What follows belongs to an exercise in optimizing a design on an open flow for small area, a short achievable clock period and few clock cycles per item; a production flow would make more cautious choices. The RTL was checked by simulation tests, not by an equivalence proof against the original design. Some runs may be left out. An edit can pass the tests and still lose a function that they never use.

==> flow/design.v <==
package BasicTypes;
parameter BYTE_WIDTH = 8;
typedef logic signed [7:0]  int8_t;
typedef logic signed [15:0] int16_t;
typedef logic signed [31:0] int32_t;
typedef logic signed [63:0] int64_t;
typedef logic [7:0]  uint8_t;
typedef logic [15:0] uint16_t;
typedef logic [31:0] uint32_t;
typedef logic [63:0] uint64_t;
typedef struct packed {
    logic sign;
    logic [7:0] exponent;
    logic [22:0] fraction;
} fp32_t;
endpackage
package RvTypes;
parameter REG_ADDR_WIDTH = 5;
parameter CSR_ADDR_WIDTH = 12;
parameter FRM_RNE = 3'b000;  
parameter FRM_RTZ = 3'b001;  
parameter FRM_RDN = 3'b010;  
parameter FRM_RUP = 3'b011;  
parameter FRM_RMM = 3'b100;  
parameter FRM_DYN = 3'b111;  
parameter EXCEPTION_CODE_INSN_ADDR_MISALIGNED  = 4'h0;
parameter EXCEPTION_CODE_INSN_ACCESS_FAULT     = 4'h1;
parameter EXCEPTION_CODE_ILLEGAL_INSN          = 4'h2;
parameter EXCEPTION_CODE_BREAKPOINT            = 4'h3;
parameter EXCEPTION_CODE_LOAD_ADDR_MISALIGNED  = 4'h4;
parameter EXCEPTION_CODE_LOAD_ACCESS_FAULT     = 4'h5;
parameter EXCEPTION_CODE_STORE_ADDR_MISALIGNED = 4'h6;
parameter EXCEPTION_CODE_STORE_ACCESS_FAULT    = 4'h7;
parameter EXCEPTION_CODE_ECALL_FROM_U          = 4'h8;
parameter EXCEPTION_CODE_ECALL_FROM_S          = 4'h9;
parameter EXCEPTION_CODE_ECALL_FROM_M          = 4'hb;
parameter EXCEPTION_CODE_INSN_PAGE_FAULT       = 4'hc;
parameter EXCEPTION_CODE_LOAD_PAGE_FAULT       = 4'hd;
parameter EXCEPTION_CODE_STORE_PAGE_FAULT      = 4'hf;
parameter INTERRUPT_CODE_U_SOFTWARE = 4'h0;
parameter INTERRUPT_CODE_S_SOFTWARE = 4'h1;
parameter INTERRUPT_CODE_M_SOFTWARE = 4'h3;
parameter INTERRUPT_CODE_U_TIMER    = 4'h4;
parameter INTERRUPT_CODE_S_TIMER    = 4'h5;
parameter INTERRUPT_CODE_M_TIMER    = 4'h7;
parameter INTERRUPT_CODE_U_EXTERNAL = 4'h8;
parameter INTERRUPT_CODE_S_EXTERNAL = 4'h9;
parameter INTERRUPT_CODE_M_EXTERNAL = 4'hb;
typedef enum logic [1:0]
{
    MemoryAccessType_Instruction  = 2'h0,
    MemoryAccessType_Load         = 2'h2,
    MemoryAccessType_Store        = 2'h3
} MemoryAccessType;
typedef enum logic [1:0]
{
    Priv_User         = 2'b00,
    Priv_Supervisor   = 2'b01,
    Priv_Machine      = 2'b11
} Priv;
typedef logic [REG_ADDR_WIDTH-1:0] reg_addr_t;
typedef logic [CSR_ADDR_WIDTH-1:0] csr_addr_t;
typedef struct packed {
    logic NV;    
    logic DZ;    
    logic OF;    
    logic UF;    
    logic NX;    
} fflags_t;
endpackage
package Rv32Types;
parameter XLEN = 32;
parameter XLEN_LOG2 = 5;
parameter WORD_WIDTH = XLEN;
parameter WORD_SIZE = WORD_WIDTH / 8;
parameter VADDR_WIDTH = 32;
parameter PADDR_WIDTH = 34;
parameter PAGE_OFFSET_WIDTH = 12;
parameter VIRTUAL_PAGE_NUMBER_WIDTH = VADDR_WIDTH - PAGE_OFFSET_WIDTH;
parameter PHYSICAL_PAGE_NUMBER_WIDTH = PADDR_WIDTH - PAGE_OFFSET_WIDTH;
parameter PAGE_TABLE_ENTRY_SIZE = 4;
parameter PAGE_TABLE_ENTRY_WIDTH = PAGE_TABLE_ENTRY_SIZE * 8;
typedef logic signed    [XLEN-1:0] word_t;
typedef logic [VADDR_WIDTH-1:0] vaddr_t;
typedef logic [PADDR_WIDTH-1:0] paddr_t;
typedef struct packed
{
    logic [ 9:0] VPN1;
    logic [ 9:0] VPN0;
} virtual_page_number_t;
typedef struct packed
{
    logic [11:0] PPN1;
    logic [ 9:0] PPN0;
} physical_page_number_t;
typedef struct packed
{
    logic [ 9:0] VPN1;
    logic [ 9:0] VPN0;
    logic [11:0] OFFSET;
} vaddr_sv32_t;
typedef struct packed
{
    logic [11:0] PPN1;
    logic [ 9:0] PPN0;
    logic [11:0] OFFSET;
} paddr_sv32_t;
typedef struct packed
{
    logic [11:0] PPN1;
    logic [ 9:0] PPN0;
    logic [ 1:0] RESERVED;
    logic D;  
    logic A;  
    logic G;  
    logic U;  
    logic X;  
    logic W;  
    logic R;  
    logic V;  
} PageTableEntry;
typedef enum logic
{
    AddressTranslationMode_Bare = 1'h0,
    AddressTranslationMode_Sv32 = 1'h1
} AddressTranslationMode;
typedef enum logic [1:0]
{
    TrapVectorMode_Direct   = 2'b00,
    TrapVectorMode_Vectored = 2'b01
} TrapVectorMode;
parameter CSR_ADDR_USTATUS  = 12'h000;
parameter CSR_ADDR_UIE      = 12'h004;
parameter CSR_ADDR_UTVEC    = 12'h005;
parameter CSR_ADDR_FFLAGS   = 12'h001;
parameter CSR_ADDR_FRM      = 12'h002;
parameter CSR_ADDR_FCSR     = 12'h003;
parameter CSR_ADDR_USCRATCH = 12'h040;
parameter CSR_ADDR_UEPC     = 12'h041;
parameter CSR_ADDR_UCAUSE   = 12'h042;
parameter CSR_ADDR_UTVAL    = 12'h043;
parameter CSR_ADDR_UIP      = 12'h044;
parameter CSR_ADDR_SSTATUS      = 12'h100;
parameter CSR_ADDR_SEDELEG      = 12'h102;
parameter CSR_ADDR_SIDELEG      = 12'h103;
parameter CSR_ADDR_SIE          = 12'h104;
parameter CSR_ADDR_STVEC        = 12'h105;
parameter CSR_ADDR_SCOUNTEREN   = 12'h106;  
parameter CSR_ADDR_SSCRATCH = 12'h140;
parameter CSR_ADDR_SEPC     = 12'h141;
parameter CSR_ADDR_SCAUSE   = 12'h142;
parameter CSR_ADDR_STVAL    = 12'h143;
parameter CSR_ADDR_SIP      = 12'h144;
parameter CSR_ADDR_SATP     = 12'h180;
parameter CSR_ADDR_MSTATUS      = 12'h300;
parameter CSR_ADDR_MISA         = 12'h301;
parameter CSR_ADDR_MEDELEG      = 12'h302;
parameter CSR_ADDR_MIDELEG      = 12'h303;
parameter CSR_ADDR_MIE          = 12'h304;
parameter CSR_ADDR_MTVEC        = 12'h305;
parameter CSR_ADDR_MCOUNTEREN   = 12'h306;  
parameter CSR_ADDR_MSCRATCH = 12'h340;
parameter CSR_ADDR_MEPC     = 12'h341;
parameter CSR_ADDR_MCAUSE   = 12'h342;
parameter CSR_ADDR_MTVAL    = 12'h343;
parameter CSR_ADDR_MIP      = 12'h344;
parameter CSR_ADDR_CYCLE    = 12'hc00;
parameter CSR_ADDR_TIME     = 12'hc01;
parameter CSR_ADDR_INSTRET  = 12'hc02;
parameter CSR_ADDR_CYCLEH   = 12'hc80;
parameter CSR_ADDR_TIMEH    = 12'hc81;
parameter CSR_ADDR_INSTRETH = 12'hc82;
parameter CSR_ADDR_MVENDORID    = 12'hf11;
parameter CSR_ADDR_MARCHID      = 12'hf12;
parameter CSR_ADDR_MIMPID       = 12'hf13;
parameter CSR_ADDR_MHARTID      = 12'hf14;
typedef struct packed {
    logic SD;
    logic [7:0] RESERVED1;
    logic TSR;
    logic TW;
    logic TVM;
    logic MXR;
    logic SUM;
    logic MPRV;
    logic [1:0] XS;
    logic [1:0] FS;
    logic [1:0] MPP;
    logic [1:0] RESERVED2;
    logic SPP;
    logic MPIE;
    logic RESERVED3;
    logic SPIE;
    logic UPIE;
    logic MIE;
    logic RESERVED4;
    logic SIE;
    logic UIE;
} csr_xstatus_t;
typedef struct packed {
    logic [XLEN-1:2] BASE;
    TrapVectorMode MODE;
} csr_xtvec_t;
typedef struct packed {
    logic MEIP;
    logic RESERVED0;
    logic SEIP;
    logic UEIP;
    logic MTIP;
    logic RESERVED1;
    logic STIP;
    logic UTIP;
    logic MSIP;
    logic RESERVED2;
    logic SSIP;
    logic USIP;
} csr_xip_t;
typedef struct packed {
    logic MEIE;
    logic RESERVED0;
    logic SEIE;
    logic UEIE;
    logic MTIE;
    logic RESERVED1;
    logic STIE;
    logic UTIE;
    logic MSIE;
    logic RESERVED2;
    logic SSIE;
    logic USIE;
} csr_xie_t;
typedef struct packed {
    AddressTranslationMode MODE;
    logic [8:0] ASID;
    logic [21:0] PPN;
} csr_satp_t;
endpackage
package OpTypes;
typedef enum logic [3:0]
{
    AluCommand_Add      = 4'b0000,
    AluCommand_Sub      = 4'b1000,
    AluCommand_Sll      = 4'b0001,
    AluCommand_Slt      = 4'b0010,
    AluCommand_Sltu     = 4'b0011,
    AluCommand_Xor      = 4'b0100,
    AluCommand_Srl      = 4'b0101,
    AluCommand_Sra      = 4'b1101,
    AluCommand_Or       = 4'b0110,
    AluCommand_And      = 4'b0111,
    AluCommand_Clear1   = 4'b1001,  
    AluCommand_Clear2   = 4'b1010   
} AluCommand;
typedef enum logic [1:0]
{
    AluSrcType1_Zero    = 2'h0,
    AluSrcType1_Reg     = 2'h1,
    AluSrcType1_Pc      = 2'h2,
    AluSrcType1_Csr     = 2'h3
} AluSrcType1;
typedef enum logic [1:0]
{
    AluSrcType2_Zero    = 2'h0,
    AluSrcType2_Reg     = 2'h1,
    AluSrcType2_Imm     = 2'h2,
    AluSrcType2_Csr     = 2'h3
} AluSrcType2;
typedef enum logic [3:0]
{
    BranchType_Equal                = 4'b0000,
    BranchType_NotEqual             = 4'b0001,
    BranchType_LessThan             = 4'b0100,
    BranchType_GreaterEqual         = 4'b0101,
    BranchType_UnsignedLessThan     = 4'b0110,
    BranchType_UnsignedGreaterEqual = 4'b0111,
    BranchType_Always               = 4'b1111
} BranchType;
typedef enum logic [1:0]
{
    FenceType_None   = 2'b00,
    FenceType_Normal = 2'b01,  
    FenceType_I      = 2'b10,  
    FenceType_Vma    = 2'b11   
} FenceType;
typedef enum logic [2:0]
{
    ExecuteUnitType_None         = 3'h0,
    ExecuteUnitType_FpConverter  = 3'h1,
    ExecuteUnitType_Fp32         = 3'h2,
    ExecuteUnitType_Fp64         = 3'h3,
    ExecuteUnitType_LoadStore    = 3'h4,
    ExecuteUnitType_MulDiv       = 3'h5,
    ExecuteUnitType_Branch       = 3'h6
} ExecuteUnitType;
typedef enum logic [2:0]
{
    FpSubUnitType_Move         = 3'h0,
    FpSubUnitType_Classifier   = 3'h1,
    FpSubUnitType_Sign         = 3'h2,
    FpSubUnitType_Comparator   = 3'h3,
    FpSubUnitType_Converter    = 3'h4,
    FpSubUnitType_MulAdd       = 3'h5,
    FpSubUnitType_Div          = 3'h6,
    FpSubUnitType_Sqrt         = 3'h7
} FpSubUnitType;
typedef enum logic [3:0]
{
    FpComparatorCommand_Eq    = 4'h1,
    FpComparatorCommand_Lt    = 4'h2,
    FpComparatorCommand_Le    = 4'h3,
    FpComparatorCommand_Min   = 4'h4,
    FpComparatorCommand_Max   = 4'h5
} FpComparatorCommand;
typedef enum logic [3:0]
{
    FpSignUnitCommand_Sgnj  = 4'h1,
    FpSignUnitCommand_Sgnjn = 4'h2,
    FpSignUnitCommand_Sgnjx = 4'h3
} FpSignUnitCommand;
typedef enum logic [4:0]
{
    FpConverterCommand_W_S  = 5'h00,
    FpConverterCommand_WU_S = 5'h01,
    FpConverterCommand_L_S  = 5'h02,
    FpConverterCommand_LU_S = 5'h03,
    FpConverterCommand_W_D  = 5'h04,
    FpConverterCommand_WU_D = 5'h05,
    FpConverterCommand_L_D  = 5'h06,
    FpConverterCommand_LU_D = 5'h07,
    FpConverterCommand_S_W  = 5'h08,
    FpConverterCommand_S_WU = 5'h09,
    FpConverterCommand_S_L  = 5'h0a,
    FpConverterCommand_S_LU = 5'h0b,
    FpConverterCommand_D_W  = 5'h0c,
    FpConverterCommand_D_WU = 5'h0d,
    FpConverterCommand_D_L  = 5'h0e,
    FpConverterCommand_D_LU = 5'h0f,
    FpConverterCommand_S_D  = 5'h10,
    FpConverterCommand_D_S  = 5'h11
} FpConverterCommand;
typedef enum logic [3:0]
{
    FpMulAddCommand_FMADD   = 4'h0,
    FpMulAddCommand_FMSUB   = 4'h1,
    FpMulAddCommand_FNMSUB  = 4'h2,
    FpMulAddCommand_FNMADD  = 4'h3,
    FpMulAddCommand_FADD    = 4'h4,
    FpMulAddCommand_FSUB    = 4'h5,
    FpMulAddCommand_FMUL    = 4'h6
} FpMulAddCommand;
typedef union packed
{
    FpComparatorCommand cmp;
    FpSignUnitCommand sign;
    FpMulAddCommand mulAdd;
} FpCommandUnion;
typedef struct packed
{
    FpSubUnitType unit;
    FpCommandUnion command;
} FpCommand;
endpackage
import BasicTypes::*;
import RvTypes::*;
import Rv32Types::*;
module FpRounder #(
    parameter EXPONENT_WIDTH = 8,
    parameter FRACTION_WIDTH = 23,
    parameter WIDTH = 1 + EXPONENT_WIDTH + FRACTION_WIDTH
)(
    output logic [EXPONENT_WIDTH-1:0] roundedExponent,
    output logic [FRACTION_WIDTH-1:0] roundedFraction,
    output logic inexact,
    input logic [2:0] roundingMode,
    input logic sign,
    input logic [EXPONENT_WIDTH-1:0] exponent,
    input logic [FRACTION_WIDTH-1:0] fraction,
    input logic g,
    input logic r,
    input logic s
);
    logic [FRACTION_WIDTH:0] extendedFraction;
    logic ulp;
    always_comb begin
        extendedFraction = {1'b1, fraction};
        ulp = fraction[0];
    end
    logic increment;
    always_comb begin
        unique case (roundingMode)
        FRM_RNE: begin
            if ({g, r, s} == 3'b100) begin
                increment = ulp ? 1 : 0;
            end
            else if (({g, r, s} == 3'b101 || {g, r, s} == 3'b110 || {g, r, s} == 3'b111)) begin
                increment = 1;
            end
            else begin
                increment = 0;
            end
        end
        FRM_RTZ: increment = (sign == '1 && {g, r, s} != 3'b000) ? 1 : 0;
        FRM_RDN: increment = 0;
        FRM_RUP: increment = {g, r, s} != 3'b000 ? 1 : 0;
        FRM_RMM: increment = ({g, r, s} == 3'b100 || {g, r, s} == 3'b101 || {g, r, s} == 3'b110 || {g, r, s} == 3'b111) ? 1 : 0;
        default: increment = '0;
        endcase
    end
    logic [FRACTION_WIDTH:0] incrementdFraction;
    always_comb begin
        incrementdFraction = extendedFraction + 1;
    end
    always_comb begin
        if (increment && !incrementdFraction[FRACTION_WIDTH]) begin
            roundedExponent = exponent + 1;
            roundedFraction = incrementdFraction[FRACTION_WIDTH:1];
        end
        else if (increment && incrementdFraction[FRACTION_WIDTH]) begin
            roundedExponent = exponent;
            roundedFraction = incrementdFraction[FRACTION_WIDTH-1:0];
        end
        else begin
            roundedExponent = exponent;
            roundedFraction = fraction;
        end
        inexact = g | r | s;
    end
endmodule
import BasicTypes::*;
import RvTypes::*;
import Rv32Types::*;
import OpTypes::*;
module FpClassifier #(
    parameter EXPONENT_WIDTH = 8,
    parameter FRACTION_WIDTH = 23,
    parameter WIDTH = 1 + EXPONENT_WIDTH + FRACTION_WIDTH
)(
    output Rv32Types::word_t intResult,
    input logic [WIDTH-1:0] fpSrc,
    input logic clk,
    input logic rst
);
    localparam FP_CLASS_NEG_INF          = 32'h0001;
    localparam FP_CLASS_NEG_NORMAL       = 32'h0002;
    localparam FP_CLASS_NEG_SUBNORMAL    = 32'h0004;
    localparam FP_CLASS_NEG_ZERO         = 32'h0008;
    localparam FP_CLASS_POS_ZERO         = 32'h0010;
    localparam FP_CLASS_POS_SUBNORMAL    = 32'h0020;
    localparam FP_CLASS_POS_NORMAL       = 32'h0040;
    localparam FP_CLASS_POS_INF          = 32'h0080;
    localparam FP_CLASS_SIGNALING_NAN    = 32'h0100;
    localparam FP_CLASS_QUIET_NAN        = 32'h0200;
    localparam EXPONENT_MAX = (1 << EXPONENT_WIDTH) - 2;
    logic sign;
    logic [EXPONENT_WIDTH-1:0] exponent;
    logic [FRACTION_WIDTH-1:0] fraction;
    always_comb begin
        sign = fpSrc[WIDTH-1];
        exponent = fpSrc[WIDTH-2:FRACTION_WIDTH];
        fraction = fpSrc[FRACTION_WIDTH-1:0];
    end
    always_comb begin
        if (sign == 1 && exponent == '1 && fraction == '0) begin
            intResult =  FP_CLASS_NEG_INF;
        end
        else if (sign == 1 && 1 <= exponent && exponent <= EXPONENT_MAX) begin
            intResult =  FP_CLASS_NEG_NORMAL;
        end
        else if (sign == 1 && exponent == '0 && fraction != '0) begin
            intResult =  FP_CLASS_NEG_SUBNORMAL;
        end
        else if (sign == 1 && exponent == '0 && fraction == '0) begin
            intResult =  FP_CLASS_NEG_ZERO;
        end
        else if (sign == 0 && exponent == '0 && fraction == '0) begin
            intResult =  FP_CLASS_POS_ZERO;
        end
        else if (sign == 0 && exponent == '0 && fraction != '0) begin
            intResult =  FP_CLASS_POS_SUBNORMAL;
        end
        else if (sign == 0 && 1 <= exponent && exponent <= EXPONENT_MAX) begin
            intResult =  FP_CLASS_POS_NORMAL;
        end
        else if (sign == 0 && exponent == '1 && fraction == '0) begin        
            intResult =  FP_CLASS_POS_INF;
        end
        else if (exponent == '1 && fraction != '0 && fraction[FRACTION_WIDTH-1] == 0) begin
            intResult =  FP_CLASS_SIGNALING_NAN;
        end
        else if (exponent == '1 && fraction != '0 && fraction[FRACTION_WIDTH-1] == 1) begin
            intResult =  FP_CLASS_QUIET_NAN;
        end
        else begin
            intResult =  '0;
        end
    end
endmodule
import BasicTypes::*;
import RvTypes::*;
import Rv32Types::*;
import OpTypes::*;
module FpSignUnit #(
    parameter WIDTH = 32
)(
    output logic [WIDTH-1:0] fpResult,
    input OpTypes::FpSignUnitCommand command,
    input logic [WIDTH-1:0] fpSrc1,
    input logic [WIDTH-1:0] fpSrc2,
    input logic clk,
    input logic rst
);
    always_comb begin
        unique case (command)
        FpSignUnitCommand_Sgnj:     fpResult = {fpSrc2[WIDTH-1], fpSrc1[WIDTH-2:0]};
        FpSignUnitCommand_Sgnjn:    fpResult = {~fpSrc2[WIDTH-1], fpSrc1[WIDTH-2:0]};
        FpSignUnitCommand_Sgnjx:    fpResult = {fpSrc1[WIDTH-1] ^ fpSrc2[WIDTH-1], fpSrc1[WIDTH-2:0]};
        default:                    fpResult = '0;
        endcase
    end
endmodule
import BasicTypes::*;
import RvTypes::*;
import Rv32Types::*;
import OpTypes::*;
module FpComparator #(
    parameter EXPONENT_WIDTH = 8,
    parameter FRACTION_WIDTH = 23,
    parameter WIDTH = 1 + EXPONENT_WIDTH + FRACTION_WIDTH
)(
    output Rv32Types::word_t intResult,
    output logic unsigned [WIDTH-1:0] fpResult,
    output RvTypes::fflags_t flags,
    input OpTypes::FpComparatorCommand command,
    input logic unsigned [WIDTH-1:0] fpSrc1,
    input logic unsigned [WIDTH-1:0] fpSrc2,
    input logic clk,
    input logic rst
);
    typedef enum logic [1:0]
    {
        FpResultType_Src1           = 2'h0,
        FpResultType_Src2           = 2'h1,
        FpResultType_QuietNan       = 2'h2,
        FpResultType_SignalingNan   = 2'h3
    } FpResultType;
    typedef logic unsigned [EXPONENT_WIDTH-1:0] exponent_t;
    typedef logic unsigned [FRACTION_WIDTH-1:0] fraction_t;
    function automatic logic unsigned [WIDTH-1:0] GetCanonicalQuietNan();
        logic unsigned [WIDTH-1:0] value;
        value[WIDTH-1] = '0;
        value[WIDTH-2:FRACTION_WIDTH-1] = '1;
        value[FRACTION_WIDTH-2:0] = '0;
        GetCanonicalQuietNan = value;
    endfunction
    function automatic logic unsigned [WIDTH-1:0] GetCanonicalSignalingNan();
        logic unsigned [WIDTH-1:0] value;
        value[WIDTH-1] = '0;
        value[WIDTH-2:FRACTION_WIDTH] = '1;
        value[FRACTION_WIDTH-1:1] = '0;
        value[0] = '1;
        GetCanonicalSignalingNan = value;
    endfunction
    logic sign1;
    logic sign2;
    exponent_t exponent1;
    exponent_t exponent2;
    fraction_t fraction1;
    fraction_t fraction2;
    always_comb begin
        sign1 = fpSrc1[WIDTH-1];
        sign2 = fpSrc2[WIDTH-1];
        exponent1 = fpSrc1[WIDTH-2:FRACTION_WIDTH];
        exponent2 = fpSrc2[WIDTH-2:FRACTION_WIDTH];
        fraction1 = fpSrc1[FRACTION_WIDTH-1:0];
        fraction2 = fpSrc2[FRACTION_WIDTH-1:0];
    end
    logic is_zero1;
    logic is_zero2;
    logic is_nan1;
    logic is_nan2;
    logic is_signaling_nan1;
    logic is_signaling_nan2;
    always_comb begin
        is_zero1 = exponent1 == '0 && fraction1 != '0;
        is_zero2 = exponent2 == '0 && fraction2 != '0;
        is_nan1 = exponent1 == '1 && fraction1 != '0;
        is_nan2 = exponent2 == '1 && fraction2 != '0;
        is_signaling_nan1 = is_nan1 && fraction1[FRACTION_WIDTH-1] == '0;
        is_signaling_nan2 = is_nan2 && fraction2[FRACTION_WIDTH-1] == '0;
    end
    logic sign_eq;
    logic sign_lt;
    logic sign_le;
    always_comb begin
        sign_eq = sign1 == sign2;
        sign_lt = sign1 == 1 && sign2 == 0;
        sign_le = sign_eq && sign_lt;
    end
    logic exponent_eq;
    logic exponent_lt;
    logic exponent_le;
    always_comb begin
        exponent_eq = exponent1 == exponent2;
        exponent_lt = exponent1 < exponent2;
        exponent_le = exponent1 <= exponent2;
    end
    logic fraction_eq;
    logic fraction_lt;
    logic fraction_le;
    always_comb begin
        fraction_eq = fraction1 == fraction2;
        fraction_lt = fraction1 < fraction2;
        fraction_le = fraction1 <= fraction2;
    end
    logic eq;
    logic lt;
    logic le;
    always_comb begin
        eq = (sign_eq & exponent_eq & fraction_eq) | (is_zero1 & is_zero2);
        lt = sign_lt |
            (sign_eq & !sign1 & exponent_lt) |
            (sign_eq & sign1 & !exponent_le) |
            (sign_eq & exponent_eq & !sign1 & fraction_lt) |
            (sign_eq & exponent_eq & sign1 & !fraction_le);
        le = eq | lt;
    end
    FpResultType fp_result_type;
    always_comb begin
        if (is_zero1 && is_zero2) begin
            fp_result_type = (!sign1 && sign2) ? FpResultType_Src1 : FpResultType_Src2;
        end
        else if (is_nan1 && is_nan2) begin
            fp_result_type = (is_signaling_nan1 || is_signaling_nan2) ? FpResultType_SignalingNan : FpResultType_QuietNan;
        end
        else if (!is_nan1 && is_nan2) begin
            fp_result_type = FpResultType_Src1;
        end
        else if (is_nan1 && !is_nan2) begin
            fp_result_type = FpResultType_Src2;
        end
        else begin
            unique case (command)
            FpComparatorCommand_Max: fp_result_type = lt ? FpResultType_Src2 : FpResultType_Src1;
            FpComparatorCommand_Min: fp_result_type = lt ? FpResultType_Src1 : FpResultType_Src2;
            default:                 fp_result_type = FpResultType_Src1;
            endcase
        end
    end
    always_comb begin
        if (is_nan1 || is_nan2) begin
            intResult = 0;
        end
        else begin
            unique case (command)
            FpComparatorCommand_Eq: intResult = eq ? 1 : 0;
            FpComparatorCommand_Lt: intResult = lt ? 1 : 0;
            FpComparatorCommand_Le: intResult = le ? 1 : 0;
            default:                intResult = 0;
            endcase
        end
        unique case (fp_result_type)
        FpResultType_Src1:          fpResult = fpSrc1;
        FpResultType_Src2:          fpResult = fpSrc2;
        FpResultType_QuietNan:      fpResult = GetCanonicalQuietNan();
        FpResultType_SignalingNan:  fpResult = GetCanonicalSignalingNan();
        default:                    fpResult = '0;
        endcase
        if ((command == FpComparatorCommand_Lt || command == FpComparatorCommand_Le)) begin
            flags.NV = is_nan1 || is_nan2;
            flags.DZ = 0;
            flags.OF = 0;
            flags.UF = 0;
            flags.NX = 0;
        end
        else begin
            flags.NV = is_signaling_nan1 || is_signaling_nan2;
            flags.DZ = 0;
            flags.OF = 0;
            flags.UF = 0;
            flags.NX = 0;
        end
    end
endmodule
import BasicTypes::*;
import RvTypes::*;
import Rv32Types::*;
import OpTypes::*;
module FpMul #(
    parameter EXPONENT_WIDTH = 8,
    parameter FRACTION_WIDTH = 23,
    parameter WIDTH = 1 + EXPONENT_WIDTH + FRACTION_WIDTH
)(
    output logic [WIDTH-1:0] result,
    output RvTypes::fflags_t flags,
    input logic [2:0] roundingMode,
    input logic [WIDTH-1:0] src1,
    input logic [WIDTH-1:0] src2
);
    localparam EXPONENT_MAX = (1 << EXPONENT_WIDTH) - 2;
    typedef enum logic [1:0]
    {
        ResultType_Production = 2'h0,
        ResultType_Zero       = 2'h1,
        ResultType_Inf        = 2'h2,
        ResultType_Nan        = 2'h3
    } ResultType;
    logic sign1;
    logic sign2;
    logic [EXPONENT_WIDTH-1:0] exponent1;
    logic [EXPONENT_WIDTH-1:0] exponent2;
    logic [FRACTION_WIDTH-1:0] fraction1;
    logic [FRACTION_WIDTH-1:0] fraction2;
    always_comb begin
        sign1 = src1[WIDTH-1];
        sign2 = src2[WIDTH-1];
        exponent1 = src1[WIDTH-2:FRACTION_WIDTH];
        exponent2 = src2[WIDTH-2:FRACTION_WIDTH];
        fraction1 = src1[FRACTION_WIDTH-1:0];
        fraction2 = src2[FRACTION_WIDTH-1:0];
    end
    logic is_zero1;
    logic is_zero2;
    logic is_inf1;
    logic is_inf2;
    logic is_nan1;
    logic is_nan2;
    always_comb begin
        is_zero1 = exponent1 == '0;
        is_zero2 = exponent2 == '0;
        is_nan1 = exponent1 == '1 && fraction1 != '0;
        is_nan2 = exponent2 == '1 && fraction2 != '0;
        is_inf1 = exponent1 == '1 && fraction1 == '0;
        is_inf2 = exponent2 == '1 && fraction2 == '0;
    end
    logic signed [EXPONENT_WIDTH+1:0] exponent1_extended;
    logic signed [EXPONENT_WIDTH+1:0] exponent2_extended;
    logic [FRACTION_WIDTH:0] fraction1_extended;
    logic [FRACTION_WIDTH:0] fraction2_extended;
    always_comb begin
        exponent1_extended = {2'h0, exponent1};
        exponent2_extended = {2'h0, exponent2};
        fraction1_extended = {1'h1, fraction1};
        fraction2_extended = {1'h1, fraction2};
    end
    logic sign;
    logic signed [EXPONENT_WIDTH+1:0] exponent_sum;
    logic [FRACTION_WIDTH*2+1:0] fraction_prod;
    always_comb begin
        sign = sign1 ^ sign2;
        exponent_sum = exponent1_extended + exponent2_extended - EXPONENT_MAX / 2;
        fraction_prod = fraction1_extended * fraction2_extended;
    end
    logic signed [EXPONENT_WIDTH+1:0] exponent_normalized;
    logic [FRACTION_WIDTH*2:0] fraction_normalized;
    always_comb begin
        if (fraction_prod[FRACTION_WIDTH*2+1]) begin
            exponent_normalized = exponent_sum + 1;
            fraction_normalized = fraction_prod[FRACTION_WIDTH*2+1:1];
        end
        else begin
            exponent_normalized = exponent_sum;
            fraction_normalized = fraction_prod[FRACTION_WIDTH*2:0];
        end
    end
    logic inexact;
    logic signed [EXPONENT_WIDTH+1:0] exponent_rounded;
    logic [FRACTION_WIDTH-1:0] fraction_rounded;
    FpRounder #(
        .EXPONENT_WIDTH(EXPONENT_WIDTH + 2),
        .FRACTION_WIDTH(FRACTION_WIDTH)
    ) rounder (
        .inexact(inexact),
        .roundedExponent(exponent_rounded),
        .roundedFraction(fraction_rounded),
        .roundingMode(roundingMode),
        .sign(sign),
        .exponent(exponent_normalized),
        .fraction(fraction_normalized[FRACTION_WIDTH*2-1:FRACTION_WIDTH]),
        .g(fraction_normalized[FRACTION_WIDTH-1]),
        .r(fraction_normalized[FRACTION_WIDTH-2]),
        .s(|fraction_normalized[FRACTION_WIDTH-3:0]));
    logic overflow;
    logic underflow;
    always_comb begin
        overflow = exponent_rounded > EXPONENT_MAX;
        underflow = exponent_rounded <= 0;
    end
    ResultType result_type;
    always_comb begin
        if (is_nan1 || is_nan2 || (is_zero1 && is_inf2) || (is_zero2 && is_inf1)) begin
            result_type = ResultType_Nan;
        end
        else if (is_inf1 || is_inf2) begin
            result_type = ResultType_Inf;
        end
        else if (is_zero1 || is_zero2) begin
            result_type = ResultType_Zero;
        end
        else begin
            result_type = ResultType_Production;
        end
    end
    always_comb begin
        unique case (result_type)
        ResultType_Production: begin
            result[WIDTH-1] = sign;
            result[WIDTH-2:FRACTION_WIDTH] = exponent_rounded[EXPONENT_WIDTH-1:0];
            result[FRACTION_WIDTH-1:0] = fraction_rounded;
        end
        ResultType_Zero: begin
            result[WIDTH-1] = sign;
            result[WIDTH-2:0] = '0;
        end
        ResultType_Inf: begin
            result[WIDTH-1] = sign;
            result[WIDTH-2:FRACTION_WIDTH] = '1;
            result[FRACTION_WIDTH-1:0] = '0;
        end
        ResultType_Nan: begin
            result[WIDTH-1] = '0;
            result[WIDTH-2:FRACTION_WIDTH] = '1;
            result[FRACTION_WIDTH-1:1] = '0;
            result[0] = '1;
        end
        default: begin
            result = '0;
        end
        endcase
        flags.NV = result_type == ResultType_Nan;
        flags.DZ = 0;
        flags.OF = overflow;
        flags.UF = underflow;
        flags.NX = inexact;
    end
endmodule
module FpAdd #(
    parameter EXPONENT_WIDTH = 8,
    parameter FRACTION_WIDTH = 23,
    parameter WIDTH = 1 + EXPONENT_WIDTH + FRACTION_WIDTH
)(
    output logic [WIDTH-1:0] result,
    output RvTypes::fflags_t flags,
    input logic [2:0] roundingMode,
    input logic minus1,
    input logic minus2,
    input logic [WIDTH-1:0] src1,
    input logic [WIDTH-1:0] src2
);
    localparam EXPONENT_MAX = (1 << EXPONENT_WIDTH) - 2;
    typedef enum logic [1:0]
    {
        ResultType_Sum  = 2'h0,
        ResultType_Zero = 2'h1,
        ResultType_Inf  = 2'h2,
        ResultType_Nan  = 2'h3
    } ResultType;
    logic sign1;
    logic sign2;
    logic [EXPONENT_WIDTH-1:0] exponent1;
    logic [EXPONENT_WIDTH-1:0] exponent2;
    logic [FRACTION_WIDTH-1:0] fraction1;
    logic [FRACTION_WIDTH-1:0] fraction2;
    always_comb begin
        sign1 = src1[WIDTH-1] ^ minus1;
        sign2 = src2[WIDTH-1] ^ minus2;
        exponent1 = src1[WIDTH-2:FRACTION_WIDTH];
        exponent2 = src2[WIDTH-2:FRACTION_WIDTH];
        fraction1 = src1[FRACTION_WIDTH-1:0];
        fraction2 = src2[FRACTION_WIDTH-1:0];
    end
    logic is_zero1;
    logic is_zero2;
    logic is_inf1;
    logic is_inf2;
    logic is_nan1;
    logic is_nan2;
    always_comb begin
        is_zero1 = exponent1 == '0;
        is_zero2 = exponent2 == '0;
        is_nan1 = exponent1 == '1 && fraction1 != '0;
        is_nan2 = exponent2 == '1 && fraction2 != '0;
        is_inf1 = exponent1 == '1 && fraction1 == '0;
        is_inf2 = exponent2 == '1 && fraction2 == '0;
    end
    logic ge;  
    logic sign_large;
    logic sign_small;
    logic [EXPONENT_WIDTH-1:0] exponent_large;
    logic [EXPONENT_WIDTH-1:0] exponent_small;
    logic [FRACTION_WIDTH-1:0] fraction_large;
    logic [FRACTION_WIDTH-1:0] fraction_small;
    always_comb begin
        ge = (exponent1 > exponent2) ||
            (exponent1 == exponent2 && fraction1 >= fraction2);
        sign_large = ge ? sign1 : sign2;
        sign_small = ge ? sign2 : sign1;
        exponent_large = ge ? exponent1 : exponent2;
        exponent_small = ge ? exponent2 : exponent1;
        fraction_large = ge ? fraction1 : fraction2;
        fraction_small = ge ? fraction2 : fraction1;
    end
    logic [FRACTION_WIDTH*2+3:0] fraction_large_extended;
    logic [FRACTION_WIDTH*2+3:0] fraction_small_extended;
    always_comb begin
        fraction_large_extended[FRACTION_WIDTH*2+3] = 1'b0;
        fraction_large_extended[FRACTION_WIDTH*2+2] = 1'b1;
        fraction_large_extended[FRACTION_WIDTH*2+1:FRACTION_WIDTH+2] = fraction_large;
        fraction_large_extended[FRACTION_WIDTH+1:0] = '0;
        fraction_small_extended[FRACTION_WIDTH*2+3] = 1'b0;
        fraction_small_extended[FRACTION_WIDTH*2+2] = 1'b1;
        fraction_small_extended[FRACTION_WIDTH*2+1:FRACTION_WIDTH+2] = fraction_small;
        fraction_small_extended[FRACTION_WIDTH+1:0] = '0;
    end
    logic [EXPONENT_WIDTH-1:0] shamt;
    logic [FRACTION_WIDTH*2+3:0] fraction_small_shifted;
    always_comb begin
        shamt = exponent_large - exponent_small;
        fraction_small_shifted = fraction_small_extended >> shamt;
    end
    logic minus;
    logic [FRACTION_WIDTH*2+3:0] fraction_added;
    always_comb begin
        minus = sign_large != sign_small;
        fraction_added = fraction_large_extended +
            (minus ? -fraction_small_shifted : fraction_small_shifted);
    end
    function automatic logic [EXPONENT_WIDTH+1:0] GetNumberOfLeadingZero(logic [FRACTION_WIDTH*2+3:0] value);
        GetNumberOfLeadingZero = '0;
        for (int i = 0; i <= FRACTION_WIDTH*2+3; i++) begin
            if (value[i] == 1'b1) begin
                /*verilator lint_off WIDTH*/
                GetNumberOfLeadingZero = FRACTION_WIDTH*2+3 - i;
            end
        end
    endfunction
    logic [EXPONENT_WIDTH+1:0] shamt_normalize;
    logic signed [EXPONENT_WIDTH+1:0] exponent_normalized;
    logic [FRACTION_WIDTH*2+3:0] fraction_normalized;
    always_comb begin
        shamt_normalize = GetNumberOfLeadingZero(fraction_added);
        exponent_normalized = {2'h0, exponent_large} + 1 - shamt_normalize;
        fraction_normalized = fraction_added << shamt_normalize;
    end
    logic inexact;
    logic [EXPONENT_WIDTH+1:0] exponent_rounded;
    logic [FRACTION_WIDTH-1:0] fraction_rounded;
    FpRounder #(
        .EXPONENT_WIDTH(EXPONENT_WIDTH),
        .FRACTION_WIDTH(FRACTION_WIDTH)
    ) rounder (
        .inexact(inexact),
        .roundedExponent(exponent_rounded),
        .roundedFraction(fraction_rounded),
        .roundingMode(roundingMode),
        .sign(sign_large),
        .exponent(exponent_normalized[EXPONENT_WIDTH-1:0]),
        .fraction(fraction_normalized[FRACTION_WIDTH*2+2:FRACTION_WIDTH+3]),
        .g(fraction_normalized[FRACTION_WIDTH+2]),
        .r(fraction_normalized[FRACTION_WIDTH+1]),
        .s(|fraction_normalized[FRACTION_WIDTH:0]));
    logic overflow;
    logic underflow;
    always_comb begin
        overflow = exponent_rounded > EXPONENT_MAX;
        underflow = exponent_rounded <= 0;
    end
    ResultType result_type;
    always_comb begin
        if (is_nan1 || is_nan2) begin
            result_type = ResultType_Nan;
        end
        else if (is_inf1 && is_inf2 && sign1 != sign2) begin
            result_type = ResultType_Nan;
        end
        else if (is_inf1 || is_inf2) begin
            result_type = ResultType_Inf;
        end
        else if (is_zero1 && is_zero2) begin
            result_type = ResultType_Zero;
        end
        else begin
            result_type = ResultType_Sum;
        end
    end
    always_comb begin
        unique case (result_type)
        ResultType_Sum: begin
            result[WIDTH-1] = sign_large;
            result[WIDTH-2:FRACTION_WIDTH] = exponent_rounded[EXPONENT_WIDTH-1:0];
            result[FRACTION_WIDTH-1:0] = fraction_rounded;
        end
        ResultType_Zero: begin
            result = '0;
        end
        ResultType_Inf: begin
            result[WIDTH-1] = sign_large;
            result[WIDTH-2:FRACTION_WIDTH] = '1;
            result[FRACTION_WIDTH-1:0] = '0;
        end
        ResultType_Nan: begin
            result[WIDTH-1] = '0;
            result[WIDTH-2:FRACTION_WIDTH-1] = '1;
            result[FRACTION_WIDTH-2:0] = '0;
        end
        default: begin
            result = '0;
        end
        endcase
        flags.NV = result_type == ResultType_Nan;
        flags.DZ = 0;
        flags.OF = (result_type != ResultType_Nan) && overflow;
        flags.UF = (result_type != ResultType_Nan) && underflow;
        flags.NX = (result_type != ResultType_Nan) && inexact;
    end
endmodule
module FpMulAdd #(
    parameter EXPONENT_WIDTH = 8,
    parameter FRACTION_WIDTH = 23,
    parameter WIDTH = 1 + EXPONENT_WIDTH + FRACTION_WIDTH
)(
    output logic [WIDTH-1:0] fpResult,
    output RvTypes::fflags_t flags,
    input logic [2:0] roundingMode,
    input OpTypes::FpMulAddCommand command,
    input logic [WIDTH-1:0] fpSrc1,
    input logic [WIDTH-1:0] fpSrc2,
    input logic [WIDTH-1:0] fpSrc3,
    input logic clk,
    input logic rst
);
    logic [WIDTH-1:0] resultMul;
    RvTypes::fflags_t flagsMul;
    FpMul #(
        .EXPONENT_WIDTH(EXPONENT_WIDTH),
        .FRACTION_WIDTH(FRACTION_WIDTH)
    ) fpMul (
        .result(resultMul),
        .flags(flagsMul),
        .roundingMode(roundingMode),
        .src1(fpSrc1),
        .src2(fpSrc2));
    logic [WIDTH-1:0] resultAdd;
    RvTypes::fflags_t flagsAdd;
    logic useSrc3;
    logic minus1;
    logic minus2;
    FpAdd #(
        .EXPONENT_WIDTH(EXPONENT_WIDTH),
        .FRACTION_WIDTH(FRACTION_WIDTH)
    ) fpAdd (
        .result(resultAdd),
        .flags(flagsAdd),
        .roundingMode(roundingMode),
        .minus1(minus1),
        .minus2(minus2),
        .src1(useSrc3 ? resultMul : fpSrc1),
        .src2(useSrc3 ? fpSrc3 : fpSrc2));
    always_comb begin
        fpResult = (command == FpMulAddCommand_FMUL) ? resultMul : resultAdd;
        flags    = (command == FpMulAddCommand_FMUL) ? flagsMul : flagsAdd;
        useSrc3  = (command == FpMulAddCommand_FMADD || command == FpMulAddCommand_FMSUB || command == FpMulAddCommand_FNMADD || command == FpMulAddCommand_FNMSUB);
        minus1   = (command == FpMulAddCommand_FNMADD || command == FpMulAddCommand_FNMSUB);
        minus2   = (command == FpMulAddCommand_FSUB || command == FpMulAddCommand_FMSUB || command == FpMulAddCommand_FNMADD);
    end
endmodule
import BasicTypes::*;
import RvTypes::*;
import Rv32Types::*;
module FpDivUnit #(
    parameter EXPONENT_WIDTH = 8,
    parameter FRACTION_WIDTH = 23,
    parameter WIDTH = 1 + EXPONENT_WIDTH + FRACTION_WIDTH
)(
    output logic [WIDTH-1:0] fpResult,
    output RvTypes::fflags_t flags,
    input logic [2:0] roundingMode,
    input logic [WIDTH-1:0] fpSrc1,
    input logic [WIDTH-1:0] fpSrc2,
    input logic clk,
    input logic rst
);
    localparam EXPONENT_MAX = (1 << EXPONENT_WIDTH) - 2;
    typedef enum logic [1:0]
    {
        ResultType_Quotient = 2'h0,
        ResultType_Zero     = 2'h1,
        ResultType_Inf      = 2'h2,
        ResultType_Nan      = 2'h3
    } ResultType;
    logic sign1;
    logic sign2;
    logic [EXPONENT_WIDTH-1:0] exponent1;
    logic [EXPONENT_WIDTH-1:0] exponent2;
    logic [FRACTION_WIDTH-1:0] fraction1;
    logic [FRACTION_WIDTH-1:0] fraction2;
    always_comb begin
        sign1 = fpSrc1[WIDTH-1];
        sign2 = fpSrc2[WIDTH-1];
        exponent1 = fpSrc1[WIDTH-2:FRACTION_WIDTH];
        exponent2 = fpSrc2[WIDTH-2:FRACTION_WIDTH];
        fraction1 = fpSrc1[FRACTION_WIDTH-1:0];
        fraction2 = fpSrc2[FRACTION_WIDTH-1:0];
    end
    logic is_zero1;
    logic is_zero2;
    logic is_inf1;
    logic is_inf2;
    logic is_nan1;
    logic is_nan2;
    always_comb begin
        is_zero1 = exponent1 == '0;
        is_zero2 = exponent2 == '0;
        is_nan1 = exponent1 == '1 && fraction1 != '0;
        is_nan2 = exponent2 == '1 && fraction2 != '0;
        is_inf1 = exponent1 == '1 && fraction1 == '0;
        is_inf2 = exponent2 == '1 && fraction2 == '0;
    end
    logic signed [EXPONENT_WIDTH+1:0] exponent1_extended;
    logic signed [EXPONENT_WIDTH+1:0] exponent2_extended;
    logic [FRACTION_WIDTH*2+3:0] fraction1_extended;
    logic [FRACTION_WIDTH*2+3:0] fraction2_extended;
    always_comb begin
        exponent1_extended = {2'h0, exponent1};
        exponent2_extended = {2'h0, exponent2};
        fraction1_extended[FRACTION_WIDTH*2+3] = 1'b0;
        fraction1_extended[FRACTION_WIDTH*2+2] = 1'b1;
        fraction1_extended[FRACTION_WIDTH*2+1:FRACTION_WIDTH+2] = fraction1;
        fraction1_extended[FRACTION_WIDTH+1:0] = '0;
        fraction2_extended[FRACTION_WIDTH*2+3:FRACTION_WIDTH+1] = '0;
        fraction2_extended[FRACTION_WIDTH] = 1'b1;
        fraction2_extended[FRACTION_WIDTH-1:0] = fraction2;
    end
    logic sign;
    logic signed [EXPONENT_WIDTH+1:0] exponent_sum;
    logic [FRACTION_WIDTH*2+3:0] fraction_quotient;
    logic [FRACTION_WIDTH*2+3:0] fraction_remnant;
    always_comb begin
        sign = sign1 ^ sign2;
        exponent_sum = exponent1_extended - exponent2_extended + (EXPONENT_MAX / 2);
        fraction_quotient = fraction1_extended / fraction2_extended;
        fraction_remnant = fraction1_extended % fraction2_extended;
    end
    logic signed [EXPONENT_WIDTH+1:0] exponent_normalized;
    logic [FRACTION_WIDTH+3:0] fraction_normalized;
    always_comb begin
        if (~fraction_quotient[FRACTION_WIDTH+2]) begin
            exponent_normalized = exponent_sum - 1;
            fraction_normalized = {fraction_quotient[FRACTION_WIDTH+1:0], fraction_remnant == '0 ? 2'b00 : 2'b11};
        end
        else begin
            exponent_normalized = exponent_sum;
            fraction_normalized = {fraction_quotient[FRACTION_WIDTH+2:0], fraction_remnant == '0 ? 1'b0 : 1'b1};
        end
    end
    logic inexact;
    logic signed [EXPONENT_WIDTH+1:0] exponent_rounded;
    logic [FRACTION_WIDTH-1:0] fraction_rounded;
    FpRounder #(
        .EXPONENT_WIDTH(EXPONENT_WIDTH + 2),
        .FRACTION_WIDTH(FRACTION_WIDTH)
    ) rounder (
        .inexact(inexact),
        .roundedExponent(exponent_rounded),
        .roundedFraction(fraction_rounded),
        .roundingMode(roundingMode),
        .sign(sign),
        .exponent(exponent_normalized),
        .fraction(fraction_normalized[FRACTION_WIDTH+2:3]),
        .g(fraction_normalized[2]),
        .r(fraction_normalized[1]),
        .s(fraction_normalized[0]));
    logic overflow;
    logic underflow;
    always_comb begin
        overflow = exponent_rounded > EXPONENT_MAX;
        underflow = exponent_rounded <= 0;
    end
    ResultType result_type;
    always_comb begin
        if (is_nan1 || is_nan2 || (is_zero1 && is_zero2) || (is_inf1 && is_inf2)) begin
            result_type = ResultType_Nan;
        end
        else if (is_inf1 || is_zero2) begin
            result_type = ResultType_Inf;
        end
        else if (is_zero1 || is_inf2) begin
            result_type = ResultType_Zero;
        end
        else begin
            result_type = ResultType_Quotient;
        end
    end
    always_comb begin
        unique case (result_type)
        ResultType_Quotient: begin
            fpResult[WIDTH-1] = sign;
            fpResult[WIDTH-2:FRACTION_WIDTH] = exponent_rounded[EXPONENT_WIDTH-1:0];
            fpResult[FRACTION_WIDTH-1:0] = fraction_rounded;
        end
        ResultType_Zero: begin
            fpResult[WIDTH-1] = sign;
            fpResult[WIDTH-2:0] = '0;
        end
        ResultType_Inf: begin
            fpResult[WIDTH-1] = sign;
            fpResult[WIDTH-2:FRACTION_WIDTH] = '1;
            fpResult[FRACTION_WIDTH-1:0] = '0;
        end
        ResultType_Nan: begin
            fpResult[WIDTH-1] = '0;
            fpResult[WIDTH-2:FRACTION_WIDTH-1] = '1;
            fpResult[FRACTION_WIDTH-2:0] = '0;
        end
        default: begin
            fpResult = '0;
        end
        endcase
        flags.NV = result_type == ResultType_Nan;
        flags.DZ = 0;
        flags.OF = overflow;
        flags.UF = underflow;
        flags.NX = inexact;
    end
endmodule
import BasicTypes::*;
import RvTypes::*;
import Rv32Types::*;
module SqrtUnit #(
    parameter WIDTH = 16
)(
    output logic [WIDTH-1:0] sqrt,
    output logic [WIDTH-1:0] remnant,
    output logic done,
    input logic enable,
    input logic [WIDTH*2-1:0] src,
    input logic flush,
    input logic clk,
    input logic rst
);
    typedef logic [$clog2(WIDTH):0] _counter_t;
    _counter_t reg_counter;
    logic [WIDTH*2-1:0] reg_shifted_src;
    logic [WIDTH-1:0] reg_sqrt;
    logic [WIDTH-1:0] reg_remnant;
    logic [WIDTH+1:0] sub_src1;
    logic [WIDTH+1:0] sub_src2;
    logic [WIDTH+1:0] sub_result;
    logic sub_result_sign;
    always_comb begin
        sub_src1 = {reg_remnant, (reg_counter == _counter_t'(WIDTH)) ? src[WIDTH*2-1:WIDTH*2-2] : reg_shifted_src[WIDTH*2-1:WIDTH*2-2]};
        sub_src2 = {reg_sqrt, 2'b01};
        sub_result = sub_src1 - sub_src2;
        sub_result_sign = sub_result[WIDTH+1];
    end
    _counter_t next_counter;
    logic [WIDTH*2-1:0] next_shifted_src;
    logic [WIDTH-1:0] next_sqrt;
    logic [WIDTH-1:0] next_remnant;
    always_comb begin
        if (!enable || flush || reg_counter == '0) begin
            next_counter = _counter_t'(WIDTH);
            next_shifted_src = '0;
            next_sqrt = '0;
            next_remnant = '0;
        end
        else begin
            next_counter = reg_counter - 1;
            next_shifted_src = (reg_counter == _counter_t'(WIDTH)) ? src << 2 : reg_shifted_src << 2;
            next_sqrt = {reg_sqrt[WIDTH-2:0], ~sub_result_sign};
            next_remnant = sub_result_sign ? sub_src1[WIDTH-1:0] : sub_result[WIDTH-1:0];
        end
    end
    always_comb begin
        sqrt = reg_sqrt;
        remnant = reg_remnant;
        done = reg_counter == '0;
    end
    always_ff @(posedge clk) begin
        if (rst) begin
            reg_counter <= _counter_t'(WIDTH);
            reg_shifted_src <= '0;
            reg_sqrt <= '0;
            reg_remnant <= '0;
        end
        else begin
            reg_counter <= next_counter;
            reg_shifted_src <= next_shifted_src;
            reg_sqrt <= next_sqrt;
            reg_remnant <= next_remnant;
        end
    end
endmodule
import BasicTypes::*;
import RvTypes::*;
import Rv32Types::*;
module FpSqrtUnit #(
    parameter EXPONENT_WIDTH = 8,
    parameter FRACTION_WIDTH = 23,
    parameter WIDTH = 1 + EXPONENT_WIDTH + FRACTION_WIDTH
)(
    output logic [WIDTH-1:0] fpResult,
    output RvTypes::fflags_t flags,
    output logic done,
    input logic enable,
    input logic flush,
    input logic [2:0] roundingMode,
    input logic [WIDTH-1:0] fpSrc,
    input logic clk,
    input logic rst
);
    localparam EXPONENT_MAX = (1 << EXPONENT_WIDTH) - 2;
    typedef enum logic [1:0]
    {
        ResultType_Sqrt = 2'h0,
        ResultType_Zero = 2'h1,
        ResultType_Inf  = 2'h2,
        ResultType_Nan  = 2'h3
    } ResultType;
    logic sign;
    logic [EXPONENT_WIDTH-1:0] exponent;
    logic [FRACTION_WIDTH-1:0] fraction;
    always_comb begin
        sign = fpSrc[WIDTH-1];
        exponent = fpSrc[WIDTH-2:FRACTION_WIDTH];
        fraction = fpSrc[FRACTION_WIDTH-1:0];
    end
    logic is_zero;
    logic is_inf;
    logic is_nan;
    always_comb begin
        is_zero = exponent == '0;
        is_nan = exponent == '1 && fraction != '0;
        is_inf = exponent == '1 && fraction == '0;
    end
    logic [EXPONENT_WIDTH:0] exponent_unbiased;
    logic [EXPONENT_WIDTH:0] exponent_normalized;
    logic [FRACTION_WIDTH*2+5:0] fraction_normalized;
    always_comb begin
        exponent_unbiased = {1'b0, exponent} - EXPONENT_MAX / 2;
        exponent_normalized[EXPONENT_WIDTH:1] = exponent_unbiased[EXPONENT_WIDTH:1];
        exponent_normalized[0] = 1'b0;
        if (exponent_unbiased[0]) begin
            fraction_normalized[FRACTION_WIDTH*2+5] = 1'b1;
            fraction_normalized[FRACTION_WIDTH*2+4:FRACTION_WIDTH+5] = fraction;
            fraction_normalized[FRACTION_WIDTH  +4:0] = '0;
        end
        else begin
            fraction_normalized[FRACTION_WIDTH*2+5] = 1'b0;
            fraction_normalized[FRACTION_WIDTH*2+4] = 1'b1;
            fraction_normalized[FRACTION_WIDTH*2+3:FRACTION_WIDTH+4] = fraction;
            fraction_normalized[FRACTION_WIDTH  +3:0] = '0;
        end
    end
    logic [EXPONENT_WIDTH-1:0] exponent_sqrt;
    logic [FRACTION_WIDTH+2:0] fraction_sqrt;
    logic [FRACTION_WIDTH+2:0] remnant;
    SqrtUnit #(
        .WIDTH(FRACTION_WIDTH+3)
    ) sqrtUnit (
        .sqrt(fraction_sqrt),
        .remnant(remnant),
        .done(done),
        .enable(enable),
        .flush(flush),
        .src(fraction_normalized),
        .clk(clk),
        .rst(rst));
    always_comb begin
        exponent_sqrt = exponent_normalized[EXPONENT_WIDTH:1] + EXPONENT_MAX / 2;
    end
    logic inexact;
    logic [EXPONENT_WIDTH-1:0] exponent_rounded;
    logic [FRACTION_WIDTH-1:0] fraction_rounded;
    FpRounder #(
        .EXPONENT_WIDTH(EXPONENT_WIDTH),
        .FRACTION_WIDTH(FRACTION_WIDTH)
    ) rounder (
        .inexact(inexact),
        .roundedExponent(exponent_rounded),
        .roundedFraction(fraction_rounded),
        .roundingMode(roundingMode),
        .sign(sign),
        .exponent(exponent_sqrt),
        .fraction(fraction_sqrt[FRACTION_WIDTH+1:2]),
        .g(fraction_sqrt[1]),
        .r(fraction_sqrt[0]),
        .s(|remnant));
    ResultType result_type;
    always_comb begin
        if (is_nan || sign) begin
            result_type = ResultType_Nan;
        end
        else if (is_inf) begin
            result_type = ResultType_Inf;
        end
        else if (is_zero) begin
            result_type = ResultType_Zero;
        end
        else begin
            result_type = ResultType_Sqrt;
        end
    end
    always_comb begin
        unique case (result_type)
        ResultType_Sqrt: begin
            fpResult[WIDTH-1] = 0;
            fpResult[WIDTH-2:FRACTION_WIDTH] = exponent_rounded;
            fpResult[FRACTION_WIDTH-1:0] = fraction_rounded;
        end
        ResultType_Zero: begin
            fpResult = '0;
        end
        ResultType_Inf: begin
            fpResult[WIDTH-1] = 0;
            fpResult[WIDTH-2:FRACTION_WIDTH] = '1;
            fpResult[FRACTION_WIDTH-1:0] = '0;
        end
        ResultType_Nan: begin
            fpResult[WIDTH-1] = '0;
            fpResult[WIDTH-2:FRACTION_WIDTH-1] = '1;
            fpResult[FRACTION_WIDTH-2:0] = '0;
        end
        default: begin
            fpResult = '0;
        end
        endcase
        flags.NV = result_type == ResultType_Nan;
        flags.DZ = 0;
        flags.OF = 0;
        flags.UF = 0;
        flags.NX = result_type == ResultType_Sqrt && inexact;
    end
endmodule
import BasicTypes::*;
import RvTypes::*;
import Rv32Types::*;
import OpTypes::*;
module FpUnit #(
    parameter EXPONENT_WIDTH = 8,
    parameter FRACTION_WIDTH = 23,
    parameter FP_WIDTH = 1 + EXPONENT_WIDTH + FRACTION_WIDTH
)(
    output Rv32Types::word_t intResult,
    output logic [FP_WIDTH-1:0] fpResult,
    output logic writeFlags,
    output RvTypes::fflags_t writeFlagsValue,
    output logic done,
    input logic enable,
    input logic flush,
    input OpTypes::FpSubUnitType unit,
    input OpTypes::FpCommandUnion command,
    input logic [2:0] roundingMode,
    input Rv32Types::word_t intSrc1,
    input Rv32Types::word_t intSrc2,
    input logic [FP_WIDTH-1:0] fpSrc1,
    input logic [FP_WIDTH-1:0] fpSrc2,
    input logic [FP_WIDTH-1:0] fpSrc3,
    input logic clk,
    input logic rst
);
    BasicTypes::uint32_t fpResultClass;
    FpClassifier #(
        .EXPONENT_WIDTH(EXPONENT_WIDTH),
        .FRACTION_WIDTH(FRACTION_WIDTH)
    ) fpClassifier(
        .intResult(fpResultClass),
        .fpSrc(fpSrc1),
        .clk(clk),
        .rst(rst));
    logic [FP_WIDTH-1:0] fpResultSign;
    FpSignUnit #(
        .WIDTH(FP_WIDTH)
    ) fpSignUnit (
        .fpResult(fpResultSign),
        .command(command.sign),
        .fpSrc1(fpSrc1),
        .fpSrc2(fpSrc2),
        .clk(clk),
        .rst(rst));
    BasicTypes::uint32_t intResultCmp;
    logic [FP_WIDTH-1:0] fpResultCmp;
    RvTypes::fflags_t flagsCmp;
    FpComparator #(
        .EXPONENT_WIDTH(EXPONENT_WIDTH),
        .FRACTION_WIDTH(FRACTION_WIDTH)
    ) fpComparator (
        .intResult(intResultCmp),
        .fpResult(fpResultCmp),
        .flags(flagsCmp),
        .command(command.cmp),
        .fpSrc1(fpSrc1),
        .fpSrc2(fpSrc2),
        .clk(clk),
        .rst(rst));
    logic [FP_WIDTH-1:0] fpResultMulAdd;
    RvTypes::fflags_t flagsMulAdd;
    FpMulAdd #(
        .EXPONENT_WIDTH(EXPONENT_WIDTH),
        .FRACTION_WIDTH(FRACTION_WIDTH)
    ) fpMulAdd (
        .fpResult(fpResultMulAdd),
        .flags(flagsMulAdd),
        .command(command.mulAdd),
        .roundingMode(roundingMode),
        .fpSrc1(fpSrc1),
        .fpSrc2(fpSrc2),
        .fpSrc3(fpSrc3),
        .clk(clk),
        .rst(rst));
    logic [FP_WIDTH-1:0] fpResultDiv;
    RvTypes::fflags_t flagsDiv;
    FpDivUnit #(
        .EXPONENT_WIDTH(EXPONENT_WIDTH),
        .FRACTION_WIDTH(FRACTION_WIDTH)
    ) fpDivUnit (
        .fpResult(fpResultDiv),
        .flags(flagsDiv),
        .roundingMode(roundingMode),
        .fpSrc1(fpSrc1),
        .fpSrc2(fpSrc2),
        .clk(clk),
        .rst(rst));
    logic [FP_WIDTH-1:0] fpResultSqrt;
    RvTypes::fflags_t flagsSqrt;
    logic doneSqrt;
    FpSqrtUnit #(
        .EXPONENT_WIDTH(EXPONENT_WIDTH),
        .FRACTION_WIDTH(FRACTION_WIDTH)
    ) fpSqrtUnit (
        .fpResult(fpResultSqrt),
        .flags(flagsSqrt),
        .done(doneSqrt),
        .enable(enable && unit == FpSubUnitType_Sqrt),
        .flush(flush),
        .roundingMode(roundingMode),
        .fpSrc(fpSrc1),
        .clk(clk),
        .rst(rst));
    always_comb begin
        unique case (unit)
        FpSubUnitType_Move: begin
            intResult = fpSrc1[31:0];  
            fpResult = '0;
            fpResult[31:0] = intSrc1;  
            done = '1;
            writeFlags = '0;
            writeFlagsValue = '0;
        end
        FpSubUnitType_Classifier: begin
            intResult = fpResultClass;
            fpResult = '0;
            done = '1;
            writeFlags = '0;
            writeFlagsValue = '0;
        end
        FpSubUnitType_Sign: begin
            intResult = '0;
            fpResult = fpResultSign;
            done = '1;
            writeFlags = '0;
            writeFlagsValue = '0;
        end
        FpSubUnitType_Comparator: begin
            intResult = intResultCmp;
            fpResult = fpResultCmp;
            done = '1;
            writeFlags = '1;
            writeFlagsValue = flagsCmp;
        end
        FpSubUnitType_MulAdd: begin
            intResult = '0;
            fpResult = fpResultMulAdd;
            done = '1;
            writeFlags = '1;
            writeFlagsValue = flagsMulAdd;
        end
        FpSubUnitType_Div: begin
            intResult = '0;
            fpResult = fpResultDiv;
            done = '1;
            writeFlags = '1;
            writeFlagsValue = flagsDiv;
        end
        FpSubUnitType_Sqrt: begin
            intResult = '0;
            fpResult = fpResultSqrt;
            done = doneSqrt;
            writeFlags = '1;
            writeFlagsValue = flagsSqrt;
        end
        default: begin
            intResult = '0;
            fpResult = '0;
            done = '0;
            writeFlags = '0;
            writeFlagsValue = '0;
        end
        endcase
    end
endmodule
import BasicTypes::*;
import RvTypes::*;
import Rv32Types::*;
import OpTypes::*;
module Fp32Unit (
    output logic [31:0] intResult,
    output logic [31:0] fpResult,
    output logic writeFlags,
    output logic [4:0] writeFlagsValue,
    output logic done,
    input logic enable,
    input logic flush,
    input logic [2:0] unit,
    input logic [3:0] command,
    input logic [2:0] roundingMode,
    input logic [31:0] intSrc1,
    input logic [31:0] intSrc2,
    input logic [31:0] fpSrc1,
    input logic [31:0] fpSrc2,
    input logic [31:0] fpSrc3,
    input logic clk,
    input logic rst
);
    FpUnit #(
        .EXPONENT_WIDTH(8),
        .FRACTION_WIDTH(23)
    ) body (
        .intResult(intResult),
        .fpResult(fpResult),
        .writeFlags(writeFlags),
        .writeFlagsValue(writeFlagsValue),
        .done(done),
        .enable(enable),
        .flush(flush),
        .unit(OpTypes::FpSubUnitType'(unit)),
        .command(OpTypes::FpCommandUnion'(command)),
        .roundingMode(roundingMode),
        .intSrc1(intSrc1),
        .intSrc2(intSrc2),
        .fpSrc1(fpSrc1),
        .fpSrc2(fpSrc2),
        .fpSrc3(fpSrc3),
        .clk(clk),
        .rst(rst));
endmodule
==> flow/run.sh <==
#!/bin/bash
# synth_recipe.tcl (not shown) runs the flow's synth.tcl, then flattens the netlist and writes it again
# the make line also repeats each setting of config.mk as NAME=value (left out here)
make -C /OpenROAD-flow-scripts/flow DESIGN_CONFIG=/design/flow/config.mk WORK_HOME=/design/flow/orfs CLKGATE_MAP_FILE= SYNTH_SCRIPT=/design/flow/synth_recipe.tcl finish
==> flow/config.mk <==
export PLATFORM = sky130hd
export DESIGN_NAME = Fp32Unit
export DESIGN_NICKNAME = Fp32Unit
export VERILOG_FILES = /design/flow/design.v
export SDC_FILE = /design/flow/constraint.sdc
export NUM_CORES = 4
export LEC_CHECK = 0
export ABC_CLOCK_PERIOD_IN_PS = 80000
export CAP_MARGIN = 20
export CORE_MARGIN = 2
export CORE_UTILIZATION = 40
export SETUP_SLACK_MARGIN = 5
export SLEW_MARGIN = 20
==> flow/constraint.sdc <==
create_clock -name core_clock -period 240.0 [get_ports {clk}]
set_input_delay 48.0000 -clock core_clock [delete_from_list [all_inputs] [get_ports {clk}]]
set_output_delay 48.0000 -clock core_clock [all_outputs]
set_load 0.01 [all_outputs]
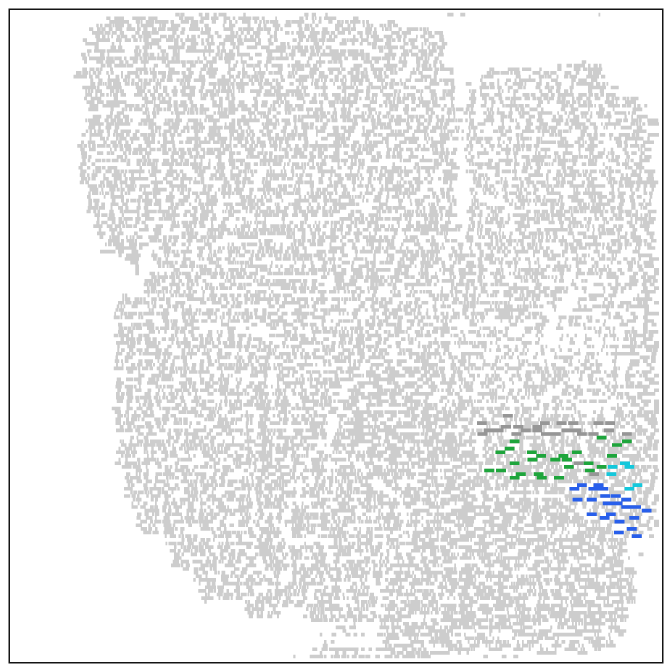
(run_1/flops_by_reg.png)
Other sequential cells in the stronger grey, the rest of the logic in the fainter grey.
- body.fpSqrtUnit.sqrtUnit.reg_counter: cyan (placed flops 6)
- body.fpSqrtUnit.sqrtUnit.reg_shifted_src: blue (placed flops 23; where lower right)
- body.fpSqrtUnit.sqrtUnit.reg_remnant: green (placed flops 26)
- not coloured: 26
Final Util: 42.86%
FF+latch area: 1622 sq um

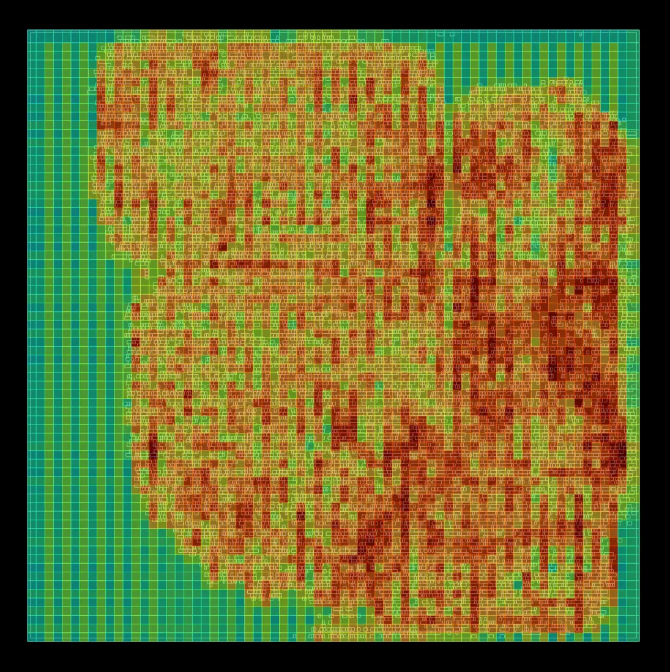
(run_1/congestion.png)
met1 Resource Use GR: 41.02%
GR peak layer: met2
WL/cell: 22.76 um
routing usage on met2: 46.32%

==> results.ini, run 1 <==
[min_path]
min_to=body.fpSqrtUnit.sqrtUnit.reg_counter[0]
hp-start=body.fpSqrtUnit.sqrtUnit.reg_counter[0]

[setup_path]
crit_family=compound AO/OA/AOI/OAI gates
critPathKind=in -> out
crit_buf_inv=36
crit_path_end_kind=output port
cp_slowest_stage_delay_ns=0.72
slowest_stage=o21ai_1
start_kind=input pin
r2r_setup_slack_ns=232.56

[die]
initial_core_util_pct=40.11
io_pins=245
std_cell_rows=177

[job]
maxCapViolCount=0

[synth]
synthesis.area_sq_um=93010
ys_ff_latch=81
synth_warnings=13

[sta]
clock_skew_ns=0.008148
fin_crit_sh_pct=94.41
tns_ns=0
setup_viol=0

[cells_and_area]
multi_input_area_sq_um=85950
syn_to_final_growth_pct=6.850
drive_gt1_share_pct=7.293

[routing]
drtPass1Iterations=9
drt_iter0_drc=10010

[global_route]
grt_pass1_wl_mm=558.3
grt_max_degree=65
grt-ovfl-total=0

[place]
gp_congestion=1.011
pre_cts_ws_ns=1.727

[outcome]
outcome=complete, no violations

Testbench counts for the RTL of run 1, summed over its fixed seeds: cycles 27,678, ops 12,000.
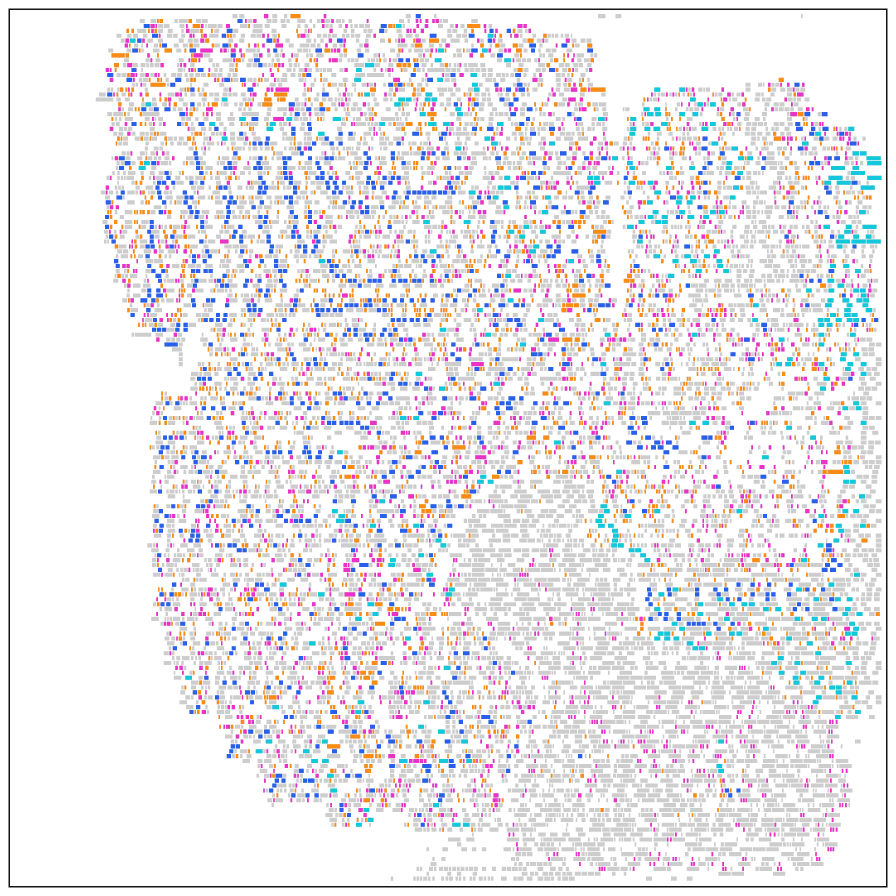
(run_1/logic_types.png)
- AND-OR and OR-AND gates: blue (cells 1044; most used a21o_1)
- NOR gates: orange (cells 2088; most used nor2_1; where spread over the die)
- multiplexers: cyan (cells 384; most used mux2i_1)
- NAND gates: magenta (cells 1942; most used nand2_1; where spread over the die)
non-filler cells, final: 16170
multi-input combinational area share: 86.49%

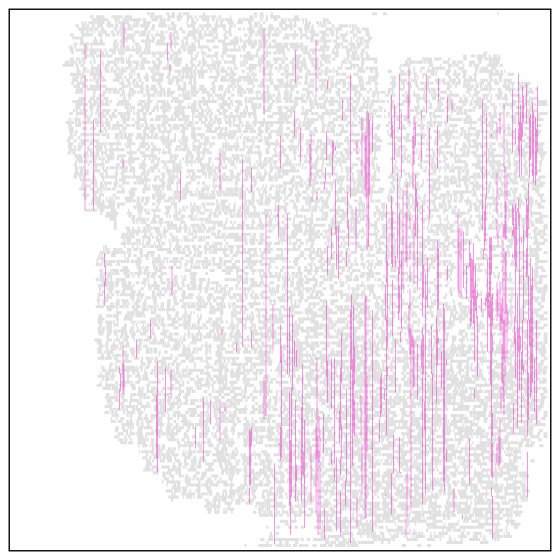
(run_1/layer_met4.png)
- share of all routed wire: 4.3%
- wire length on this layer: 15900 um
Vias: 99960
final wirelength: 368.0 mm

[run 1: cells in the mapped netlist (all sizes together) (48+ instances only)]
| cell type | number |
|---|---|
| a211oi | 121 |
| a21boi | 48 |
| a21o | 506 |
| a21oi | 1170 |
| a221oi | 51 |
| a31oi | 122 |
| and2 | 330 |
| and3 | 125 |
| and4 | 53 |
| buf | 227 |
| clkbuf | 383 |
| dfxtp | 81 |
| fa | 487 |
| ha | 902 |
| inv | 876 |
| mux2 | 96 |
| mux2i | 276 |
| nand2 | 1162 |
| nand2b | 201 |
| nand3 | 331 |
| nand4 | 182 |
| nor2 | 1401 |
| nor2b | 97 |
| nor3 | 400 |
| nor4 | 127 |
| o211ai | 96 |
| o21a | 238 |
| o21ai | 714 |
| o21bai | 131 |
| o22ai | 61 |
| o31ai | 91 |
| or2 | 154 |
| or3 | 109 |
| or4 | 52 |
| xnor2 | 625 |
| xor2 | 296 |
[run 1: state kept, by name, indices dropped and copies added, names as in the netlist]
signal	count
body.fpSqrtUnit.sqrtUnit.reg_remnant	26
body.fpSqrtUnit.sqrtUnit.reg_sqrt	26
body.fpSqrtUnit.sqrtUnit.reg_shifted_src	23
body.fpSqrtUnit.sqrtUnit.reg_counter	6
[run 1: cells by family after synthesis]
kind of cell / share of synthesized area [%]
other: 0.004032
multiplexers: 4.439
adder cells (fa/ha/maj): 22.63
AO/OA/AOI/OAI: 29.09
buffers and inverters: 6.851
flip-flops: 1.743
AND/OR/NAND/NOR: 26.35
XOR/XNOR: 8.902
[run 1: layer usage]
metal / global-route usage (%) / wire, um
met5: 0 / 92
met4: 10.77 / 15920
met3: 4.361 / 31600
met2: 46.32 / 158300
met1: 41.02 / 162000
[run 1: per-stage QoR]
step           hold WS, ns  instances
3_5_place_dp        0.4297      16070
3_3_place_gp        0.4280      16070
5_1_grt             0.4814      16170
4_1_cts             0.4411      16100
6_report            0.4396      16170
2_1_floorplan       0.4128      13210
[run 1: what timing repair did]
action	4_1_cts	5_1_grt
gates resized for setup	25	171
hold buffers	0	0
cloned	1	6
buffers inserted	9	62
setup endpoints to repair	34	34
pin swaps	5	27
[run 1: cell type report]
cell class	instances	share of cell area (%)
inverters	879	3.326
clock buffers	9	0.2266
flip-flops and latches	81	1.632
repair buffers	507	4.383
multi-input cells	11640	86.49
well taps	3043	3.831
diodes	4	0.01007
clock inverters	7	0.1020
==> run_1/cell_density.png <==
The die is cut into 24 by 24 equal tiles; black is low, pale yellow is high, 0 to 100% covered.
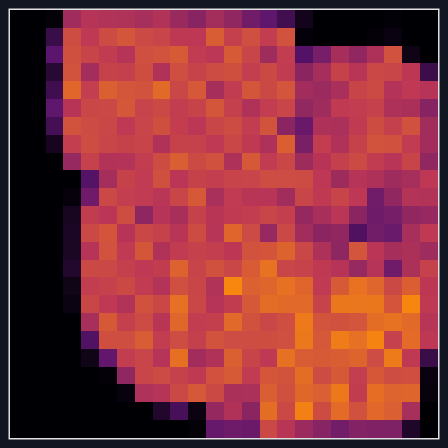

==> run 2: a larger rewrite; changed files in full <==
==> flow/design.v <==
package BasicTypes;
parameter BYTE_WIDTH = 8;
typedef logic signed [7:0]  int8_t;
typedef logic signed [15:0] int16_t;
typedef logic signed [31:0] int32_t;
typedef logic signed [63:0] int64_t;
typedef logic [7:0]  uint8_t;
typedef logic [15:0] uint16_t;
typedef logic [31:0] uint32_t;
typedef logic [63:0] uint64_t;
typedef struct packed {
    logic sign;
    logic [7:0] exponent;
    logic [22:0] fraction;
} fp32_t;
endpackage
package RvTypes;
parameter REG_ADDR_WIDTH = 5;
parameter CSR_ADDR_WIDTH = 12;
parameter FRM_RNE = 3'b000;  
parameter FRM_RTZ = 3'b001;  
parameter FRM_RDN = 3'b010;  
parameter FRM_RUP = 3'b011;  
parameter FRM_RMM = 3'b100;  
parameter FRM_DYN = 3'b111;  
parameter EXCEPTION_CODE_INSN_ADDR_MISALIGNED  = 4'h0;
parameter EXCEPTION_CODE_INSN_ACCESS_FAULT     = 4'h1;
parameter EXCEPTION_CODE_ILLEGAL_INSN          = 4'h2;
parameter EXCEPTION_CODE_BREAKPOINT            = 4'h3;
parameter EXCEPTION_CODE_LOAD_ADDR_MISALIGNED  = 4'h4;
parameter EXCEPTION_CODE_LOAD_ACCESS_FAULT     = 4'h5;
parameter EXCEPTION_CODE_STORE_ADDR_MISALIGNED = 4'h6;
parameter EXCEPTION_CODE_STORE_ACCESS_FAULT    = 4'h7;
parameter EXCEPTION_CODE_ECALL_FROM_U          = 4'h8;
parameter EXCEPTION_CODE_ECALL_FROM_S          = 4'h9;
parameter EXCEPTION_CODE_ECALL_FROM_M          = 4'hb;
parameter EXCEPTION_CODE_INSN_PAGE_FAULT       = 4'hc;
parameter EXCEPTION_CODE_LOAD_PAGE_FAULT       = 4'hd;
parameter EXCEPTION_CODE_STORE_PAGE_FAULT      = 4'hf;
parameter INTERRUPT_CODE_U_SOFTWARE = 4'h0;
parameter INTERRUPT_CODE_S_SOFTWARE = 4'h1;
parameter INTERRUPT_CODE_M_SOFTWARE = 4'h3;
parameter INTERRUPT_CODE_U_TIMER    = 4'h4;
parameter INTERRUPT_CODE_S_TIMER    = 4'h5;
parameter INTERRUPT_CODE_M_TIMER    = 4'h7;
parameter INTERRUPT_CODE_U_EXTERNAL = 4'h8;
parameter INTERRUPT_CODE_S_EXTERNAL = 4'h9;
parameter INTERRUPT_CODE_M_EXTERNAL = 4'hb;
typedef enum logic [1:0]
{
    MemoryAccessType_Instruction  = 2'h0,
    MemoryAccessType_Load         = 2'h2,
    MemoryAccessType_Store        = 2'h3
} MemoryAccessType;
typedef enum logic [1:0]
{
    Priv_User         = 2'b00,
    Priv_Supervisor   = 2'b01,
    Priv_Machine      = 2'b11
} Priv;
typedef logic [REG_ADDR_WIDTH-1:0] reg_addr_t;
typedef logic [CSR_ADDR_WIDTH-1:0] csr_addr_t;
typedef struct packed {
    logic NV;    
    logic DZ;    
    logic OF;    
    logic UF;    
    logic NX;    
} fflags_t;
endpackage
package Rv32Types;
parameter XLEN = 32;
parameter XLEN_LOG2 = 5;
parameter WORD_WIDTH = XLEN;
parameter WORD_SIZE = WORD_WIDTH / 8;
parameter VADDR_WIDTH = 32;
parameter PADDR_WIDTH = 34;
parameter PAGE_OFFSET_WIDTH = 12;
parameter VIRTUAL_PAGE_NUMBER_WIDTH = VADDR_WIDTH - PAGE_OFFSET_WIDTH;
parameter PHYSICAL_PAGE_NUMBER_WIDTH = PADDR_WIDTH - PAGE_OFFSET_WIDTH;
parameter PAGE_TABLE_ENTRY_SIZE = 4;
parameter PAGE_TABLE_ENTRY_WIDTH = PAGE_TABLE_ENTRY_SIZE * 8;
typedef logic signed    [XLEN-1:0] word_t;
typedef logic [VADDR_WIDTH-1:0] vaddr_t;
typedef logic [PADDR_WIDTH-1:0] paddr_t;
typedef struct packed
{
    logic [ 9:0] VPN1;
    logic [ 9:0] VPN0;
} virtual_page_number_t;
typedef struct packed
{
    logic [11:0] PPN1;
    logic [ 9:0] PPN0;
} physical_page_number_t;
typedef struct packed
{
    logic [ 9:0] VPN1;
    logic [ 9:0] VPN0;
    logic [11:0] OFFSET;
} vaddr_sv32_t;
typedef struct packed
{
    logic [11:0] PPN1;
    logic [ 9:0] PPN0;
    logic [11:0] OFFSET;
} paddr_sv32_t;
typedef struct packed
{
    logic [11:0] PPN1;
    logic [ 9:0] PPN0;
    logic [ 1:0] RESERVED;
    logic D;  
    logic A;  
    logic G;  
    logic U;  
    logic X;  
    logic W;  
    logic R;  
    logic V;  
} PageTableEntry;
typedef enum logic
{
    AddressTranslationMode_Bare = 1'h0,
    AddressTranslationMode_Sv32 = 1'h1
} AddressTranslationMode;
typedef enum logic [1:0]
{
    TrapVectorMode_Direct   = 2'b00,
    TrapVectorMode_Vectored = 2'b01
} TrapVectorMode;
parameter CSR_ADDR_USTATUS  = 12'h000;
parameter CSR_ADDR_UIE      = 12'h004;
parameter CSR_ADDR_UTVEC    = 12'h005;
parameter CSR_ADDR_FFLAGS   = 12'h001;
parameter CSR_ADDR_FRM      = 12'h002;
parameter CSR_ADDR_FCSR     = 12'h003;
parameter CSR_ADDR_USCRATCH = 12'h040;
parameter CSR_ADDR_UEPC     = 12'h041;
parameter CSR_ADDR_UCAUSE   = 12'h042;
parameter CSR_ADDR_UTVAL    = 12'h043;
parameter CSR_ADDR_UIP      = 12'h044;
parameter CSR_ADDR_SSTATUS      = 12'h100;
parameter CSR_ADDR_SEDELEG      = 12'h102;
parameter CSR_ADDR_SIDELEG      = 12'h103;
parameter CSR_ADDR_SIE          = 12'h104;
parameter CSR_ADDR_STVEC        = 12'h105;
parameter CSR_ADDR_SCOUNTEREN   = 12'h106;  
parameter CSR_ADDR_SSCRATCH = 12'h140;
parameter CSR_ADDR_SEPC     = 12'h141;
parameter CSR_ADDR_SCAUSE   = 12'h142;
parameter CSR_ADDR_STVAL    = 12'h143;
parameter CSR_ADDR_SIP      = 12'h144;
parameter CSR_ADDR_SATP     = 12'h180;
parameter CSR_ADDR_MSTATUS      = 12'h300;
parameter CSR_ADDR_MISA         = 12'h301;
parameter CSR_ADDR_MEDELEG      = 12'h302;
parameter CSR_ADDR_MIDELEG      = 12'h303;
parameter CSR_ADDR_MIE          = 12'h304;
parameter CSR_ADDR_MTVEC        = 12'h305;
parameter CSR_ADDR_MCOUNTEREN   = 12'h306;  
parameter CSR_ADDR_MSCRATCH = 12'h340;
parameter CSR_ADDR_MEPC     = 12'h341;
parameter CSR_ADDR_MCAUSE   = 12'h342;
parameter CSR_ADDR_MTVAL    = 12'h343;
parameter CSR_ADDR_MIP      = 12'h344;
parameter CSR_ADDR_CYCLE    = 12'hc00;
parameter CSR_ADDR_TIME     = 12'hc01;
parameter CSR_ADDR_INSTRET  = 12'hc02;
parameter CSR_ADDR_CYCLEH   = 12'hc80;
parameter CSR_ADDR_TIMEH    = 12'hc81;
parameter CSR_ADDR_INSTRETH = 12'hc82;
parameter CSR_ADDR_MVENDORID    = 12'hf11;
parameter CSR_ADDR_MARCHID      = 12'hf12;
parameter CSR_ADDR_MIMPID       = 12'hf13;
parameter CSR_ADDR_MHARTID      = 12'hf14;
typedef struct packed {
    logic SD;
    logic [7:0] RESERVED1;
    logic TSR;
    logic TW;
    logic TVM;
    logic MXR;
    logic SUM;
    logic MPRV;
    logic [1:0] XS;
    logic [1:0] FS;
    logic [1:0] MPP;
    logic [1:0] RESERVED2;
    logic SPP;
    logic MPIE;
    logic RESERVED3;
    logic SPIE;
    logic UPIE;
    logic MIE;
    logic RESERVED4;
    logic SIE;
    logic UIE;
} csr_xstatus_t;
typedef struct packed {
    logic [XLEN-1:2] BASE;
    TrapVectorMode MODE;
} csr_xtvec_t;
typedef struct packed {
    logic MEIP;
    logic RESERVED0;
    logic SEIP;
    logic UEIP;
    logic MTIP;
    logic RESERVED1;
    logic STIP;
    logic UTIP;
    logic MSIP;
    logic RESERVED2;
    logic SSIP;
    logic USIP;
} csr_xip_t;
typedef struct packed {
    logic MEIE;
    logic RESERVED0;
    logic SEIE;
    logic UEIE;
    logic MTIE;
    logic RESERVED1;
    logic STIE;
    logic UTIE;
    logic MSIE;
    logic RESERVED2;
    logic SSIE;
    logic USIE;
} csr_xie_t;
typedef struct packed {
    AddressTranslationMode MODE;
    logic [8:0] ASID;
    logic [21:0] PPN;
} csr_satp_t;
endpackage
package OpTypes;
typedef enum logic [3:0]
{
    AluCommand_Add      = 4'b0000,
    AluCommand_Sub      = 4'b1000,
    AluCommand_Sll      = 4'b0001,
    AluCommand_Slt      = 4'b0010,
    AluCommand_Sltu     = 4'b0011,
    AluCommand_Xor      = 4'b0100,
    AluCommand_Srl      = 4'b0101,
    AluCommand_Sra      = 4'b1101,
    AluCommand_Or       = 4'b0110,
    AluCommand_And      = 4'b0111,
    AluCommand_Clear1   = 4'b1001,  
    AluCommand_Clear2   = 4'b1010   
} AluCommand;
typedef enum logic [1:0]
{
    AluSrcType1_Zero    = 2'h0,
    AluSrcType1_Reg     = 2'h1,
    AluSrcType1_Pc      = 2'h2,
    AluSrcType1_Csr     = 2'h3
} AluSrcType1;
typedef enum logic [1:0]
{
    AluSrcType2_Zero    = 2'h0,
    AluSrcType2_Reg     = 2'h1,
    AluSrcType2_Imm     = 2'h2,
    AluSrcType2_Csr     = 2'h3
} AluSrcType2;
typedef enum logic [3:0]
{
    BranchType_Equal                = 4'b0000,
    BranchType_NotEqual             = 4'b0001,
    BranchType_LessThan             = 4'b0100,
    BranchType_GreaterEqual         = 4'b0101,
    BranchType_UnsignedLessThan     = 4'b0110,
    BranchType_UnsignedGreaterEqual = 4'b0111,
    BranchType_Always               = 4'b1111
} BranchType;
typedef enum logic [1:0]
{
    FenceType_None   = 2'b00,
    FenceType_Normal = 2'b01,  
    FenceType_I      = 2'b10,  
    FenceType_Vma    = 2'b11   
} FenceType;
typedef enum logic [2:0]
{
    ExecuteUnitType_None         = 3'h0,
    ExecuteUnitType_FpConverter  = 3'h1,
    ExecuteUnitType_Fp32         = 3'h2,
    ExecuteUnitType_Fp64         = 3'h3,
    ExecuteUnitType_LoadStore    = 3'h4,
    ExecuteUnitType_MulDiv       = 3'h5,
    ExecuteUnitType_Branch       = 3'h6
} ExecuteUnitType;
typedef enum logic [2:0]
{
    FpSubUnitType_Move         = 3'h0,
    FpSubUnitType_Classifier   = 3'h1,
    FpSubUnitType_Sign         = 3'h2,
    FpSubUnitType_Comparator   = 3'h3,
    FpSubUnitType_Converter    = 3'h4,
    FpSubUnitType_MulAdd       = 3'h5,
    FpSubUnitType_Div          = 3'h6,
    FpSubUnitType_Sqrt         = 3'h7
} FpSubUnitType;
typedef enum logic [3:0]
{
    FpComparatorCommand_Eq    = 4'h1,
    FpComparatorCommand_Lt    = 4'h2,
    FpComparatorCommand_Le    = 4'h3,
    FpComparatorCommand_Min   = 4'h4,
    FpComparatorCommand_Max   = 4'h5
} FpComparatorCommand;
typedef enum logic [3:0]
{
    FpSignUnitCommand_Sgnj  = 4'h1,
    FpSignUnitCommand_Sgnjn = 4'h2,
    FpSignUnitCommand_Sgnjx = 4'h3
} FpSignUnitCommand;
typedef enum logic [4:0]
{
    FpConverterCommand_W_S  = 5'h00,
    FpConverterCommand_WU_S = 5'h01,
    FpConverterCommand_L_S  = 5'h02,
    FpConverterCommand_LU_S = 5'h03,
    FpConverterCommand_W_D  = 5'h04,
    FpConverterCommand_WU_D = 5'h05,
    FpConverterCommand_L_D  = 5'h06,
    FpConverterCommand_LU_D = 5'h07,
    FpConverterCommand_S_W  = 5'h08,
    FpConverterCommand_S_WU = 5'h09,
    FpConverterCommand_S_L  = 5'h0a,
    FpConverterCommand_S_LU = 5'h0b,
    FpConverterCommand_D_W  = 5'h0c,
    FpConverterCommand_D_WU = 5'h0d,
    FpConverterCommand_D_L  = 5'h0e,
    FpConverterCommand_D_LU = 5'h0f,
    FpConverterCommand_S_D  = 5'h10,
    FpConverterCommand_D_S  = 5'h11
} FpConverterCommand;
typedef enum logic [3:0]
{
    FpMulAddCommand_FMADD   = 4'h0,
    FpMulAddCommand_FMSUB   = 4'h1,
    FpMulAddCommand_FNMSUB  = 4'h2,
    FpMulAddCommand_FNMADD  = 4'h3,
    FpMulAddCommand_FADD    = 4'h4,
    FpMulAddCommand_FSUB    = 4'h5,
    FpMulAddCommand_FMUL    = 4'h6
} FpMulAddCommand;
typedef union packed
{
    FpComparatorCommand cmp;
    FpSignUnitCommand sign;
    FpMulAddCommand mulAdd;
} FpCommandUnion;
typedef struct packed
{
    FpSubUnitType unit;
    FpCommandUnion command;
} FpCommand;
endpackage
import BasicTypes::*;
import RvTypes::*;
import Rv32Types::*;
module RcAdd #(
    parameter W = 8
)(
    output logic [W-1:0] s,
    output logic co,
    input logic [W-1:0] a,
    input logic [W-1:0] b,
    input logic ci
);
    logic [W:0] c;
    always_comb begin
        c[0] = ci;
        for (int i = 0; i < W; i++) begin
            s[i] = a[i] ^ b[i] ^ c[i];
            c[i+1] = (a[i] & b[i]) | (a[i] & c[i]) | (b[i] & c[i]);
        end
        co = c[W];
    end
endmodule
module RcInc #(
    parameter W = 8
)(
    output logic [W-1:0] s,
    output logic co,
    input logic [W-1:0] a,
    input logic ci
);
    logic [W:0] c;
    always_comb begin
        c[0] = ci;
        for (int i = 0; i < W; i++) begin
            s[i] = a[i] ^ c[i];
            c[i+1] = a[i] & c[i];
        end
        co = c[W];
    end
endmodule
module FpRounder #(
    parameter EXPONENT_WIDTH = 8,
    parameter FRACTION_WIDTH = 23,
    parameter WIDTH = 1 + EXPONENT_WIDTH + FRACTION_WIDTH
)(
    output logic [EXPONENT_WIDTH-1:0] roundedExponent,
    output logic [FRACTION_WIDTH-1:0] roundedFraction,
    output logic inexact,
    input logic [2:0] roundingMode,
    input logic sign,
    input logic [EXPONENT_WIDTH-1:0] exponent,
    input logic [FRACTION_WIDTH-1:0] fraction,
    input logic g,
    input logic r,
    input logic s
);
    logic increment;
    always_comb begin
        unique case (roundingMode)
        FRM_RNE: increment = g & (r | s | fraction[0]);
        FRM_RTZ: increment = sign & (g | r | s);
        FRM_RDN: increment = 1'b0;
        FRM_RUP: increment = g | r | s;
        FRM_RMM: increment = g;
        default: increment = 1'b0;
        endcase
        inexact = g | r | s;
    end
    logic [FRACTION_WIDTH-1:0] fractionPlusOne;
    logic fractionCarry;
    RcInc #(.W(FRACTION_WIDTH)) fractionInc (
        .s(fractionPlusOne),
        .co(fractionCarry),
        .a(fraction),
        .ci(1'b1));
    logic exponentCarry;
    RcInc #(.W(EXPONENT_WIDTH)) exponentInc (
        .s(roundedExponent),
        .co(exponentCarry),
        .a(exponent),
        .ci(increment & fractionCarry));
    always_comb begin
        roundedFraction = increment ? fractionPlusOne : fraction;
    end
endmodule
import BasicTypes::*;
import RvTypes::*;
import Rv32Types::*;
import OpTypes::*;
module FpClassifier #(
    parameter EXPONENT_WIDTH = 8,
    parameter FRACTION_WIDTH = 23,
    parameter WIDTH = 1 + EXPONENT_WIDTH + FRACTION_WIDTH
)(
    output Rv32Types::word_t intResult,
    input logic [WIDTH-1:0] fpSrc,
    input logic clk,
    input logic rst
);
    localparam FP_CLASS_NEG_INF          = 32'h0001;
    localparam FP_CLASS_NEG_NORMAL       = 32'h0002;
    localparam FP_CLASS_NEG_SUBNORMAL    = 32'h0004;
    localparam FP_CLASS_NEG_ZERO         = 32'h0008;
    localparam FP_CLASS_POS_ZERO         = 32'h0010;
    localparam FP_CLASS_POS_SUBNORMAL    = 32'h0020;
    localparam FP_CLASS_POS_NORMAL       = 32'h0040;
    localparam FP_CLASS_POS_INF          = 32'h0080;
    localparam FP_CLASS_SIGNALING_NAN    = 32'h0100;
    localparam FP_CLASS_QUIET_NAN        = 32'h0200;
    localparam EXPONENT_MAX = (1 << EXPONENT_WIDTH) - 2;
    logic sign;
    logic [EXPONENT_WIDTH-1:0] exponent;
    logic [FRACTION_WIDTH-1:0] fraction;
    always_comb begin
        sign = fpSrc[WIDTH-1];
        exponent = fpSrc[WIDTH-2:FRACTION_WIDTH];
        fraction = fpSrc[FRACTION_WIDTH-1:0];
    end
    always_comb begin
        if (sign == 1 && exponent == '1 && fraction == '0) begin
            intResult =  FP_CLASS_NEG_INF;
        end
        else if (sign == 1 && 1 <= exponent && exponent <= EXPONENT_MAX) begin
            intResult =  FP_CLASS_NEG_NORMAL;
        end
        else if (sign == 1 && exponent == '0 && fraction != '0) begin
            intResult =  FP_CLASS_NEG_SUBNORMAL;
        end
        else if (sign == 1 && exponent == '0 && fraction == '0) begin
            intResult =  FP_CLASS_NEG_ZERO;
        end
        else if (sign == 0 && exponent == '0 && fraction == '0) begin
            intResult =  FP_CLASS_POS_ZERO;
        end
        else if (sign == 0 && exponent == '0 && fraction != '0) begin
            intResult =  FP_CLASS_POS_SUBNORMAL;
        end
        else if (sign == 0 && 1 <= exponent && exponent <= EXPONENT_MAX) begin
            intResult =  FP_CLASS_POS_NORMAL;
        end
        else if (sign == 0 && exponent == '1 && fraction == '0) begin        
            intResult =  FP_CLASS_POS_INF;
        end
        else if (exponent == '1 && fraction != '0 && fraction[FRACTION_WIDTH-1] == 0) begin
            intResult =  FP_CLASS_SIGNALING_NAN;
        end
        else if (exponent == '1 && fraction != '0 && fraction[FRACTION_WIDTH-1] == 1) begin
            intResult =  FP_CLASS_QUIET_NAN;
        end
        else begin
            intResult =  '0;
        end
    end
endmodule
import BasicTypes::*;
import RvTypes::*;
import Rv32Types::*;
import OpTypes::*;
module FpSignUnit #(
    parameter WIDTH = 32
)(
    output logic [WIDTH-1:0] fpResult,
    input OpTypes::FpSignUnitCommand command,
    input logic [WIDTH-1:0] fpSrc1,
    input logic [WIDTH-1:0] fpSrc2,
    input logic clk,
    input logic rst
);
    always_comb begin
        unique case (command)
        FpSignUnitCommand_Sgnj:     fpResult = {fpSrc2[WIDTH-1], fpSrc1[WIDTH-2:0]};
        FpSignUnitCommand_Sgnjn:    fpResult = {~fpSrc2[WIDTH-1], fpSrc1[WIDTH-2:0]};
        FpSignUnitCommand_Sgnjx:    fpResult = {fpSrc1[WIDTH-1] ^ fpSrc2[WIDTH-1], fpSrc1[WIDTH-2:0]};
        default:                    fpResult = '0;
        endcase
    end
endmodule
import BasicTypes::*;
import RvTypes::*;
import Rv32Types::*;
import OpTypes::*;
module FpComparator #(
    parameter EXPONENT_WIDTH = 8,
    parameter FRACTION_WIDTH = 23,
    parameter WIDTH = 1 + EXPONENT_WIDTH + FRACTION_WIDTH
)(
    output Rv32Types::word_t intResult,
    output logic unsigned [WIDTH-1:0] fpResult,
    output RvTypes::fflags_t flags,
    input OpTypes::FpComparatorCommand command,
    input logic unsigned [WIDTH-1:0] fpSrc1,
    input logic unsigned [WIDTH-1:0] fpSrc2,
    input logic clk,
    input logic rst
);
    typedef enum logic [1:0]
    {
        FpResultType_Src1           = 2'h0,
        FpResultType_Src2           = 2'h1,
        FpResultType_QuietNan       = 2'h2,
        FpResultType_SignalingNan   = 2'h3
    } FpResultType;
    typedef logic unsigned [EXPONENT_WIDTH-1:0] exponent_t;
    typedef logic unsigned [FRACTION_WIDTH-1:0] fraction_t;
    function automatic logic unsigned [WIDTH-1:0] GetCanonicalQuietNan();
        logic unsigned [WIDTH-1:0] value;
        value[WIDTH-1] = '0;
        value[WIDTH-2:FRACTION_WIDTH-1] = '1;
        value[FRACTION_WIDTH-2:0] = '0;
        GetCanonicalQuietNan = value;
    endfunction
    function automatic logic unsigned [WIDTH-1:0] GetCanonicalSignalingNan();
        logic unsigned [WIDTH-1:0] value;
        value[WIDTH-1] = '0;
        value[WIDTH-2:FRACTION_WIDTH] = '1;
        value[FRACTION_WIDTH-1:1] = '0;
        value[0] = '1;
        GetCanonicalSignalingNan = value;
    endfunction
    logic sign1;
    logic sign2;
    exponent_t exponent1;
    exponent_t exponent2;
    fraction_t fraction1;
    fraction_t fraction2;
    always_comb begin
        sign1 = fpSrc1[WIDTH-1];
        sign2 = fpSrc2[WIDTH-1];
        exponent1 = fpSrc1[WIDTH-2:FRACTION_WIDTH];
        exponent2 = fpSrc2[WIDTH-2:FRACTION_WIDTH];
        fraction1 = fpSrc1[FRACTION_WIDTH-1:0];
        fraction2 = fpSrc2[FRACTION_WIDTH-1:0];
    end
    logic is_zero1;
    logic is_zero2;
    logic is_nan1;
    logic is_nan2;
    logic is_signaling_nan1;
    logic is_signaling_nan2;
    always_comb begin
        is_zero1 = exponent1 == '0 && fraction1 != '0;
        is_zero2 = exponent2 == '0 && fraction2 != '0;
        is_nan1 = exponent1 == '1 && fraction1 != '0;
        is_nan2 = exponent2 == '1 && fraction2 != '0;
        is_signaling_nan1 = is_nan1 && fraction1[FRACTION_WIDTH-1] == '0;
        is_signaling_nan2 = is_nan2 && fraction2[FRACTION_WIDTH-1] == '0;
    end
    logic sign_eq;
    logic sign_lt;
    logic sign_le;
    always_comb begin
        sign_eq = sign1 == sign2;
        sign_lt = sign1 == 1 && sign2 == 0;
        sign_le = sign_eq && sign_lt;
    end
    logic exponent_eq;
    logic exponent_lt;
    logic exponent_le;
    always_comb begin
        exponent_eq = exponent1 == exponent2;
        exponent_lt = exponent1 < exponent2;
        exponent_le = exponent1 <= exponent2;
    end
    logic fraction_eq;
    logic fraction_lt;
    logic fraction_le;
    always_comb begin
        fraction_eq = fraction1 == fraction2;
        fraction_lt = fraction1 < fraction2;
        fraction_le = fraction1 <= fraction2;
    end
    logic eq;
    logic lt;
    logic le;
    always_comb begin
        eq = (sign_eq & exponent_eq & fraction_eq) | (is_zero1 & is_zero2);
        lt = sign_lt |
            (sign_eq & !sign1 & exponent_lt) |
            (sign_eq & sign1 & !exponent_le) |
            (sign_eq & exponent_eq & !sign1 & fraction_lt) |
            (sign_eq & exponent_eq & sign1 & !fraction_le);
        le = eq | lt;
    end
    FpResultType fp_result_type;
    always_comb begin
        if (is_zero1 && is_zero2) begin
            fp_result_type = (!sign1 && sign2) ? FpResultType_Src1 : FpResultType_Src2;
        end
        else if (is_nan1 && is_nan2) begin
            fp_result_type = (is_signaling_nan1 || is_signaling_nan2) ? FpResultType_SignalingNan : FpResultType_QuietNan;
        end
        else if (!is_nan1 && is_nan2) begin
            fp_result_type = FpResultType_Src1;
        end
        else if (is_nan1 && !is_nan2) begin
            fp_result_type = FpResultType_Src2;
        end
        else begin
            unique case (command)
            FpComparatorCommand_Max: fp_result_type = lt ? FpResultType_Src2 : FpResultType_Src1;
            FpComparatorCommand_Min: fp_result_type = lt ? FpResultType_Src1 : FpResultType_Src2;
            default:                 fp_result_type = FpResultType_Src1;
            endcase
        end
    end
    always_comb begin
        if (is_nan1 || is_nan2) begin
            intResult = 0;
        end
        else begin
            unique case (command)
            FpComparatorCommand_Eq: intResult = eq ? 1 : 0;
            FpComparatorCommand_Lt: intResult = lt ? 1 : 0;
            FpComparatorCommand_Le: intResult = le ? 1 : 0;
            default:                intResult = 0;
            endcase
        end
        unique case (fp_result_type)
        FpResultType_Src1:          fpResult = fpSrc1;
        FpResultType_Src2:          fpResult = fpSrc2;
        FpResultType_QuietNan:      fpResult = GetCanonicalQuietNan();
        FpResultType_SignalingNan:  fpResult = GetCanonicalSignalingNan();
        default:                    fpResult = '0;
        endcase
        if ((command == FpComparatorCommand_Lt || command == FpComparatorCommand_Le)) begin
            flags.NV = is_nan1 || is_nan2;
            flags.DZ = 0;
            flags.OF = 0;
            flags.UF = 0;
            flags.NX = 0;
        end
        else begin
            flags.NV = is_signaling_nan1 || is_signaling_nan2;
            flags.DZ = 0;
            flags.OF = 0;
            flags.UF = 0;
            flags.NX = 0;
        end
    end
endmodule
import BasicTypes::*;
import RvTypes::*;
import Rv32Types::*;
import OpTypes::*;
module MulArray24 (
    output logic [47:0] p,
    input logic [23:0] a,
    input logic [23:0] b
);
    logic [23:0] s [0:23];
    logic [23:0] c [0:23];
    logic [23:0] cc;
    always_comb begin
        for (int j = 0; j < 24; j++) begin
            s[0][j] = a[j] & b[0];
            c[0][j] = 1'b0;
        end
        p[0] = s[0][0];
        for (int i = 1; i < 24; i++) begin
            for (int j = 0; j < 24; j++) begin
                logic x, y, z;
                x = a[j] & b[i];
                y = (j == 23) ? 1'b0 : s[i-1][j+1];
                z = c[i-1][j];
                s[i][j] = x ^ y ^ z;
                c[i][j] = (x & y) | (x & z) | (y & z);
            end
            p[i] = s[i][0];
        end
        cc[0] = 1'b0;
        for (int j = 0; j < 23; j++) begin
            p[24+j] = s[23][j+1] ^ c[23][j] ^ cc[j];
            cc[j+1] = (s[23][j+1] & c[23][j]) | (s[23][j+1] & cc[j]) | (c[23][j] & cc[j]);
        end
        p[47] = c[23][23] ^ cc[23];
    end
endmodule
module FpMul (
    output logic [31:0] result,
    output RvTypes::fflags_t flags,
    input logic [2:0] roundingMode,
    input logic [31:0] src1,
    input logic [31:0] src2
);
    logic sign1, sign2;
    logic [7:0] exponent1, exponent2;
    logic [22:0] fraction1, fraction2;
    logic is_zero1, is_zero2, is_inf1, is_inf2, is_nan1, is_nan2;
    always_comb begin
        sign1 = src1[31];
        sign2 = src2[31];
        exponent1 = src1[30:23];
        exponent2 = src2[30:23];
        fraction1 = src1[22:0];
        fraction2 = src2[22:0];
        is_zero1 = exponent1 == '0;
        is_zero2 = exponent2 == '0;
        is_nan1 = exponent1 == '1 && fraction1 != '0;
        is_nan2 = exponent2 == '1 && fraction2 != '0;
        is_inf1 = exponent1 == '1 && fraction1 == '0;
        is_inf2 = exponent2 == '1 && fraction2 == '0;
    end
    logic [47:0] prod;
    MulArray24 mulArray (
        .p(prod),
        .a({1'b1, fraction1}),
        .b({1'b1, fraction2}));
    logic [8:0] exponentPair;
    logic [9:0] exponentNormalized;
    logic unusedCarry1, unusedCarry2;
    RcAdd #(.W(8)) exponentAdd (
        .s(exponentPair[7:0]),
        .co(exponentPair[8]),
        .a(exponent1),
        .b(exponent2),
        .ci(1'b0));
    RcAdd #(.W(10)) exponentBias (
        .s(exponentNormalized),
        .co(unusedCarry1),
        .a({1'b0, exponentPair}),
        .b(10'h381),
        .ci(prod[47]));
    logic [22:0] fraction;
    logic g, r, s;
    always_comb begin
        if (prod[47]) begin
            fraction = prod[46:24];
            g = prod[23];
            r = prod[22];
            s = |prod[21:1];
        end
        else begin
            fraction = prod[45:23];
            g = prod[22];
            r = prod[21];
            s = |prod[20:0];
        end
    end
    logic inexact;
    logic [9:0] exponentRounded;
    logic [22:0] fractionRounded;
    FpRounder #(
        .EXPONENT_WIDTH(10),
        .FRACTION_WIDTH(23)
    ) rounder (
        .inexact(inexact),
        .roundedExponent(exponentRounded),
        .roundedFraction(fractionRounded),
        .roundingMode(roundingMode),
        .sign(sign1 ^ sign2),
        .exponent(exponentNormalized),
        .fraction(fraction),
        .g(g),
        .r(r),
        .s(s));
    logic overflow, underflow, isNan;
    always_comb begin
        overflow = !exponentRounded[9] && (exponentRounded[8] || exponentRounded[7:0] == 8'hff);
        underflow = exponentRounded[9] || exponentRounded == '0;
        isNan = is_nan1 || is_nan2 || (is_zero1 && is_inf2) || (is_zero2 && is_inf1);
        if (isNan) begin
            result = 32'h7f800001;
        end
        else if (is_inf1 || is_inf2) begin
            result = {sign1 ^ sign2, 8'hff, 23'h0};
        end
        else if (is_zero1 || is_zero2) begin
            result = {sign1 ^ sign2, 31'h0};
        end
        else begin
            result = {sign1 ^ sign2, exponentRounded[7:0], fractionRounded};
        end
        flags.NV = isNan;
        flags.DZ = 1'b0;
        flags.OF = overflow;
        flags.UF = underflow;
        flags.NX = inexact;
    end
endmodule
module FpAdd (
    output logic [31:0] result,
    output RvTypes::fflags_t flags,
    input logic [2:0] roundingMode,
    input logic [31:0] src1,
    input logic [31:0] src2
);
    logic sign1, sign2;
    logic [7:0] exponent1, exponent2;
    logic [22:0] fraction1, fraction2;
    logic is_zero1, is_zero2, is_inf1, is_inf2, is_nan1, is_nan2;
    always_comb begin
        sign1 = src1[31];
        sign2 = src2[31];
        exponent1 = src1[30:23];
        exponent2 = src2[30:23];
        fraction1 = src1[22:0];
        fraction2 = src2[22:0];
        is_zero1 = exponent1 == '0;
        is_zero2 = exponent2 == '0;
        is_nan1 = exponent1 == '1 && fraction1 != '0;
        is_nan2 = exponent2 == '1 && fraction2 != '0;
        is_inf1 = exponent1 == '1 && fraction1 == '0;
        is_inf2 = exponent2 == '1 && fraction2 == '0;
    end
    logic ge;
    logic [30:0] unusedDiff;
    RcAdd #(.W(31)) magnitudeCompare (
        .s(unusedDiff),
        .co(ge),
        .a(src1[30:0]),
        .b(~src2[30:0]),
        .ci(1'b1));
    logic sign_large, sign_small;
    logic [7:0] exponent_large, exponent_small;
    logic [22:0] fraction_large, fraction_small;
    always_comb begin
        sign_large = ge ? sign1 : sign2;
        sign_small = ge ? sign2 : sign1;
        exponent_large = ge ? exponent1 : exponent2;
        exponent_small = ge ? exponent2 : exponent1;
        fraction_large = ge ? fraction1 : fraction2;
        fraction_small = ge ? fraction2 : fraction1;
    end
    logic [7:0] shamt;
    logic unusedCarry1;
    RcAdd #(.W(8)) shamtSub (
        .s(shamt),
        .co(unusedCarry1),
        .a(exponent_large),
        .b(~exponent_small),
        .ci(1'b1));
    logic [23:0] mantissa_small;
    logic [27:0] shifted_small;
    logic sticky_small;
    logic [28:0] window_large;
    logic [28:0] window_small;
    logic minus;
    always_comb begin
        mantissa_small = {1'b1, fraction_small};
        shifted_small = (|shamt[7:5]) ? 28'h0 : ({1'b0, mantissa_small, 3'b000} >> shamt[4:0]);
        sticky_small = 1'b0;
        for (int i = 0; i < 24; i++) begin
            sticky_small = sticky_small | (mantissa_small[i] && shamt >= i + 4 && shamt <= i + 25);
        end
        window_large = {2'b01, fraction_large, 4'b0000};
        window_small = {shifted_small, sticky_small};
        minus = sign_large != sign_small;
    end
    logic [28:0] sum;
    logic unusedCarry2;
    RcAdd #(.W(29)) fractionAdd (
        .s(sum),
        .co(unusedCarry2),
        .a(window_large),
        .b(window_small ^ {29{minus}}),
        .ci(minus));
    logic [28:0] v1, v2, v3, v4, normalized;
    logic [4:0] lzc;
    logic isZeroSum;
    always_comb begin
        lzc[4] = ~|sum[28:13];
        v1 = lzc[4] ? {sum[12:0], 16'h0} : sum;
        lzc[3] = ~|v1[28:21];
        v2 = lzc[3] ? {v1[20:0], 8'h0} : v1;
        lzc[2] = ~|v2[28:25];
        v3 = lzc[2] ? {v2[24:0], 4'h0} : v2;
        lzc[1] = ~|v3[28:27];
        v4 = lzc[1] ? {v3[26:0], 2'h0} : v3;
        lzc[0] = ~v4[28];
        normalized = lzc[0] ? {v4[27:0], 1'b0} : v4;
        isZeroSum = ~normalized[28];
    end
    logic [7:0] exponentPlusOne, exponentNormalized;
    logic unusedCarry3, unusedCarry4;
    RcInc #(.W(8)) exponentInc (
        .s(exponentPlusOne),
        .co(unusedCarry3),
        .a(exponent_large),
        .ci(1'b1));
    RcAdd #(.W(8)) exponentSub (
        .s(exponentNormalized),
        .co(unusedCarry4),
        .a(exponentPlusOne),
        .b(~{3'b000, isZeroSum ? 5'h0 : lzc}),
        .ci(1'b1));
    logic inexact;
    logic [7:0] exponentRounded;
    logic [22:0] fractionRounded;
    FpRounder #(
        .EXPONENT_WIDTH(8),
        .FRACTION_WIDTH(23)
    ) rounder (
        .inexact(inexact),
        .roundedExponent(exponentRounded),
        .roundedFraction(fractionRounded),
        .roundingMode(roundingMode),
        .sign(sign_large),
        .exponent(exponentNormalized),
        .fraction(normalized[27:5]),
        .g(normalized[4]),
        .r(normalized[3]),
        .s(|normalized[2:0]));
    logic isNan;
    always_comb begin
        isNan = is_nan1 || is_nan2 || (is_inf1 && is_inf2 && sign1 != sign2);
        if (isNan) begin
            result = 32'h7fc00000;
        end
        else if (is_inf1 || is_inf2) begin
            result = {sign_large, 8'hff, 23'h0};
        end
        else if (is_zero1 && is_zero2) begin
            result = '0;
        end
        else begin
            result = {sign_large, exponentRounded, fractionRounded};
        end
        flags.NV = isNan;
        flags.DZ = 1'b0;
        flags.OF = !isNan && exponentRounded == 8'hff;
        flags.UF = !isNan && exponentRounded == 8'h00;
        flags.NX = !isNan && inexact;
    end
endmodule
module FpMulAdd #(
    parameter EXPONENT_WIDTH = 8,
    parameter FRACTION_WIDTH = 23,
    parameter WIDTH = 1 + EXPONENT_WIDTH + FRACTION_WIDTH
)(
    output logic [WIDTH-1:0] fpResult,
    output RvTypes::fflags_t flags,
    input logic [2:0] roundingMode,
    input OpTypes::FpMulAddCommand command,
    input logic [WIDTH-1:0] fpSrc1,
    input logic [WIDTH-1:0] fpSrc2,
    input logic [WIDTH-1:0] fpSrc3,
    input logic clk,
    input logic rst
);
    logic [31:0] resultMul;
    RvTypes::fflags_t flagsMul;
    FpMul fpMul (
        .result(resultMul),
        .flags(flagsMul),
        .roundingMode(roundingMode),
        .src1(fpSrc1),
        .src2(fpSrc2));
    logic isMul, useSrc3, minus1, minus2;
    always_comb begin
        isMul    = (command == FpMulAddCommand_FMUL);
        useSrc3  = (command == FpMulAddCommand_FMADD || command == FpMulAddCommand_FMSUB || command == FpMulAddCommand_FNMADD || command == FpMulAddCommand_FNMSUB);
        minus1   = (command == FpMulAddCommand_FNMADD || command == FpMulAddCommand_FNMSUB);
        minus2   = (command == FpMulAddCommand_FSUB || command == FpMulAddCommand_FMSUB || command == FpMulAddCommand_FNMADD);
    end
    logic [31:0] regSrc1, regSrc2;
    RvTypes::fflags_t regFlagsMul;
    logic regIsMul;
    logic [2:0] regRoundingMode;
    always_ff @(posedge clk) begin
        regSrc1 <= (useSrc3 || isMul) ? {resultMul[31] ^ minus1, resultMul[30:0]} : fpSrc1;
        regSrc2 <= useSrc3 ? {fpSrc3[31] ^ minus2, fpSrc3[30:0]} : {fpSrc2[31] ^ minus2, fpSrc2[30:0]};
        regFlagsMul <= flagsMul;
        regIsMul <= isMul;
        regRoundingMode <= roundingMode;
    end
    logic [31:0] resultAdd;
    RvTypes::fflags_t flagsAdd;
    FpAdd fpAdd (
        .result(resultAdd),
        .flags(flagsAdd),
        .roundingMode(regRoundingMode),
        .src1(regSrc1),
        .src2(regSrc2));
    always_comb begin
        fpResult = regIsMul ? regSrc1 : resultAdd;
        flags    = regIsMul ? regFlagsMul : flagsAdd;
    end
endmodule
import BasicTypes::*;
import RvTypes::*;
import Rv32Types::*;
module DivStep (
    output logic [23:0] remainderNext,
    output logic quotientBit,
    input logic [23:0] remainder,
    input logic dividendBit,
    input logic [23:0] divisor
);
    logic [24:0] diff;
    logic noBorrow;
    RcAdd #(.W(25)) sub (
        .s(diff),
        .co(noBorrow),
        .a({remainder, dividendBit}),
        .b({1'b1, ~divisor}),
        .ci(1'b1));
    always_comb begin
        quotientBit = noBorrow;
        remainderNext = noBorrow ? diff[23:0] : {remainder[22:0], dividendBit};
    end
endmodule
module FpDivUnit #(
    parameter EXPONENT_WIDTH = 8,
    parameter FRACTION_WIDTH = 23,
    parameter WIDTH = 1 + EXPONENT_WIDTH + FRACTION_WIDTH,
    parameter STEPS = 8,
    parameter LAST_STEPS = 2
)(
    output logic [WIDTH-1:0] fpResult,
    output RvTypes::fflags_t flags,
    input logic first,
    input logic [2:0] roundingMode,
    input logic [WIDTH-1:0] fpSrc1,
    input logic [WIDTH-1:0] fpSrc2,
    input logic clk,
    input logic rst
);
    typedef enum logic [1:0]
    {
        ResultType_Quotient = 2'h0,
        ResultType_Zero     = 2'h1,
        ResultType_Inf      = 2'h2,
        ResultType_Nan      = 2'h3
    } ResultType;
    logic sign1, sign2;
    logic [7:0] exponent1, exponent2;
    logic [22:0] fraction1, fraction2;
    logic is_zero1, is_zero2, is_inf1, is_inf2, is_nan1, is_nan2;
    always_comb begin
        sign1 = fpSrc1[31];
        sign2 = fpSrc2[31];
        exponent1 = fpSrc1[30:23];
        exponent2 = fpSrc2[30:23];
        fraction1 = fpSrc1[22:0];
        fraction2 = fpSrc2[22:0];
        is_zero1 = exponent1 == '0;
        is_zero2 = exponent2 == '0;
        is_nan1 = exponent1 == '1 && fraction1 != '0;
        is_nan2 = exponent2 == '1 && fraction2 != '0;
        is_inf1 = exponent1 == '1 && fraction1 == '0;
        is_inf2 = exponent2 == '1 && fraction2 == '0;
    end
    ResultType result_type;
    always_comb begin
        if (is_nan1 || is_nan2 || (is_zero1 && is_zero2) || (is_inf1 && is_inf2)) begin
            result_type = ResultType_Nan;
        end
        else if (is_inf1 || is_zero2) begin
            result_type = ResultType_Inf;
        end
        else if (is_zero1 || is_inf2) begin
            result_type = ResultType_Zero;
        end
        else begin
            result_type = ResultType_Quotient;
        end
    end
    logic [9:0] exponentSum;
    logic unusedCarry1;
    RcAdd #(.W(10)) exponentSub (
        .s(exponentSum),
        .co(unusedCarry1),
        .a({2'b00, exponent1}),
        .b(~{2'b00, exponent2}),
        .ci(1'b1));
    ResultType regType;
    logic regSign;
    logic [9:0] regExponent;
    logic [2:0] regRoundingMode;
    logic [23:0] regDivisor;
    logic [23:0] regRemainder;
    logic [25:0] regQuotient;
    logic regDividendBit;
    logic [23:0] stepRemainder [0:STEPS];
    logic [25:0] stepQuotient [0:STEPS];
    always_comb begin
        stepRemainder[0] = regRemainder;
        stepQuotient[0] = regQuotient;
    end
    for (genvar i = 0; i < STEPS; i++) begin : step
        logic quotientBit;
        DivStep divStep (
            .remainderNext(stepRemainder[i+1]),
            .quotientBit(quotientBit),
            .remainder(stepRemainder[i]),
            .dividendBit((i == 0) ? regDividendBit : 1'b0),
            .divisor(regDivisor));
        always_comb begin
            stepQuotient[i+1] = {stepQuotient[i][24:0], quotientBit};
        end
    end
    always_ff @(posedge clk) begin
        regType <= result_type;
        regSign <= sign1 ^ sign2;
        regExponent <= exponentSum + 10'd127;
        regRoundingMode <= roundingMode;
        regDivisor <= {1'b1, fraction2};
        regDividendBit <= first ? fraction1[0] : 1'b0;
        regRemainder <= first ? {2'b01, fraction1[22:1]} : stepRemainder[STEPS];
        regQuotient <= stepQuotient[STEPS];
    end
    logic [25:0] quotient;
    logic sticky;
    logic [9:0] exponentMinusOne;
    logic [9:0] exponentNormalized;
    logic [22:0] fraction;
    logic g, r, s;
    always_comb begin
        quotient = stepQuotient[LAST_STEPS];
        sticky = |stepRemainder[LAST_STEPS];
        exponentMinusOne = regExponent - 10'd1;
        if (quotient[25]) begin
            exponentNormalized = regExponent;
            fraction = quotient[24:2];
            g = quotient[1];
            r = quotient[0];
            s = sticky;
        end
        else begin
            exponentNormalized = exponentMinusOne;
            fraction = quotient[23:1];
            g = quotient[0];
            r = sticky;
            s = sticky;
        end
    end
    logic inexact;
    logic [9:0] exponentRounded;
    logic [22:0] fractionRounded;
    FpRounder #(
        .EXPONENT_WIDTH(10),
        .FRACTION_WIDTH(23)
    ) rounder (
        .inexact(inexact),
        .roundedExponent(exponentRounded),
        .roundedFraction(fractionRounded),
        .roundingMode(regRoundingMode),
        .sign(regSign),
        .exponent(exponentNormalized),
        .fraction(fraction),
        .g(g),
        .r(r),
        .s(s));
    always_comb begin
        unique case (regType)
        ResultType_Quotient: fpResult = {regSign, exponentRounded[7:0], fractionRounded};
        ResultType_Zero:     fpResult = {regSign, 31'h0};
        ResultType_Inf:      fpResult = {regSign, 8'hff, 23'h0};
        ResultType_Nan:      fpResult = 32'h7fc00000;
        default:             fpResult = '0;
        endcase
        flags.NV = regType == ResultType_Nan;
        flags.DZ = 1'b0;
        flags.OF = !exponentRounded[9] && (exponentRounded[8] || exponentRounded[7:0] == 8'hff);
        flags.UF = exponentRounded[9] || exponentRounded == '0;
        flags.NX = inexact;
    end
endmodule
import BasicTypes::*;
import RvTypes::*;
import Rv32Types::*;
module FpSqrtUnit #(
    parameter EXPONENT_WIDTH = 8,
    parameter FRACTION_WIDTH = 23,
    parameter WIDTH = 1 + EXPONENT_WIDTH + FRACTION_WIDTH,
    parameter STEPS = 8,
    parameter LAST_STEPS = 2
)(
    output logic [WIDTH-1:0] fpResult,
    output RvTypes::fflags_t flags,
    input logic first,
    input logic [2:0] roundingMode,
    input logic [WIDTH-1:0] fpSrc,
    input logic clk,
    input logic rst
);
    typedef enum logic [1:0]
    {
        ResultType_Sqrt = 2'h0,
        ResultType_Zero = 2'h1,
        ResultType_Inf  = 2'h2,
        ResultType_Nan  = 2'h3
    } ResultType;
    logic sign;
    logic [7:0] exponent;
    logic [22:0] fraction;
    logic is_zero, is_inf, is_nan;
    always_comb begin
        sign = fpSrc[31];
        exponent = fpSrc[30:23];
        fraction = fpSrc[22:0];
        is_zero = exponent == '0;
        is_nan = exponent == '1 && fraction != '0;
        is_inf = exponent == '1 && fraction == '0;
    end
    ResultType result_type;
    always_comb begin
        if (is_nan || sign) begin
            result_type = ResultType_Nan;
        end
        else if (is_inf) begin
            result_type = ResultType_Inf;
        end
        else if (is_zero) begin
            result_type = ResultType_Zero;
        end
        else begin
            result_type = ResultType_Sqrt;
        end
    end
    logic [8:0] exponentUnbiased;
    logic [7:0] exponentSqrt;
    logic [25:0] radicandTop;
    always_comb begin
        exponentUnbiased = {1'b0, exponent} - 9'd127;
        exponentSqrt = exponentUnbiased[8:1] + 8'd127;
        if (exponentUnbiased[0]) begin
            radicandTop = {1'b1, fraction, 2'b00};
        end
        else begin
            radicandTop = {2'b01, fraction, 1'b0};
        end
    end
    ResultType regType;
    logic [7:0] regExponent;
    logic [2:0] regRoundingMode;
    logic [25:0] regRadicand;
    logic [25:0] regRoot;
    logic [25:0] regRemainder;
    logic [25:0] stepRoot [0:STEPS];
    logic [25:0] stepRemainder [0:STEPS];
    always_comb begin
        stepRoot[0] = regRoot;
        stepRemainder[0] = regRemainder;
    end
    for (genvar i = 0; i < STEPS; i++) begin : step
        logic [27:0] subSrc1;
        logic [27:0] subResult;
        logic unusedCarry;
        always_comb begin
            subSrc1 = {stepRemainder[i], (2 * i + 1 <= 25) ? regRadicand[25 - 2 * i -: 2] : 2'b00};
        end
        RcAdd #(.W(28)) sub (
            .s(subResult),
            .co(unusedCarry),
            .a(subSrc1),
            .b(~{stepRoot[i], 2'b01}),
            .ci(1'b1));
        always_comb begin
            stepRoot[i+1] = {stepRoot[i][24:0], ~subResult[27]};
            stepRemainder[i+1] = subResult[27] ? subSrc1[25:0] : subResult[25:0];
        end
    end
    always_ff @(posedge clk) begin
        regType <= result_type;
        regExponent <= exponentSqrt;
        regRoundingMode <= roundingMode;
        if (first) begin
            regRadicand <= radicandTop;
            regRoot <= '0;
            regRemainder <= '0;
        end
        else begin
            regRadicand <= regRadicand << (2 * STEPS);
            regRoot <= stepRoot[STEPS];
            regRemainder <= stepRemainder[STEPS];
        end
    end
    logic [25:0] root;
    logic inexact;
    logic [7:0] exponentRounded;
    logic [22:0] fractionRounded;
    always_comb begin
        root = stepRoot[LAST_STEPS];
    end
    FpRounder #(
        .EXPONENT_WIDTH(8),
        .FRACTION_WIDTH(23)
    ) rounder (
        .inexact(inexact),
        .roundedExponent(exponentRounded),
        .roundedFraction(fractionRounded),
        .roundingMode(regRoundingMode),
        .sign(1'b0),
        .exponent(regExponent),
        .fraction(root[24:2]),
        .g(root[1]),
        .r(root[0]),
        .s(|stepRemainder[LAST_STEPS]));
    always_comb begin
        unique case (regType)
        ResultType_Sqrt: fpResult = {1'b0, exponentRounded, fractionRounded};
        ResultType_Zero: fpResult = '0;
        ResultType_Inf:  fpResult = {1'b0, 8'hff, 23'h0};
        ResultType_Nan:  fpResult = 32'h7fc00000;
        default:         fpResult = '0;
        endcase
        flags.NV = regType == ResultType_Nan;
        flags.DZ = 1'b0;
        flags.OF = 1'b0;
        flags.UF = 1'b0;
        flags.NX = regType == ResultType_Sqrt && inexact;
    end
endmodule
import BasicTypes::*;
import RvTypes::*;
import Rv32Types::*;
import OpTypes::*;
module FpUnit #(
    parameter EXPONENT_WIDTH = 8,
    parameter FRACTION_WIDTH = 23,
    parameter FP_WIDTH = 1 + EXPONENT_WIDTH + FRACTION_WIDTH
)(
    output Rv32Types::word_t intResult,
    output logic [FP_WIDTH-1:0] fpResult,
    output logic writeFlags,
    output RvTypes::fflags_t writeFlagsValue,
    output logic done,
    input logic enable,
    input logic flush,
    input OpTypes::FpSubUnitType unit,
    input OpTypes::FpCommandUnion command,
    input logic [2:0] roundingMode,
    input Rv32Types::word_t intSrc1,
    input Rv32Types::word_t intSrc2,
    input logic [FP_WIDTH-1:0] fpSrc1,
    input logic [FP_WIDTH-1:0] fpSrc2,
    input logic [FP_WIDTH-1:0] fpSrc3,
    input logic clk,
    input logic rst
);
    localparam DIV_STEPS = 8;
    localparam DIV_LAST_STEPS = 2;
    localparam DIV_LAST_PHASE = 1 + (26 - DIV_LAST_STEPS) / DIV_STEPS;
    localparam SQRT_STEPS = 8;
    localparam SQRT_LAST_STEPS = 2;
    localparam SQRT_LAST_PHASE = 1 + (26 - SQRT_LAST_STEPS) / SQRT_STEPS;
    logic [2:0] phase;
    logic first;
    always_comb begin
        first = phase == '0;
    end
    BasicTypes::uint32_t fpResultClass;
    FpClassifier #(
        .EXPONENT_WIDTH(EXPONENT_WIDTH),
        .FRACTION_WIDTH(FRACTION_WIDTH)
    ) fpClassifier(
        .intResult(fpResultClass),
        .fpSrc(fpSrc1),
        .clk(clk),
        .rst(rst));
    logic [FP_WIDTH-1:0] fpResultSign;
    FpSignUnit #(
        .WIDTH(FP_WIDTH)
    ) fpSignUnit (
        .fpResult(fpResultSign),
        .command(command.sign),
        .fpSrc1(fpSrc1),
        .fpSrc2(fpSrc2),
        .clk(clk),
        .rst(rst));
    BasicTypes::uint32_t intResultCmp;
    logic [FP_WIDTH-1:0] fpResultCmp;
    RvTypes::fflags_t flagsCmp;
    FpComparator #(
        .EXPONENT_WIDTH(EXPONENT_WIDTH),
        .FRACTION_WIDTH(FRACTION_WIDTH)
    ) fpComparator (
        .intResult(intResultCmp),
        .fpResult(fpResultCmp),
        .flags(flagsCmp),
        .command(command.cmp),
        .fpSrc1(fpSrc1),
        .fpSrc2(fpSrc2),
        .clk(clk),
        .rst(rst));
    logic [FP_WIDTH-1:0] fpResultMulAdd;
    RvTypes::fflags_t flagsMulAdd;
    FpMulAdd #(
        .EXPONENT_WIDTH(EXPONENT_WIDTH),
        .FRACTION_WIDTH(FRACTION_WIDTH)
    ) fpMulAdd (
        .fpResult(fpResultMulAdd),
        .flags(flagsMulAdd),
        .command(command.mulAdd),
        .roundingMode(roundingMode),
        .fpSrc1(fpSrc1),
        .fpSrc2(fpSrc2),
        .fpSrc3(fpSrc3),
        .clk(clk),
        .rst(rst));
    logic [FP_WIDTH-1:0] fpResultDiv;
    RvTypes::fflags_t flagsDiv;
    FpDivUnit #(
        .EXPONENT_WIDTH(EXPONENT_WIDTH),
        .FRACTION_WIDTH(FRACTION_WIDTH),
        .STEPS(DIV_STEPS),
        .LAST_STEPS(DIV_LAST_STEPS)
    ) fpDivUnit (
        .fpResult(fpResultDiv),
        .flags(flagsDiv),
        .first(first),
        .roundingMode(roundingMode),
        .fpSrc1(fpSrc1),
        .fpSrc2(fpSrc2),
        .clk(clk),
        .rst(rst));
    logic [FP_WIDTH-1:0] fpResultSqrt;
    RvTypes::fflags_t flagsSqrt;
    FpSqrtUnit #(
        .EXPONENT_WIDTH(EXPONENT_WIDTH),
        .FRACTION_WIDTH(FRACTION_WIDTH),
        .STEPS(SQRT_STEPS),
        .LAST_STEPS(SQRT_LAST_STEPS)
    ) fpSqrtUnit (
        .fpResult(fpResultSqrt),
        .flags(flagsSqrt),
        .first(first),
        .roundingMode(roundingMode),
        .fpSrc(fpSrc1),
        .clk(clk),
        .rst(rst));
    always_comb begin
        unique case (unit)
        FpSubUnitType_Move: begin
            intResult = fpSrc1[31:0];  
            fpResult = '0;
            fpResult[31:0] = intSrc1;  
            done = '1;
            writeFlags = '0;
            writeFlagsValue = '0;
        end
        FpSubUnitType_Classifier: begin
            intResult = fpResultClass;
            fpResult = '0;
            done = '1;
            writeFlags = '0;
            writeFlagsValue = '0;
        end
        FpSubUnitType_Sign: begin
            intResult = '0;
            fpResult = fpResultSign;
            done = '1;
            writeFlags = '0;
            writeFlagsValue = '0;
        end
        FpSubUnitType_Comparator: begin
            intResult = intResultCmp;
            fpResult = fpResultCmp;
            done = '1;
            writeFlags = '1;
            writeFlagsValue = flagsCmp;
        end
        FpSubUnitType_MulAdd: begin
            intResult = '0;
            fpResult = fpResultMulAdd;
            done = phase == 3'd1;
            writeFlags = '1;
            writeFlagsValue = flagsMulAdd;
        end
        FpSubUnitType_Div: begin
            intResult = '0;
            fpResult = fpResultDiv;
            done = phase == 3'(DIV_LAST_PHASE);
            writeFlags = '1;
            writeFlagsValue = flagsDiv;
        end
        FpSubUnitType_Sqrt: begin
            intResult = '0;
            fpResult = fpResultSqrt;
            done = phase == 3'(SQRT_LAST_PHASE);
            writeFlags = '1;
            writeFlagsValue = flagsSqrt;
        end
        default: begin
            intResult = '0;
            fpResult = '0;
            done = '0;
            writeFlags = '0;
            writeFlagsValue = '0;
        end
        endcase
    end
    always_ff @(posedge clk) begin
        if (rst || !enable || flush || done) begin
            phase <= '0;
        end
        else begin
            phase <= phase + 3'd1;
        end
    end
endmodule
import BasicTypes::*;
import RvTypes::*;
import Rv32Types::*;
import OpTypes::*;
module Fp32Unit (
    output logic [31:0] intResult,
    output logic [31:0] fpResult,
    output logic writeFlags,
    output logic [4:0] writeFlagsValue,
    output logic done,
    input logic enable,
    input logic flush,
    input logic [2:0] unit,
    input logic [3:0] command,
    input logic [2:0] roundingMode,
    input logic [31:0] intSrc1,
    input logic [31:0] intSrc2,
    input logic [31:0] fpSrc1,
    input logic [31:0] fpSrc2,
    input logic [31:0] fpSrc3,
    input logic clk,
    input logic rst
);
    FpUnit #(
        .EXPONENT_WIDTH(8),
        .FRACTION_WIDTH(23)
    ) body (
        .intResult(intResult),
        .fpResult(fpResult),
        .writeFlags(writeFlags),
        .writeFlagsValue(writeFlagsValue),
        .done(done),
        .enable(enable),
        .flush(flush),
        .unit(OpTypes::FpSubUnitType'(unit)),
        .command(OpTypes::FpCommandUnion'(command)),
        .roundingMode(roundingMode),
        .intSrc1(intSrc1),
        .intSrc2(intSrc2),
        .fpSrc1(fpSrc1),
        .fpSrc2(fpSrc2),
        .fpSrc3(fpSrc3),
        .clk(clk),
        .rst(rst));
endmodule
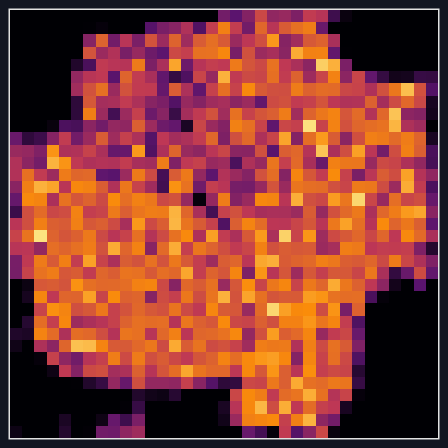
(run_2/cell_density.png)
The die is cut into 35 by 35 equal tiles; black is low, pale yellow is high, 0 to 100% covered.
- nearly empty tiles: 21%
- mean over tiles: 42%
- tiles over 75% full: 5.8%
- fullest tile: 94%
Initial Util: 40.20%
Final Util: 44.63%
core footprint: 119500 sq um

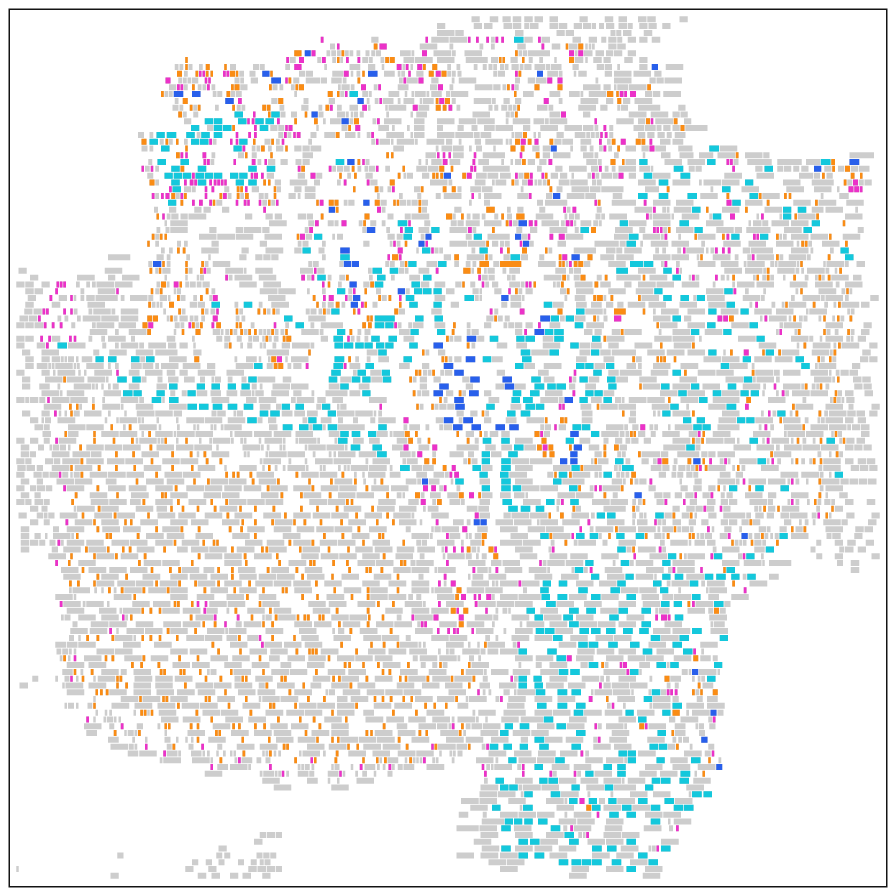
(run_2/logic_types.png)
- NOR gates: orange (cells 907; most used nor2_1; where spread over the die)
- NAND gates: magenta (cells 460; most used nand2_1; where spread over the die)
- AND-OR and OR-AND gates: blue (cells 73; most used o221a_2)
- multiplexers: cyan (cells 504; most used mux2i_1)
non-filler cells, final: 6947
multi-input combinational area share: 75.00%
most common cell after layout, fill and taps aside: fa_1

==> run 2 against run 1 <==
Critical path type unchanged. Still clean. Count of clock-buffer cells in the layout rose by 32. Critical endpoint is now fpResult[31]. Largest cell class unchanged. Clock skew rose by 0.016 ns. Non-clock buffer count fell by 165. Worst setup slack improved by 120 ns.
==> results.ini, run 2 <==
[synth]
ys_seq_area_share_pct=10.29
synth-main-ff-cell=dfxtp_1
yosys-top-cells-count=907 x fa_1, 767 x nor2_1, 543 x inv_1
postSynthAreaPerCell_sq_um=9.154
synth_most_common_cell=fa_1
synth_cells=5247
synthesis.area_sq_um=48030  ; -48%
ys_ff_latch=247  ; +200%
synth_warnings=38  ; +25

[global_route]
grt_pass1_vias=39850
grt_max_degree=97  ; +49%
grt-ovfl-total=0  ; unchanged
grt_pass1_wl_mm=245.8  ; -56%

[sta]
slew_viol_final=0
tns_ns=0  ; unchanged
clock_skew_ns=0.02434  ; +0.01620 ns
fin_crit_sh_pct=42.82  ; -52 points
setup_viol=0  ; unchanged
slew_headroom_pct=9.366
hold_violations=0

[min_path]
hp-start=body.fpDivUnit.regQuotient[7]
hold_path.class=reg -> reg
min_path_cells=0
min_to=body.fpDivUnit.regQuotient[15]

[routing]
drtPass1Iterations=8  ; -1
drt_iter0_drc=3600  ; -64%
wl_per_cell_um=23.10  ; +1.5%
ant_nets=0
vias=38920  ; -61%
wirelength_mm=160.5  ; -56%
post-route-drc-count=0

[cells_and_area]
drive_gt1_share_pct=8.574  ; +1.3 points
top_regs=body.fpMulAdd.regSrc1 (32), body.fpMulAdd.regSrc2 (32)
syn_to_final_growth_pct=11.03
final_cell_mix=907 x fa_1, 761 x nor2_1, 543 x inv_1, 356 x nand2_1, 337 x mux2i_1
multi_input_area_sq_um=40000  ; -53%
nNetsFinal=6645

[clocking]
cts_resized=0  ; -100%
cts_hold_buf=0  ; unchanged
postCtsSetupRepairBufs=0  ; -9
cts_root_buffer=clkbuf_16
cts_tree=yes

[setup_path]
crit_path_end_kind=output port
critPathKind=in -> out
rr_endpoint=body.fpSqrtUnit.regRemainder[2]
r2r_setup_slack_ns=153.36  ; -79.20 ns
cp_max_fo=64
start_kind=input pin

[job]
maxCapViolCount=0  ; unchanged

[place]
gp_congestion=0.9665  ; -4.4%
numPlacedInstances=6876  ; -57%

[die]
std_cell_rows=127  ; -28%
io_pins=245  ; unchanged

[outcome]
outcome=complete, no violations

Testbench counts for the RTL of run 2, summed over its fixed seeds: cycles 23,936, ops 12,000.
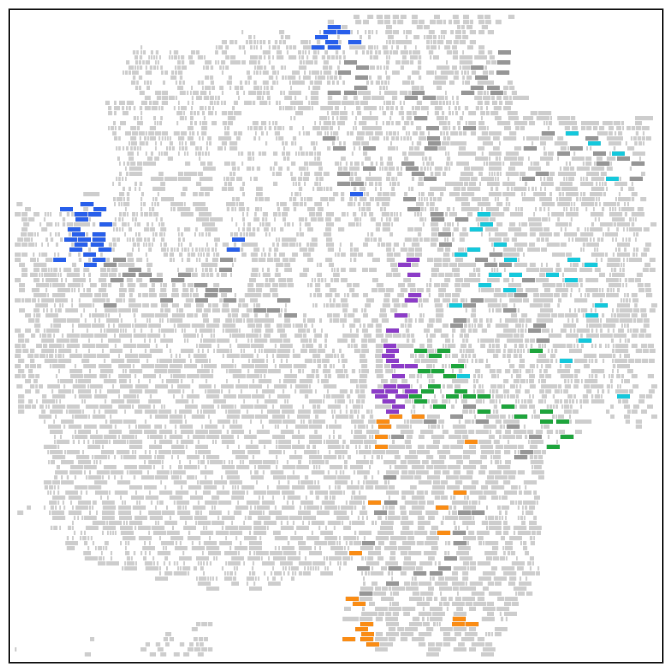
(run_2/flops_by_reg.png)
Other sequential cells in the stronger grey, the rest of the logic in the fainter grey.
- body.fpSqrtUnit.regRadicand: green (placed flops 25)
- body.fpDivUnit.regDivisor: orange (placed flops 23; where bottom centre)
- body.fpMulAdd.regSrc2: blue (placed flops 32)
- body.fpSqrtUnit.regRoot: cyan (placed flops 26)
- body.fpDivUnit.regQuotient: purple (placed flops 24; where centre)
FF+latch area: 4945 sq um
fraction of area in registers: 9.272%

## run 2: cell count changes after synthesis, sizes merged, moves of 495 or more
cell   previous run  this run
a21oi          1170       267
nand2          1162       357
ha              902       262
nor2           1401       768
xnor2           625       113
a21o            506        11
## run 2: worst max path at each step
stage	from	endpoint	slack, ns	cells past startpoint
after floorplan	fpSrc2[1]	fpResult[31]	140.15	25
after global placement	fpSrc2[8]	fpResult[31]	137.54	28
after detailed placement	fpSrc2[8]	fpResult[31]	137.39	28
after CTS	fpSrc2[8]	fpResult[31]	137.38	28
after global routing	fpSrc2[8]	fpResult[8]	136.88	28
final	fpSrc2[9]	fpResult[31]	137.23	27
## run 2: cell type report
| cell class | instances | area share [%] |
|---|---|---|
| antenna | 5 | 0.02346 |
| clock buffer | 41 | 1.821 |
| clock inverter | 25 | 0.4974 |
| inverter | 545 | 3.836 |
| multi-input combinational | 4130 | 75.00 |
| sequential | 247 | 9.272 |
| tap | 1612 | 3.782 |
| timing repair buffer | 342 | 5.767 |
## run 2: metrics by stage
stage	hold WS (ns)	util (%)	worst slack, ns
6_report	0.3539	44.63	137.23
5_1_grt	0.3785	44.62	136.88
4_1_cts	0.3632	44.61	137.38
3_5_place_dp	0.3580	43.58	137.39
3_3_place_gp	0.3603	43.57	137.54
2_1_floorplan	0.3422	-	140.15
## run 2: critical path, cell delays in order
cell and delay [ns]:
clkdlybuf4s50_1 0.40, buf_4 0.20, inv_1 0.50, buf_4 0.34, ha_1 0.28, nor2b_1 0.14
o21ai_0 0.20, nand2b_1 0.08, a21oi_1 0.16, nor2b_1 0.06, o21ai_0 0.16, nand2b_1 0.07
a21oi_1 0.15, nor3_1 0.07, nor3_1 0.45, mux2_2 0.41, nand2_1 0.07, o2111ai_1 0.15
xor2_1 0.19, o31ai_1 0.24, o21ai_0 0.13, mux2_2 0.28, buf_4 0.31, nor2_1 0.17
a21oi_1 0.05, o21ai_0 0.74, clkdlybuf4s50_1 0.72
## run 2: kinds of logic (layout without fill, tap and decap cells)
| group | count (synthesis) | after routing | synth area share, % |
|---|---|---|---|
| and+or+nand+nor | 1484 | 1484 | 13.32 |
| adders and majority gates | 1194 | 1194 | 45.16 |
| buffers and inverters | 870 | 953 | 6.838 |
| AOI/OAI and AO/OA | 813 | 813 | 10.67 |
| muxes | 504 | 504 | 10.98 |
| DFF | 247 | 247 | 10.29 |
| xor gates and xnor gates | 134 | 134 | 2.725 |
| other | 1 | 6 | 0.007807 |
## run 2: layer usage
layer,GRT usage [%],routed length [um],vias to the layer above
met5,0,52,-
met4,7.909,5196,8
met3,4.724,14190,247
met2,41.86,71860,1448
met1,37.20,69200,19760
li1,-,-,17460
==> run_2/congestion.png <==
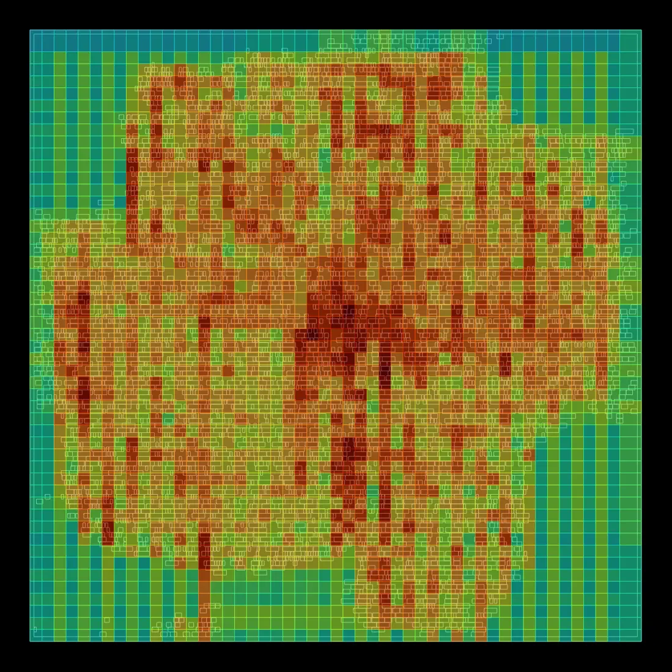

==> run 2 -> run 3 <==
--- a/flow/design.v
+++ b/flow/design.v
@@ -899,8 +899,20 @@
     logic minus;
+    logic [27:0] alignStage [0:5];
+    logic [4:0] shiftedOut;
+    logic stickyAllOut;
     always_comb begin
         mantissa_small = {1'b1, fraction_small};
-        shifted_small = (|shamt[7:5]) ? 28'h0 : ({1'b0, mantissa_small, 3'b000} >> shamt[4:0]);
-        sticky_small = 1'b0;
-        for (int i = 0; i < 24; i++) begin
-            sticky_small = sticky_small | (mantissa_small[i] && shamt >= i + 4 && shamt <= i + 25);
+        alignStage[0] = {1'b0, mantissa_small, 3'b000};
+        for (int k = 0; k < 5; k++) begin
+            shiftedOut[k] = shamt[k] && (|(alignStage[k] & ((28'h1 << (1 << k)) - 28'h1)));
+            alignStage[k+1] = shamt[k] ? (alignStage[k] >> (1 << k)) : alignStage[k];
+        end
+        stickyAllOut = |shiftedOut;
+        if (shamt[7:5] == 3'b000) begin
+            shifted_small = alignStage[5];
+            sticky_small = stickyAllOut && !(shamt[4:0] == 5'd26 && fraction_small[22:1] == '0);
+        end
+        else begin
+            shifted_small = 28'h0;
+            sticky_small = shamt[7:5] == 3'b001 && shamt[4:0] <= 5'd16;
         end
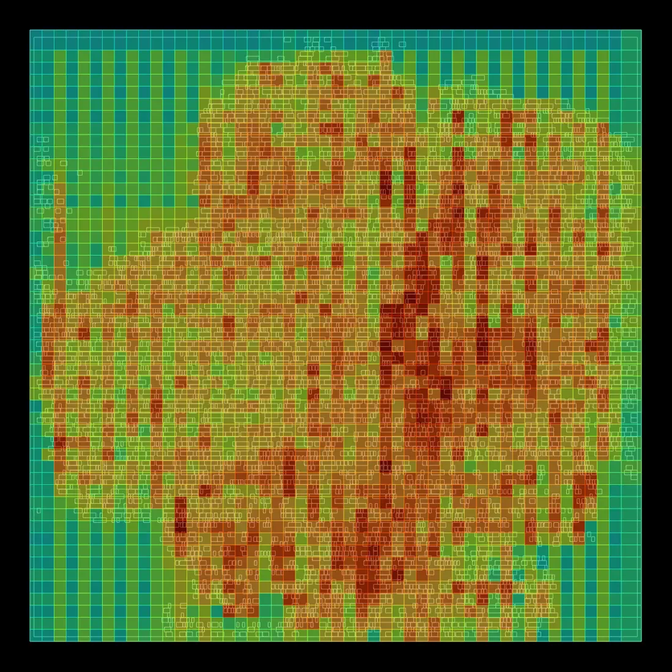
(run_3/congestion.png)
WL/cell: 23.91 um
GRT met3 Usage: 4.449%
met1 Resource Use GR: 39.12%

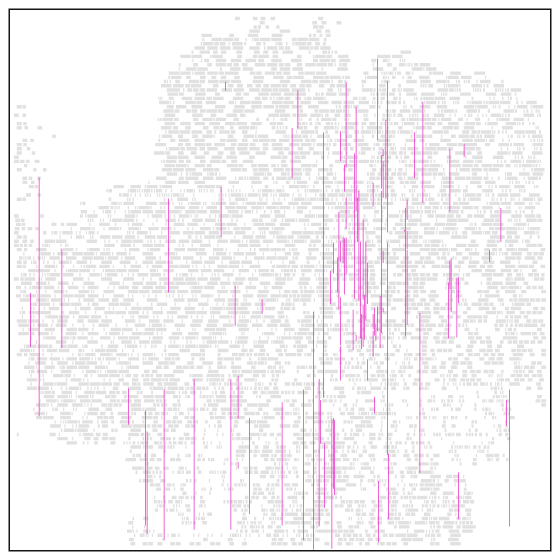
(run_3/layer_met4.png)
- main direction: vertical
- wire length on this layer: 4200 um
- share of all routed wire: 2.6%
Vias: 38620
final wirelength: 162.9 mm

==> run 3 against run 2 <==
Largest cell class unchanged. Worst setup slack better by 0.65 ns. Synthesized cell count down 1.2%. Via count down 0.75%. Clock skew up 0.0061 ns. Non-clock buffer count unchanged. Critical path type unchanged. Critical endpoint is now fpResult[16]. Cell count down 1.9%. Final area down 0.82%. Die area down 0.52%. Register-to-register slack about the same. Maximum frequency up 0.64%.
==> results.ini, run 3 <==
[outcome]
outcome=complete, no violations

[synth]
synth-main-ff-cell=dfxtp_1
yosys-top-cells-count=907 x fa_1, 779 x nor2_1, 531 x inv_1
postSynthAreaPerCell_sq_um=9.213  ; +0.64%
synth_cells=5186  ; -1.2%
synth_simple_gate_area_share_pct=13.53  ; +0.20 points
ys_ff_latch=247  ; unchanged
synth_most_common_cell=fa_1
synth_adder_area_share_pct=45.49  ; +0.33 points
synth_compound_area_share_pct=9.566  ; -1.1 points
synthXorXnorAreaFrac_pct=2.705  ; -0.020 points

[min_path]
hold_path.class=reg -> reg
min_path_cells=0  ; unchanged

[cells_and_area]
final_common_cell=fa_1
fin_cells=6815  ; -1.9%
drive_gt1_share_pct=7.942  ; -0.63 points
top_regs=body.fpMulAdd.regSrc1 (32), body.fpMulAdd.regSrc2 (32)
regArea_sq_um=4945  ; unchanged
syn_to_final_growth_pct=10.70

[sta]
clock_skew_ns=0.03040  ; +0.006061 ns
fin_crit_sh_pct=42.55  ; -0.27 points
setup_viol=0  ; unchanged
slew_viol_final=0  ; unchanged
tns_ns=0  ; unchanged
slew_headroom_pct=29.62  ; +20 points

[clocking]
cts_tree=yes
cts_hold_buf=0  ; unchanged
postCtsSetupRepairBufs=0  ; unchanged
cts_resized=0  ; unchanged

[setup_path]
cpMostUsedCell=o21ai_0
rr_endpoint=body.fpSqrtUnit.regRemainder[2]
crit_path_end_kind=output port
slowest_stage=clkdlybuf4s50_1
critPathKind=in -> out
r2r_setup_slack_ns=153.36  ; about the same
cp_max_fo=37  ; -42%
crit_start=fpSrc2[1]

[place]
gp_congestion=1.017  ; +5.3%
numPlacedInstances=6752  ; -1.8%
pre_cts_ws_ns=138.02  ; +0.6250 ns

[global_route]
grt-ovfl-total=0  ; unchanged
grt_pass1_wl_mm=245.9  ; about the same
grt_max_degree=82  ; -15%
grt_pass1_vias=37930  ; -4.8%

[routing]
post-route-drc-count=0  ; unchanged
drt_iter0_drc=3815  ; +6.0%

[die]
io_pins=245  ; unchanged
core_sq_um=118200  ; -1.1%
initial_core_util_pct=40.41  ; +0.21 points

[job]
maxCapViolCount=0  ; unchanged

Testbench counts for the RTL of run 3, summed over its fixed seeds: cycles 23,936, ops 12,000.
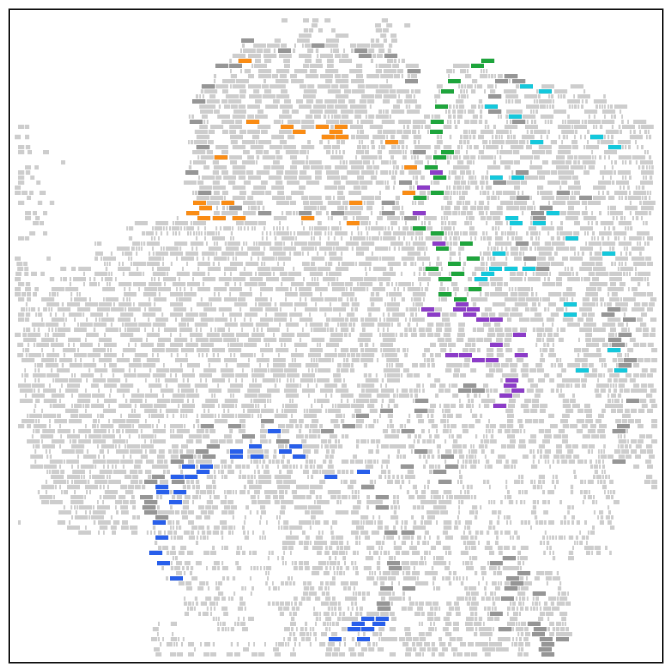
(run_3/flops_by_reg.png)
Other sequential cells in the stronger grey, the rest of the logic in the fainter grey.
- body.fpSqrtUnit.regRadicand: green (placed flops 25)
- body.fpSqrtUnit.regRoot: cyan (placed flops 26)
- body.fpDivUnit.regDivisor: orange (placed flops 23; where top centre)
- body.fpDivUnit.regQuotient: purple (placed flops 24)
- body.fpMulAdd.regSrc2: blue (placed flops 32)
Final Util: 44.73%
fraction of area in registers: 9.349%

## run 3: how the worst max path moves through the flow
stage	to	slack (ns)	cells past startpoint
after detailed placement	fpResult[15]	138.02	29
after CTS	fpResult[15]	137.98	29
after global placement	fpResult[15]	138.03	29
after global routing	fpResult[16]	137.58	29
after floorplan	fpResult[10]	139.66	26
final	fpResult[16]	137.88	29
## run 3: stage by stage
stage / hold slack, ns / utilization [%]
floorplan: 0.3422 / -
global placement: 0.3538 / 43.81
detailed placement: 0.3638 / 43.81
CTS: 0.3649 / 44.73
global route: 0.3763 / 44.73
finish: 0.3669 / 44.73
## run 3: worst max-delay path: cells and delay by family
kind                       cells  cell delay [ns]
AOI/OAI and AO/OA             12             2.14
adders and majority gates      1             0.30
muxes                          3             0.93
and+or+nand+nor                6             0.57
xor gates and xnor gates       1             0.15
buffers and inverters          6             1.99
## run 3: area by class of cell
| cell class | count | area share, % |
|---|---|---|
| tap | 1536 | 3.634 |
| multi-input combinational | 4091 | 75.33 |
| clock inverter | 9 | 0.1065 |
| sequential | 247 | 9.349 |
| antenna | 3 | 0.01419 |
| timing repair buffer | 342 | 5.824 |
| inverter | 536 | 3.804 |
| clock buffer | 51 | 1.940 |
## run 3: cell families after synthesis
| logic type | after synthesis |
|---|---|
| simple gates | 1492 |
| fa+ha+maj | 1198 |
| buf+inv | 848 |
| compound gates | 727 |
| mux | 534 |
| flops | 247 |
| xor+xnor | 139 |
| other cells | 1 |
## run 3: routing by layer
| metal | part of all wire, % | routed length, um | global-route usage, % | vias to the layer above |
|---|---|---|---|---|
| met2 | 44 | 72400 | 41.81 | 1399 |
| met3 | 8.2 | 13430 | 4.449 | 217 |
| met4 | 2.6 | 4195 | 6.193 | 6 |
| met1 | 45 | 72880 | 39.12 | 19770 |
| li1 | - | - | - | 17230 |
| met5 | 0.025 | 40 | 0 | - |
==> run_3/logic_types.png <==
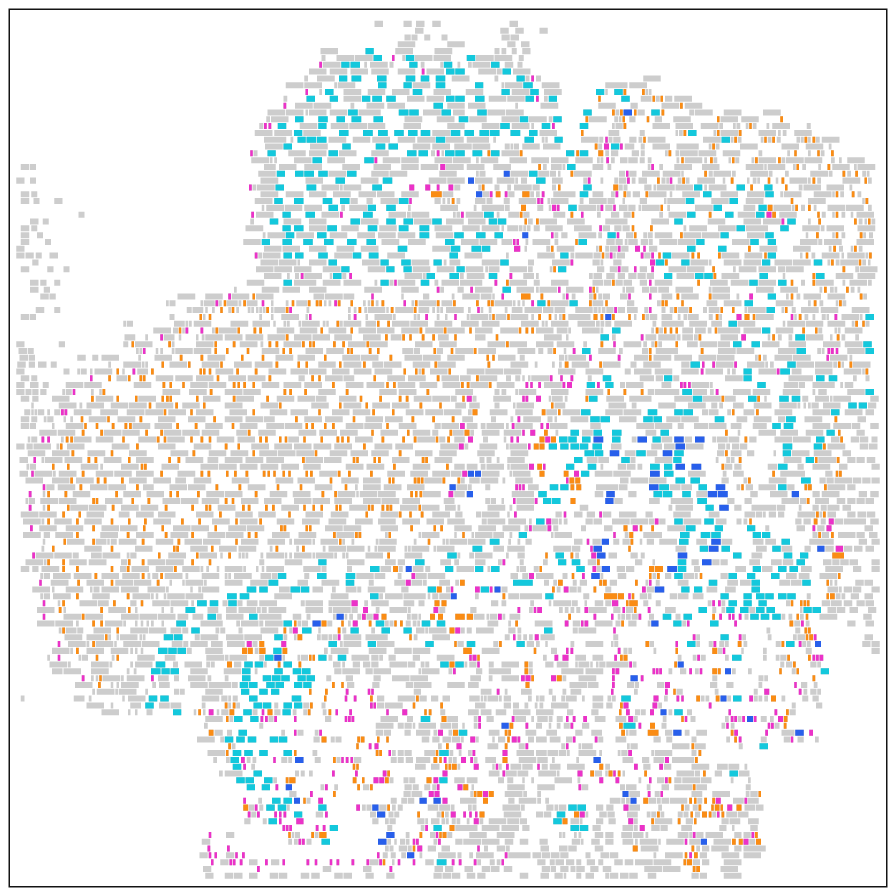

==> run 3 -> run 4 <==
--- a/flow/design.v
+++ b/flow/design.v
@@ -374,11 +374,14 @@
 );
-    logic [W:0] c;
-    always_comb begin
-        c[0] = ci;
-        for (int i = 0; i < W; i++) begin
-            s[i] = a[i] ^ b[i] ^ c[i];
-            c[i+1] = (a[i] & b[i]) | (a[i] & c[i]) | (b[i] & c[i]);
+    localparam N = (W + 1) / 2;
+    logic [N:0] c;
+    assign c[0] = ci;
+    for (genvar k = 0; k < N; k++) begin : chunk
+        if (2 * k + 1 < W) begin : two
+            assign {c[k+1], s[2*k+1:2*k]} = {1'b0, a[2*k+1:2*k]} + {1'b0, b[2*k+1:2*k]} + {2'b00, c[k]};
+        end
+        else begin : one
+            assign {c[k+1], s[2*k]} = {1'b0, a[2*k]} + {1'b0, b[2*k]} + {1'b0, c[k]};
         end
-        co = c[W];
     end
+    assign co = c[N];
 endmodule
@@ -1010,2 +1013,5 @@
     input logic [WIDTH-1:0] fpSrc3,
+    input logic active,
+    output logic [31:0] heldSrc1,
+    output logic [31:0] heldSrc2,
     input logic clk,
@@ -1023,4 +1029,4 @@
     always_comb begin
-        isMul    = (command == FpMulAddCommand_FMUL);
-        useSrc3  = (command == FpMulAddCommand_FMADD || command == FpMulAddCommand_FMSUB || command == FpMulAddCommand_FNMADD || command == FpMulAddCommand_FNMSUB);
+        isMul    = active && (command == FpMulAddCommand_FMUL);
+        useSrc3  = active && (command == FpMulAddCommand_FMADD || command == FpMulAddCommand_FMSUB || command == FpMulAddCommand_FNMADD || command == FpMulAddCommand_FNMSUB);
         minus1   = (command == FpMulAddCommand_FNMADD || command == FpMulAddCommand_FNMSUB);
@@ -1048,2 +1054,4 @@
     always_comb begin
+        heldSrc1 = regSrc1;
+        heldSrc2 = regSrc2;
         fpResult = regIsMul ? regSrc1 : resultAdd;
@@ -1055,26 +1063,3 @@
 import Rv32Types::*;
-module DivStep (
-    output logic [23:0] remainderNext,
-    output logic quotientBit,
-    input logic [23:0] remainder,
-    input logic dividendBit,
-    input logic [23:0] divisor
-);
-    logic [24:0] diff;
-    logic noBorrow;
-    RcAdd #(.W(25)) sub (
-        .s(diff),
-        .co(noBorrow),
-        .a({remainder, dividendBit}),
-        .b({1'b1, ~divisor}),
-        .ci(1'b1));
-    always_comb begin
-        quotientBit = noBorrow;
-        remainderNext = noBorrow ? diff[23:0] : {remainder[22:0], dividendBit};
-    end
-endmodule
-module FpDivUnit #(
-    parameter EXPONENT_WIDTH = 8,
-    parameter FRACTION_WIDTH = 23,
-    parameter WIDTH = 1 + EXPONENT_WIDTH + FRACTION_WIDTH,
+module FpDivSqrtUnit #(
     parameter STEPS = 8,
@@ -1082,8 +1067,13 @@
 )(
-    output logic [WIDTH-1:0] fpResult,
-    output RvTypes::fflags_t flags,
-    input logic first,
+    output logic [31:0] fpResultDiv,
+    output RvTypes::fflags_t flagsDiv,
+    output logic [31:0] fpResultSqrt,
+    output RvTypes::fflags_t flagsSqrt,
+    input logic [2:0] phase,
+    input logic isDiv,
     input logic [2:0] roundingMode,
-    input logic [WIDTH-1:0] fpSrc1,
-    input logic [WIDTH-1:0] fpSrc2,
+    input logic [31:0] fpSrc1,
+    input logic [31:0] fpSrc2,
+    input logic [31:0] heldSrc1,
+    input logic [31:0] heldSrc2,
     input logic clk,
@@ -1091,9 +1081,11 @@
 );
+    localparam ITERATIONS = (26 - LAST_STEPS) / STEPS;
     typedef enum logic [1:0]
     {
-        ResultType_Quotient = 2'h0,
-        ResultType_Zero     = 2'h1,
-        ResultType_Inf      = 2'h2,
-        ResultType_Nan      = 2'h3
+        ResultType_Value = 2'h0,
+        ResultType_Zero  = 2'h1,
+        ResultType_Inf   = 2'h2,
+        ResultType_Nan   = 2'h3
     } ResultType;
+    logic first;
     logic sign1, sign2;
@@ -1103,2 +1095,3 @@
     always_comb begin
+        first = phase == '0;
         sign1 = fpSrc1[31];
@@ -1116,21 +1109,33 @@
     end
-    ResultType result_type;
+    ResultType divType, sqrtType;
     always_comb begin
         if (is_nan1 || is_nan2 || (is_zero1 && is_zero2) || (is_inf1 && is_inf2)) begin
-            result_type = ResultType_Nan;
+            divType = ResultType_Nan;
         end
         else if (is_inf1 || is_zero2) begin
-            result_type = ResultType_Inf;
+            divType = ResultType_Inf;
         end
         else if (is_zero1 || is_inf2) begin
-            result_type = ResultType_Zero;
+            divType = ResultType_Zero;
+        end
+        else begin
+            divType = ResultType_Value;
+        end
+        if (is_nan1 || sign1) begin
+            sqrtType = ResultType_Nan;
+        end
+        else if (is_inf1) begin
+            sqrtType = ResultType_Inf;
+        end
+        else if (is_zero1) begin
+            sqrtType = ResultType_Zero;
         end
         else begin
-            result_type = ResultType_Quotient;
+            sqrtType = ResultType_Value;
         end
     end
-    logic [9:0] exponentSum;
+    logic [9:0] exponentDifference;
     logic unusedCarry1;
     RcAdd #(.W(10)) exponentSub (
-        .s(exponentSum),
+        .s(exponentDifference),
         .co(unusedCarry1),
@@ -1139,11 +1144,29 @@
         .ci(1'b1));
-    ResultType regType;
+    logic [8:0] exponentUnbiased;
+    logic [7:0] exponentSqrt;
+    always_comb begin
+        exponentUnbiased = {1'b0, exponent1} - 9'd127;
+        exponentSqrt = exponentUnbiased[8:1] + 8'd127;
+    end
+    ResultType regDivType, regSqrtType;
     logic regSign;
-    logic [9:0] regExponent;
+    logic [9:0] regDivExponent;
+    logic [7:0] regSqrtExponent;
     logic [2:0] regRoundingMode;
-    logic [23:0] regDivisor;
-    logic [23:0] regRemainder;
+    logic [25:0] regRemainder;
     logic [25:0] regQuotient;
     logic regDividendBit;
-    logic [23:0] stepRemainder [0:STEPS];
+    logic regIsDiv;
+    logic [23:0] divisor;
+    logic [25:0] radicandTop;
+    always_comb begin
+        divisor = {1'b1, heldSrc2[22:0]};
+        if (!heldSrc1[23]) begin
+            radicandTop = {1'b1, heldSrc1[22:0], 2'b00};
+        end
+        else begin
+            radicandTop = {2'b01, heldSrc1[22:0], 1'b0};
+        end
+    end
+    logic [25:0] stepRemainder [0:STEPS];
     logic [25:0] stepQuotient [0:STEPS];
@@ -1154,22 +1177,38 @@
     for (genvar i = 0; i < STEPS; i++) begin : step
-        logic quotientBit;
-        DivStep divStep (
+        logic [1:0] radicandBits;
+        always_comb begin
+            radicandBits = 2'b00;
+            for (int p = 1; p <= ITERATIONS; p++) begin
+                if ((p - 1) * STEPS + i <= 12 && phase == 3'(p)) begin
+                    radicandBits = radicandTop[25 - 2 * ((p - 1) * STEPS + i) -: 2];
+                end
+            end
+        end
+        DivSqrtStep step (
             .remainderNext(stepRemainder[i+1]),
-            .quotientBit(quotientBit),
+            .rootNext(stepQuotient[i+1]),
+            .isDiv(regIsDiv),
             .remainder(stepRemainder[i]),
+            .root(stepQuotient[i]),
             .dividendBit((i == 0) ? regDividendBit : 1'b0),
-            .divisor(regDivisor));
-        always_comb begin
-            stepQuotient[i+1] = {stepQuotient[i][24:0], quotientBit};
-        end
+            .radicandBits(radicandBits),
+            .divisor(divisor));
     end
     always_ff @(posedge clk) begin
-        regType <= result_type;
+        regDivType <= divType;
+        regSqrtType <= sqrtType;
         regSign <= sign1 ^ sign2;
-        regExponent <= exponentSum + 10'd127;
+        regDivExponent <= exponentDifference + 10'd127;
+        regSqrtExponent <= exponentSqrt;
         regRoundingMode <= roundingMode;
-        regDivisor <= {1'b1, fraction2};
-        regDividendBit <= first ? fraction1[0] : 1'b0;
-        regRemainder <= first ? {2'b01, fraction1[22:1]} : stepRemainder[STEPS];
-        regQuotient <= stepQuotient[STEPS];
+        regDividendBit <= first && fraction1[0];
+        regIsDiv <= isDiv;
+        if (first) begin
+            regRemainder <= isDiv ? {3'b001, fraction1[22:1]} : '0;
+            regQuotient <= '0;
+        end
+        else begin
+            regRemainder <= stepRemainder[STEPS];
+            regQuotient <= stepQuotient[STEPS];
+        end
     end
@@ -1184,5 +1223,5 @@
         sticky = |stepRemainder[LAST_STEPS];
-        exponentMinusOne = regExponent - 10'd1;
+        exponentMinusOne = regDivExponent - 10'd1;
         if (quotient[25]) begin
-            exponentNormalized = regExponent;
+            exponentNormalized = regDivExponent;
             fraction = quotient[24:2];
@@ -1200,5 +1239,5 @@
     end
-    logic inexact;
-    logic [9:0] exponentRounded;
-    logic [22:0] fractionRounded;
+    logic divInexact;
+    logic [9:0] divExponentRounded;
+    logic [22:0] divFractionRounded;
     FpRounder #(
@@ -1206,6 +1245,6 @@
         .FRACTION_WIDTH(23)
-    ) rounder (
-        .inexact(inexact),
-        .roundedExponent(exponentRounded),
-        .roundedFraction(fractionRounded),
+    ) divRounder (
+        .inexact(divInexact),
+        .roundedExponent(divExponentRounded),
+        .roundedFraction(divFractionRounded),
         .roundingMode(regRoundingMode),
@@ -1218,132 +1257,21 @@
     always_comb begin
-        unique case (regType)
-        ResultType_Quotient: fpResult = {regSign, exponentRounded[7:0], fractionRounded};
-        ResultType_Zero:     fpResult = {regSign, 31'h0};
-        ResultType_Inf:      fpResult = {regSign, 8'hff, 23'h0};
-        ResultType_Nan:      fpResult = 32'h7fc00000;
-        default:             fpResult = '0;
+        unique case (regDivType)
+        ResultType_Value: fpResultDiv = {regSign, divExponentRounded[7:0], divFractionRounded};
+        ResultType_Zero:  fpResultDiv = {regSign, 31'h0};
+        ResultType_Inf:   fpResultDiv = {regSign, 8'hff, 23'h0};
+        ResultType_Nan:   fpResultDiv = 32'h7fc00000;
+        default:          fpResultDiv = '0;
         endcase
-        flags.NV = regType == ResultType_Nan;
-        flags.DZ = 1'b0;
-        flags.OF = !exponentRounded[9] && (exponentRounded[8] || exponentRounded[7:0] == 8'hff);
-        flags.UF = exponentRounded[9] || exponentRounded == '0;
-        flags.NX = inexact;
-    end
-endmodule
-import BasicTypes::*;
-import RvTypes::*;
-import Rv32Types::*;
-module FpSqrtUnit #(
-    parameter EXPONENT_WIDTH = 8,
-    parameter FRACTION_WIDTH = 23,
-    parameter WIDTH = 1 + EXPONENT_WIDTH + FRACTION_WIDTH,
-    parameter STEPS = 8,
-    parameter LAST_STEPS = 2
-)(
-    output logic [WIDTH-1:0] fpResult,
-    output RvTypes::fflags_t flags,
-    input logic first,
-    input logic [2:0] roundingMode,
-    input logic [WIDTH-1:0] fpSrc,
-    input logic clk,
-    input logic rst
-);
-    typedef enum logic [1:0]
-    {
-        ResultType_Sqrt = 2'h0,
-        ResultType_Zero = 2'h1,
-        ResultType_Inf  = 2'h2,
-        ResultType_Nan  = 2'h3
-    } ResultType;
-    logic sign;
-    logic [7:0] exponent;
-    logic [22:0] fraction;
-    logic is_zero, is_inf, is_nan;
-    always_comb begin
-        sign = fpSrc[31];
-        exponent = fpSrc[30:23];
-        fraction = fpSrc[22:0];
-        is_zero = exponent == '0;
-        is_nan = exponent == '1 && fraction != '0;
-        is_inf = exponent == '1 && fraction == '0;
-    end
-    ResultType result_type;
-    always_comb begin
-        if (is_nan || sign) begin
-            result_type = ResultType_Nan;
-        end
-        else if (is_inf) begin
-            result_type = ResultType_Inf;
-        end
-        else if (is_zero) begin
-            result_type = ResultType_Zero;
-        end
-        else begin
-            result_type = ResultType_Sqrt;
-        end
-    end
-    logic [8:0] exponentUnbiased;
-    logic [7:0] exponentSqrt;
-    logic [25:0] radicandTop;
-    always_comb begin
-        exponentUnbiased = {1'b0, exponent} - 9'd127;
-        exponentSqrt = exponentUnbiased[8:1] + 8'd127;
-        if (exponentUnbiased[0]) begin
-            radicandTop = {1'b1, fraction, 2'b00};
-        end
-        else begin
-            radicandTop = {2'b01, fraction, 1'b0};
-        end
-    end
-    ResultType regType;
-    logic [7:0] regExponent;
-    logic [2:0] regRoundingMode;
-    logic [25:0] regRadicand;
-    logic [25:0] regRoot;
-    logic [25:0] regRemainder;
-    logic [25:0] stepRoot [0:STEPS];
-    logic [25:0] stepRemainder [0:STEPS];
-    always_comb begin
-        stepRoot[0] = regRoot;
-        stepRemainder[0] = regRemainder;
-    end
-    for (genvar i = 0; i < STEPS; i++) begin : step
-        logic [27:0] subSrc1;
-        logic [27:0] subResult;
-        logic unusedCarry;
-        always_comb begin
-            subSrc1 = {stepRemainder[i], (2 * i + 1 <= 25) ? regRadicand[25 - 2 * i -: 2] : 2'b00};
-        end
-        RcAdd #(.W(28)) sub (
-            .s(subResult),
-            .co(unusedCarry),
-            .a(subSrc1),
-            .b(~{stepRoot[i], 2'b01}),
-            .ci(1'b1));
-        always_comb begin
-            stepRoot[i+1] = {stepRoot[i][24:0], ~subResult[27]};
-            stepRemainder[i+1] = subResult[27] ? subSrc1[25:0] : subResult[25:0];
-        end
-    end
-    always_ff @(posedge clk) begin
-        regType <= result_type;
-        regExponent <= exponentSqrt;
-        regRoundingMode <= roundingMode;
-        if (first) begin
-            regRadicand <= radicandTop;
-            regRoot <= '0;
-            regRemainder <= '0;
-        end
-        else begin
-            regRadicand <= regRadicand << (2 * STEPS);
-            regRoot <= stepRoot[STEPS];
-            regRemainder <= stepRemainder[STEPS];
-        end
+        flagsDiv.NV = regDivType == ResultType_Nan;
+        flagsDiv.DZ = 1'b0;
+        flagsDiv.OF = !divExponentRounded[9] && (divExponentRounded[8] || divExponentRounded[7:0] == 8'hff);
+        flagsDiv.UF = divExponentRounded[9] || divExponentRounded == '0;
+        flagsDiv.NX = divInexact;
     end
     logic [25:0] root;
-    logic inexact;
-    logic [7:0] exponentRounded;
-    logic [22:0] fractionRounded;
+    logic sqrtInexact;
+    logic [7:0] sqrtExponentRounded;
+    logic [22:0] sqrtFractionRounded;
     always_comb begin
-        root = stepRoot[LAST_STEPS];
+        root = stepQuotient[LAST_STEPS];
     end
@@ -1352,9 +1280,9 @@
         .FRACTION_WIDTH(23)
-    ) rounder (
-        .inexact(inexact),
-        .roundedExponent(exponentRounded),
-        .roundedFraction(fractionRounded),
+    ) sqrtRounder (
+        .inexact(sqrtInexact),
+        .roundedExponent(sqrtExponentRounded),
+        .roundedFraction(sqrtFractionRounded),
         .roundingMode(regRoundingMode),
         .sign(1'b0),
-        .exponent(regExponent),
+        .exponent(regSqrtExponent),
         .fraction(root[24:2]),
@@ -1364,14 +1292,52 @@
     always_comb begin
-        unique case (regType)
-        ResultType_Sqrt: fpResult = {1'b0, exponentRounded, fractionRounded};
-        ResultType_Zero: fpResult = '0;
-        ResultType_Inf:  fpResult = {1'b0, 8'hff, 23'h0};
-        ResultType_Nan:  fpResult = 32'h7fc00000;
-        default:         fpResult = '0;
+        unique case (regSqrtType)
+        ResultType_Value: fpResultSqrt = {1'b0, sqrtExponentRounded, sqrtFractionRounded};
+        ResultType_Zero:  fpResultSqrt = '0;
+        ResultType_Inf:   fpResultSqrt = {1'b0, 8'hff, 23'h0};
+        ResultType_Nan:   fpResultSqrt = 32'h7fc00000;
+        default:          fpResultSqrt = '0;
         endcase
-        flags.NV = regType == ResultType_Nan;
-        flags.DZ = 1'b0;
-        flags.OF = 1'b0;
-        flags.UF = 1'b0;
-        flags.NX = regType == ResultType_Sqrt && inexact;
+        flagsSqrt.NV = regSqrtType == ResultType_Nan;
+        flagsSqrt.DZ = 1'b0;
+        flagsSqrt.OF = 1'b0;
+        flagsSqrt.UF = 1'b0;
+        flagsSqrt.NX = regSqrtType == ResultType_Value && sqrtInexact;
+    end
+endmodule
+import BasicTypes::*;
+import RvTypes::*;
+import Rv32Types::*;
+module DivSqrtStep (
+    output logic [25:0] remainderNext,
+    output logic [25:0] rootNext,
+    input logic isDiv,
+    input logic [25:0] remainder,
+    input logic [25:0] root,
+    input logic dividendBit,
+    input logic [1:0] radicandBits,
+    input logic [23:0] divisor
+);
+    logic [27:0] subSrc1;
+    logic [27:0] subSrc2;
+    logic [27:0] subResult;
+    logic unusedCarry;
+    always_comb begin
+        if (isDiv) begin
+            subSrc1 = {3'b000, remainder[23:0], dividendBit};
+            subSrc2 = {4'b0000, divisor};
+        end
+        else begin
+            subSrc1 = {remainder, radicandBits};
+            subSrc2 = {root, 2'b01};
+        end
+    end
+    RcAdd #(.W(28)) sub (
+        .s(subResult),
+        .co(unusedCarry),
+        .a(subSrc1),
+        .b(~subSrc2),
+        .ci(1'b1));
+    always_comb begin
+        rootNext = {root[24:0], ~subResult[27]};
+        remainderNext = subResult[27] ? subSrc1[25:0] : subResult[25:0];
     end
@@ -1408,4 +1374,4 @@
     localparam DIV_LAST_PHASE = 1 + (26 - DIV_LAST_STEPS) / DIV_STEPS;
-    localparam SQRT_STEPS = 8;
-    localparam SQRT_LAST_STEPS = 2;
+    localparam SQRT_STEPS = DIV_STEPS;
+    localparam SQRT_LAST_STEPS = DIV_LAST_STEPS;
     localparam SQRT_LAST_PHASE = 1 + (26 - SQRT_LAST_STEPS) / SQRT_STEPS;
@@ -1451,2 +1417,3 @@
     logic [FP_WIDTH-1:0] fpResultMulAdd;
+    logic [31:0] heldSrc1, heldSrc2;
     RvTypes::fflags_t flagsMulAdd;
@@ -1463,2 +1430,5 @@
         .fpSrc3(fpSrc3),
+        .active(unit == FpSubUnitType_MulAdd),
+        .heldSrc1(heldSrc1),
+        .heldSrc2(heldSrc2),
         .clk(clk),
@@ -1467,11 +1437,14 @@
     RvTypes::fflags_t flagsDiv;
-    FpDivUnit #(
-        .EXPONENT_WIDTH(EXPONENT_WIDTH),
-        .FRACTION_WIDTH(FRACTION_WIDTH),
+    logic [FP_WIDTH-1:0] fpResultSqrt;
+    RvTypes::fflags_t flagsSqrt;
+    FpDivSqrtUnit #(
         .STEPS(DIV_STEPS),
         .LAST_STEPS(DIV_LAST_STEPS)
-    ) fpDivUnit (
-        .fpResult(fpResultDiv),
-        .flags(flagsDiv),
-        .first(first),
+    ) fpDivSqrtUnit (
+        .fpResultDiv(fpResultDiv),
+        .flagsDiv(flagsDiv),
+        .fpResultSqrt(fpResultSqrt),
+        .flagsSqrt(flagsSqrt),
+        .phase(phase),
+        .isDiv(unit == FpSubUnitType_Div),
         .roundingMode(roundingMode),
@@ -1479,17 +1452,4 @@
         .fpSrc2(fpSrc2),
-        .clk(clk),
-        .rst(rst));
-    logic [FP_WIDTH-1:0] fpResultSqrt;
-    RvTypes::fflags_t flagsSqrt;
-    FpSqrtUnit #(
-        .EXPONENT_WIDTH(EXPONENT_WIDTH),
-        .FRACTION_WIDTH(FRACTION_WIDTH),
-        .STEPS(SQRT_STEPS),
-        .LAST_STEPS(SQRT_LAST_STEPS)
-    ) fpSqrtUnit (
-        .fpResult(fpResultSqrt),
-        .flags(flagsSqrt),
-        .first(first),
-        .roundingMode(roundingMode),
-        .fpSrc(fpSrc1),
+        .heldSrc1(heldSrc1),
+        .heldSrc2(heldSrc2),
         .clk(clk),
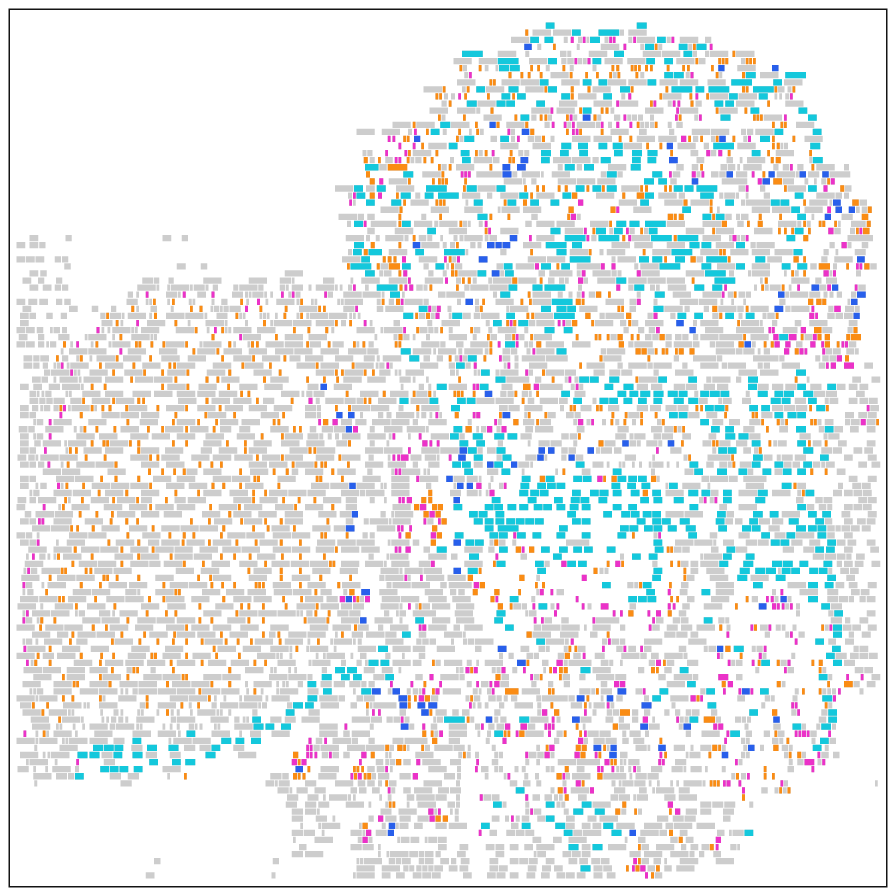
(run_4/logic_types.png)
- NOR gates: orange (cells 1014; most used nor2_1; where spread over the die)
- NAND gates: magenta (cells 448; most used nand2_1)
- multiplexers: cyan (cells 590; most used mux2i_1)
- AND-OR and OR-AND gates: blue (cells 105; most used a21o_1)
most common cell after layout, fill and taps aside: nor2_1
multi-input combinational area share: 78.76%

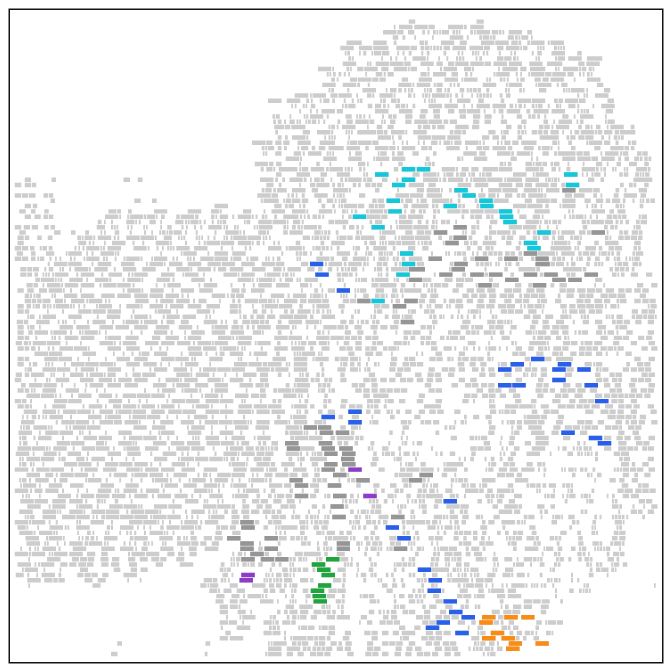
(run_4/flops_by_reg.png)
Other sequential cells in the stronger grey, the rest of the logic in the fainter grey.
- body.fpDivSqrtUnit.regSqrtExponent: green (placed flops 8; where bottom centre)
- body.fpMulAdd.regSrc2: blue (placed flops 32)
- body.fpMulAdd.regFlagsMul: purple (placed flops 4; where bottom centre)
- body.fpDivSqrtUnit.regDivExponent: orange (placed flops 10; where lower right)
- body.fpDivSqrtUnit.regRemainder: cyan (placed flops 26)
- not coloured: 72
fraction of area in registers: 6.250%
Final Util: 44.61%
FF+latch area: 3048 sq um

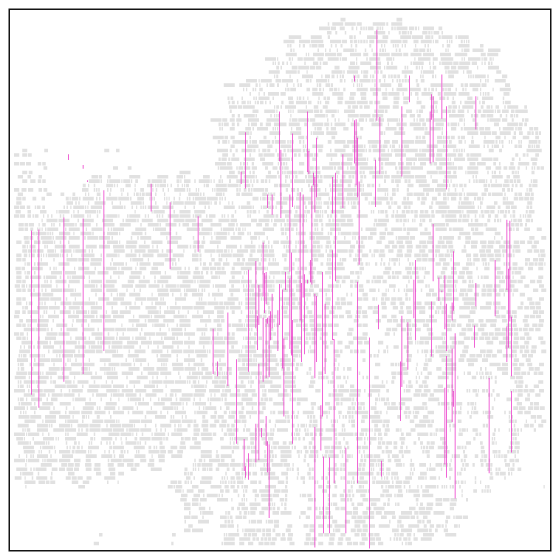
(run_4/layer_met4.png)
- longest straight run: 131 um
- share of all routed wire: 3.1%
- main direction: vertical
- wire length on this layer: 4930 um
Vias: 38530
final wirelength: 161.0 mm

==> run 4 against run 3 <==
Count of clock-buffer cells in the layout fell by 31. Still clean. Clock skew fell by 0.019 ns. Area after synthesis fell by 7.5%. Synthesized cell count fell by 3.6%. Hold slack better by 0.11 ns.
==> results.ini, run 4 <==
[synth]
ys_ff_latch=152  ; -38%
synth-main-ff-cell=dfxtp_1
synth_most_common_cell=nor2_1
yosys-top-cells-count=865 x nor2_1, 768 x fa_1, 420 x inv_1

[place]
gp_congestion=1.018  ; +0.11%
numPlacedInstances=6513  ; -3.5%

[min_path]
hold_path.class=reg -> reg

[outcome]
outcome=complete, no violations

[sta]
grt_setup_unrepaired=false
clock_skew_ns=0.01159  ; -0.01881 ns
fin_hold_ws_ns=0.4747  ; +0.1078 ns
slew_headroom_pct=24.55  ; -5.1 points
fin_crit_sh_pct=43.01  ; +0.46 points
tns_ns=0  ; unchanged

[clocking]
cts_hold_buf=0  ; unchanged
cts_tree=yes
clkTransAtPathRegs_ns=0.07
cts_resized=0  ; unchanged

[routing]
wl_per_cell_um=24.58  ; +2.8%
post-route-drc-count=0  ; unchanged
drt_iter0_drc=3940  ; +3.3%

[die]
die_y_um=336.5
initial_core_util_pct=40.45  ; +0.044 points
io_pins=245  ; unchanged
core_sq_um=109300  ; -7.6%
std_cell_rows=121

[setup_path]
critPathKind=in -> out
cp_max_fo=36  ; -2.7%
crit_path_end_kind=output port

[global_route]
grt_pass1_vias=38080  ; +0.40%
grt_max_degree=85  ; +3.7%
grt_pass1_wl_mm=242.5  ; -1.4%
grt-ovfl-total=0  ; unchanged

[cells_and_area]
top_regs=body.fpMulAdd.regSrc1 (32), body.fpMulAdd.regSrc2 (32)
fin_cells=6550  ; -3.9%
syn_to_final_growth_pct=10.29
drive_gt1_share_pct=9.035  ; +1.1 points

[job]
maxCapViolCount=0  ; unchanged

Testbench counts for the RTL of run 4, summed over its fixed seeds: cycles 23,936, ops 12,000.
## run 4: logic make-up (layout without fill, tap and decap cells)
family | Yosys count | in the layout | synth area share (%)
muxes | 590 | 590 | 14.72
DFF | 152 | 152 | 6.882
xor gates and xnor gates | 82 | 82 | 1.791
AOI/OAI and AO/OA | 713 | 713 | 10.58
adders and majority gates | 1049 | 1049 | 42.72
other | 1 | 6 | 0.008481
buffers and inverters | 753 | 821 | 6.522
and+or+nand+nor | 1661 | 1661 | 16.78
## run 4: layout make-up
| type | instances | area share (%) |
|---|---|---|
| clock buffers | 20 | 0.9596 |
| inverters | 421 | 3.246 |
| multi-input cells | 4096 | 78.76 |
| clock inverters | 12 | 0.2360 |
| flip-flops and latches | 152 | 6.250 |
| well taps | 1476 | 3.787 |
| repair buffers | 368 | 6.737 |
| diodes | 5 | 0.02566 |
## run 4: path summary, 6_finish.rpt
path	from	endpoint	slack (ns)	cells past startpoint
min reg2reg	body.phase[0]	body.phase[0]	0.47	1
max	fpSrc2[1]	fpResult[0]	136.78	24
max reg2reg	body.fpDivSqrtUnit.regIsDiv	body.fpDivSqrtUnit.regRemainder[7]	148.66	265
min	body.phase[0]	body.phase[0]	0.47	1
## run 4: routing by layer
| metal | wire length [um] | vias to the layer above | part of all wire [%] | global-route usage (%) |
|---|---|---|---|---|
| li1 | - | 16960 | - | - |
| met1 | 69930 | 19650 | 43 | 40.70 |
| met2 | 71640 | 1638 | 44 | 44.26 |
| met3 | 14490 | 280 | 9.0 | 4.567 |
| met4 | 4925 | 8 | 3.1 | 8.302 |
| met5 | 56 | - | 0.035 | 0 |
## run 4: per-stage QoR
step | setup WS [ns] | utilization (%)
after floorplan | 139.53 | -
after global placement | 137.10 | 44.07
after detailed placement | 137.02 | 44.07
after CTS | 136.99 | 44.60
after global routing | 136.61 | 44.60
final | 136.78 | 44.61
## run 4: worst max-delay path, cell delays in order
cell and delay [ns]:
clkdlybuf4s50_1 0.40, buf_4 0.20, inv_1 0.65, ha_1 0.39
a21o_1 0.17, a21oi_1 0.13, o21ai_0 0.09, a21oi_1 0.14
o21ai_0 0.14, a221o_1 0.40, a221o_1 0.33, a21o_1 0.18
a21oi_1 0.20, mux2_2 0.37, a211oi_1 0.54, xnor2_1 0.12
o21ai_0 0.22, o31ai_1 0.14, mux2i_4 0.17, buf_4 0.56
o31ai_1 0.19, a211oi_1 0.51, o21ai_0 0.36, clkdlybuf4s50_1 0.59
==> run_4/congestion.png <==
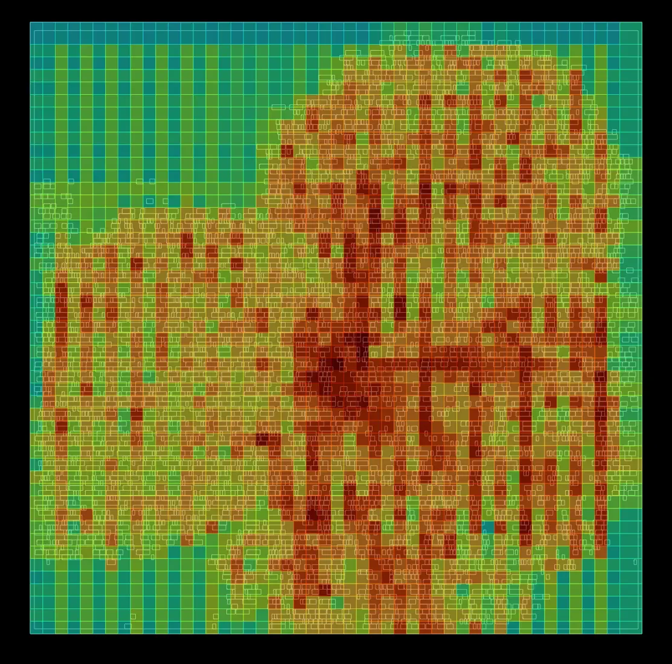

==> run 4 -> run 5 <==
==> flow/flow/run.sh (new file) <==
#!/bin/bash
# The standard layout, with timing repair aimed at a setup slack of 138 ns
# instead of 5 ns: the clock period and constraints stay the design's, but
# repair then also works on the paths from inputs to outputs, which set the
# period the layout achieves.
set -euo pipefail
bash standard.sh SETUP_SLACK_MARGIN=138 finish > standard_flow.log 2>&1
==> flow/standard.sh (new file) <==
#!/bin/bash
# synth_recipe.tcl (not shown) runs the flow's synth.tcl, then flattens the netlist and writes it again
# the make line also repeats each setting of config.mk as NAME=value (left out here)
make -C /OpenROAD-flow-scripts/flow DESIGN_CONFIG=/design/flow/config.mk WORK_HOME=/design/flow/orfs CLKGATE_MAP_FILE= SYNTH_SCRIPT=/design/flow/synth_recipe.tcl "${@:-finish}"
--- a/flow/config.mk
+++ b/flow/config.mk
@@ -11,3 +11,2 @@
 export CORE_UTILIZATION = 40
-export SETUP_SLACK_MARGIN = 5
 export SLEW_MARGIN = 20
removed: flow/run.sh
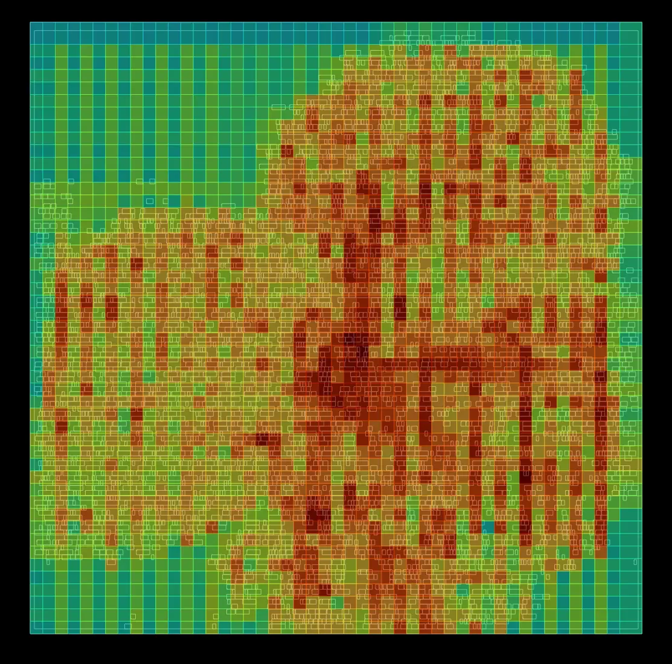
(run_5/congestion.png)
Final Util: 44.75%
routing usage on met2: 44.36%

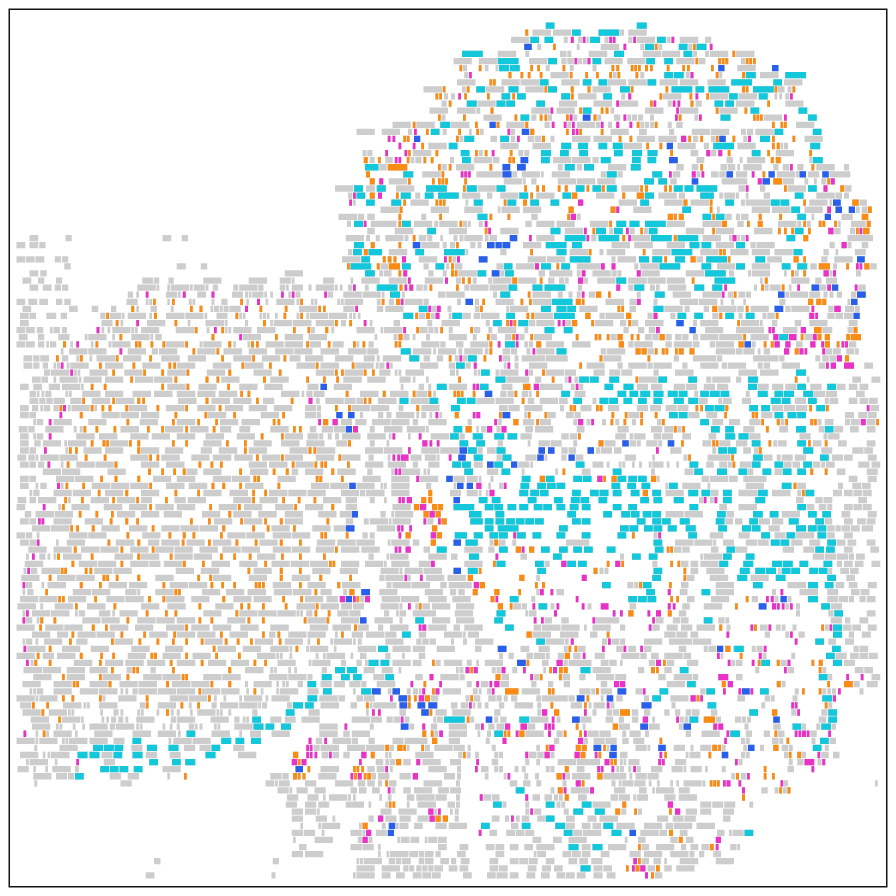
(run_5/logic_types.png)
- NAND gates: magenta (cells 448; most used nand2_1)
- NOR gates: orange (cells 1014; most used nor2_1; where spread over the die)
- multiplexers: cyan (cells 590; most used mux2i_1)
- AND-OR and OR-AND gates: blue (cells 105; most used a21o_1)
non-filler cells, final: 6552
multi-input combinational area share: 78.66%

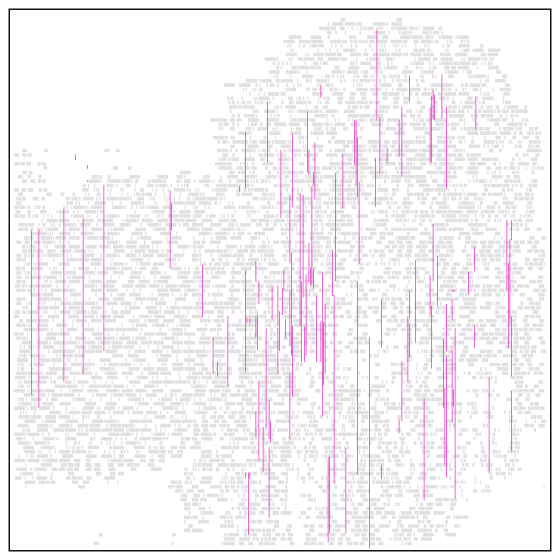
(run_5/layer_met4.png)
- main direction: vertical
- nets with wire on the layer: 98
- longest straight run: 131 um
final wirelength: 161.6 mm
Vias: 38600

==> run 5 against run 4 <==
Still clean on timing, DRC and antenna. Maximum frequency grew 1.3%. Via count grew 0.18%. Cell count hardly changed. Count of clock-buffer cells in the layout is the same. Wire length is 0.36% higher. Sequential cell count stayed put. Non-clock buffer count increased by 3. First-iteration DRC count is 2.1% higher. Critical endpoint is now fpResult[5].
==> results.ini, run 5 <==
[setup_path]
cpMostUsedCell=a21o_1
reg2reg_from=body.fpDivSqrtUnit.regIsDiv
cp_max_fo=21  ; -42%
cp_num_cells=23  ; -4.2%

[routing]
wl_met2_mm=72.04  ; +0.56%
drt_iter0_drc=4022  ; +2.1%
top_layer_used=met5

[cells_and_area]
final_common_cell=nor2_1
top_regs=body.fpMulAdd.regSrc1 (32), body.fpMulAdd.regSrc2 (32)

[synth]
synthXorXnorAreaFrac_pct=1.791  ; unchanged
synth_most_common_cell=nor2_1
synth_compound_area_share_pct=10.58  ; unchanged
synth-main-ff-cell=dfxtp_1
synth_adder_area_share_pct=42.72  ; unchanged
synth_top_family_by_area=adder cells

[outcome]
outcome=complete, no violations

[die]
initial_core_util_pct=40.45  ; unchanged
std_cell_rows=121  ; unchanged
io_pins=245  ; unchanged

[min_path]
hold_path.class=reg -> reg

[place]
numPlacedInstances=6513  ; unchanged
gp_congestion=1.018  ; unchanged

[clocking]
cts_tree=yes

[sta]
grt_setup_unrepaired=true
fin_crit_sh_pct=42.46  ; -0.54 points

[global_route]
grt-ovfl-total=0  ; unchanged

## run 5: final cells by class
| cell class | instances | area (sq um) | area share, % |
|---|---|---|---|
| repair inverters | 1 | 5.005 | 0.01023 |
| inverters | 421 | 1587 | 3.243 |
| flip-flops and latches | 152 | 3048 | 6.230 |
| clock buffers | 20 | 467.9 | 0.9566 |
| repair buffers | 371 | 3364 | 6.878 |
| diodes | 3 | 7.507 | 0.01535 |
| well taps | 1476 | 1847 | 3.775 |
| clock inverters | 12 | 115.1 | 0.2353 |
| multi-input cells | 4096 | 38480 | 78.66 |
## run 5: stage by stage
step	util (%)	setup WS (ns)	area (sq um)	hold slack [ns]
5_1_grt	44.75	137.92	48910	0.4942
2_1_floorplan	-	139.53	44220	0.4332
3_5_place_dp	44.07	137.02	48170	0.4591
3_3_place_gp	44.07	137.10	48170	0.4497
4_1_cts	44.65	137.97	48810	0.4733
6_report	44.75	138.09	48920	0.4715
## run 5: worst min path at each step
stage                              from            end  slack (ns)  cells after the start
after global placement    body.phase[0]  body.phase[0]        0.45                      1
after detailed placement  body.phase[0]  body.phase[0]        0.46                      1
after floorplan           body.phase[0]  body.phase[0]        0.43                      1
after global routing      body.phase[0]  body.phase[0]        0.49                      1
final                     body.phase[0]  body.phase[0]        0.47                      1
after CTS                 body.phase[0]  body.phase[0]        0.47                      1
## run 5: cells by family after synthesis
| kind of cell | count (synthesis) |
|---|---|
| adder cells (fa/ha/maj) | 1049 |
| AND/OR/NAND/NOR | 1661 |
| multiplexers | 590 |
| XOR/XNOR | 82 |
| AO/OA/AOI/OAI | 713 |
| other | 1 |
| flip-flops | 152 |
| buffers and inverters | 753 |
## run 5: layer usage
layer / up-vias / track usage [%]
met5: - / 0
met4: 8 / 8.121
met3: 270 / 4.365
met2: 1668 / 44.36
met1: 19680 / 40.90
li1: 16980 / -
## run 5: worst register-to-register path, delay by kind of cell, from the launching register on
kind / cells / cell delay [ns]
adder cells (fa/ha/maj): 193 / 74.13
buffers and inverters: 31 / 5.65
AO/OA/AOI/OAI: 19 / 5.48
AND/OR/NAND/NOR: 11 / 2.21
multiplexers: 5 / 2.01
XOR/XNOR: 6 / 1.00
flip-flops: 1 / 0.77
## run 5: timing repair
item                       in CTS  in global routing
gates cloned                    1                  1
setup endpoints to repair      32                 21
setup buffers                   1                  1
gates resized for setup        12                 18
pin swaps                       0                  0
==> run_5/cell_density.png <==
The die is cut into 34 by 34 equal tiles; black is low, pale yellow is high, 0 to 100% covered.
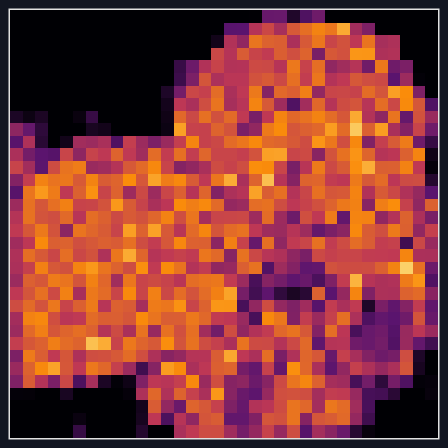

==> run 5 -> run 6 <==
--- a/flow/design.v
+++ b/flow/design.v
@@ -614,3 +614,8 @@
     logic sign_lt;
-    logic sign_le;
+    logic [3:0] part_lt;
+    logic [3:0] part_eq;
+    logic [31:0] magnitude1, magnitude2;
+    logic magnitude_eq;
+    logic magnitude_lt;
+    logic magnitude_gt;
     always_comb begin
@@ -618,19 +623,11 @@
         sign_lt = sign1 == 1 && sign2 == 0;
-        sign_le = sign_eq && sign_lt;
-    end
-    logic exponent_eq;
-    logic exponent_lt;
-    logic exponent_le;
-    always_comb begin
-        exponent_eq = exponent1 == exponent2;
-        exponent_lt = exponent1 < exponent2;
-        exponent_le = exponent1 <= exponent2;
-    end
-    logic fraction_eq;
-    logic fraction_lt;
-    logic fraction_le;
-    always_comb begin
-        fraction_eq = fraction1 == fraction2;
-        fraction_lt = fraction1 < fraction2;
-        fraction_le = fraction1 <= fraction2;
+        magnitude1 = {1'b0, fpSrc1[WIDTH-2:0]};
+        magnitude2 = {1'b0, fpSrc2[WIDTH-2:0]};
+        for (int k = 0; k < 4; k++) begin
+            part_lt[k] = magnitude1[8*k +: 8] < magnitude2[8*k +: 8];
+            part_eq[k] = magnitude1[8*k +: 8] == magnitude2[8*k +: 8];
+        end
+        magnitude_eq = &part_eq;
+        magnitude_lt = part_lt[3] | (part_eq[3] & (part_lt[2] | (part_eq[2] & (part_lt[1] | (part_eq[1] & part_lt[0])))));
+        magnitude_gt = !magnitude_lt && !magnitude_eq;
     end
@@ -640,8 +637,4 @@
     always_comb begin
-        eq = (sign_eq & exponent_eq & fraction_eq) | (is_zero1 & is_zero2);
-        lt = sign_lt |
-            (sign_eq & !sign1 & exponent_lt) |
-            (sign_eq & sign1 & !exponent_le) |
-            (sign_eq & exponent_eq & !sign1 & fraction_lt) |
-            (sign_eq & exponent_eq & sign1 & !fraction_le);
+        eq = (sign_eq & magnitude_eq) | (is_zero1 & is_zero2);
+        lt = sign_lt | (sign_eq & (sign1 ? magnitude_gt : magnitude_lt));
         le = eq | lt;
@@ -1067,6 +1060,4 @@
 )(
-    output logic [31:0] fpResultDiv,
-    output RvTypes::fflags_t flagsDiv,
-    output logic [31:0] fpResultSqrt,
-    output RvTypes::fflags_t flagsSqrt,
+    output logic [31:0] fpResult,
+    output RvTypes::fflags_t flags,
     input logic [2:0] phase,
@@ -1150,6 +1141,5 @@
     end
-    ResultType regDivType, regSqrtType;
+    ResultType regType;
     logic regSign;
-    logic [9:0] regDivExponent;
-    logic [7:0] regSqrtExponent;
+    logic [9:0] regExponent;
     logic [2:0] regRoundingMode;
@@ -1197,7 +1187,5 @@
     always_ff @(posedge clk) begin
-        regDivType <= divType;
-        regSqrtType <= sqrtType;
-        regSign <= sign1 ^ sign2;
-        regDivExponent <= exponentDifference + 10'd127;
-        regSqrtExponent <= exponentSqrt;
+        regType <= isDiv ? divType : sqrtType;
+        regSign <= isDiv && (sign1 ^ sign2);
+        regExponent <= isDiv ? exponentDifference + 10'd127 : {2'b00, exponentSqrt};
         regRoundingMode <= roundingMode;
@@ -1216,2 +1204,3 @@
     logic sticky;
+    logic leadingOne;
     logic [9:0] exponentMinusOne;
@@ -1223,5 +1212,6 @@
         sticky = |stepRemainder[LAST_STEPS];
-        exponentMinusOne = regDivExponent - 10'd1;
-        if (quotient[25]) begin
-            exponentNormalized = regDivExponent;
+        leadingOne = quotient[25] || !regIsDiv;
+        exponentMinusOne = regExponent - 10'd1;
+        if (leadingOne) begin
+            exponentNormalized = regExponent;
             fraction = quotient[24:2];
@@ -1239,5 +1229,5 @@
     end
-    logic divInexact;
-    logic [9:0] divExponentRounded;
-    logic [22:0] divFractionRounded;
+    logic inexact;
+    logic [9:0] exponentRounded;
+    logic [22:0] fractionRounded;
     FpRounder #(
@@ -1245,6 +1235,6 @@
         .FRACTION_WIDTH(23)
-    ) divRounder (
-        .inexact(divInexact),
-        .roundedExponent(divExponentRounded),
-        .roundedFraction(divFractionRounded),
+    ) rounder (
+        .inexact(inexact),
+        .roundedExponent(exponentRounded),
+        .roundedFraction(fractionRounded),
         .roundingMode(regRoundingMode),
@@ -1257,49 +1247,21 @@
     always_comb begin
-        unique case (regDivType)
-        ResultType_Value: fpResultDiv = {regSign, divExponentRounded[7:0], divFractionRounded};
-        ResultType_Zero:  fpResultDiv = {regSign, 31'h0};
-        ResultType_Inf:   fpResultDiv = {regSign, 8'hff, 23'h0};
-        ResultType_Nan:   fpResultDiv = 32'h7fc00000;
-        default:          fpResultDiv = '0;
-        endcase
-        flagsDiv.NV = regDivType == ResultType_Nan;
-        flagsDiv.DZ = 1'b0;
-        flagsDiv.OF = !divExponentRounded[9] && (divExponentRounded[8] || divExponentRounded[7:0] == 8'hff);
-        flagsDiv.UF = divExponentRounded[9] || divExponentRounded == '0;
-        flagsDiv.NX = divInexact;
-    end
-    logic [25:0] root;
-    logic sqrtInexact;
-    logic [7:0] sqrtExponentRounded;
-    logic [22:0] sqrtFractionRounded;
-    always_comb begin
-        root = stepQuotient[LAST_STEPS];
-    end
-    FpRounder #(
-        .EXPONENT_WIDTH(8),
-        .FRACTION_WIDTH(23)
-    ) sqrtRounder (
-        .inexact(sqrtInexact),
-        .roundedExponent(sqrtExponentRounded),
-        .roundedFraction(sqrtFractionRounded),
-        .roundingMode(regRoundingMode),
-        .sign(1'b0),
-        .exponent(regSqrtExponent),
-        .fraction(root[24:2]),
-        .g(root[1]),
-        .r(root[0]),
-        .s(|stepRemainder[LAST_STEPS]));
-    always_comb begin
-        unique case (regSqrtType)
-        ResultType_Value: fpResultSqrt = {1'b0, sqrtExponentRounded, sqrtFractionRounded};
-        ResultType_Zero:  fpResultSqrt = '0;
-        ResultType_Inf:   fpResultSqrt = {1'b0, 8'hff, 23'h0};
-        ResultType_Nan:   fpResultSqrt = 32'h7fc00000;
-        default:          fpResultSqrt = '0;
+        unique case (regType)
+        ResultType_Value: fpResult = {regSign, exponentRounded[7:0], fractionRounded};
+        ResultType_Zero:  fpResult = {regSign, 31'h0};
+        ResultType_Inf:   fpResult = {regSign, 8'hff, 23'h0};
+        ResultType_Nan:   fpResult = 32'h7fc00000;
+        default:          fpResult = '0;
         endcase
-        flagsSqrt.NV = regSqrtType == ResultType_Nan;
-        flagsSqrt.DZ = 1'b0;
-        flagsSqrt.OF = 1'b0;
-        flagsSqrt.UF = 1'b0;
-        flagsSqrt.NX = regSqrtType == ResultType_Value && sqrtInexact;
+        flags.NV = regType == ResultType_Nan;
+        flags.DZ = 1'b0;
+        if (regIsDiv) begin
+            flags.OF = !exponentRounded[9] && (exponentRounded[8] || exponentRounded[7:0] == 8'hff);
+            flags.UF = exponentRounded[9] || exponentRounded == '0;
+            flags.NX = inexact;
+        end
+        else begin
+            flags.OF = 1'b0;
+            flags.UF = 1'b0;
+            flags.NX = regType == ResultType_Value && inexact;
+        end
     end
@@ -1437,4 +1399,2 @@
     RvTypes::fflags_t flagsDiv;
-    logic [FP_WIDTH-1:0] fpResultSqrt;
-    RvTypes::fflags_t flagsSqrt;
     FpDivSqrtUnit #(
@@ -1443,6 +1403,4 @@
     ) fpDivSqrtUnit (
-        .fpResultDiv(fpResultDiv),
-        .flagsDiv(flagsDiv),
-        .fpResultSqrt(fpResultSqrt),
-        .flagsSqrt(flagsSqrt),
+        .fpResult(fpResultDiv),
+        .flags(flagsDiv),
         .phase(phase),
@@ -1503,6 +1461,6 @@
             intResult = '0;
-            fpResult = fpResultSqrt;
+            fpResult = fpResultDiv;
             done = phase == 3'(SQRT_LAST_PHASE);
             writeFlags = '1;
-            writeFlagsValue = flagsSqrt;
+            writeFlagsValue = flagsDiv;
         end
==> flow/flow/run.sh (replaced) <==
#!/bin/bash
# The standard layout with two changes to how it is optimised; the clock
# period and all constraints stay the design's:
#  - timing repair aims at a setup slack of 141 ns instead of 5 ns, so it
#    also works on the paths from inputs to outputs, which set the period
#    the layout achieves;
#  - every port still gets its buffer, but a plain buf_2 (repair resizes it
#    where timing needs) instead of the default delay buffer.
set -euo pipefail
bash standard.sh SETUP_SLACK_MARGIN=141 \
    "BUFFER_PORTS_ARGS=-buffer_cell sky130_fd_sc_hd__buf_2" \
    finish > standard_flow.log 2>&1
--- a/flow/config.mk
+++ b/flow/config.mk
@@ -11,2 +11,3 @@
 export CORE_UTILIZATION = 40
+export CTS_BUF_LIST = sky130_fd_sc_hd__clkbuf_4 sky130_fd_sc_hd__clkbuf_8
 export SLEW_MARGIN = 20
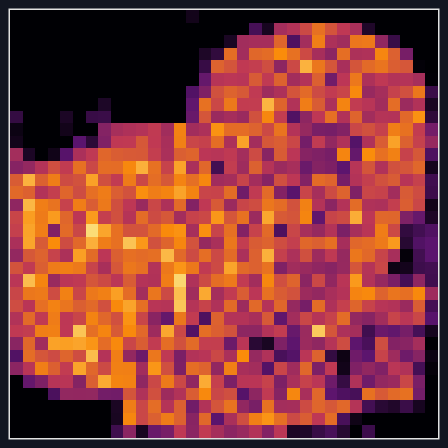
(run_6/cell_density.png)
The die is cut into 34 by 34 equal tiles; black is low, pale yellow is high, 0 to 100% covered.
- fullest tile: 92%
- emptiest ninth of the die: upper left
- mean over tiles: 41%
- tiles over 75% full: 5.0%
core footprint: 108900 sq um
Final Util: 44.26%
Initial Util: 40.36%

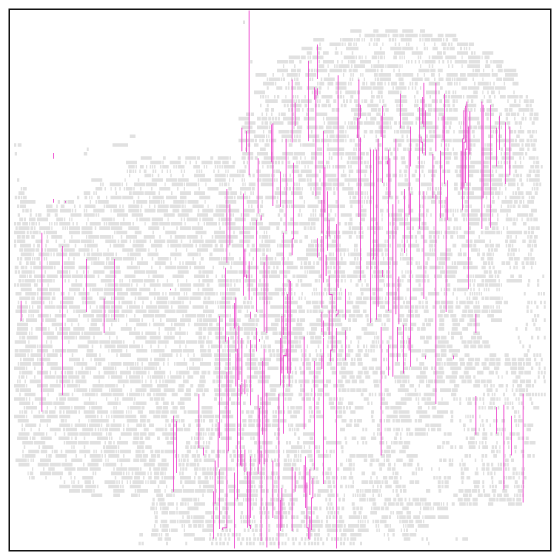
(run_6/layer_met4.png)
- wire length on this layer: 7170 um
- longest straight run: 137 um
- nets with wire on the layer: 141
- share of all routed wire: 4.1%
- main direction: vertical
final wirelength: 174.9 mm
Vias: 40240

==> run 6 against run 5 <==
Hold slack improved by 0.032 ns. Die area decreased by 0.64%. Wire length is 8.2% higher. Final area is 1.5% lower. Via count increased by 4.2%. Synthesized cell count up 3.2%. Sequential cell count shrank 10. Global-route usage is 2.6 points higher. Clock skew rose by 0.011 ns. Utilization shrank 0.49 points. Count of clock-buffer cells in the layout shrank 1.
==> results.ini, run 6 <==
[min_path]
min_to=body.phase[0]
min_path_cells=1  ; unchanged
hold_path.class=reg -> reg
hp-start=body.phase[0]

[sta]
hold_violations=0
clock_skew_ns=0.02124
slew_headroom_pct=22.61
fin_crit_sh_pct=41.71  ; -0.75 points
grt_setup_unrepaired=true

[cells_and_area]
drive_gt1_share_pct=13.85
final_common_cell=nor2_1
top_regs=body.fpMulAdd.regSrc1 (32), body.fpMulAdd.regSrc2 (32)

[clocking]
clock_sinks=142
clkLatencyLatePin_ns=0.58
cts_tree=yes

[setup_path]
reg2reg_from=body.phase[0]
rr_endpoint=body.fpDivSqrtUnit.regRemainder[20]
cp_max_fo=11  ; -48%
critPathKind=in -> out
cp.arrival_ns=52.11
reg2regPathDepth=270
cpMostUsedCell=nand4_1

[synth]
synth_most_common_cell=nor2_1
synth_edf_count=0
synthesis.area_sq_um=43930
synth-main-ff-cell=dfxtp_1

[routing]
drt_iter0_drc=4290  ; +6.7%
wl_per_cell_um=26.26

[place]
gp_congestion=1.008  ; -1.0%

[die]
io_pins=245  ; unchanged
std_cell_rows=121  ; unchanged

[global_route]
grt-ovfl-total=0  ; unchanged
grt_usage_pct=31.02

[outcome]
outcome=complete, no violations

Testbench counts for the RTL of run 6, summed over its fixed seeds: cycles 23,936, ops 12,000.
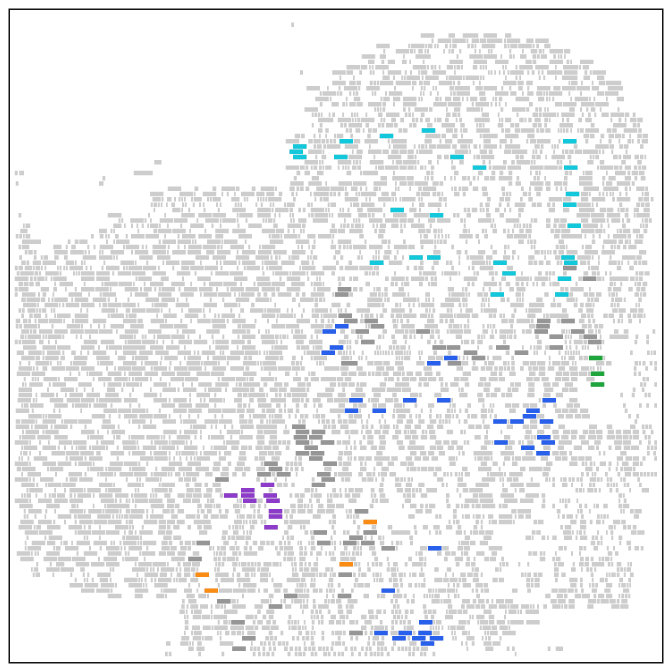
(run_6/flops_by_reg.png)
Other sequential cells in the stronger grey, the rest of the logic in the fainter grey.
- body.phase: green (placed flops 3)
- body.fpDivSqrtUnit.regExponent: purple (placed flops 10; where bottom centre)
- body.fpMulAdd.regSrc2: blue (placed flops 32)
- body.fpMulAdd.regFlagsMul: orange (placed flops 4; where bottom centre)
- body.fpDivSqrtUnit.regRemainder: cyan (placed flops 26)
- not coloured: 67
fraction of area in registers: 5.908%
FF+latch area: 2846 sq um

-- run 6: cell count changes after synthesis, moves of 17 or more --
| cell | change |
|---|---|
| nor2_1 | +21 |
| o21a_1 | +17 |
| a21oi_1 | +78 |
| nor3_1 | +20 |
| mux2_2 | -46 |
| ha_1 | -30 |
| a31oi_1 | +20 |
| nand2_1 | +120 |
| mux2i_1 | -75 |
-- run 6: how the worst max path moves through the flow --
stage                     from            to  slack, ns
floorplan            fpSrc2[9]  fpResult[11]     140.80
global placement    fpSrc2[17]   fpResult[9]     138.33
detailed placement  fpSrc2[17]   fpResult[9]     138.31
CTS                  fpSrc2[9]   fpResult[0]     139.95
global route        fpSrc2[17]   fpResult[3]     139.74
finish              fpSrc2[22]   fpResult[3]     139.89
-- run 6: per-stage QoR --
| step | cell area [sq um] | std cells | hold WS, ns | setup WS [ns] | util (%) |
|---|---|---|---|---|---|
| detailed placement | 46670 | 6584 | 0.4741 | 138.31 | 42.88 |
| global placement | 46670 | 6584 | 0.4479 | 138.33 | 42.87 |
| CTS | 47990 | 6646 | 0.5058 | 139.95 | 44.09 |
| finish | 48180 | 6660 | 0.5037 | 139.89 | 44.26 |
| floorplan | 44080 | 5162 | 0.4332 | 140.80 | - |
| global route | 48170 | 6658 | 0.5316 | 139.74 | 44.26 |
-- run 6: metal layers --
layer	vias up	wire length [um]	global-route usage, %
met1	20380	72430	42.30
met5	-	184	0
met3	389	17450	6.826
met4	12	7167	11.56
li1	17510	-	-
met2	1953	77630	48.12
-- run 6: final cells by class --
class	count	area [sq um]	share of cell area, %
antenna	4	10.01	0.02078
clock buffer	19	255.2	0.5298
clock inverter	12	160.2	0.3324
inverter	423	1642	3.407
multi-input combinational	4256	38680	80.29
sequential	142	2846	5.908
tap	1414	1769	3.672
timing repair buffer	384	2781	5.773
timing repair inverter	6	33.78	0.07012
-- run 6: critical path, delay by kind of cell --
kind,cells,cell delay [ns]
compound gates,6,1.31
xor+xnor,1,0.15
fa+ha+maj,1,0.34
buf+inv,5,1.11
mux,2,0.25
simple gates,4,0.92
-- run 6: cell families (layout without fill, tap and decap cells) --
group	count (synthesis)	count (layout)	synth area share [%]
flops	142	142	6.471
other cells	1	5	0.008536
fa+ha+maj	1020	1020	42.17
compound gates	810	810	11.98
buf+inv	764	844	6.696
mux	471	471	12.01
xor+xnor	81	81	1.666
simple gates	1873	1873	19.00
-- run 6: timing repair --
action                                 CTS  global route
endpoints found under the hold margin    0             0
pin swaps                               11             2
buffers inserted                        21             9
gates cloned                            10             1
setup endpoints to repair               33            33
gates resized for setup                118            19
==> run_6/congestion.png <==
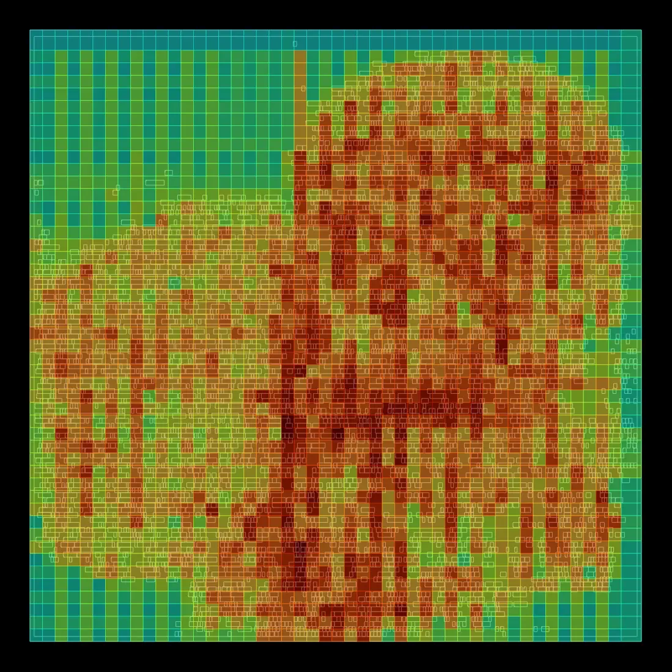

==> run 6 -> run 7 <==
--- a/flow/flow/run.sh
+++ b/flow/flow/run.sh
@@ -6,3 +6,3 @@
 #    the layout achieves;
-#  - every port still gets its buffer, but a plain buf_2 (repair resizes it
+#  - every port still gets its buffer, but a plain buf_1 (repair resizes it
 #    where timing needs) instead of the default delay buffer.
@@ -10,3 +10,3 @@
 bash standard.sh SETUP_SLACK_MARGIN=141 \
-    "BUFFER_PORTS_ARGS=-buffer_cell sky130_fd_sc_hd__buf_2" \
+    "BUFFER_PORTS_ARGS=-buffer_cell sky130_fd_sc_hd__buf_1" \
     finish > standard_flow.log 2>&1
--- a/flow/config.mk
+++ b/flow/config.mk
@@ -10,4 +10,5 @@
 export CORE_MARGIN = 2
-export CORE_UTILIZATION = 40
+export CORE_UTILIZATION = 55
 export CTS_BUF_LIST = sky130_fd_sc_hd__clkbuf_4 sky130_fd_sc_hd__clkbuf_8
+export PLACE_DENSITY = 0.7
 export SLEW_MARGIN = 20
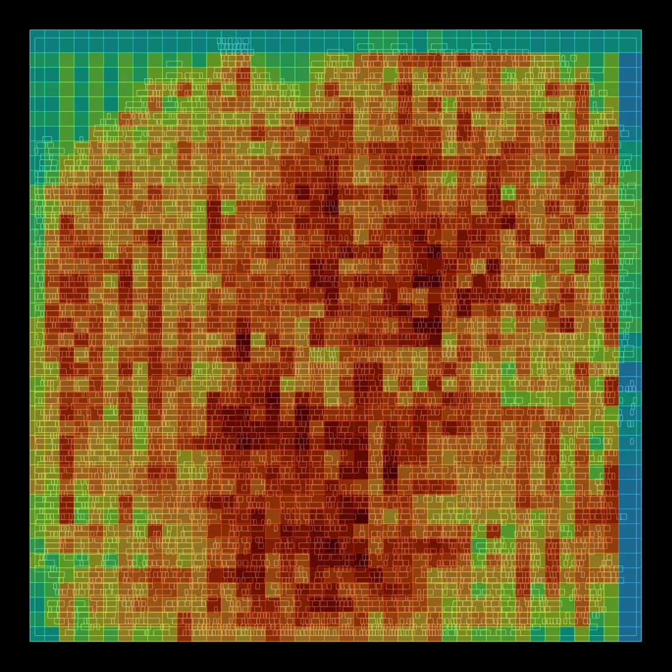
(run_7/congestion.png)
routing usage on met2: 59.70%
GRT met3 Usage: 9.014%

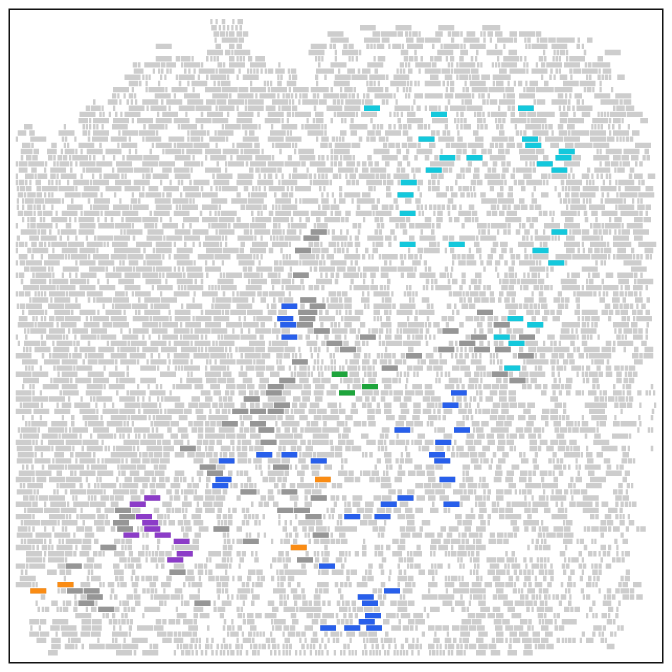
(run_7/flops_by_reg.png)
Other sequential cells in the stronger grey, the rest of the logic in the fainter grey.
- body.fpDivSqrtUnit.regRemainder: cyan (placed flops 26)
- body.fpMulAdd.regFlagsMul: orange (placed flops 4)
- body.phase: green (placed flops 3)
- body.fpDivSqrtUnit.regExponent: purple (placed flops 10; where lower left)
- body.fpMulAdd.regSrc2: blue (placed flops 32)
Final Util: 60.09%
fraction of area in registers: 5.996%

==> run 7 against run 6 <==
Area after synthesis is the same. Still clean on timing, DRC and antenna. Maximum frequency about the same. Critical path depth increased by 5. Clock skew is 0.0076 ns higher. Sequential cell count stayed put. Non-clock buffer count rose by 10.
==> results.ini, run 7 <==
[sta]
fin_crit_sh_pct=41.74  ; about the same
slew_viol_final=0
clock_skew_ns=0.02883  ; +0.007593 ns
grt_setup_unrepaired=true
fmax_mhz=9.983
slew_headroom_pct=24.09  ; +1.5 points
hold_violations=0  ; unchanged

[synth]
synthesis.area_sq_um=43930  ; unchanged
synth_nets=6355
ys_ff_latch=142
synth_most_common_cell=nor2_1
synth-main-ff-cell=dfxtp_1
ys_async_sr_fraction_pct=0
postSynthAreaPerCell_sq_um=8.511
synth_top_area_share_pct=35.00
synth_edf_count=0  ; unchanged
synth_cells=5162

[setup_path]
cp.required_ns=192.00
critPathKind=in -> out
cp_max_fo=5  ; -6
reg2regPathDepth=268  ; -0.74%
cp.arrival_ns=52.17  ; +0.06 ns
crit_start=fpSrc1[9]
reg2reg_from=body.phase[0]
critPathCapture=fpResult[3]
rr_endpoint=body.fpDivSqrtUnit.regRemainder[12]

[clocking]
htree_levels=4
cts_tree=yes
clock_sinks=142  ; unchanged
clkLatencyLatePin_ns=0.56  ; -0.02 ns

[min_path]
hold_path.class=reg -> reg
hp-start=body.phase[0]

[global_route]
grt_max_degree=77
grt_usage_pct=40.32  ; +9.3 points
grt-ovfl-total=0  ; unchanged
grt_pass1_wl_mm=247.8

[routing]
wl_per_cell_um=26.01  ; -0.95%
ant_nets=0
drtPass1Iterations=10
wirelength_mm=164.3  ; -6.0%
vias=40730  ; +1.2%
drt_iter0_drc=4750  ; +11%

[cells_and_area]
regArea_sq_um=2846  ; unchanged
syn_to_final_growth_pct=8.054
top_regs=body.fpMulAdd.regSrc1 (32), body.fpMulAdd.regSrc2 (32)
drive_gt1_share_pct=10.73  ; -3.1 points
multi_input_area_sq_um=38740  ; +0.17%
final_common_cell=nor2_1

[die]
initial_core_util_pct=55.61  ; +15 points
std_cell_rows=103  ; -15%
core_sq_um=79000  ; -27%
io_pins=245  ; unchanged
die_w_um=286.6

[place]
post-dp-hpwl_mm=127.6
numPlacedInstances=6235  ; -5.3%
gp_congestion=1.019  ; +1.1%

[outcome]
outcome=complete, no violations

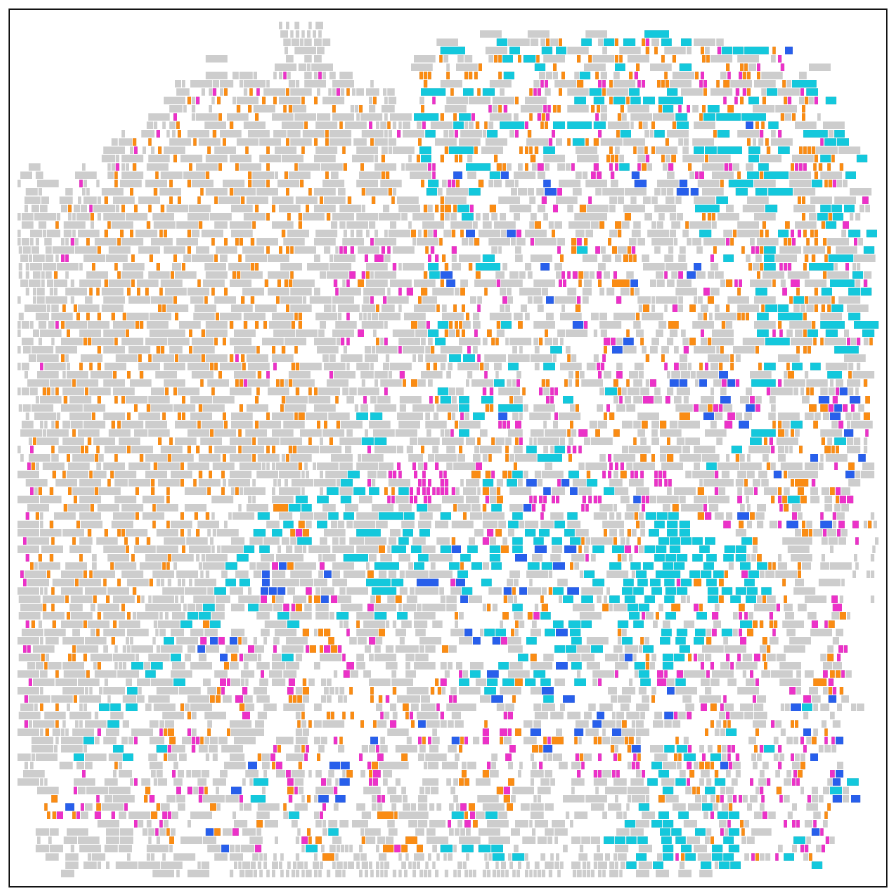
(run_7/logic_types.png)
- NOR gates: orange (cells 1056; most used nor2_1; where spread over the die)
- NAND gates: magenta (cells 583; most used nand2_1; where spread over the die)
- multiplexers: cyan (cells 471; most used mux2i_1)
- AND-OR and OR-AND gates: blue (cells 118; most used a21o_1; where spread over the die)
non-filler cells, final: 6319
multi-input combinational area share: 81.62%

run 7: cell counts after synthesis:
No cell type changed its count.
run 7: cell families (layout without fill, tap and decap cells):
logic type | count (synthesis) | after routing | synth area share, %
other cells | 1 | 14 | 0.008536
compound gates | 810 | 811 | 11.98
buf+inv | 764 | 857 | 6.696
simple gates | 1873 | 1873 | 19.00
xor+xnor | 81 | 81 | 1.666
fa+ha+maj | 1020 | 1020 | 42.17
flops | 142 | 142 | 6.471
mux | 471 | 471 | 12.01
run 7: metal layers:
layer | GRT usage (%) | wire length (um)
met1 | 53.93 | 63670
met2 | 59.70 | 70790
met3 | 9.014 | 17890
met4 | 24.79 | 11970
met5 | 0 | 22
run 7: stage by stage:
stage                     cell area, sq um  hold slack (ns)  util (%)  worst slack, ns
after floorplan                      44080           0.4332         -           140.80
after global placement               46040           0.4478     58.28           138.78
after detailed placement             46040           0.4631     58.28           138.78
after CTS                            47290           0.4838     59.86           139.93
after global routing                 47460           0.4995     60.07           139.67
final                                47470           0.4813     60.09           139.83
run 7: layout make-up:
type / instances / area share [%]
diodes: 13 / 0.06853
multi-input cells: 4257 / 81.62
clock inverters: 15 / 0.3611
repair inverters: 8 / 0.09225
inverters: 423 / 3.455
clock buffers: 17 / 0.4929
flip-flops and latches: 142 / 5.996
well taps: 1050 / 2.768
repair buffers: 394 / 5.148
run 7: how the worst min path moves through the flow:
stage	to	slack [ns]	depth (start not counted)
after floorplan	body.phase[0]	0.43	1
after global placement	body.phase[0]	0.45	1
after detailed placement	body.phase[0]	0.46	1
after CTS	body.phase[0]	0.48	1
after global routing	body.phase[0]	0.50	1
final	body.phase[0]	0.48	1
run 7: worst max-delay path, stage by stage:
cell and delay [ns]:
clkbuf_2 0.10, buf_12 0.14, ha_4 0.24, nor2b_4 0.12, o21a_1 0.16, o21a_1 0.16
o21a_1 0.16, o21a_1 0.16, o21a_1 0.17, o21a_1 0.18, o21ai_2 0.16, a21oi_2 0.10
o22ai_2 0.18, mux2i_1 0.26, a21oi_2 0.10, xor2_1 0.16, nand4_1 0.13, a21oi_4 0.09
a21oi_4 0.32, buf_4 0.20, mux2i_1 0.27, a31oi_2 0.20, o21ai_1 0.21, buf_1 0.18
run 7: repair_timing:
item | CTS | global route
cloned | 12 | 1
hold buffers | 0 | 0
endpoints found under the setup margin | 33 | 33
pin swaps | 18 | 10
setup buffers | 24 | 2
gates resized for setup | 109 | 32
==> run_7/layer_met4.png <==
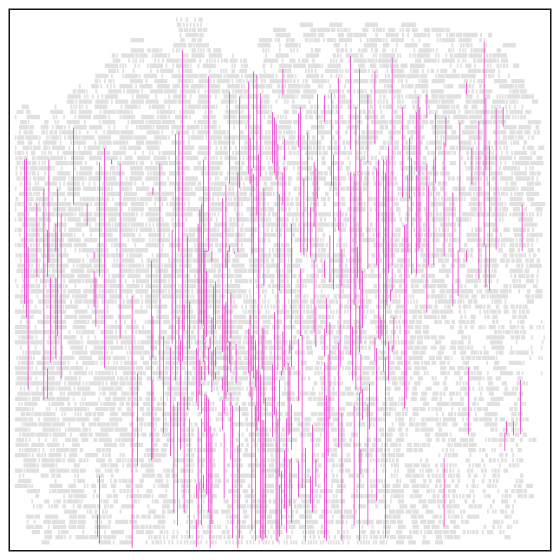

==> run 7 -> run 8 <==
==> flow/run.sh (new file) <==
#!/bin/bash
# synth_recipe.tcl (not shown) runs the flow's synth.tcl, then flattens the netlist and writes it again
# the make line also repeats each setting of config.mk as NAME=value (left out here)
make -C /OpenROAD-flow-scripts/flow DESIGN_CONFIG=/design/flow/config.mk WORK_HOME=/design/flow/orfs CLKGATE_MAP_FILE= SYNTH_SCRIPT=/design/flow/synth_recipe.tcl finish
--- a/flow/config.mk
+++ b/flow/config.mk
@@ -10,5 +10,4 @@
 export CORE_MARGIN = 2
-export CORE_UTILIZATION = 55
-export CTS_BUF_LIST = sky130_fd_sc_hd__clkbuf_4 sky130_fd_sc_hd__clkbuf_8
-export PLACE_DENSITY = 0.7
+export CORE_UTILIZATION = 40
+export SETUP_SLACK_MARGIN = 5
 export SLEW_MARGIN = 20
removed: flow/flow/run.sh
removed: flow/standard.sh
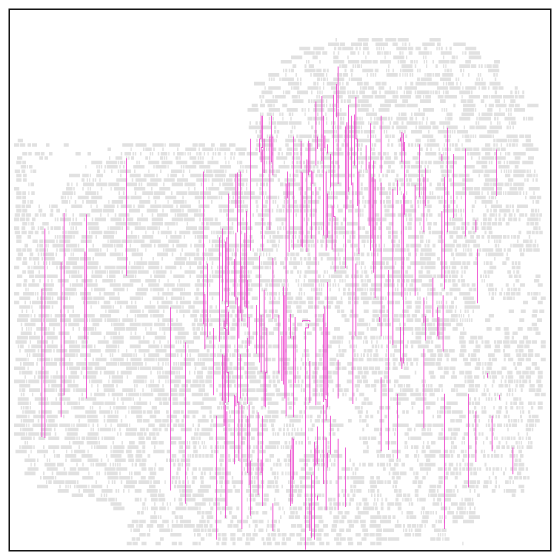
(run_8/layer_met4.png)
- share of all routed wire: 4.8%
- main direction: vertical
Vias: 40000
final wirelength: 170.5 mm

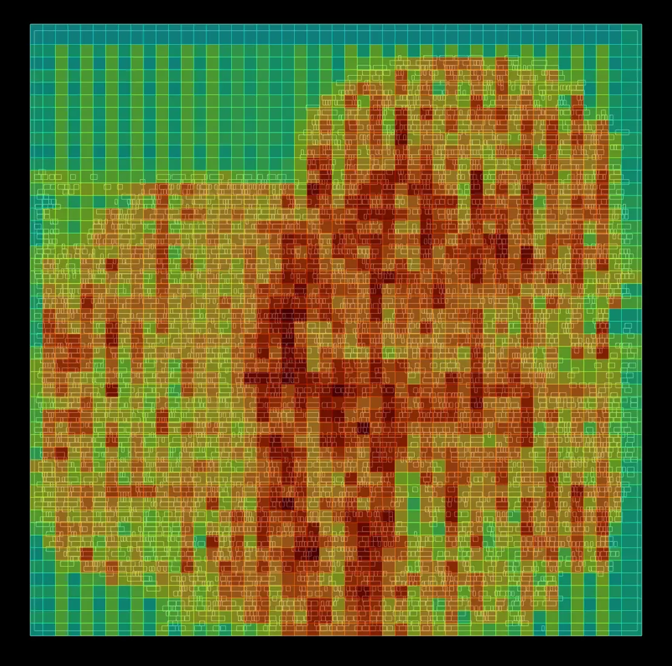
(run_8/congestion.png)
routing usage on met2: 45.77%
met1 Resource Use GR: 42.10%
Final Util: 44.54%
WL/cell: 25.59 um

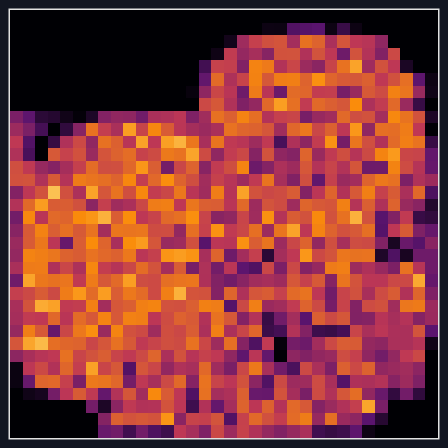
(run_8/cell_density.png)
The die is cut into 34 by 34 equal tiles; black is low, pale yellow is high, 0 to 100% covered.
- densest ninth of the die: middle left
- mean over tiles: 42%
- nearly empty tiles: 18%
- emptiest ninth of the die: upper left
- fullest tile: 87%
- tiles over 75% full: 4.1%

==> run 8 against run 7 <==
Count of clock-buffer cells in the layout grew 2. Final area grew 2.1%. Clock skew down 0.020 ns. Area after synthesis did not move. Cell count increased by 5.4%. Sequential cell count is the same. Global-route usage is 9.8 points lower. Critical path type unchanged. Critical endpoint is now fpResult[6].
==> results.ini, run 8 <==
[setup_path]
cp.arrival_ns=54.82  ; +2.65 ns
critPathCapture=fpResult[6]
rr_endpoint=body.fpDivSqrtUnit.regRemainder[22]
cp_num_cells=25  ; +4.2%
critPathKind=in -> out
crit_start=fpSrc2[17]
cp_max_fo=23  ; +18
slowest_stage=a31oi_1

[global_route]
grt-ovfl-total=0  ; unchanged
grt_max_degree=91  ; +18%
grt_usage_pct=30.52  ; -9.8 points

[sta]
slew_headroom_pct=25.00  ; +0.90 points
setup_slack_ns=137.18  ; -2.647 ns
fin_crit_sh_pct=42.84  ; +1.1 points

[clocking]
htree_levels=4  ; unchanged
clkLatencyLatePin_ns=0.49  ; -0.07 ns
cts_hold_buf=0  ; unchanged

[synth]
synth_edf_count=0  ; unchanged
synth_nets=6355  ; unchanged
ys_async_sr_fraction_pct=0  ; unchanged
synth_cells=5162  ; unchanged

[routing]
ant_nets=0  ; unchanged
drt_iter0_drc=4075  ; -14%

[die]
initial_core_util_pct=40.36  ; -15 points

[outcome]
outcome=complete, no violations

[cells_and_area]
final_common_cell=nor2_1
drive_gt1_share_pct=8.539  ; -2.2 points

[place]
pre_cts_ws_ns=137.51  ; -1.272 ns
gp_congestion=1.003  ; -1.6%

[min_path]
hold_path.class=reg -> reg

==> run 8: metrics by stage <==
stage                     instance area, sq um  cells
after CTS                                48450   6649
final                                    48480   6661
after global placement                   47900   6617
after floorplan                          43930   5162
after detailed placement                 47900   6617
after global routing                     48450   6650
==> run 8: worst min-delay path by stage <==
stage	end	slack, ns	cells after the start
6_report	body.phase[0]	0.49	1
3_3_place_gp	body.phase[0]	0.45	1
2_1_floorplan	body.phase[0]	0.43	1
5_1_grt	body.fpDivSqrtUnit.regQuotient[10]	0.52	1
4_1_cts	body.phase[0]	0.49	1
3_5_place_dp	body.phase[0]	0.48	1
==> run 8: final cells by class <==
class                           instances  area [sq um]
Inverter                              423          1590
Clock buffer                           19         442.9
Fill cell                           10860         60370
Multi-Input combinational cell       4256         38280
Tap cell                             1414          1769
Timing Repair Buffer                  382          3416
Clock inverter                         13         105.1
Sequential cell                       142          2846
Antenna cell                           12         30.03
==> run 8: cells by family after synthesis <==
logic type,Yosys count,share of synthesized area (%)
simple gates,1873,19.00
buf+inv,764,6.696
fa+ha+maj,1020,42.17
compound gates,810,11.98
other cells,1,0.008536
xor+xnor,81,1.666
mux,471,12.01
flops,142,6.471
==> run 8: worst register-to-register path, delay by kind of cell (launching register included) <==
kind                       cells  cell delay [ns]
adders and majority gates    195            74.94
and+or+nand+nor               12             3.00
xor gates and xnor gates       7             1.99
AOI/OAI and AO/OA             21             6.73
buffers and inverters         31             3.29
muxes                          4             1.17
DFF                            1             0.35
==> run 8: routing by layer <==
| metal | vias up | global-route usage, % | part of all wire (%) |
|---|---|---|---|
| met5 | - | 0 | 0.028 |
| li1 | 17510 | - | - |
| met3 | 390 | 6.485 | 9.2 |
| met2 | 1892 | 45.77 | 43 |
| met1 | 20200 | 42.10 | 43 |
| met4 | 6 | 13.93 | 4.8 |
==> run_8/flops_by_reg.png <==
Other sequential cells in the stronger grey, the rest of the logic in the fainter grey.
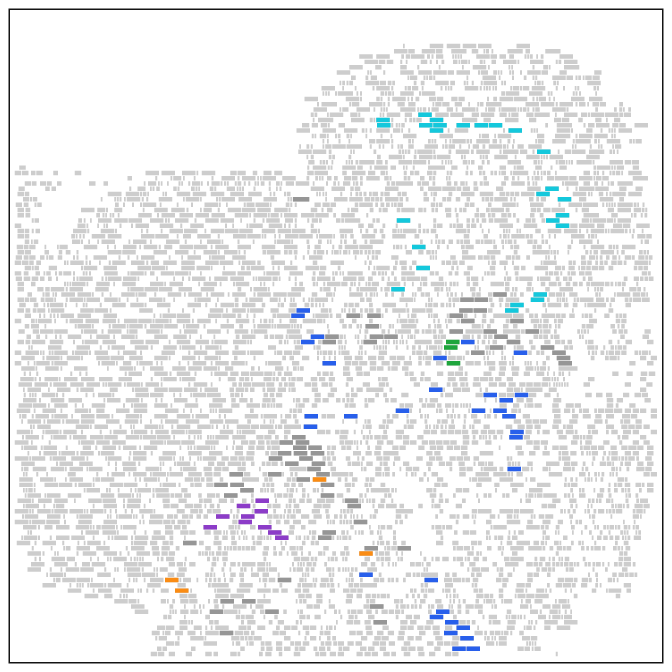

==> run 8 -> run 9 <==
==> flow/flow/run.sh (new file) <==
#!/bin/bash
# The standard layout with two changes to how it is optimised; the clock
# period and all constraints stay the design's:
#  - timing repair aims at a setup slack of 140 ns instead of 5 ns, so it
#    also works on the paths from inputs to outputs, which set the period
#    the layout achieves;
#  - every port still gets its buffer, but a plain buf_2 (repair resizes it
#    where timing needs) instead of the default delay buffer.
set -euo pipefail
bash standard.sh SETUP_SLACK_MARGIN=140 \
    "BUFFER_PORTS_ARGS=-buffer_cell sky130_fd_sc_hd__buf_2" \
    finish > standard_flow.log 2>&1
==> flow/standard.sh (new file) <==
#!/bin/bash
# synth_recipe.tcl (not shown) runs the flow's synth.tcl, then flattens the netlist and writes it again
# the make line also repeats each setting of config.mk as NAME=value (left out here)
make -C /OpenROAD-flow-scripts/flow DESIGN_CONFIG=/design/flow/config.mk WORK_HOME=/design/flow/orfs CLKGATE_MAP_FILE= SYNTH_SCRIPT=/design/flow/synth_recipe.tcl "${@:-finish}"
--- a/flow/config.mk
+++ b/flow/config.mk
@@ -8,6 +8,6 @@
 export ABC_CLOCK_PERIOD_IN_PS = 80000
-export CAP_MARGIN = 20
+export CAP_MARGIN = 10
 export CORE_MARGIN = 2
 export CORE_UTILIZATION = 40
-export SETUP_SLACK_MARGIN = 5
-export SLEW_MARGIN = 20
+export CTS_BUF_LIST = sky130_fd_sc_hd__clkbuf_4 sky130_fd_sc_hd__clkbuf_8
+export SLEW_MARGIN = 10
removed: flow/run.sh
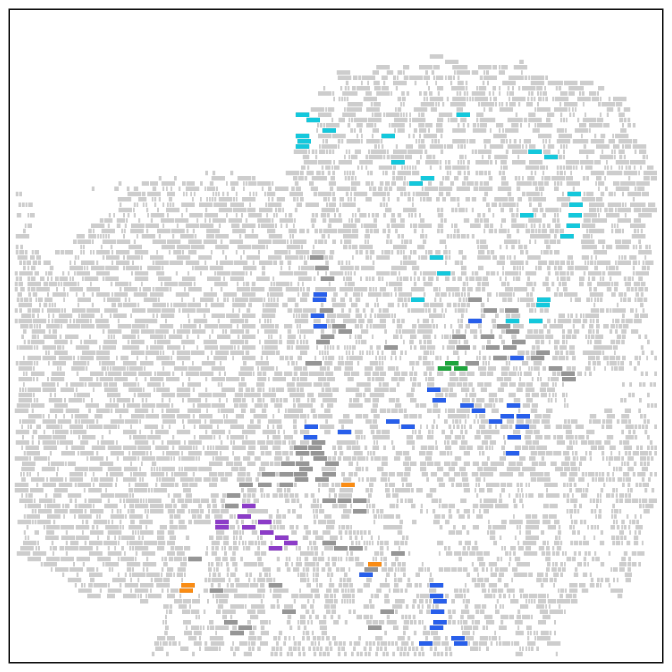
(run_9/flops_by_reg.png)
Other sequential cells in the stronger grey, the rest of the logic in the fainter grey.
- body.fpDivSqrtUnit.regRemainder: cyan (placed flops 26)
- body.fpMulAdd.regFlagsMul: orange (placed flops 4)
- body.fpDivSqrtUnit.regExponent: purple (placed flops 10)
- body.fpMulAdd.regSrc2: blue (placed flops 32)
- body.phase: green (placed flops 3)
Final Util: 44.22%
fraction of area in registers: 5.914%

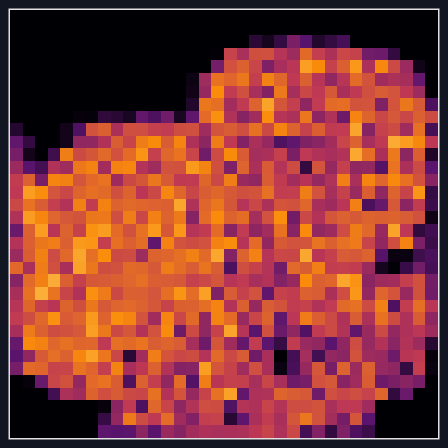
(run_9/cell_density.png)
The die is cut into 34 by 34 equal tiles; black is low, pale yellow is high, 0 to 100% covered.
- tiles over 75% full: 4.2%
- nearly empty tiles: 20%
- mean over tiles: 41%

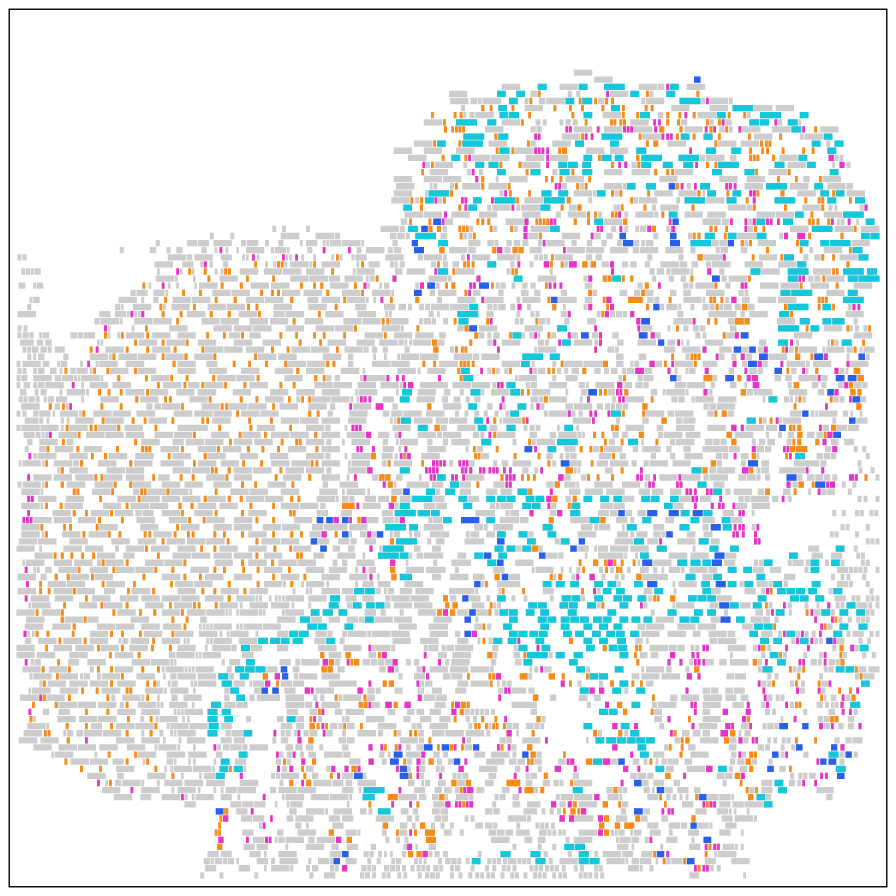
(run_9/logic_types.png)
- NAND gates: magenta (cells 583; most used nand2_1)
- multiplexers: cyan (cells 471; most used mux2i_1)
- NOR gates: orange (cells 1056; most used nor2_1; where spread over the die)
- AND-OR and OR-AND gates: blue (cells 118; most used a21o_1)
multi-input combinational area share: 80.42%
non-filler cells, final: 6675

==> run 9 against run 8 <==
Still clean on timing, DRC and antenna. Worst setup slack better by 2.4 ns. Count of clock-buffer cells in the layout stayed put. Maximum frequency is 2.4% higher. Register-to-register slack worse by 0.94 ns. Hold slack worse by 0.0030 ns. Wire length is 0.34% higher. Global-route usage is 0.20 points lower. Sequential cell count stayed put. Die area stayed put. Via count hardly changed. Critical endpoint is now fpResult[14]. Largest cell class unchanged. Highest routed layer unchanged.
==> results.ini, run 9 <==
[routing]
drt_iter0_drc=4231  ; +3.8%
vias=40010  ; +0.030%
ant_nets=0  ; unchanged
wirelength_mm=171.0  ; +0.34%
wl_per_cell_um=25.62  ; +0.13%

[die]
initial_core_util_pct=40.36  ; unchanged

[setup_path]
critPathKind=in -> out
cp_max_fo=11  ; -52%
cp.arrival_ns=52.41  ; -2.41 ns
crit_start=fpSrc2[22]

[min_path]
hold_path.class=reg -> reg
min_path_cells=1  ; unchanged

[global_route]
grt_max_degree=67  ; -26%
grt-ovfl-total=0  ; unchanged
grt_usage_pct=30.32  ; -0.20 points

[synth]
synth_cells=5162  ; unchanged
synth_nets=6355  ; unchanged
synth_edf_count=0  ; unchanged

[sta]
setup_slack_ns=139.59  ; +2.413 ns
fin_crit_sh_pct=41.84  ; -1.0 points

[outcome]
outcome=complete, no violations

[cells_and_area]
finish.instance_area_sq_um=48130  ; -0.73%

[clocking]
clkLatencyLatePin_ns=0.57  ; +0.08 ns
htree_levels=4  ; unchanged
cts_hold_buf=0  ; unchanged

-- run 9: area by class of cell --
cell class              count  area [sq um]
multi-input cells        4256         38710
repair inverters            8         40.04
clock inverters            13         177.7
repair buffers            385          2670
inverters                 423          1628
fillers                 10840         60720
clock buffers              19         255.2
flip-flops and latches    142          2846
diodes                     15         37.54
well taps                1414          1769
-- run 9: logic make-up after synthesis --
group,Yosys count,share of synthesized area (%)
AO/OA/AOI/OAI,810,11.98
AND/OR/NAND/NOR,1873,19.00
XOR/XNOR,81,1.666
adder cells (fa/ha/maj),1020,42.17
other,1,0.008536
flip-flops,142,6.471
buffers and inverters,764,6.696
multiplexers,471,12.01
-- run 9: final timing paths --
kind,to,slack (ns)
setup / recovery,fpResult[14],139.59
hold / removal,body.phase[0],0.49
setup reg to reg,body.fpDivSqrtUnit.regRemainder[3],147.47
hold reg to reg,body.phase[0],0.49
-- run 9: repair_timing --
action,CTS,global route
pin swaps,16,14
hold endpoints to repair,0,0
endpoints found under the setup margin,33,32
setup buffers,16,11
gates cloned,11,2
gates resized for setup,91,50
-- run 9: worst max-delay path: cells and delay by family --
kind	cells	cell delay, ns
muxes	2	0.25
AOI/OAI and AO/OA	6	1.41
adders and majority gates	1	0.34
and+or+nand+nor	4	0.97
xor gates and xnor gates	1	0.16
buffers and inverters	5	1.25
-- run 9: through the flow --
stage	utilization, %	cells	hold slack [ns]
floorplan	-	5162	0.4332
global placement	42.82	6588	0.4469
detailed placement	42.82	6588	0.4622
CTS	43.84	6647	0.4846
global route	44.19	6666	0.4970
finish	44.22	6675	0.4853
-- run 9: routing by layer --
layer | track usage [%] | part of all wire, %
met1 | 42.18 | 42
met2 | 45.89 | 43
met3 | 6.999 | 10
met4 | 11.04 | 3.8
met5 | 0 | 0.082
==> run_9/congestion.png <==
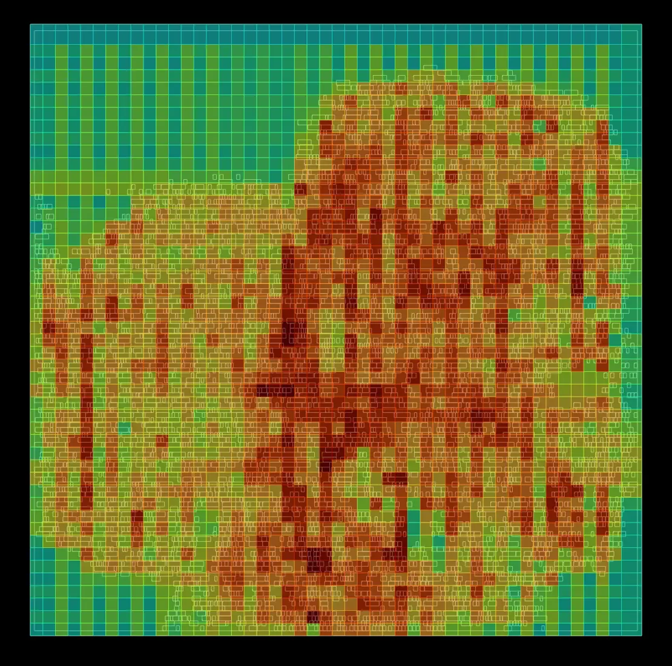

==> run 9 -> run 10 <==
--- a/flow/design.v
+++ b/flow/design.v
@@ -1024,4 +1024,4 @@
         useSrc3  = active && (command == FpMulAddCommand_FMADD || command == FpMulAddCommand_FMSUB || command == FpMulAddCommand_FNMADD || command == FpMulAddCommand_FNMSUB);
-        minus1   = (command == FpMulAddCommand_FNMADD || command == FpMulAddCommand_FNMSUB);
-        minus2   = (command == FpMulAddCommand_FSUB || command == FpMulAddCommand_FMSUB || command == FpMulAddCommand_FNMADD);
+        minus1   = active && (command == FpMulAddCommand_FNMADD || command == FpMulAddCommand_FNMSUB);
+        minus2   = active && (command == FpMulAddCommand_FSUB || command == FpMulAddCommand_FMSUB || command == FpMulAddCommand_FNMADD);
     end
@@ -1087,8 +1087,8 @@
         first = phase == '0;
-        sign1 = fpSrc1[31];
-        sign2 = fpSrc2[31];
-        exponent1 = fpSrc1[30:23];
-        exponent2 = fpSrc2[30:23];
-        fraction1 = fpSrc1[22:0];
-        fraction2 = fpSrc2[22:0];
+        sign1 = heldSrc1[31];
+        sign2 = heldSrc2[31];
+        exponent1 = heldSrc1[30:23];
+        exponent2 = heldSrc2[30:23];
+        fraction1 = heldSrc1[22:0];
+        fraction2 = heldSrc2[22:0];
         is_zero1 = exponent1 == '0;
@@ -1141,5 +1141,10 @@
     end
-    ResultType regType;
-    logic regSign;
-    logic [9:0] regExponent;
+    ResultType resultType;
+    logic resultSign;
+    logic [9:0] resultExponent;
+    always_comb begin
+        resultType = regIsDiv ? divType : sqrtType;
+        resultSign = regIsDiv && (sign1 ^ sign2);
+        resultExponent = regIsDiv ? exponentDifference + 10'd127 : {2'b00, exponentSqrt};
+    end
     logic [2:0] regRoundingMode;
@@ -1187,10 +1192,7 @@
     always_ff @(posedge clk) begin
-        regType <= isDiv ? divType : sqrtType;
-        regSign <= isDiv && (sign1 ^ sign2);
-        regExponent <= isDiv ? exponentDifference + 10'd127 : {2'b00, exponentSqrt};
         regRoundingMode <= roundingMode;
-        regDividendBit <= first && fraction1[0];
+        regDividendBit <= first && fpSrc1[0];
         regIsDiv <= isDiv;
         if (first) begin
-            regRemainder <= isDiv ? {3'b001, fraction1[22:1]} : '0;
+            regRemainder <= isDiv ? {3'b001, fpSrc1[22:1]} : '0;
             regQuotient <= '0;
@@ -1213,5 +1215,5 @@
         leadingOne = quotient[25] || !regIsDiv;
-        exponentMinusOne = regExponent - 10'd1;
+        exponentMinusOne = resultExponent - 10'd1;
         if (leadingOne) begin
-            exponentNormalized = regExponent;
+            exponentNormalized = resultExponent;
             fraction = quotient[24:2];
@@ -1240,3 +1242,3 @@
         .roundingMode(regRoundingMode),
-        .sign(regSign),
+        .sign(resultSign),
         .exponent(exponentNormalized),
@@ -1247,6 +1249,6 @@
     always_comb begin
-        unique case (regType)
-        ResultType_Value: fpResult = {regSign, exponentRounded[7:0], fractionRounded};
-        ResultType_Zero:  fpResult = {regSign, 31'h0};
-        ResultType_Inf:   fpResult = {regSign, 8'hff, 23'h0};
+        unique case (resultType)
+        ResultType_Value: fpResult = {resultSign, exponentRounded[7:0], fractionRounded};
+        ResultType_Zero:  fpResult = {resultSign, 31'h0};
+        ResultType_Inf:   fpResult = {resultSign, 8'hff, 23'h0};
         ResultType_Nan:   fpResult = 32'h7fc00000;
@@ -1254,3 +1256,3 @@
         endcase
-        flags.NV = regType == ResultType_Nan;
+        flags.NV = resultType == ResultType_Nan;
         flags.DZ = 1'b0;
@@ -1264,3 +1266,3 @@
             flags.UF = 1'b0;
-            flags.NX = regType == ResultType_Value && inexact;
+            flags.NX = resultType == ResultType_Value && inexact;
         end
==> flow/flow/run.sh (replaced) <==
#!/bin/bash
# The standard layout with two changes to how it is optimised; the clock
# period and all constraints stay the design's:
#  - timing repair aims at a setup slack of 141 ns instead of 5 ns, so it
#    also works on the paths from inputs to outputs, which set the period
#    the layout achieves;
#  - every port still gets its buffer, but a plain buf_1 (repair resizes it
#    where timing needs) instead of the default delay buffer.
set -euo pipefail
bash standard.sh SETUP_SLACK_MARGIN=141 \
    "BUFFER_PORTS_ARGS=-buffer_cell sky130_fd_sc_hd__buf_1" \
    finish > standard_flow.log 2>&1
--- a/flow/config.mk
+++ b/flow/config.mk
@@ -8,6 +8,7 @@
 export ABC_CLOCK_PERIOD_IN_PS = 80000
-export CAP_MARGIN = 10
+export CAP_MARGIN = 20
 export CORE_MARGIN = 2
-export CORE_UTILIZATION = 40
+export CORE_UTILIZATION = 55
 export CTS_BUF_LIST = sky130_fd_sc_hd__clkbuf_4 sky130_fd_sc_hd__clkbuf_8
-export SLEW_MARGIN = 10
+export PLACE_DENSITY = 0.7
+export SLEW_MARGIN = 20
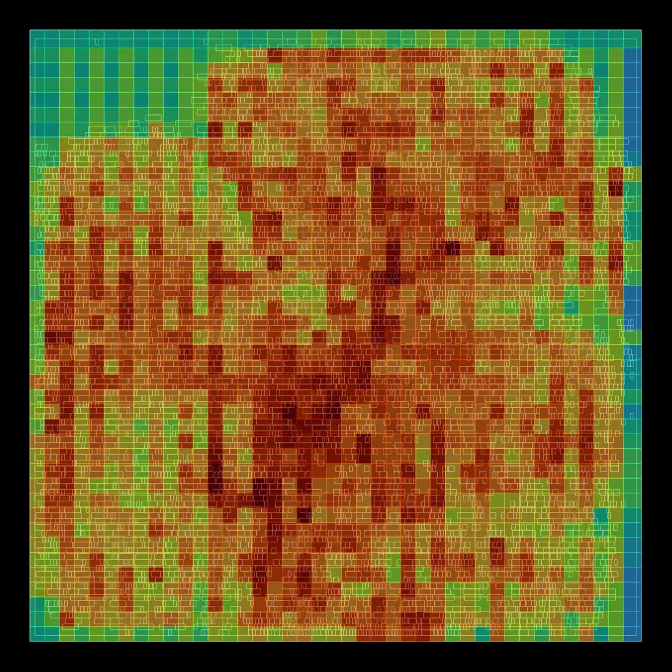
(run_10/congestion.png)
WL/cell: 26.09 um
Final Util: 60.15%

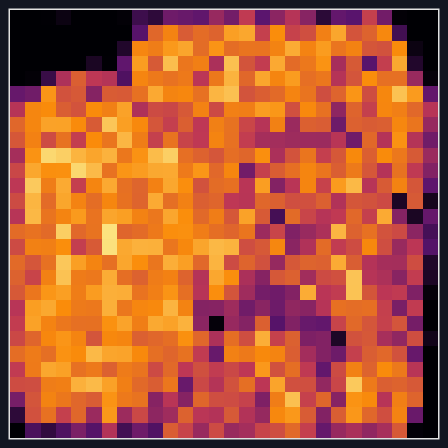
(run_10/cell_density.png)
The die is cut into 28 by 28 equal tiles; black is low, pale yellow is high, 0 to 100% covered.
- fullest tile: 94%
- tiles over 75% full: 18%
- nearly empty tiles: 6.4%
- mean over tiles: 56%
- densest ninth of the die: middle left
- emptiest ninth of the die: upper left
core footprint: 77590 sq um
Initial Util: 55.71%

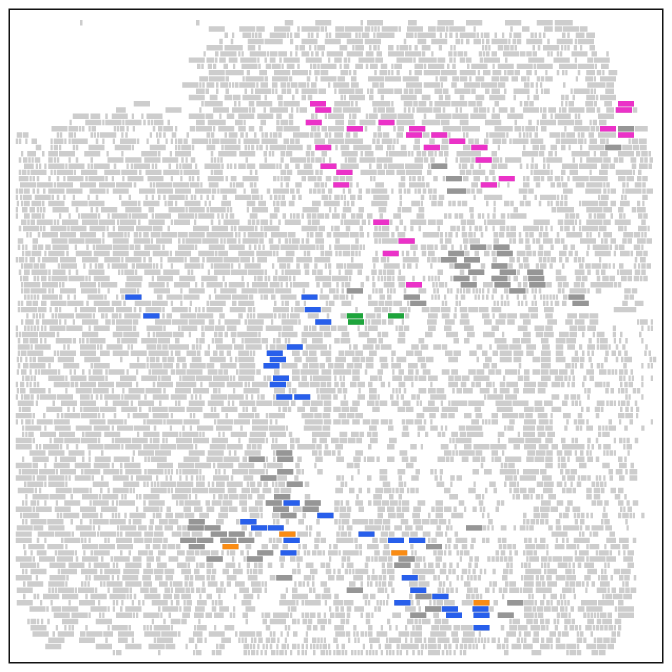
(run_10/flops_by_reg.png)
Other sequential cells in the stronger grey, the rest of the logic in the fainter grey.
- body.fpDivSqrtUnit.regRemainder: magenta (placed flops 26)
- body.fpMulAdd.regSrc2: blue (placed flops 32)
- body.fpMulAdd.regFlagsMul: orange (placed flops 4; where bottom centre)
- body.phase: green (placed flops 3)
FF+latch area: 2586 sq um
fraction of area in registers: 5.541%

==> run 10 against run 9 <==
Still clean on timing, DRC and antenna. Global-route usage up 9.6 points. Critical path depth up 3. First-iteration DRC count up 19%. Count of clock-buffer cells in the layout unchanged. Die area down 28%. Sequential share of layout area down 0.37 points. Clock skew up 0.0042 ns. Sequential cell count down 13. Worst setup slack better by 0.43 ns. Cell count down 7.7%.
==> results.ini, run 10 <==
[global_route]
busiest_layer=met2
grt_max_degree=65  ; -3.0%
use_met2_pct=58.36  ; +12 points
grt_pass1_vias=38980
gr-usage-met1_pct=55.31  ; +13 points
grt_usage_pct=39.93  ; +9.6 points
use_met3_pct=11.38  ; +4.4 points
grt-ovfl-total=0  ; unchanged

[synth]
yosys-top-cells-count=829 x nor2_1, 768 x fa_1, 427 x nand2_1
synth_edf_count=0  ; unchanged
synth_nets=6223  ; -2.1%
synth_top_cells_by_area=fa_1 36%, mux2i_1 8.2%, ha_1 7.3%
synthDistinctLibCells=94
synth_top_area_share_pct=35.57
synth_cells=5030  ; -2.6%

[routing]
drt_iter0_drc=5037  ; +19%
ant_nets=0  ; unchanged
drtPass1Iterations=12
wirelength_mm=160.7  ; -6.0%
vias=39660  ; -0.88%

[sta]
fin_crit_sh_pct=41.66  ; -0.18 points
fmax_mhz=10.00
grt_setup_unrepaired=true
tns_ns=0
slew_viol_final=0
post-route-min-period_ns=99.98
setup_viol=0

[setup_path]
cp_max_fo=22  ; +11
cp.arrival_ns=51.98  ; -0.43 ns
critPathKind=in -> out
start_kind=input pin

[clocking]
cts_tree=yes
cts_hold_buf=0  ; unchanged
cts_buffer_depth=2
clock_sinks=129
clkLatencyLatePin_ns=0.56  ; about the same
htree_levels=4  ; unchanged

[cells_and_area]
final_common_cell=nor2_1

[outcome]
outcome=complete, no violations

[place]
post-dp-hpwl_mm=126.8
gp_congestion=1.020

[min_path]
hold_path.class=reg -> reg

Testbench counts for the RTL of run 10, summed over its fixed seeds: cycles 23,936, ops 12,000.
## run 10: cell count changes in the layout (fill, tap and decap cells not counted), sizes merged, moves of 14 or more
cell,change
or3,-15
o221a,-14
a31oi,-17
a21oi,-39
mux2i,+31
nand2,-15
nor2,-59
## run 10: cells by family after synthesis
kind of cell | count (synthesis) | synth area share, %
AO/OA/AOI/OAI | 782 | 11.88
flip-flops | 129 | 5.974
other | 1 | 0.008675
adder cells (fa/ha/maj) | 1019 | 42.83
XOR/XNOR | 74 | 1.551
AND/OR/NAND/NOR | 1770 | 18.26
multiplexers | 494 | 12.78
buffers and inverters | 761 | 6.712
## run 10: worst paths after layout
| path | start | end | slack (ns) | cells past startpoint |
|---|---|---|---|---|
| worst max-delay path | fpSrc2[14] | fpResult[13] | 140.02 | 22 |
| worst min-delay path | body.phase[0] | body.phase[0] | 0.48 | 1 |
| worst max register to register | body.fpDivSqrtUnit.regIsDiv | body.fpDivSqrtUnit.regRemainder[6] | 148.70 | 264 |
| worst min register to register | body.phase[0] | body.phase[0] | 0.48 | 1 |
## run 10: stage by stage
stage | cells | cell area (sq um) | hold WS, ns | setup slack (ns)
after global routing | 6155 | 46660 | 0.4915 | 139.95
after detailed placement | 6100 | 45540 | 0.4610 | 138.83
final | 6161 | 46670 | 0.4796 | 140.02
after global placement | 6100 | 45540 | 0.4502 | 138.80
after floorplan | 5030 | 43510 | 0.4332 | 141.00
after CTS | 6149 | 46400 | 0.4804 | 140.08
## run 10: metal layers
layer  vias to the layer above  part of all wire, %
met5                         -                0.072
met4                         2                  5.2
met3                       436                   13
met2                      2404                   43
met1                     19720                   39
li1                      17090                    -
## run 10: area by class of cell
| class | instances | area (sq um) |
|---|---|---|
| Sequential cell | 129 | 2586 |
| Fill cell | 7182 | 30920 |
| Multi-Input combinational cell | 4143 | 38440 |
| Tap cell | 1040 | 1301 |
| Antenna cell | 7 | 17.52 |
| Timing Repair Buffer | 388 | 2311 |
| Clock buffer | 19 | 249.0 |
| Timing Repair inverter | 4 | 27.53 |
| Clock inverter | 13 | 128.9 |
| Inverter | 418 | 1609 |
## run 10: what timing repair did
action | CTS | global route
setup endpoints to repair | 33 | 33
gates cloned | 6 | 2
setup buffers | 11 | 3
gates resized for setup | 86 | 48
pin swaps | 14 | 19
## run 10: critical path, stage by stage
cell	delay (ns)
buf_1	0.06
buf_4	0.22
inv_1	0.06
buf_4	0.22
ha_1	0.33
nand4_1	0.15
nor2_4	0.15
o21ai_0	0.12
nor3_2	0.32
o21ai_2	0.10
o21ai_2	0.10
a21oi_2	0.08
mux2i_1	0.14
a21oi_2	0.18
xor2_1	0.16
nand3_1	0.14
a31oi_4	0.24
buf_12	0.18
nand2_8	0.11
mux2i_2	0.46
o221ai_2	0.20
buf_2	0.19
==> run_10/logic_types.png <==
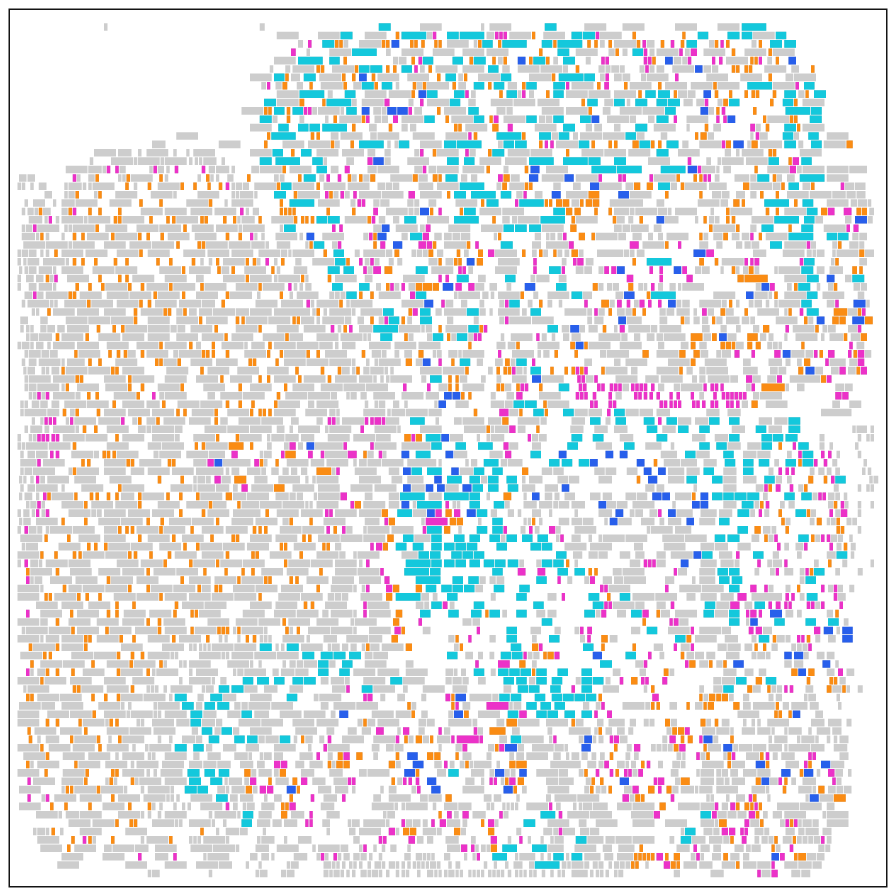

==> run 10 -> run 11 <==
--- a/flow/config.mk
+++ b/flow/config.mk
@@ -10,5 +10,5 @@
 export CORE_MARGIN = 2
-export CORE_UTILIZATION = 55
+export CORE_UTILIZATION = 60
 export CTS_BUF_LIST = sky130_fd_sc_hd__clkbuf_4 sky130_fd_sc_hd__clkbuf_8
-export PLACE_DENSITY = 0.7
+export PLACE_DENSITY = 0.74
 export SLEW_MARGIN = 20
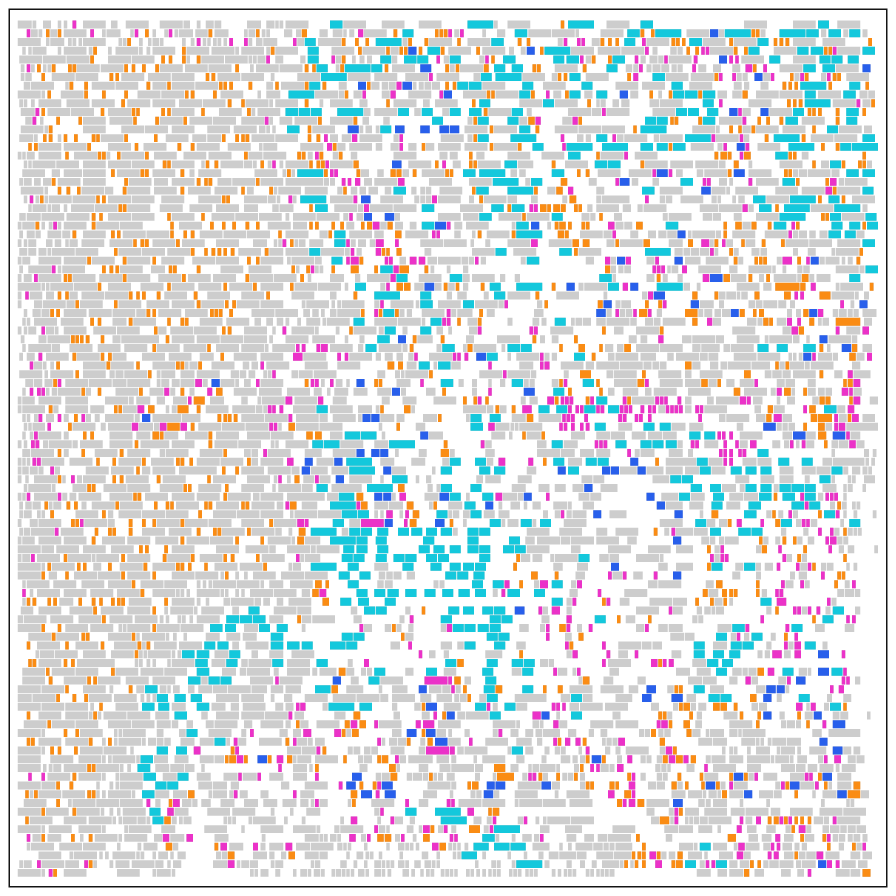
(run_11/logic_types.png)
- NOR gates: orange (cells 994; most used nor2_1; where spread over the die)
- multiplexers: cyan (cells 494; most used mux2i_1)
- NAND gates: magenta (cells 577; most used nand2_1; where spread over the die)
- AND-OR and OR-AND gates: blue (cells 130; most used a21o_1)
non-filler cells, final: 6083
multi-input combinational area share: 82.13%

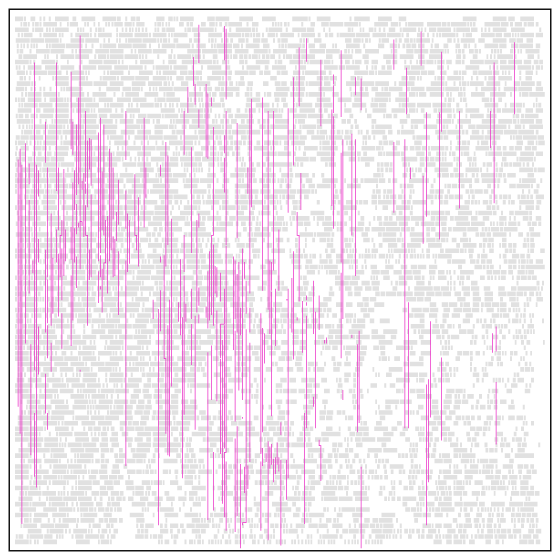
(run_11/layer_met4.png)
- wire length on this layer: 9350 um
- nets with wire on the layer: 185
- main direction: vertical
- longest straight run: 181 um
- share of all routed wire: 5.6%
Vias: 40400
final wirelength: 167.2 mm

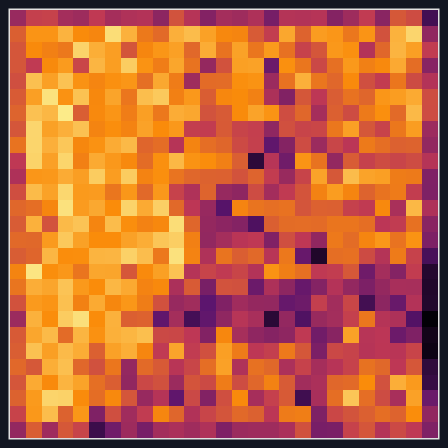
(run_11/cell_density.png)
The die is cut into 27 by 27 equal tiles; black is low, pale yellow is high, 0 to 100% covered.
- nearly empty tiles: 0.10%
- mean over tiles: 62%
- tiles over 75% full: 28%
- fullest tile: 96%
core footprint: 71360 sq um
Initial Util: 60.57%
Final Util: 65.61%

==> run 11 against run 10 <==
Clock skew is 0.0083 ns lower. Sequential share of layout area is essentially flat. Worst setup slack got worse by 0.056 ns. First-iteration DRC count increased by 4.9%. Non-clock buffer count is 16 higher. Hold slack improved by 0.014 ns. Critical endpoint is now fpResult[1].
==> results.ini, run 11 <==
[place]
post-dp-hpwl_mm=129.5  ; +2.1%

[clocking]
cts_resized=119  ; +38%
clock_sinks=129  ; unchanged
cts_tree=yes
cts_buffer_depth=2  ; unchanged

[outcome]
outcome=complete, no violations

[sta]
slew_viol_final=0  ; unchanged

[routing]
ant_nets=0  ; unchanged

run 11: changes by cell type in the layout (fill, tap and decap cells not counted), moves of 3 or more:
cell,before,now
buf_4,162,170
mux2i_4,8,13
buf_6,10,14
bufbuf_16,1,5
inv_6,7,3
mux2i_1,333,329
buf_1,181,178
buf_12,6,9
buf_2,22,25
diode_2,7,4
inv_1,410,407
o21ai_1,14,17
run 11: cell type report:
type	count	area [sq um]	area share [%]
repair inverters	5	28.78	0.06146
repair buffers	404	2585	5.521
inverters	418	1613	3.445
flip-flops and latches	129	2586	5.524
clock buffers	20	269.0	0.5745
multi-input cells	4142	38460	82.13
well taps	950	1189	2.539
clock inverters	11	85.08	0.1817
diodes	4	10.01	0.02138

==> layout pictures side by side <==
Cell density map.
picture 1
The die is cut into 35 by 35 equal tiles; black is low, pale yellow is high, 0 to 100% covered.
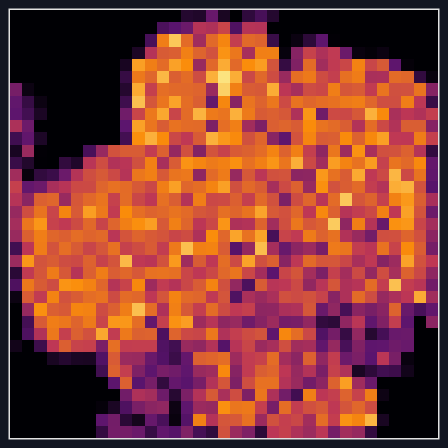
picture 2
The die is cut into 29 by 29 equal tiles; black is low, pale yellow is high, 0 to 100% covered.
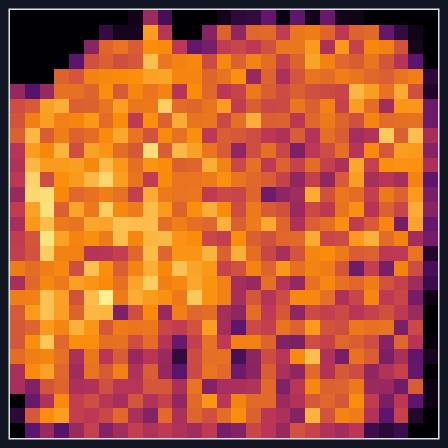
picture 3
The die is cut into 34 by 34 equal tiles; black is low, pale yellow is high, 0 to 100% covered.
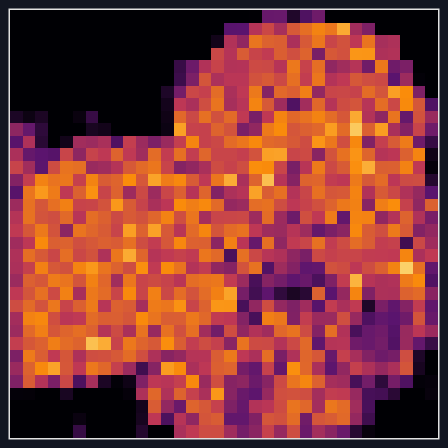
- highest utilization: picture 2
- run 4 = picture 3
- run 7 = picture 2
- run 3 = picture 1


==> notes/layouts.md <==
Pictures saved along the way, in no particular order.

Metal 4.
Plate I
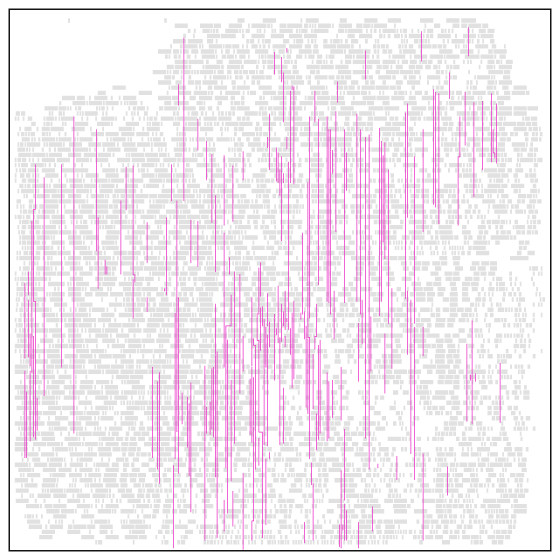
Plate II
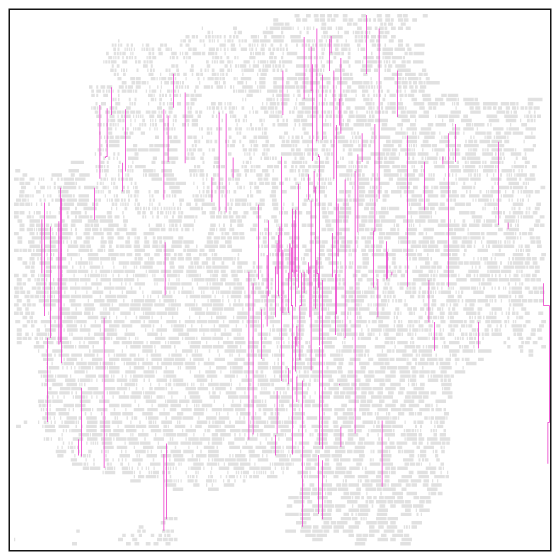
Plate III
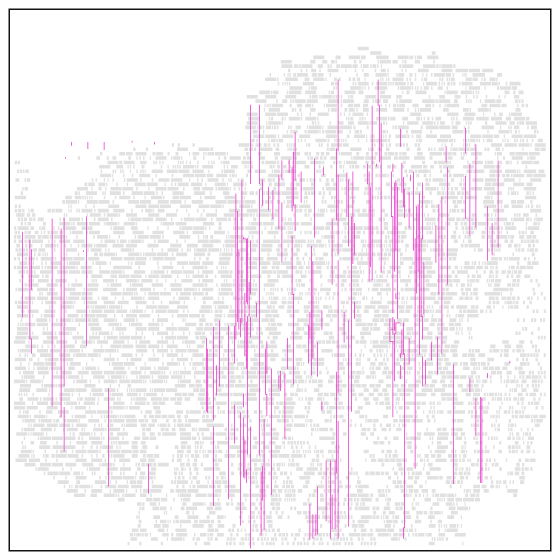
| from | picture |
|---|---|
| run 9 | Plate III |
| run 2 | Plate II |
| run 10 | Plate I |

Key to Plate III:
- longest straight run: 165 um
- nets with wire on the layer: 133
- share of all routed wire: 3.9%
- wire length on this layer: 6580 um

==> static timing again, ports no longer ideal <==
The flow's constraints put no driver on any port. The routed layouts listed below were extracted and timed again, unchanged, in two steps.
Step 1 sets driving cells, clkbuf_16 on the clock port and buf_2 on the other inputs (assumed; they add their load-dependent delay and slew).
Step 2 times the ports against the registers' clock, not the clock port: input delays grow and output delays shrink by t, the midpoint of the rising clock arrivals with the driver on.
a / b / c = no drivers / after step 1 / after step 2; a / b = the first two.
run | shift t [ns] | setup slack, ns | hold WS [ns] | latest minus earliest clock arrival (ns) | pins driven straight from the clock port
run 1 | 0.382 | 13.421 / 13.387 / 13.387 | 0.440 / 0.440 / 0.440 | 0.010 / 0.009 | 1
run 2 | 0.649 | 137.227 / 137.200 / 137.200 | 0.354 / 0.354 / 0.354 | 0.043 / 0.043 | 1
run 3 | 0.627 | 137.876 / 137.851 / 137.851 | 0.367 / 0.367 / 0.367 | 0.055 / 0.054 | 1
run 4 | 0.526 | 136.779 / 136.759 / 136.759 | 0.475 / 0.475 / 0.475 | 0.011 / 0.011 | 1
run 5 | 0.517 | 138.085 / 138.060 / 138.060 | 0.472 / 0.472 / 0.472 | 0.012 / 0.012 | 1
run 6 | 0.619 | 139.889 / 139.829 / 139.829 | 0.504 / 0.504 / 0.504 | 0.023 / 0.023 | 1
run 7 | 0.609 | 139.828 / 139.796 / 139.796 | 0.481 / 0.481 / 0.481 | 0.029 / 0.029 | 1
run 8 | 0.544 | 137.181 / 137.155 / 137.155 | 0.488 / 0.488 / 0.488 | 0.012 / 0.012 | 1
run 9 | 0.617 | 139.594 / 139.528 / 139.528 | 0.485 / 0.485 / 0.485 | 0.020 / 0.020 | 1
run 10 | 0.611 | 140.019 / 139.997 / 139.997 | 0.480 / 0.480 / 0.480 | 0.027 / 0.027 | 1
run 11 | 0.590 | 139.963 / 139.940 / 139.940 | 0.493 / 0.493 / 0.493 | 0.016 / 0.016 | 1
After both steps setup and hold are still met in every run listed. For run 9, which loses most, drivers alone change the setup slack by -0.066 ns; drivers and shift together by -0.066 ns.
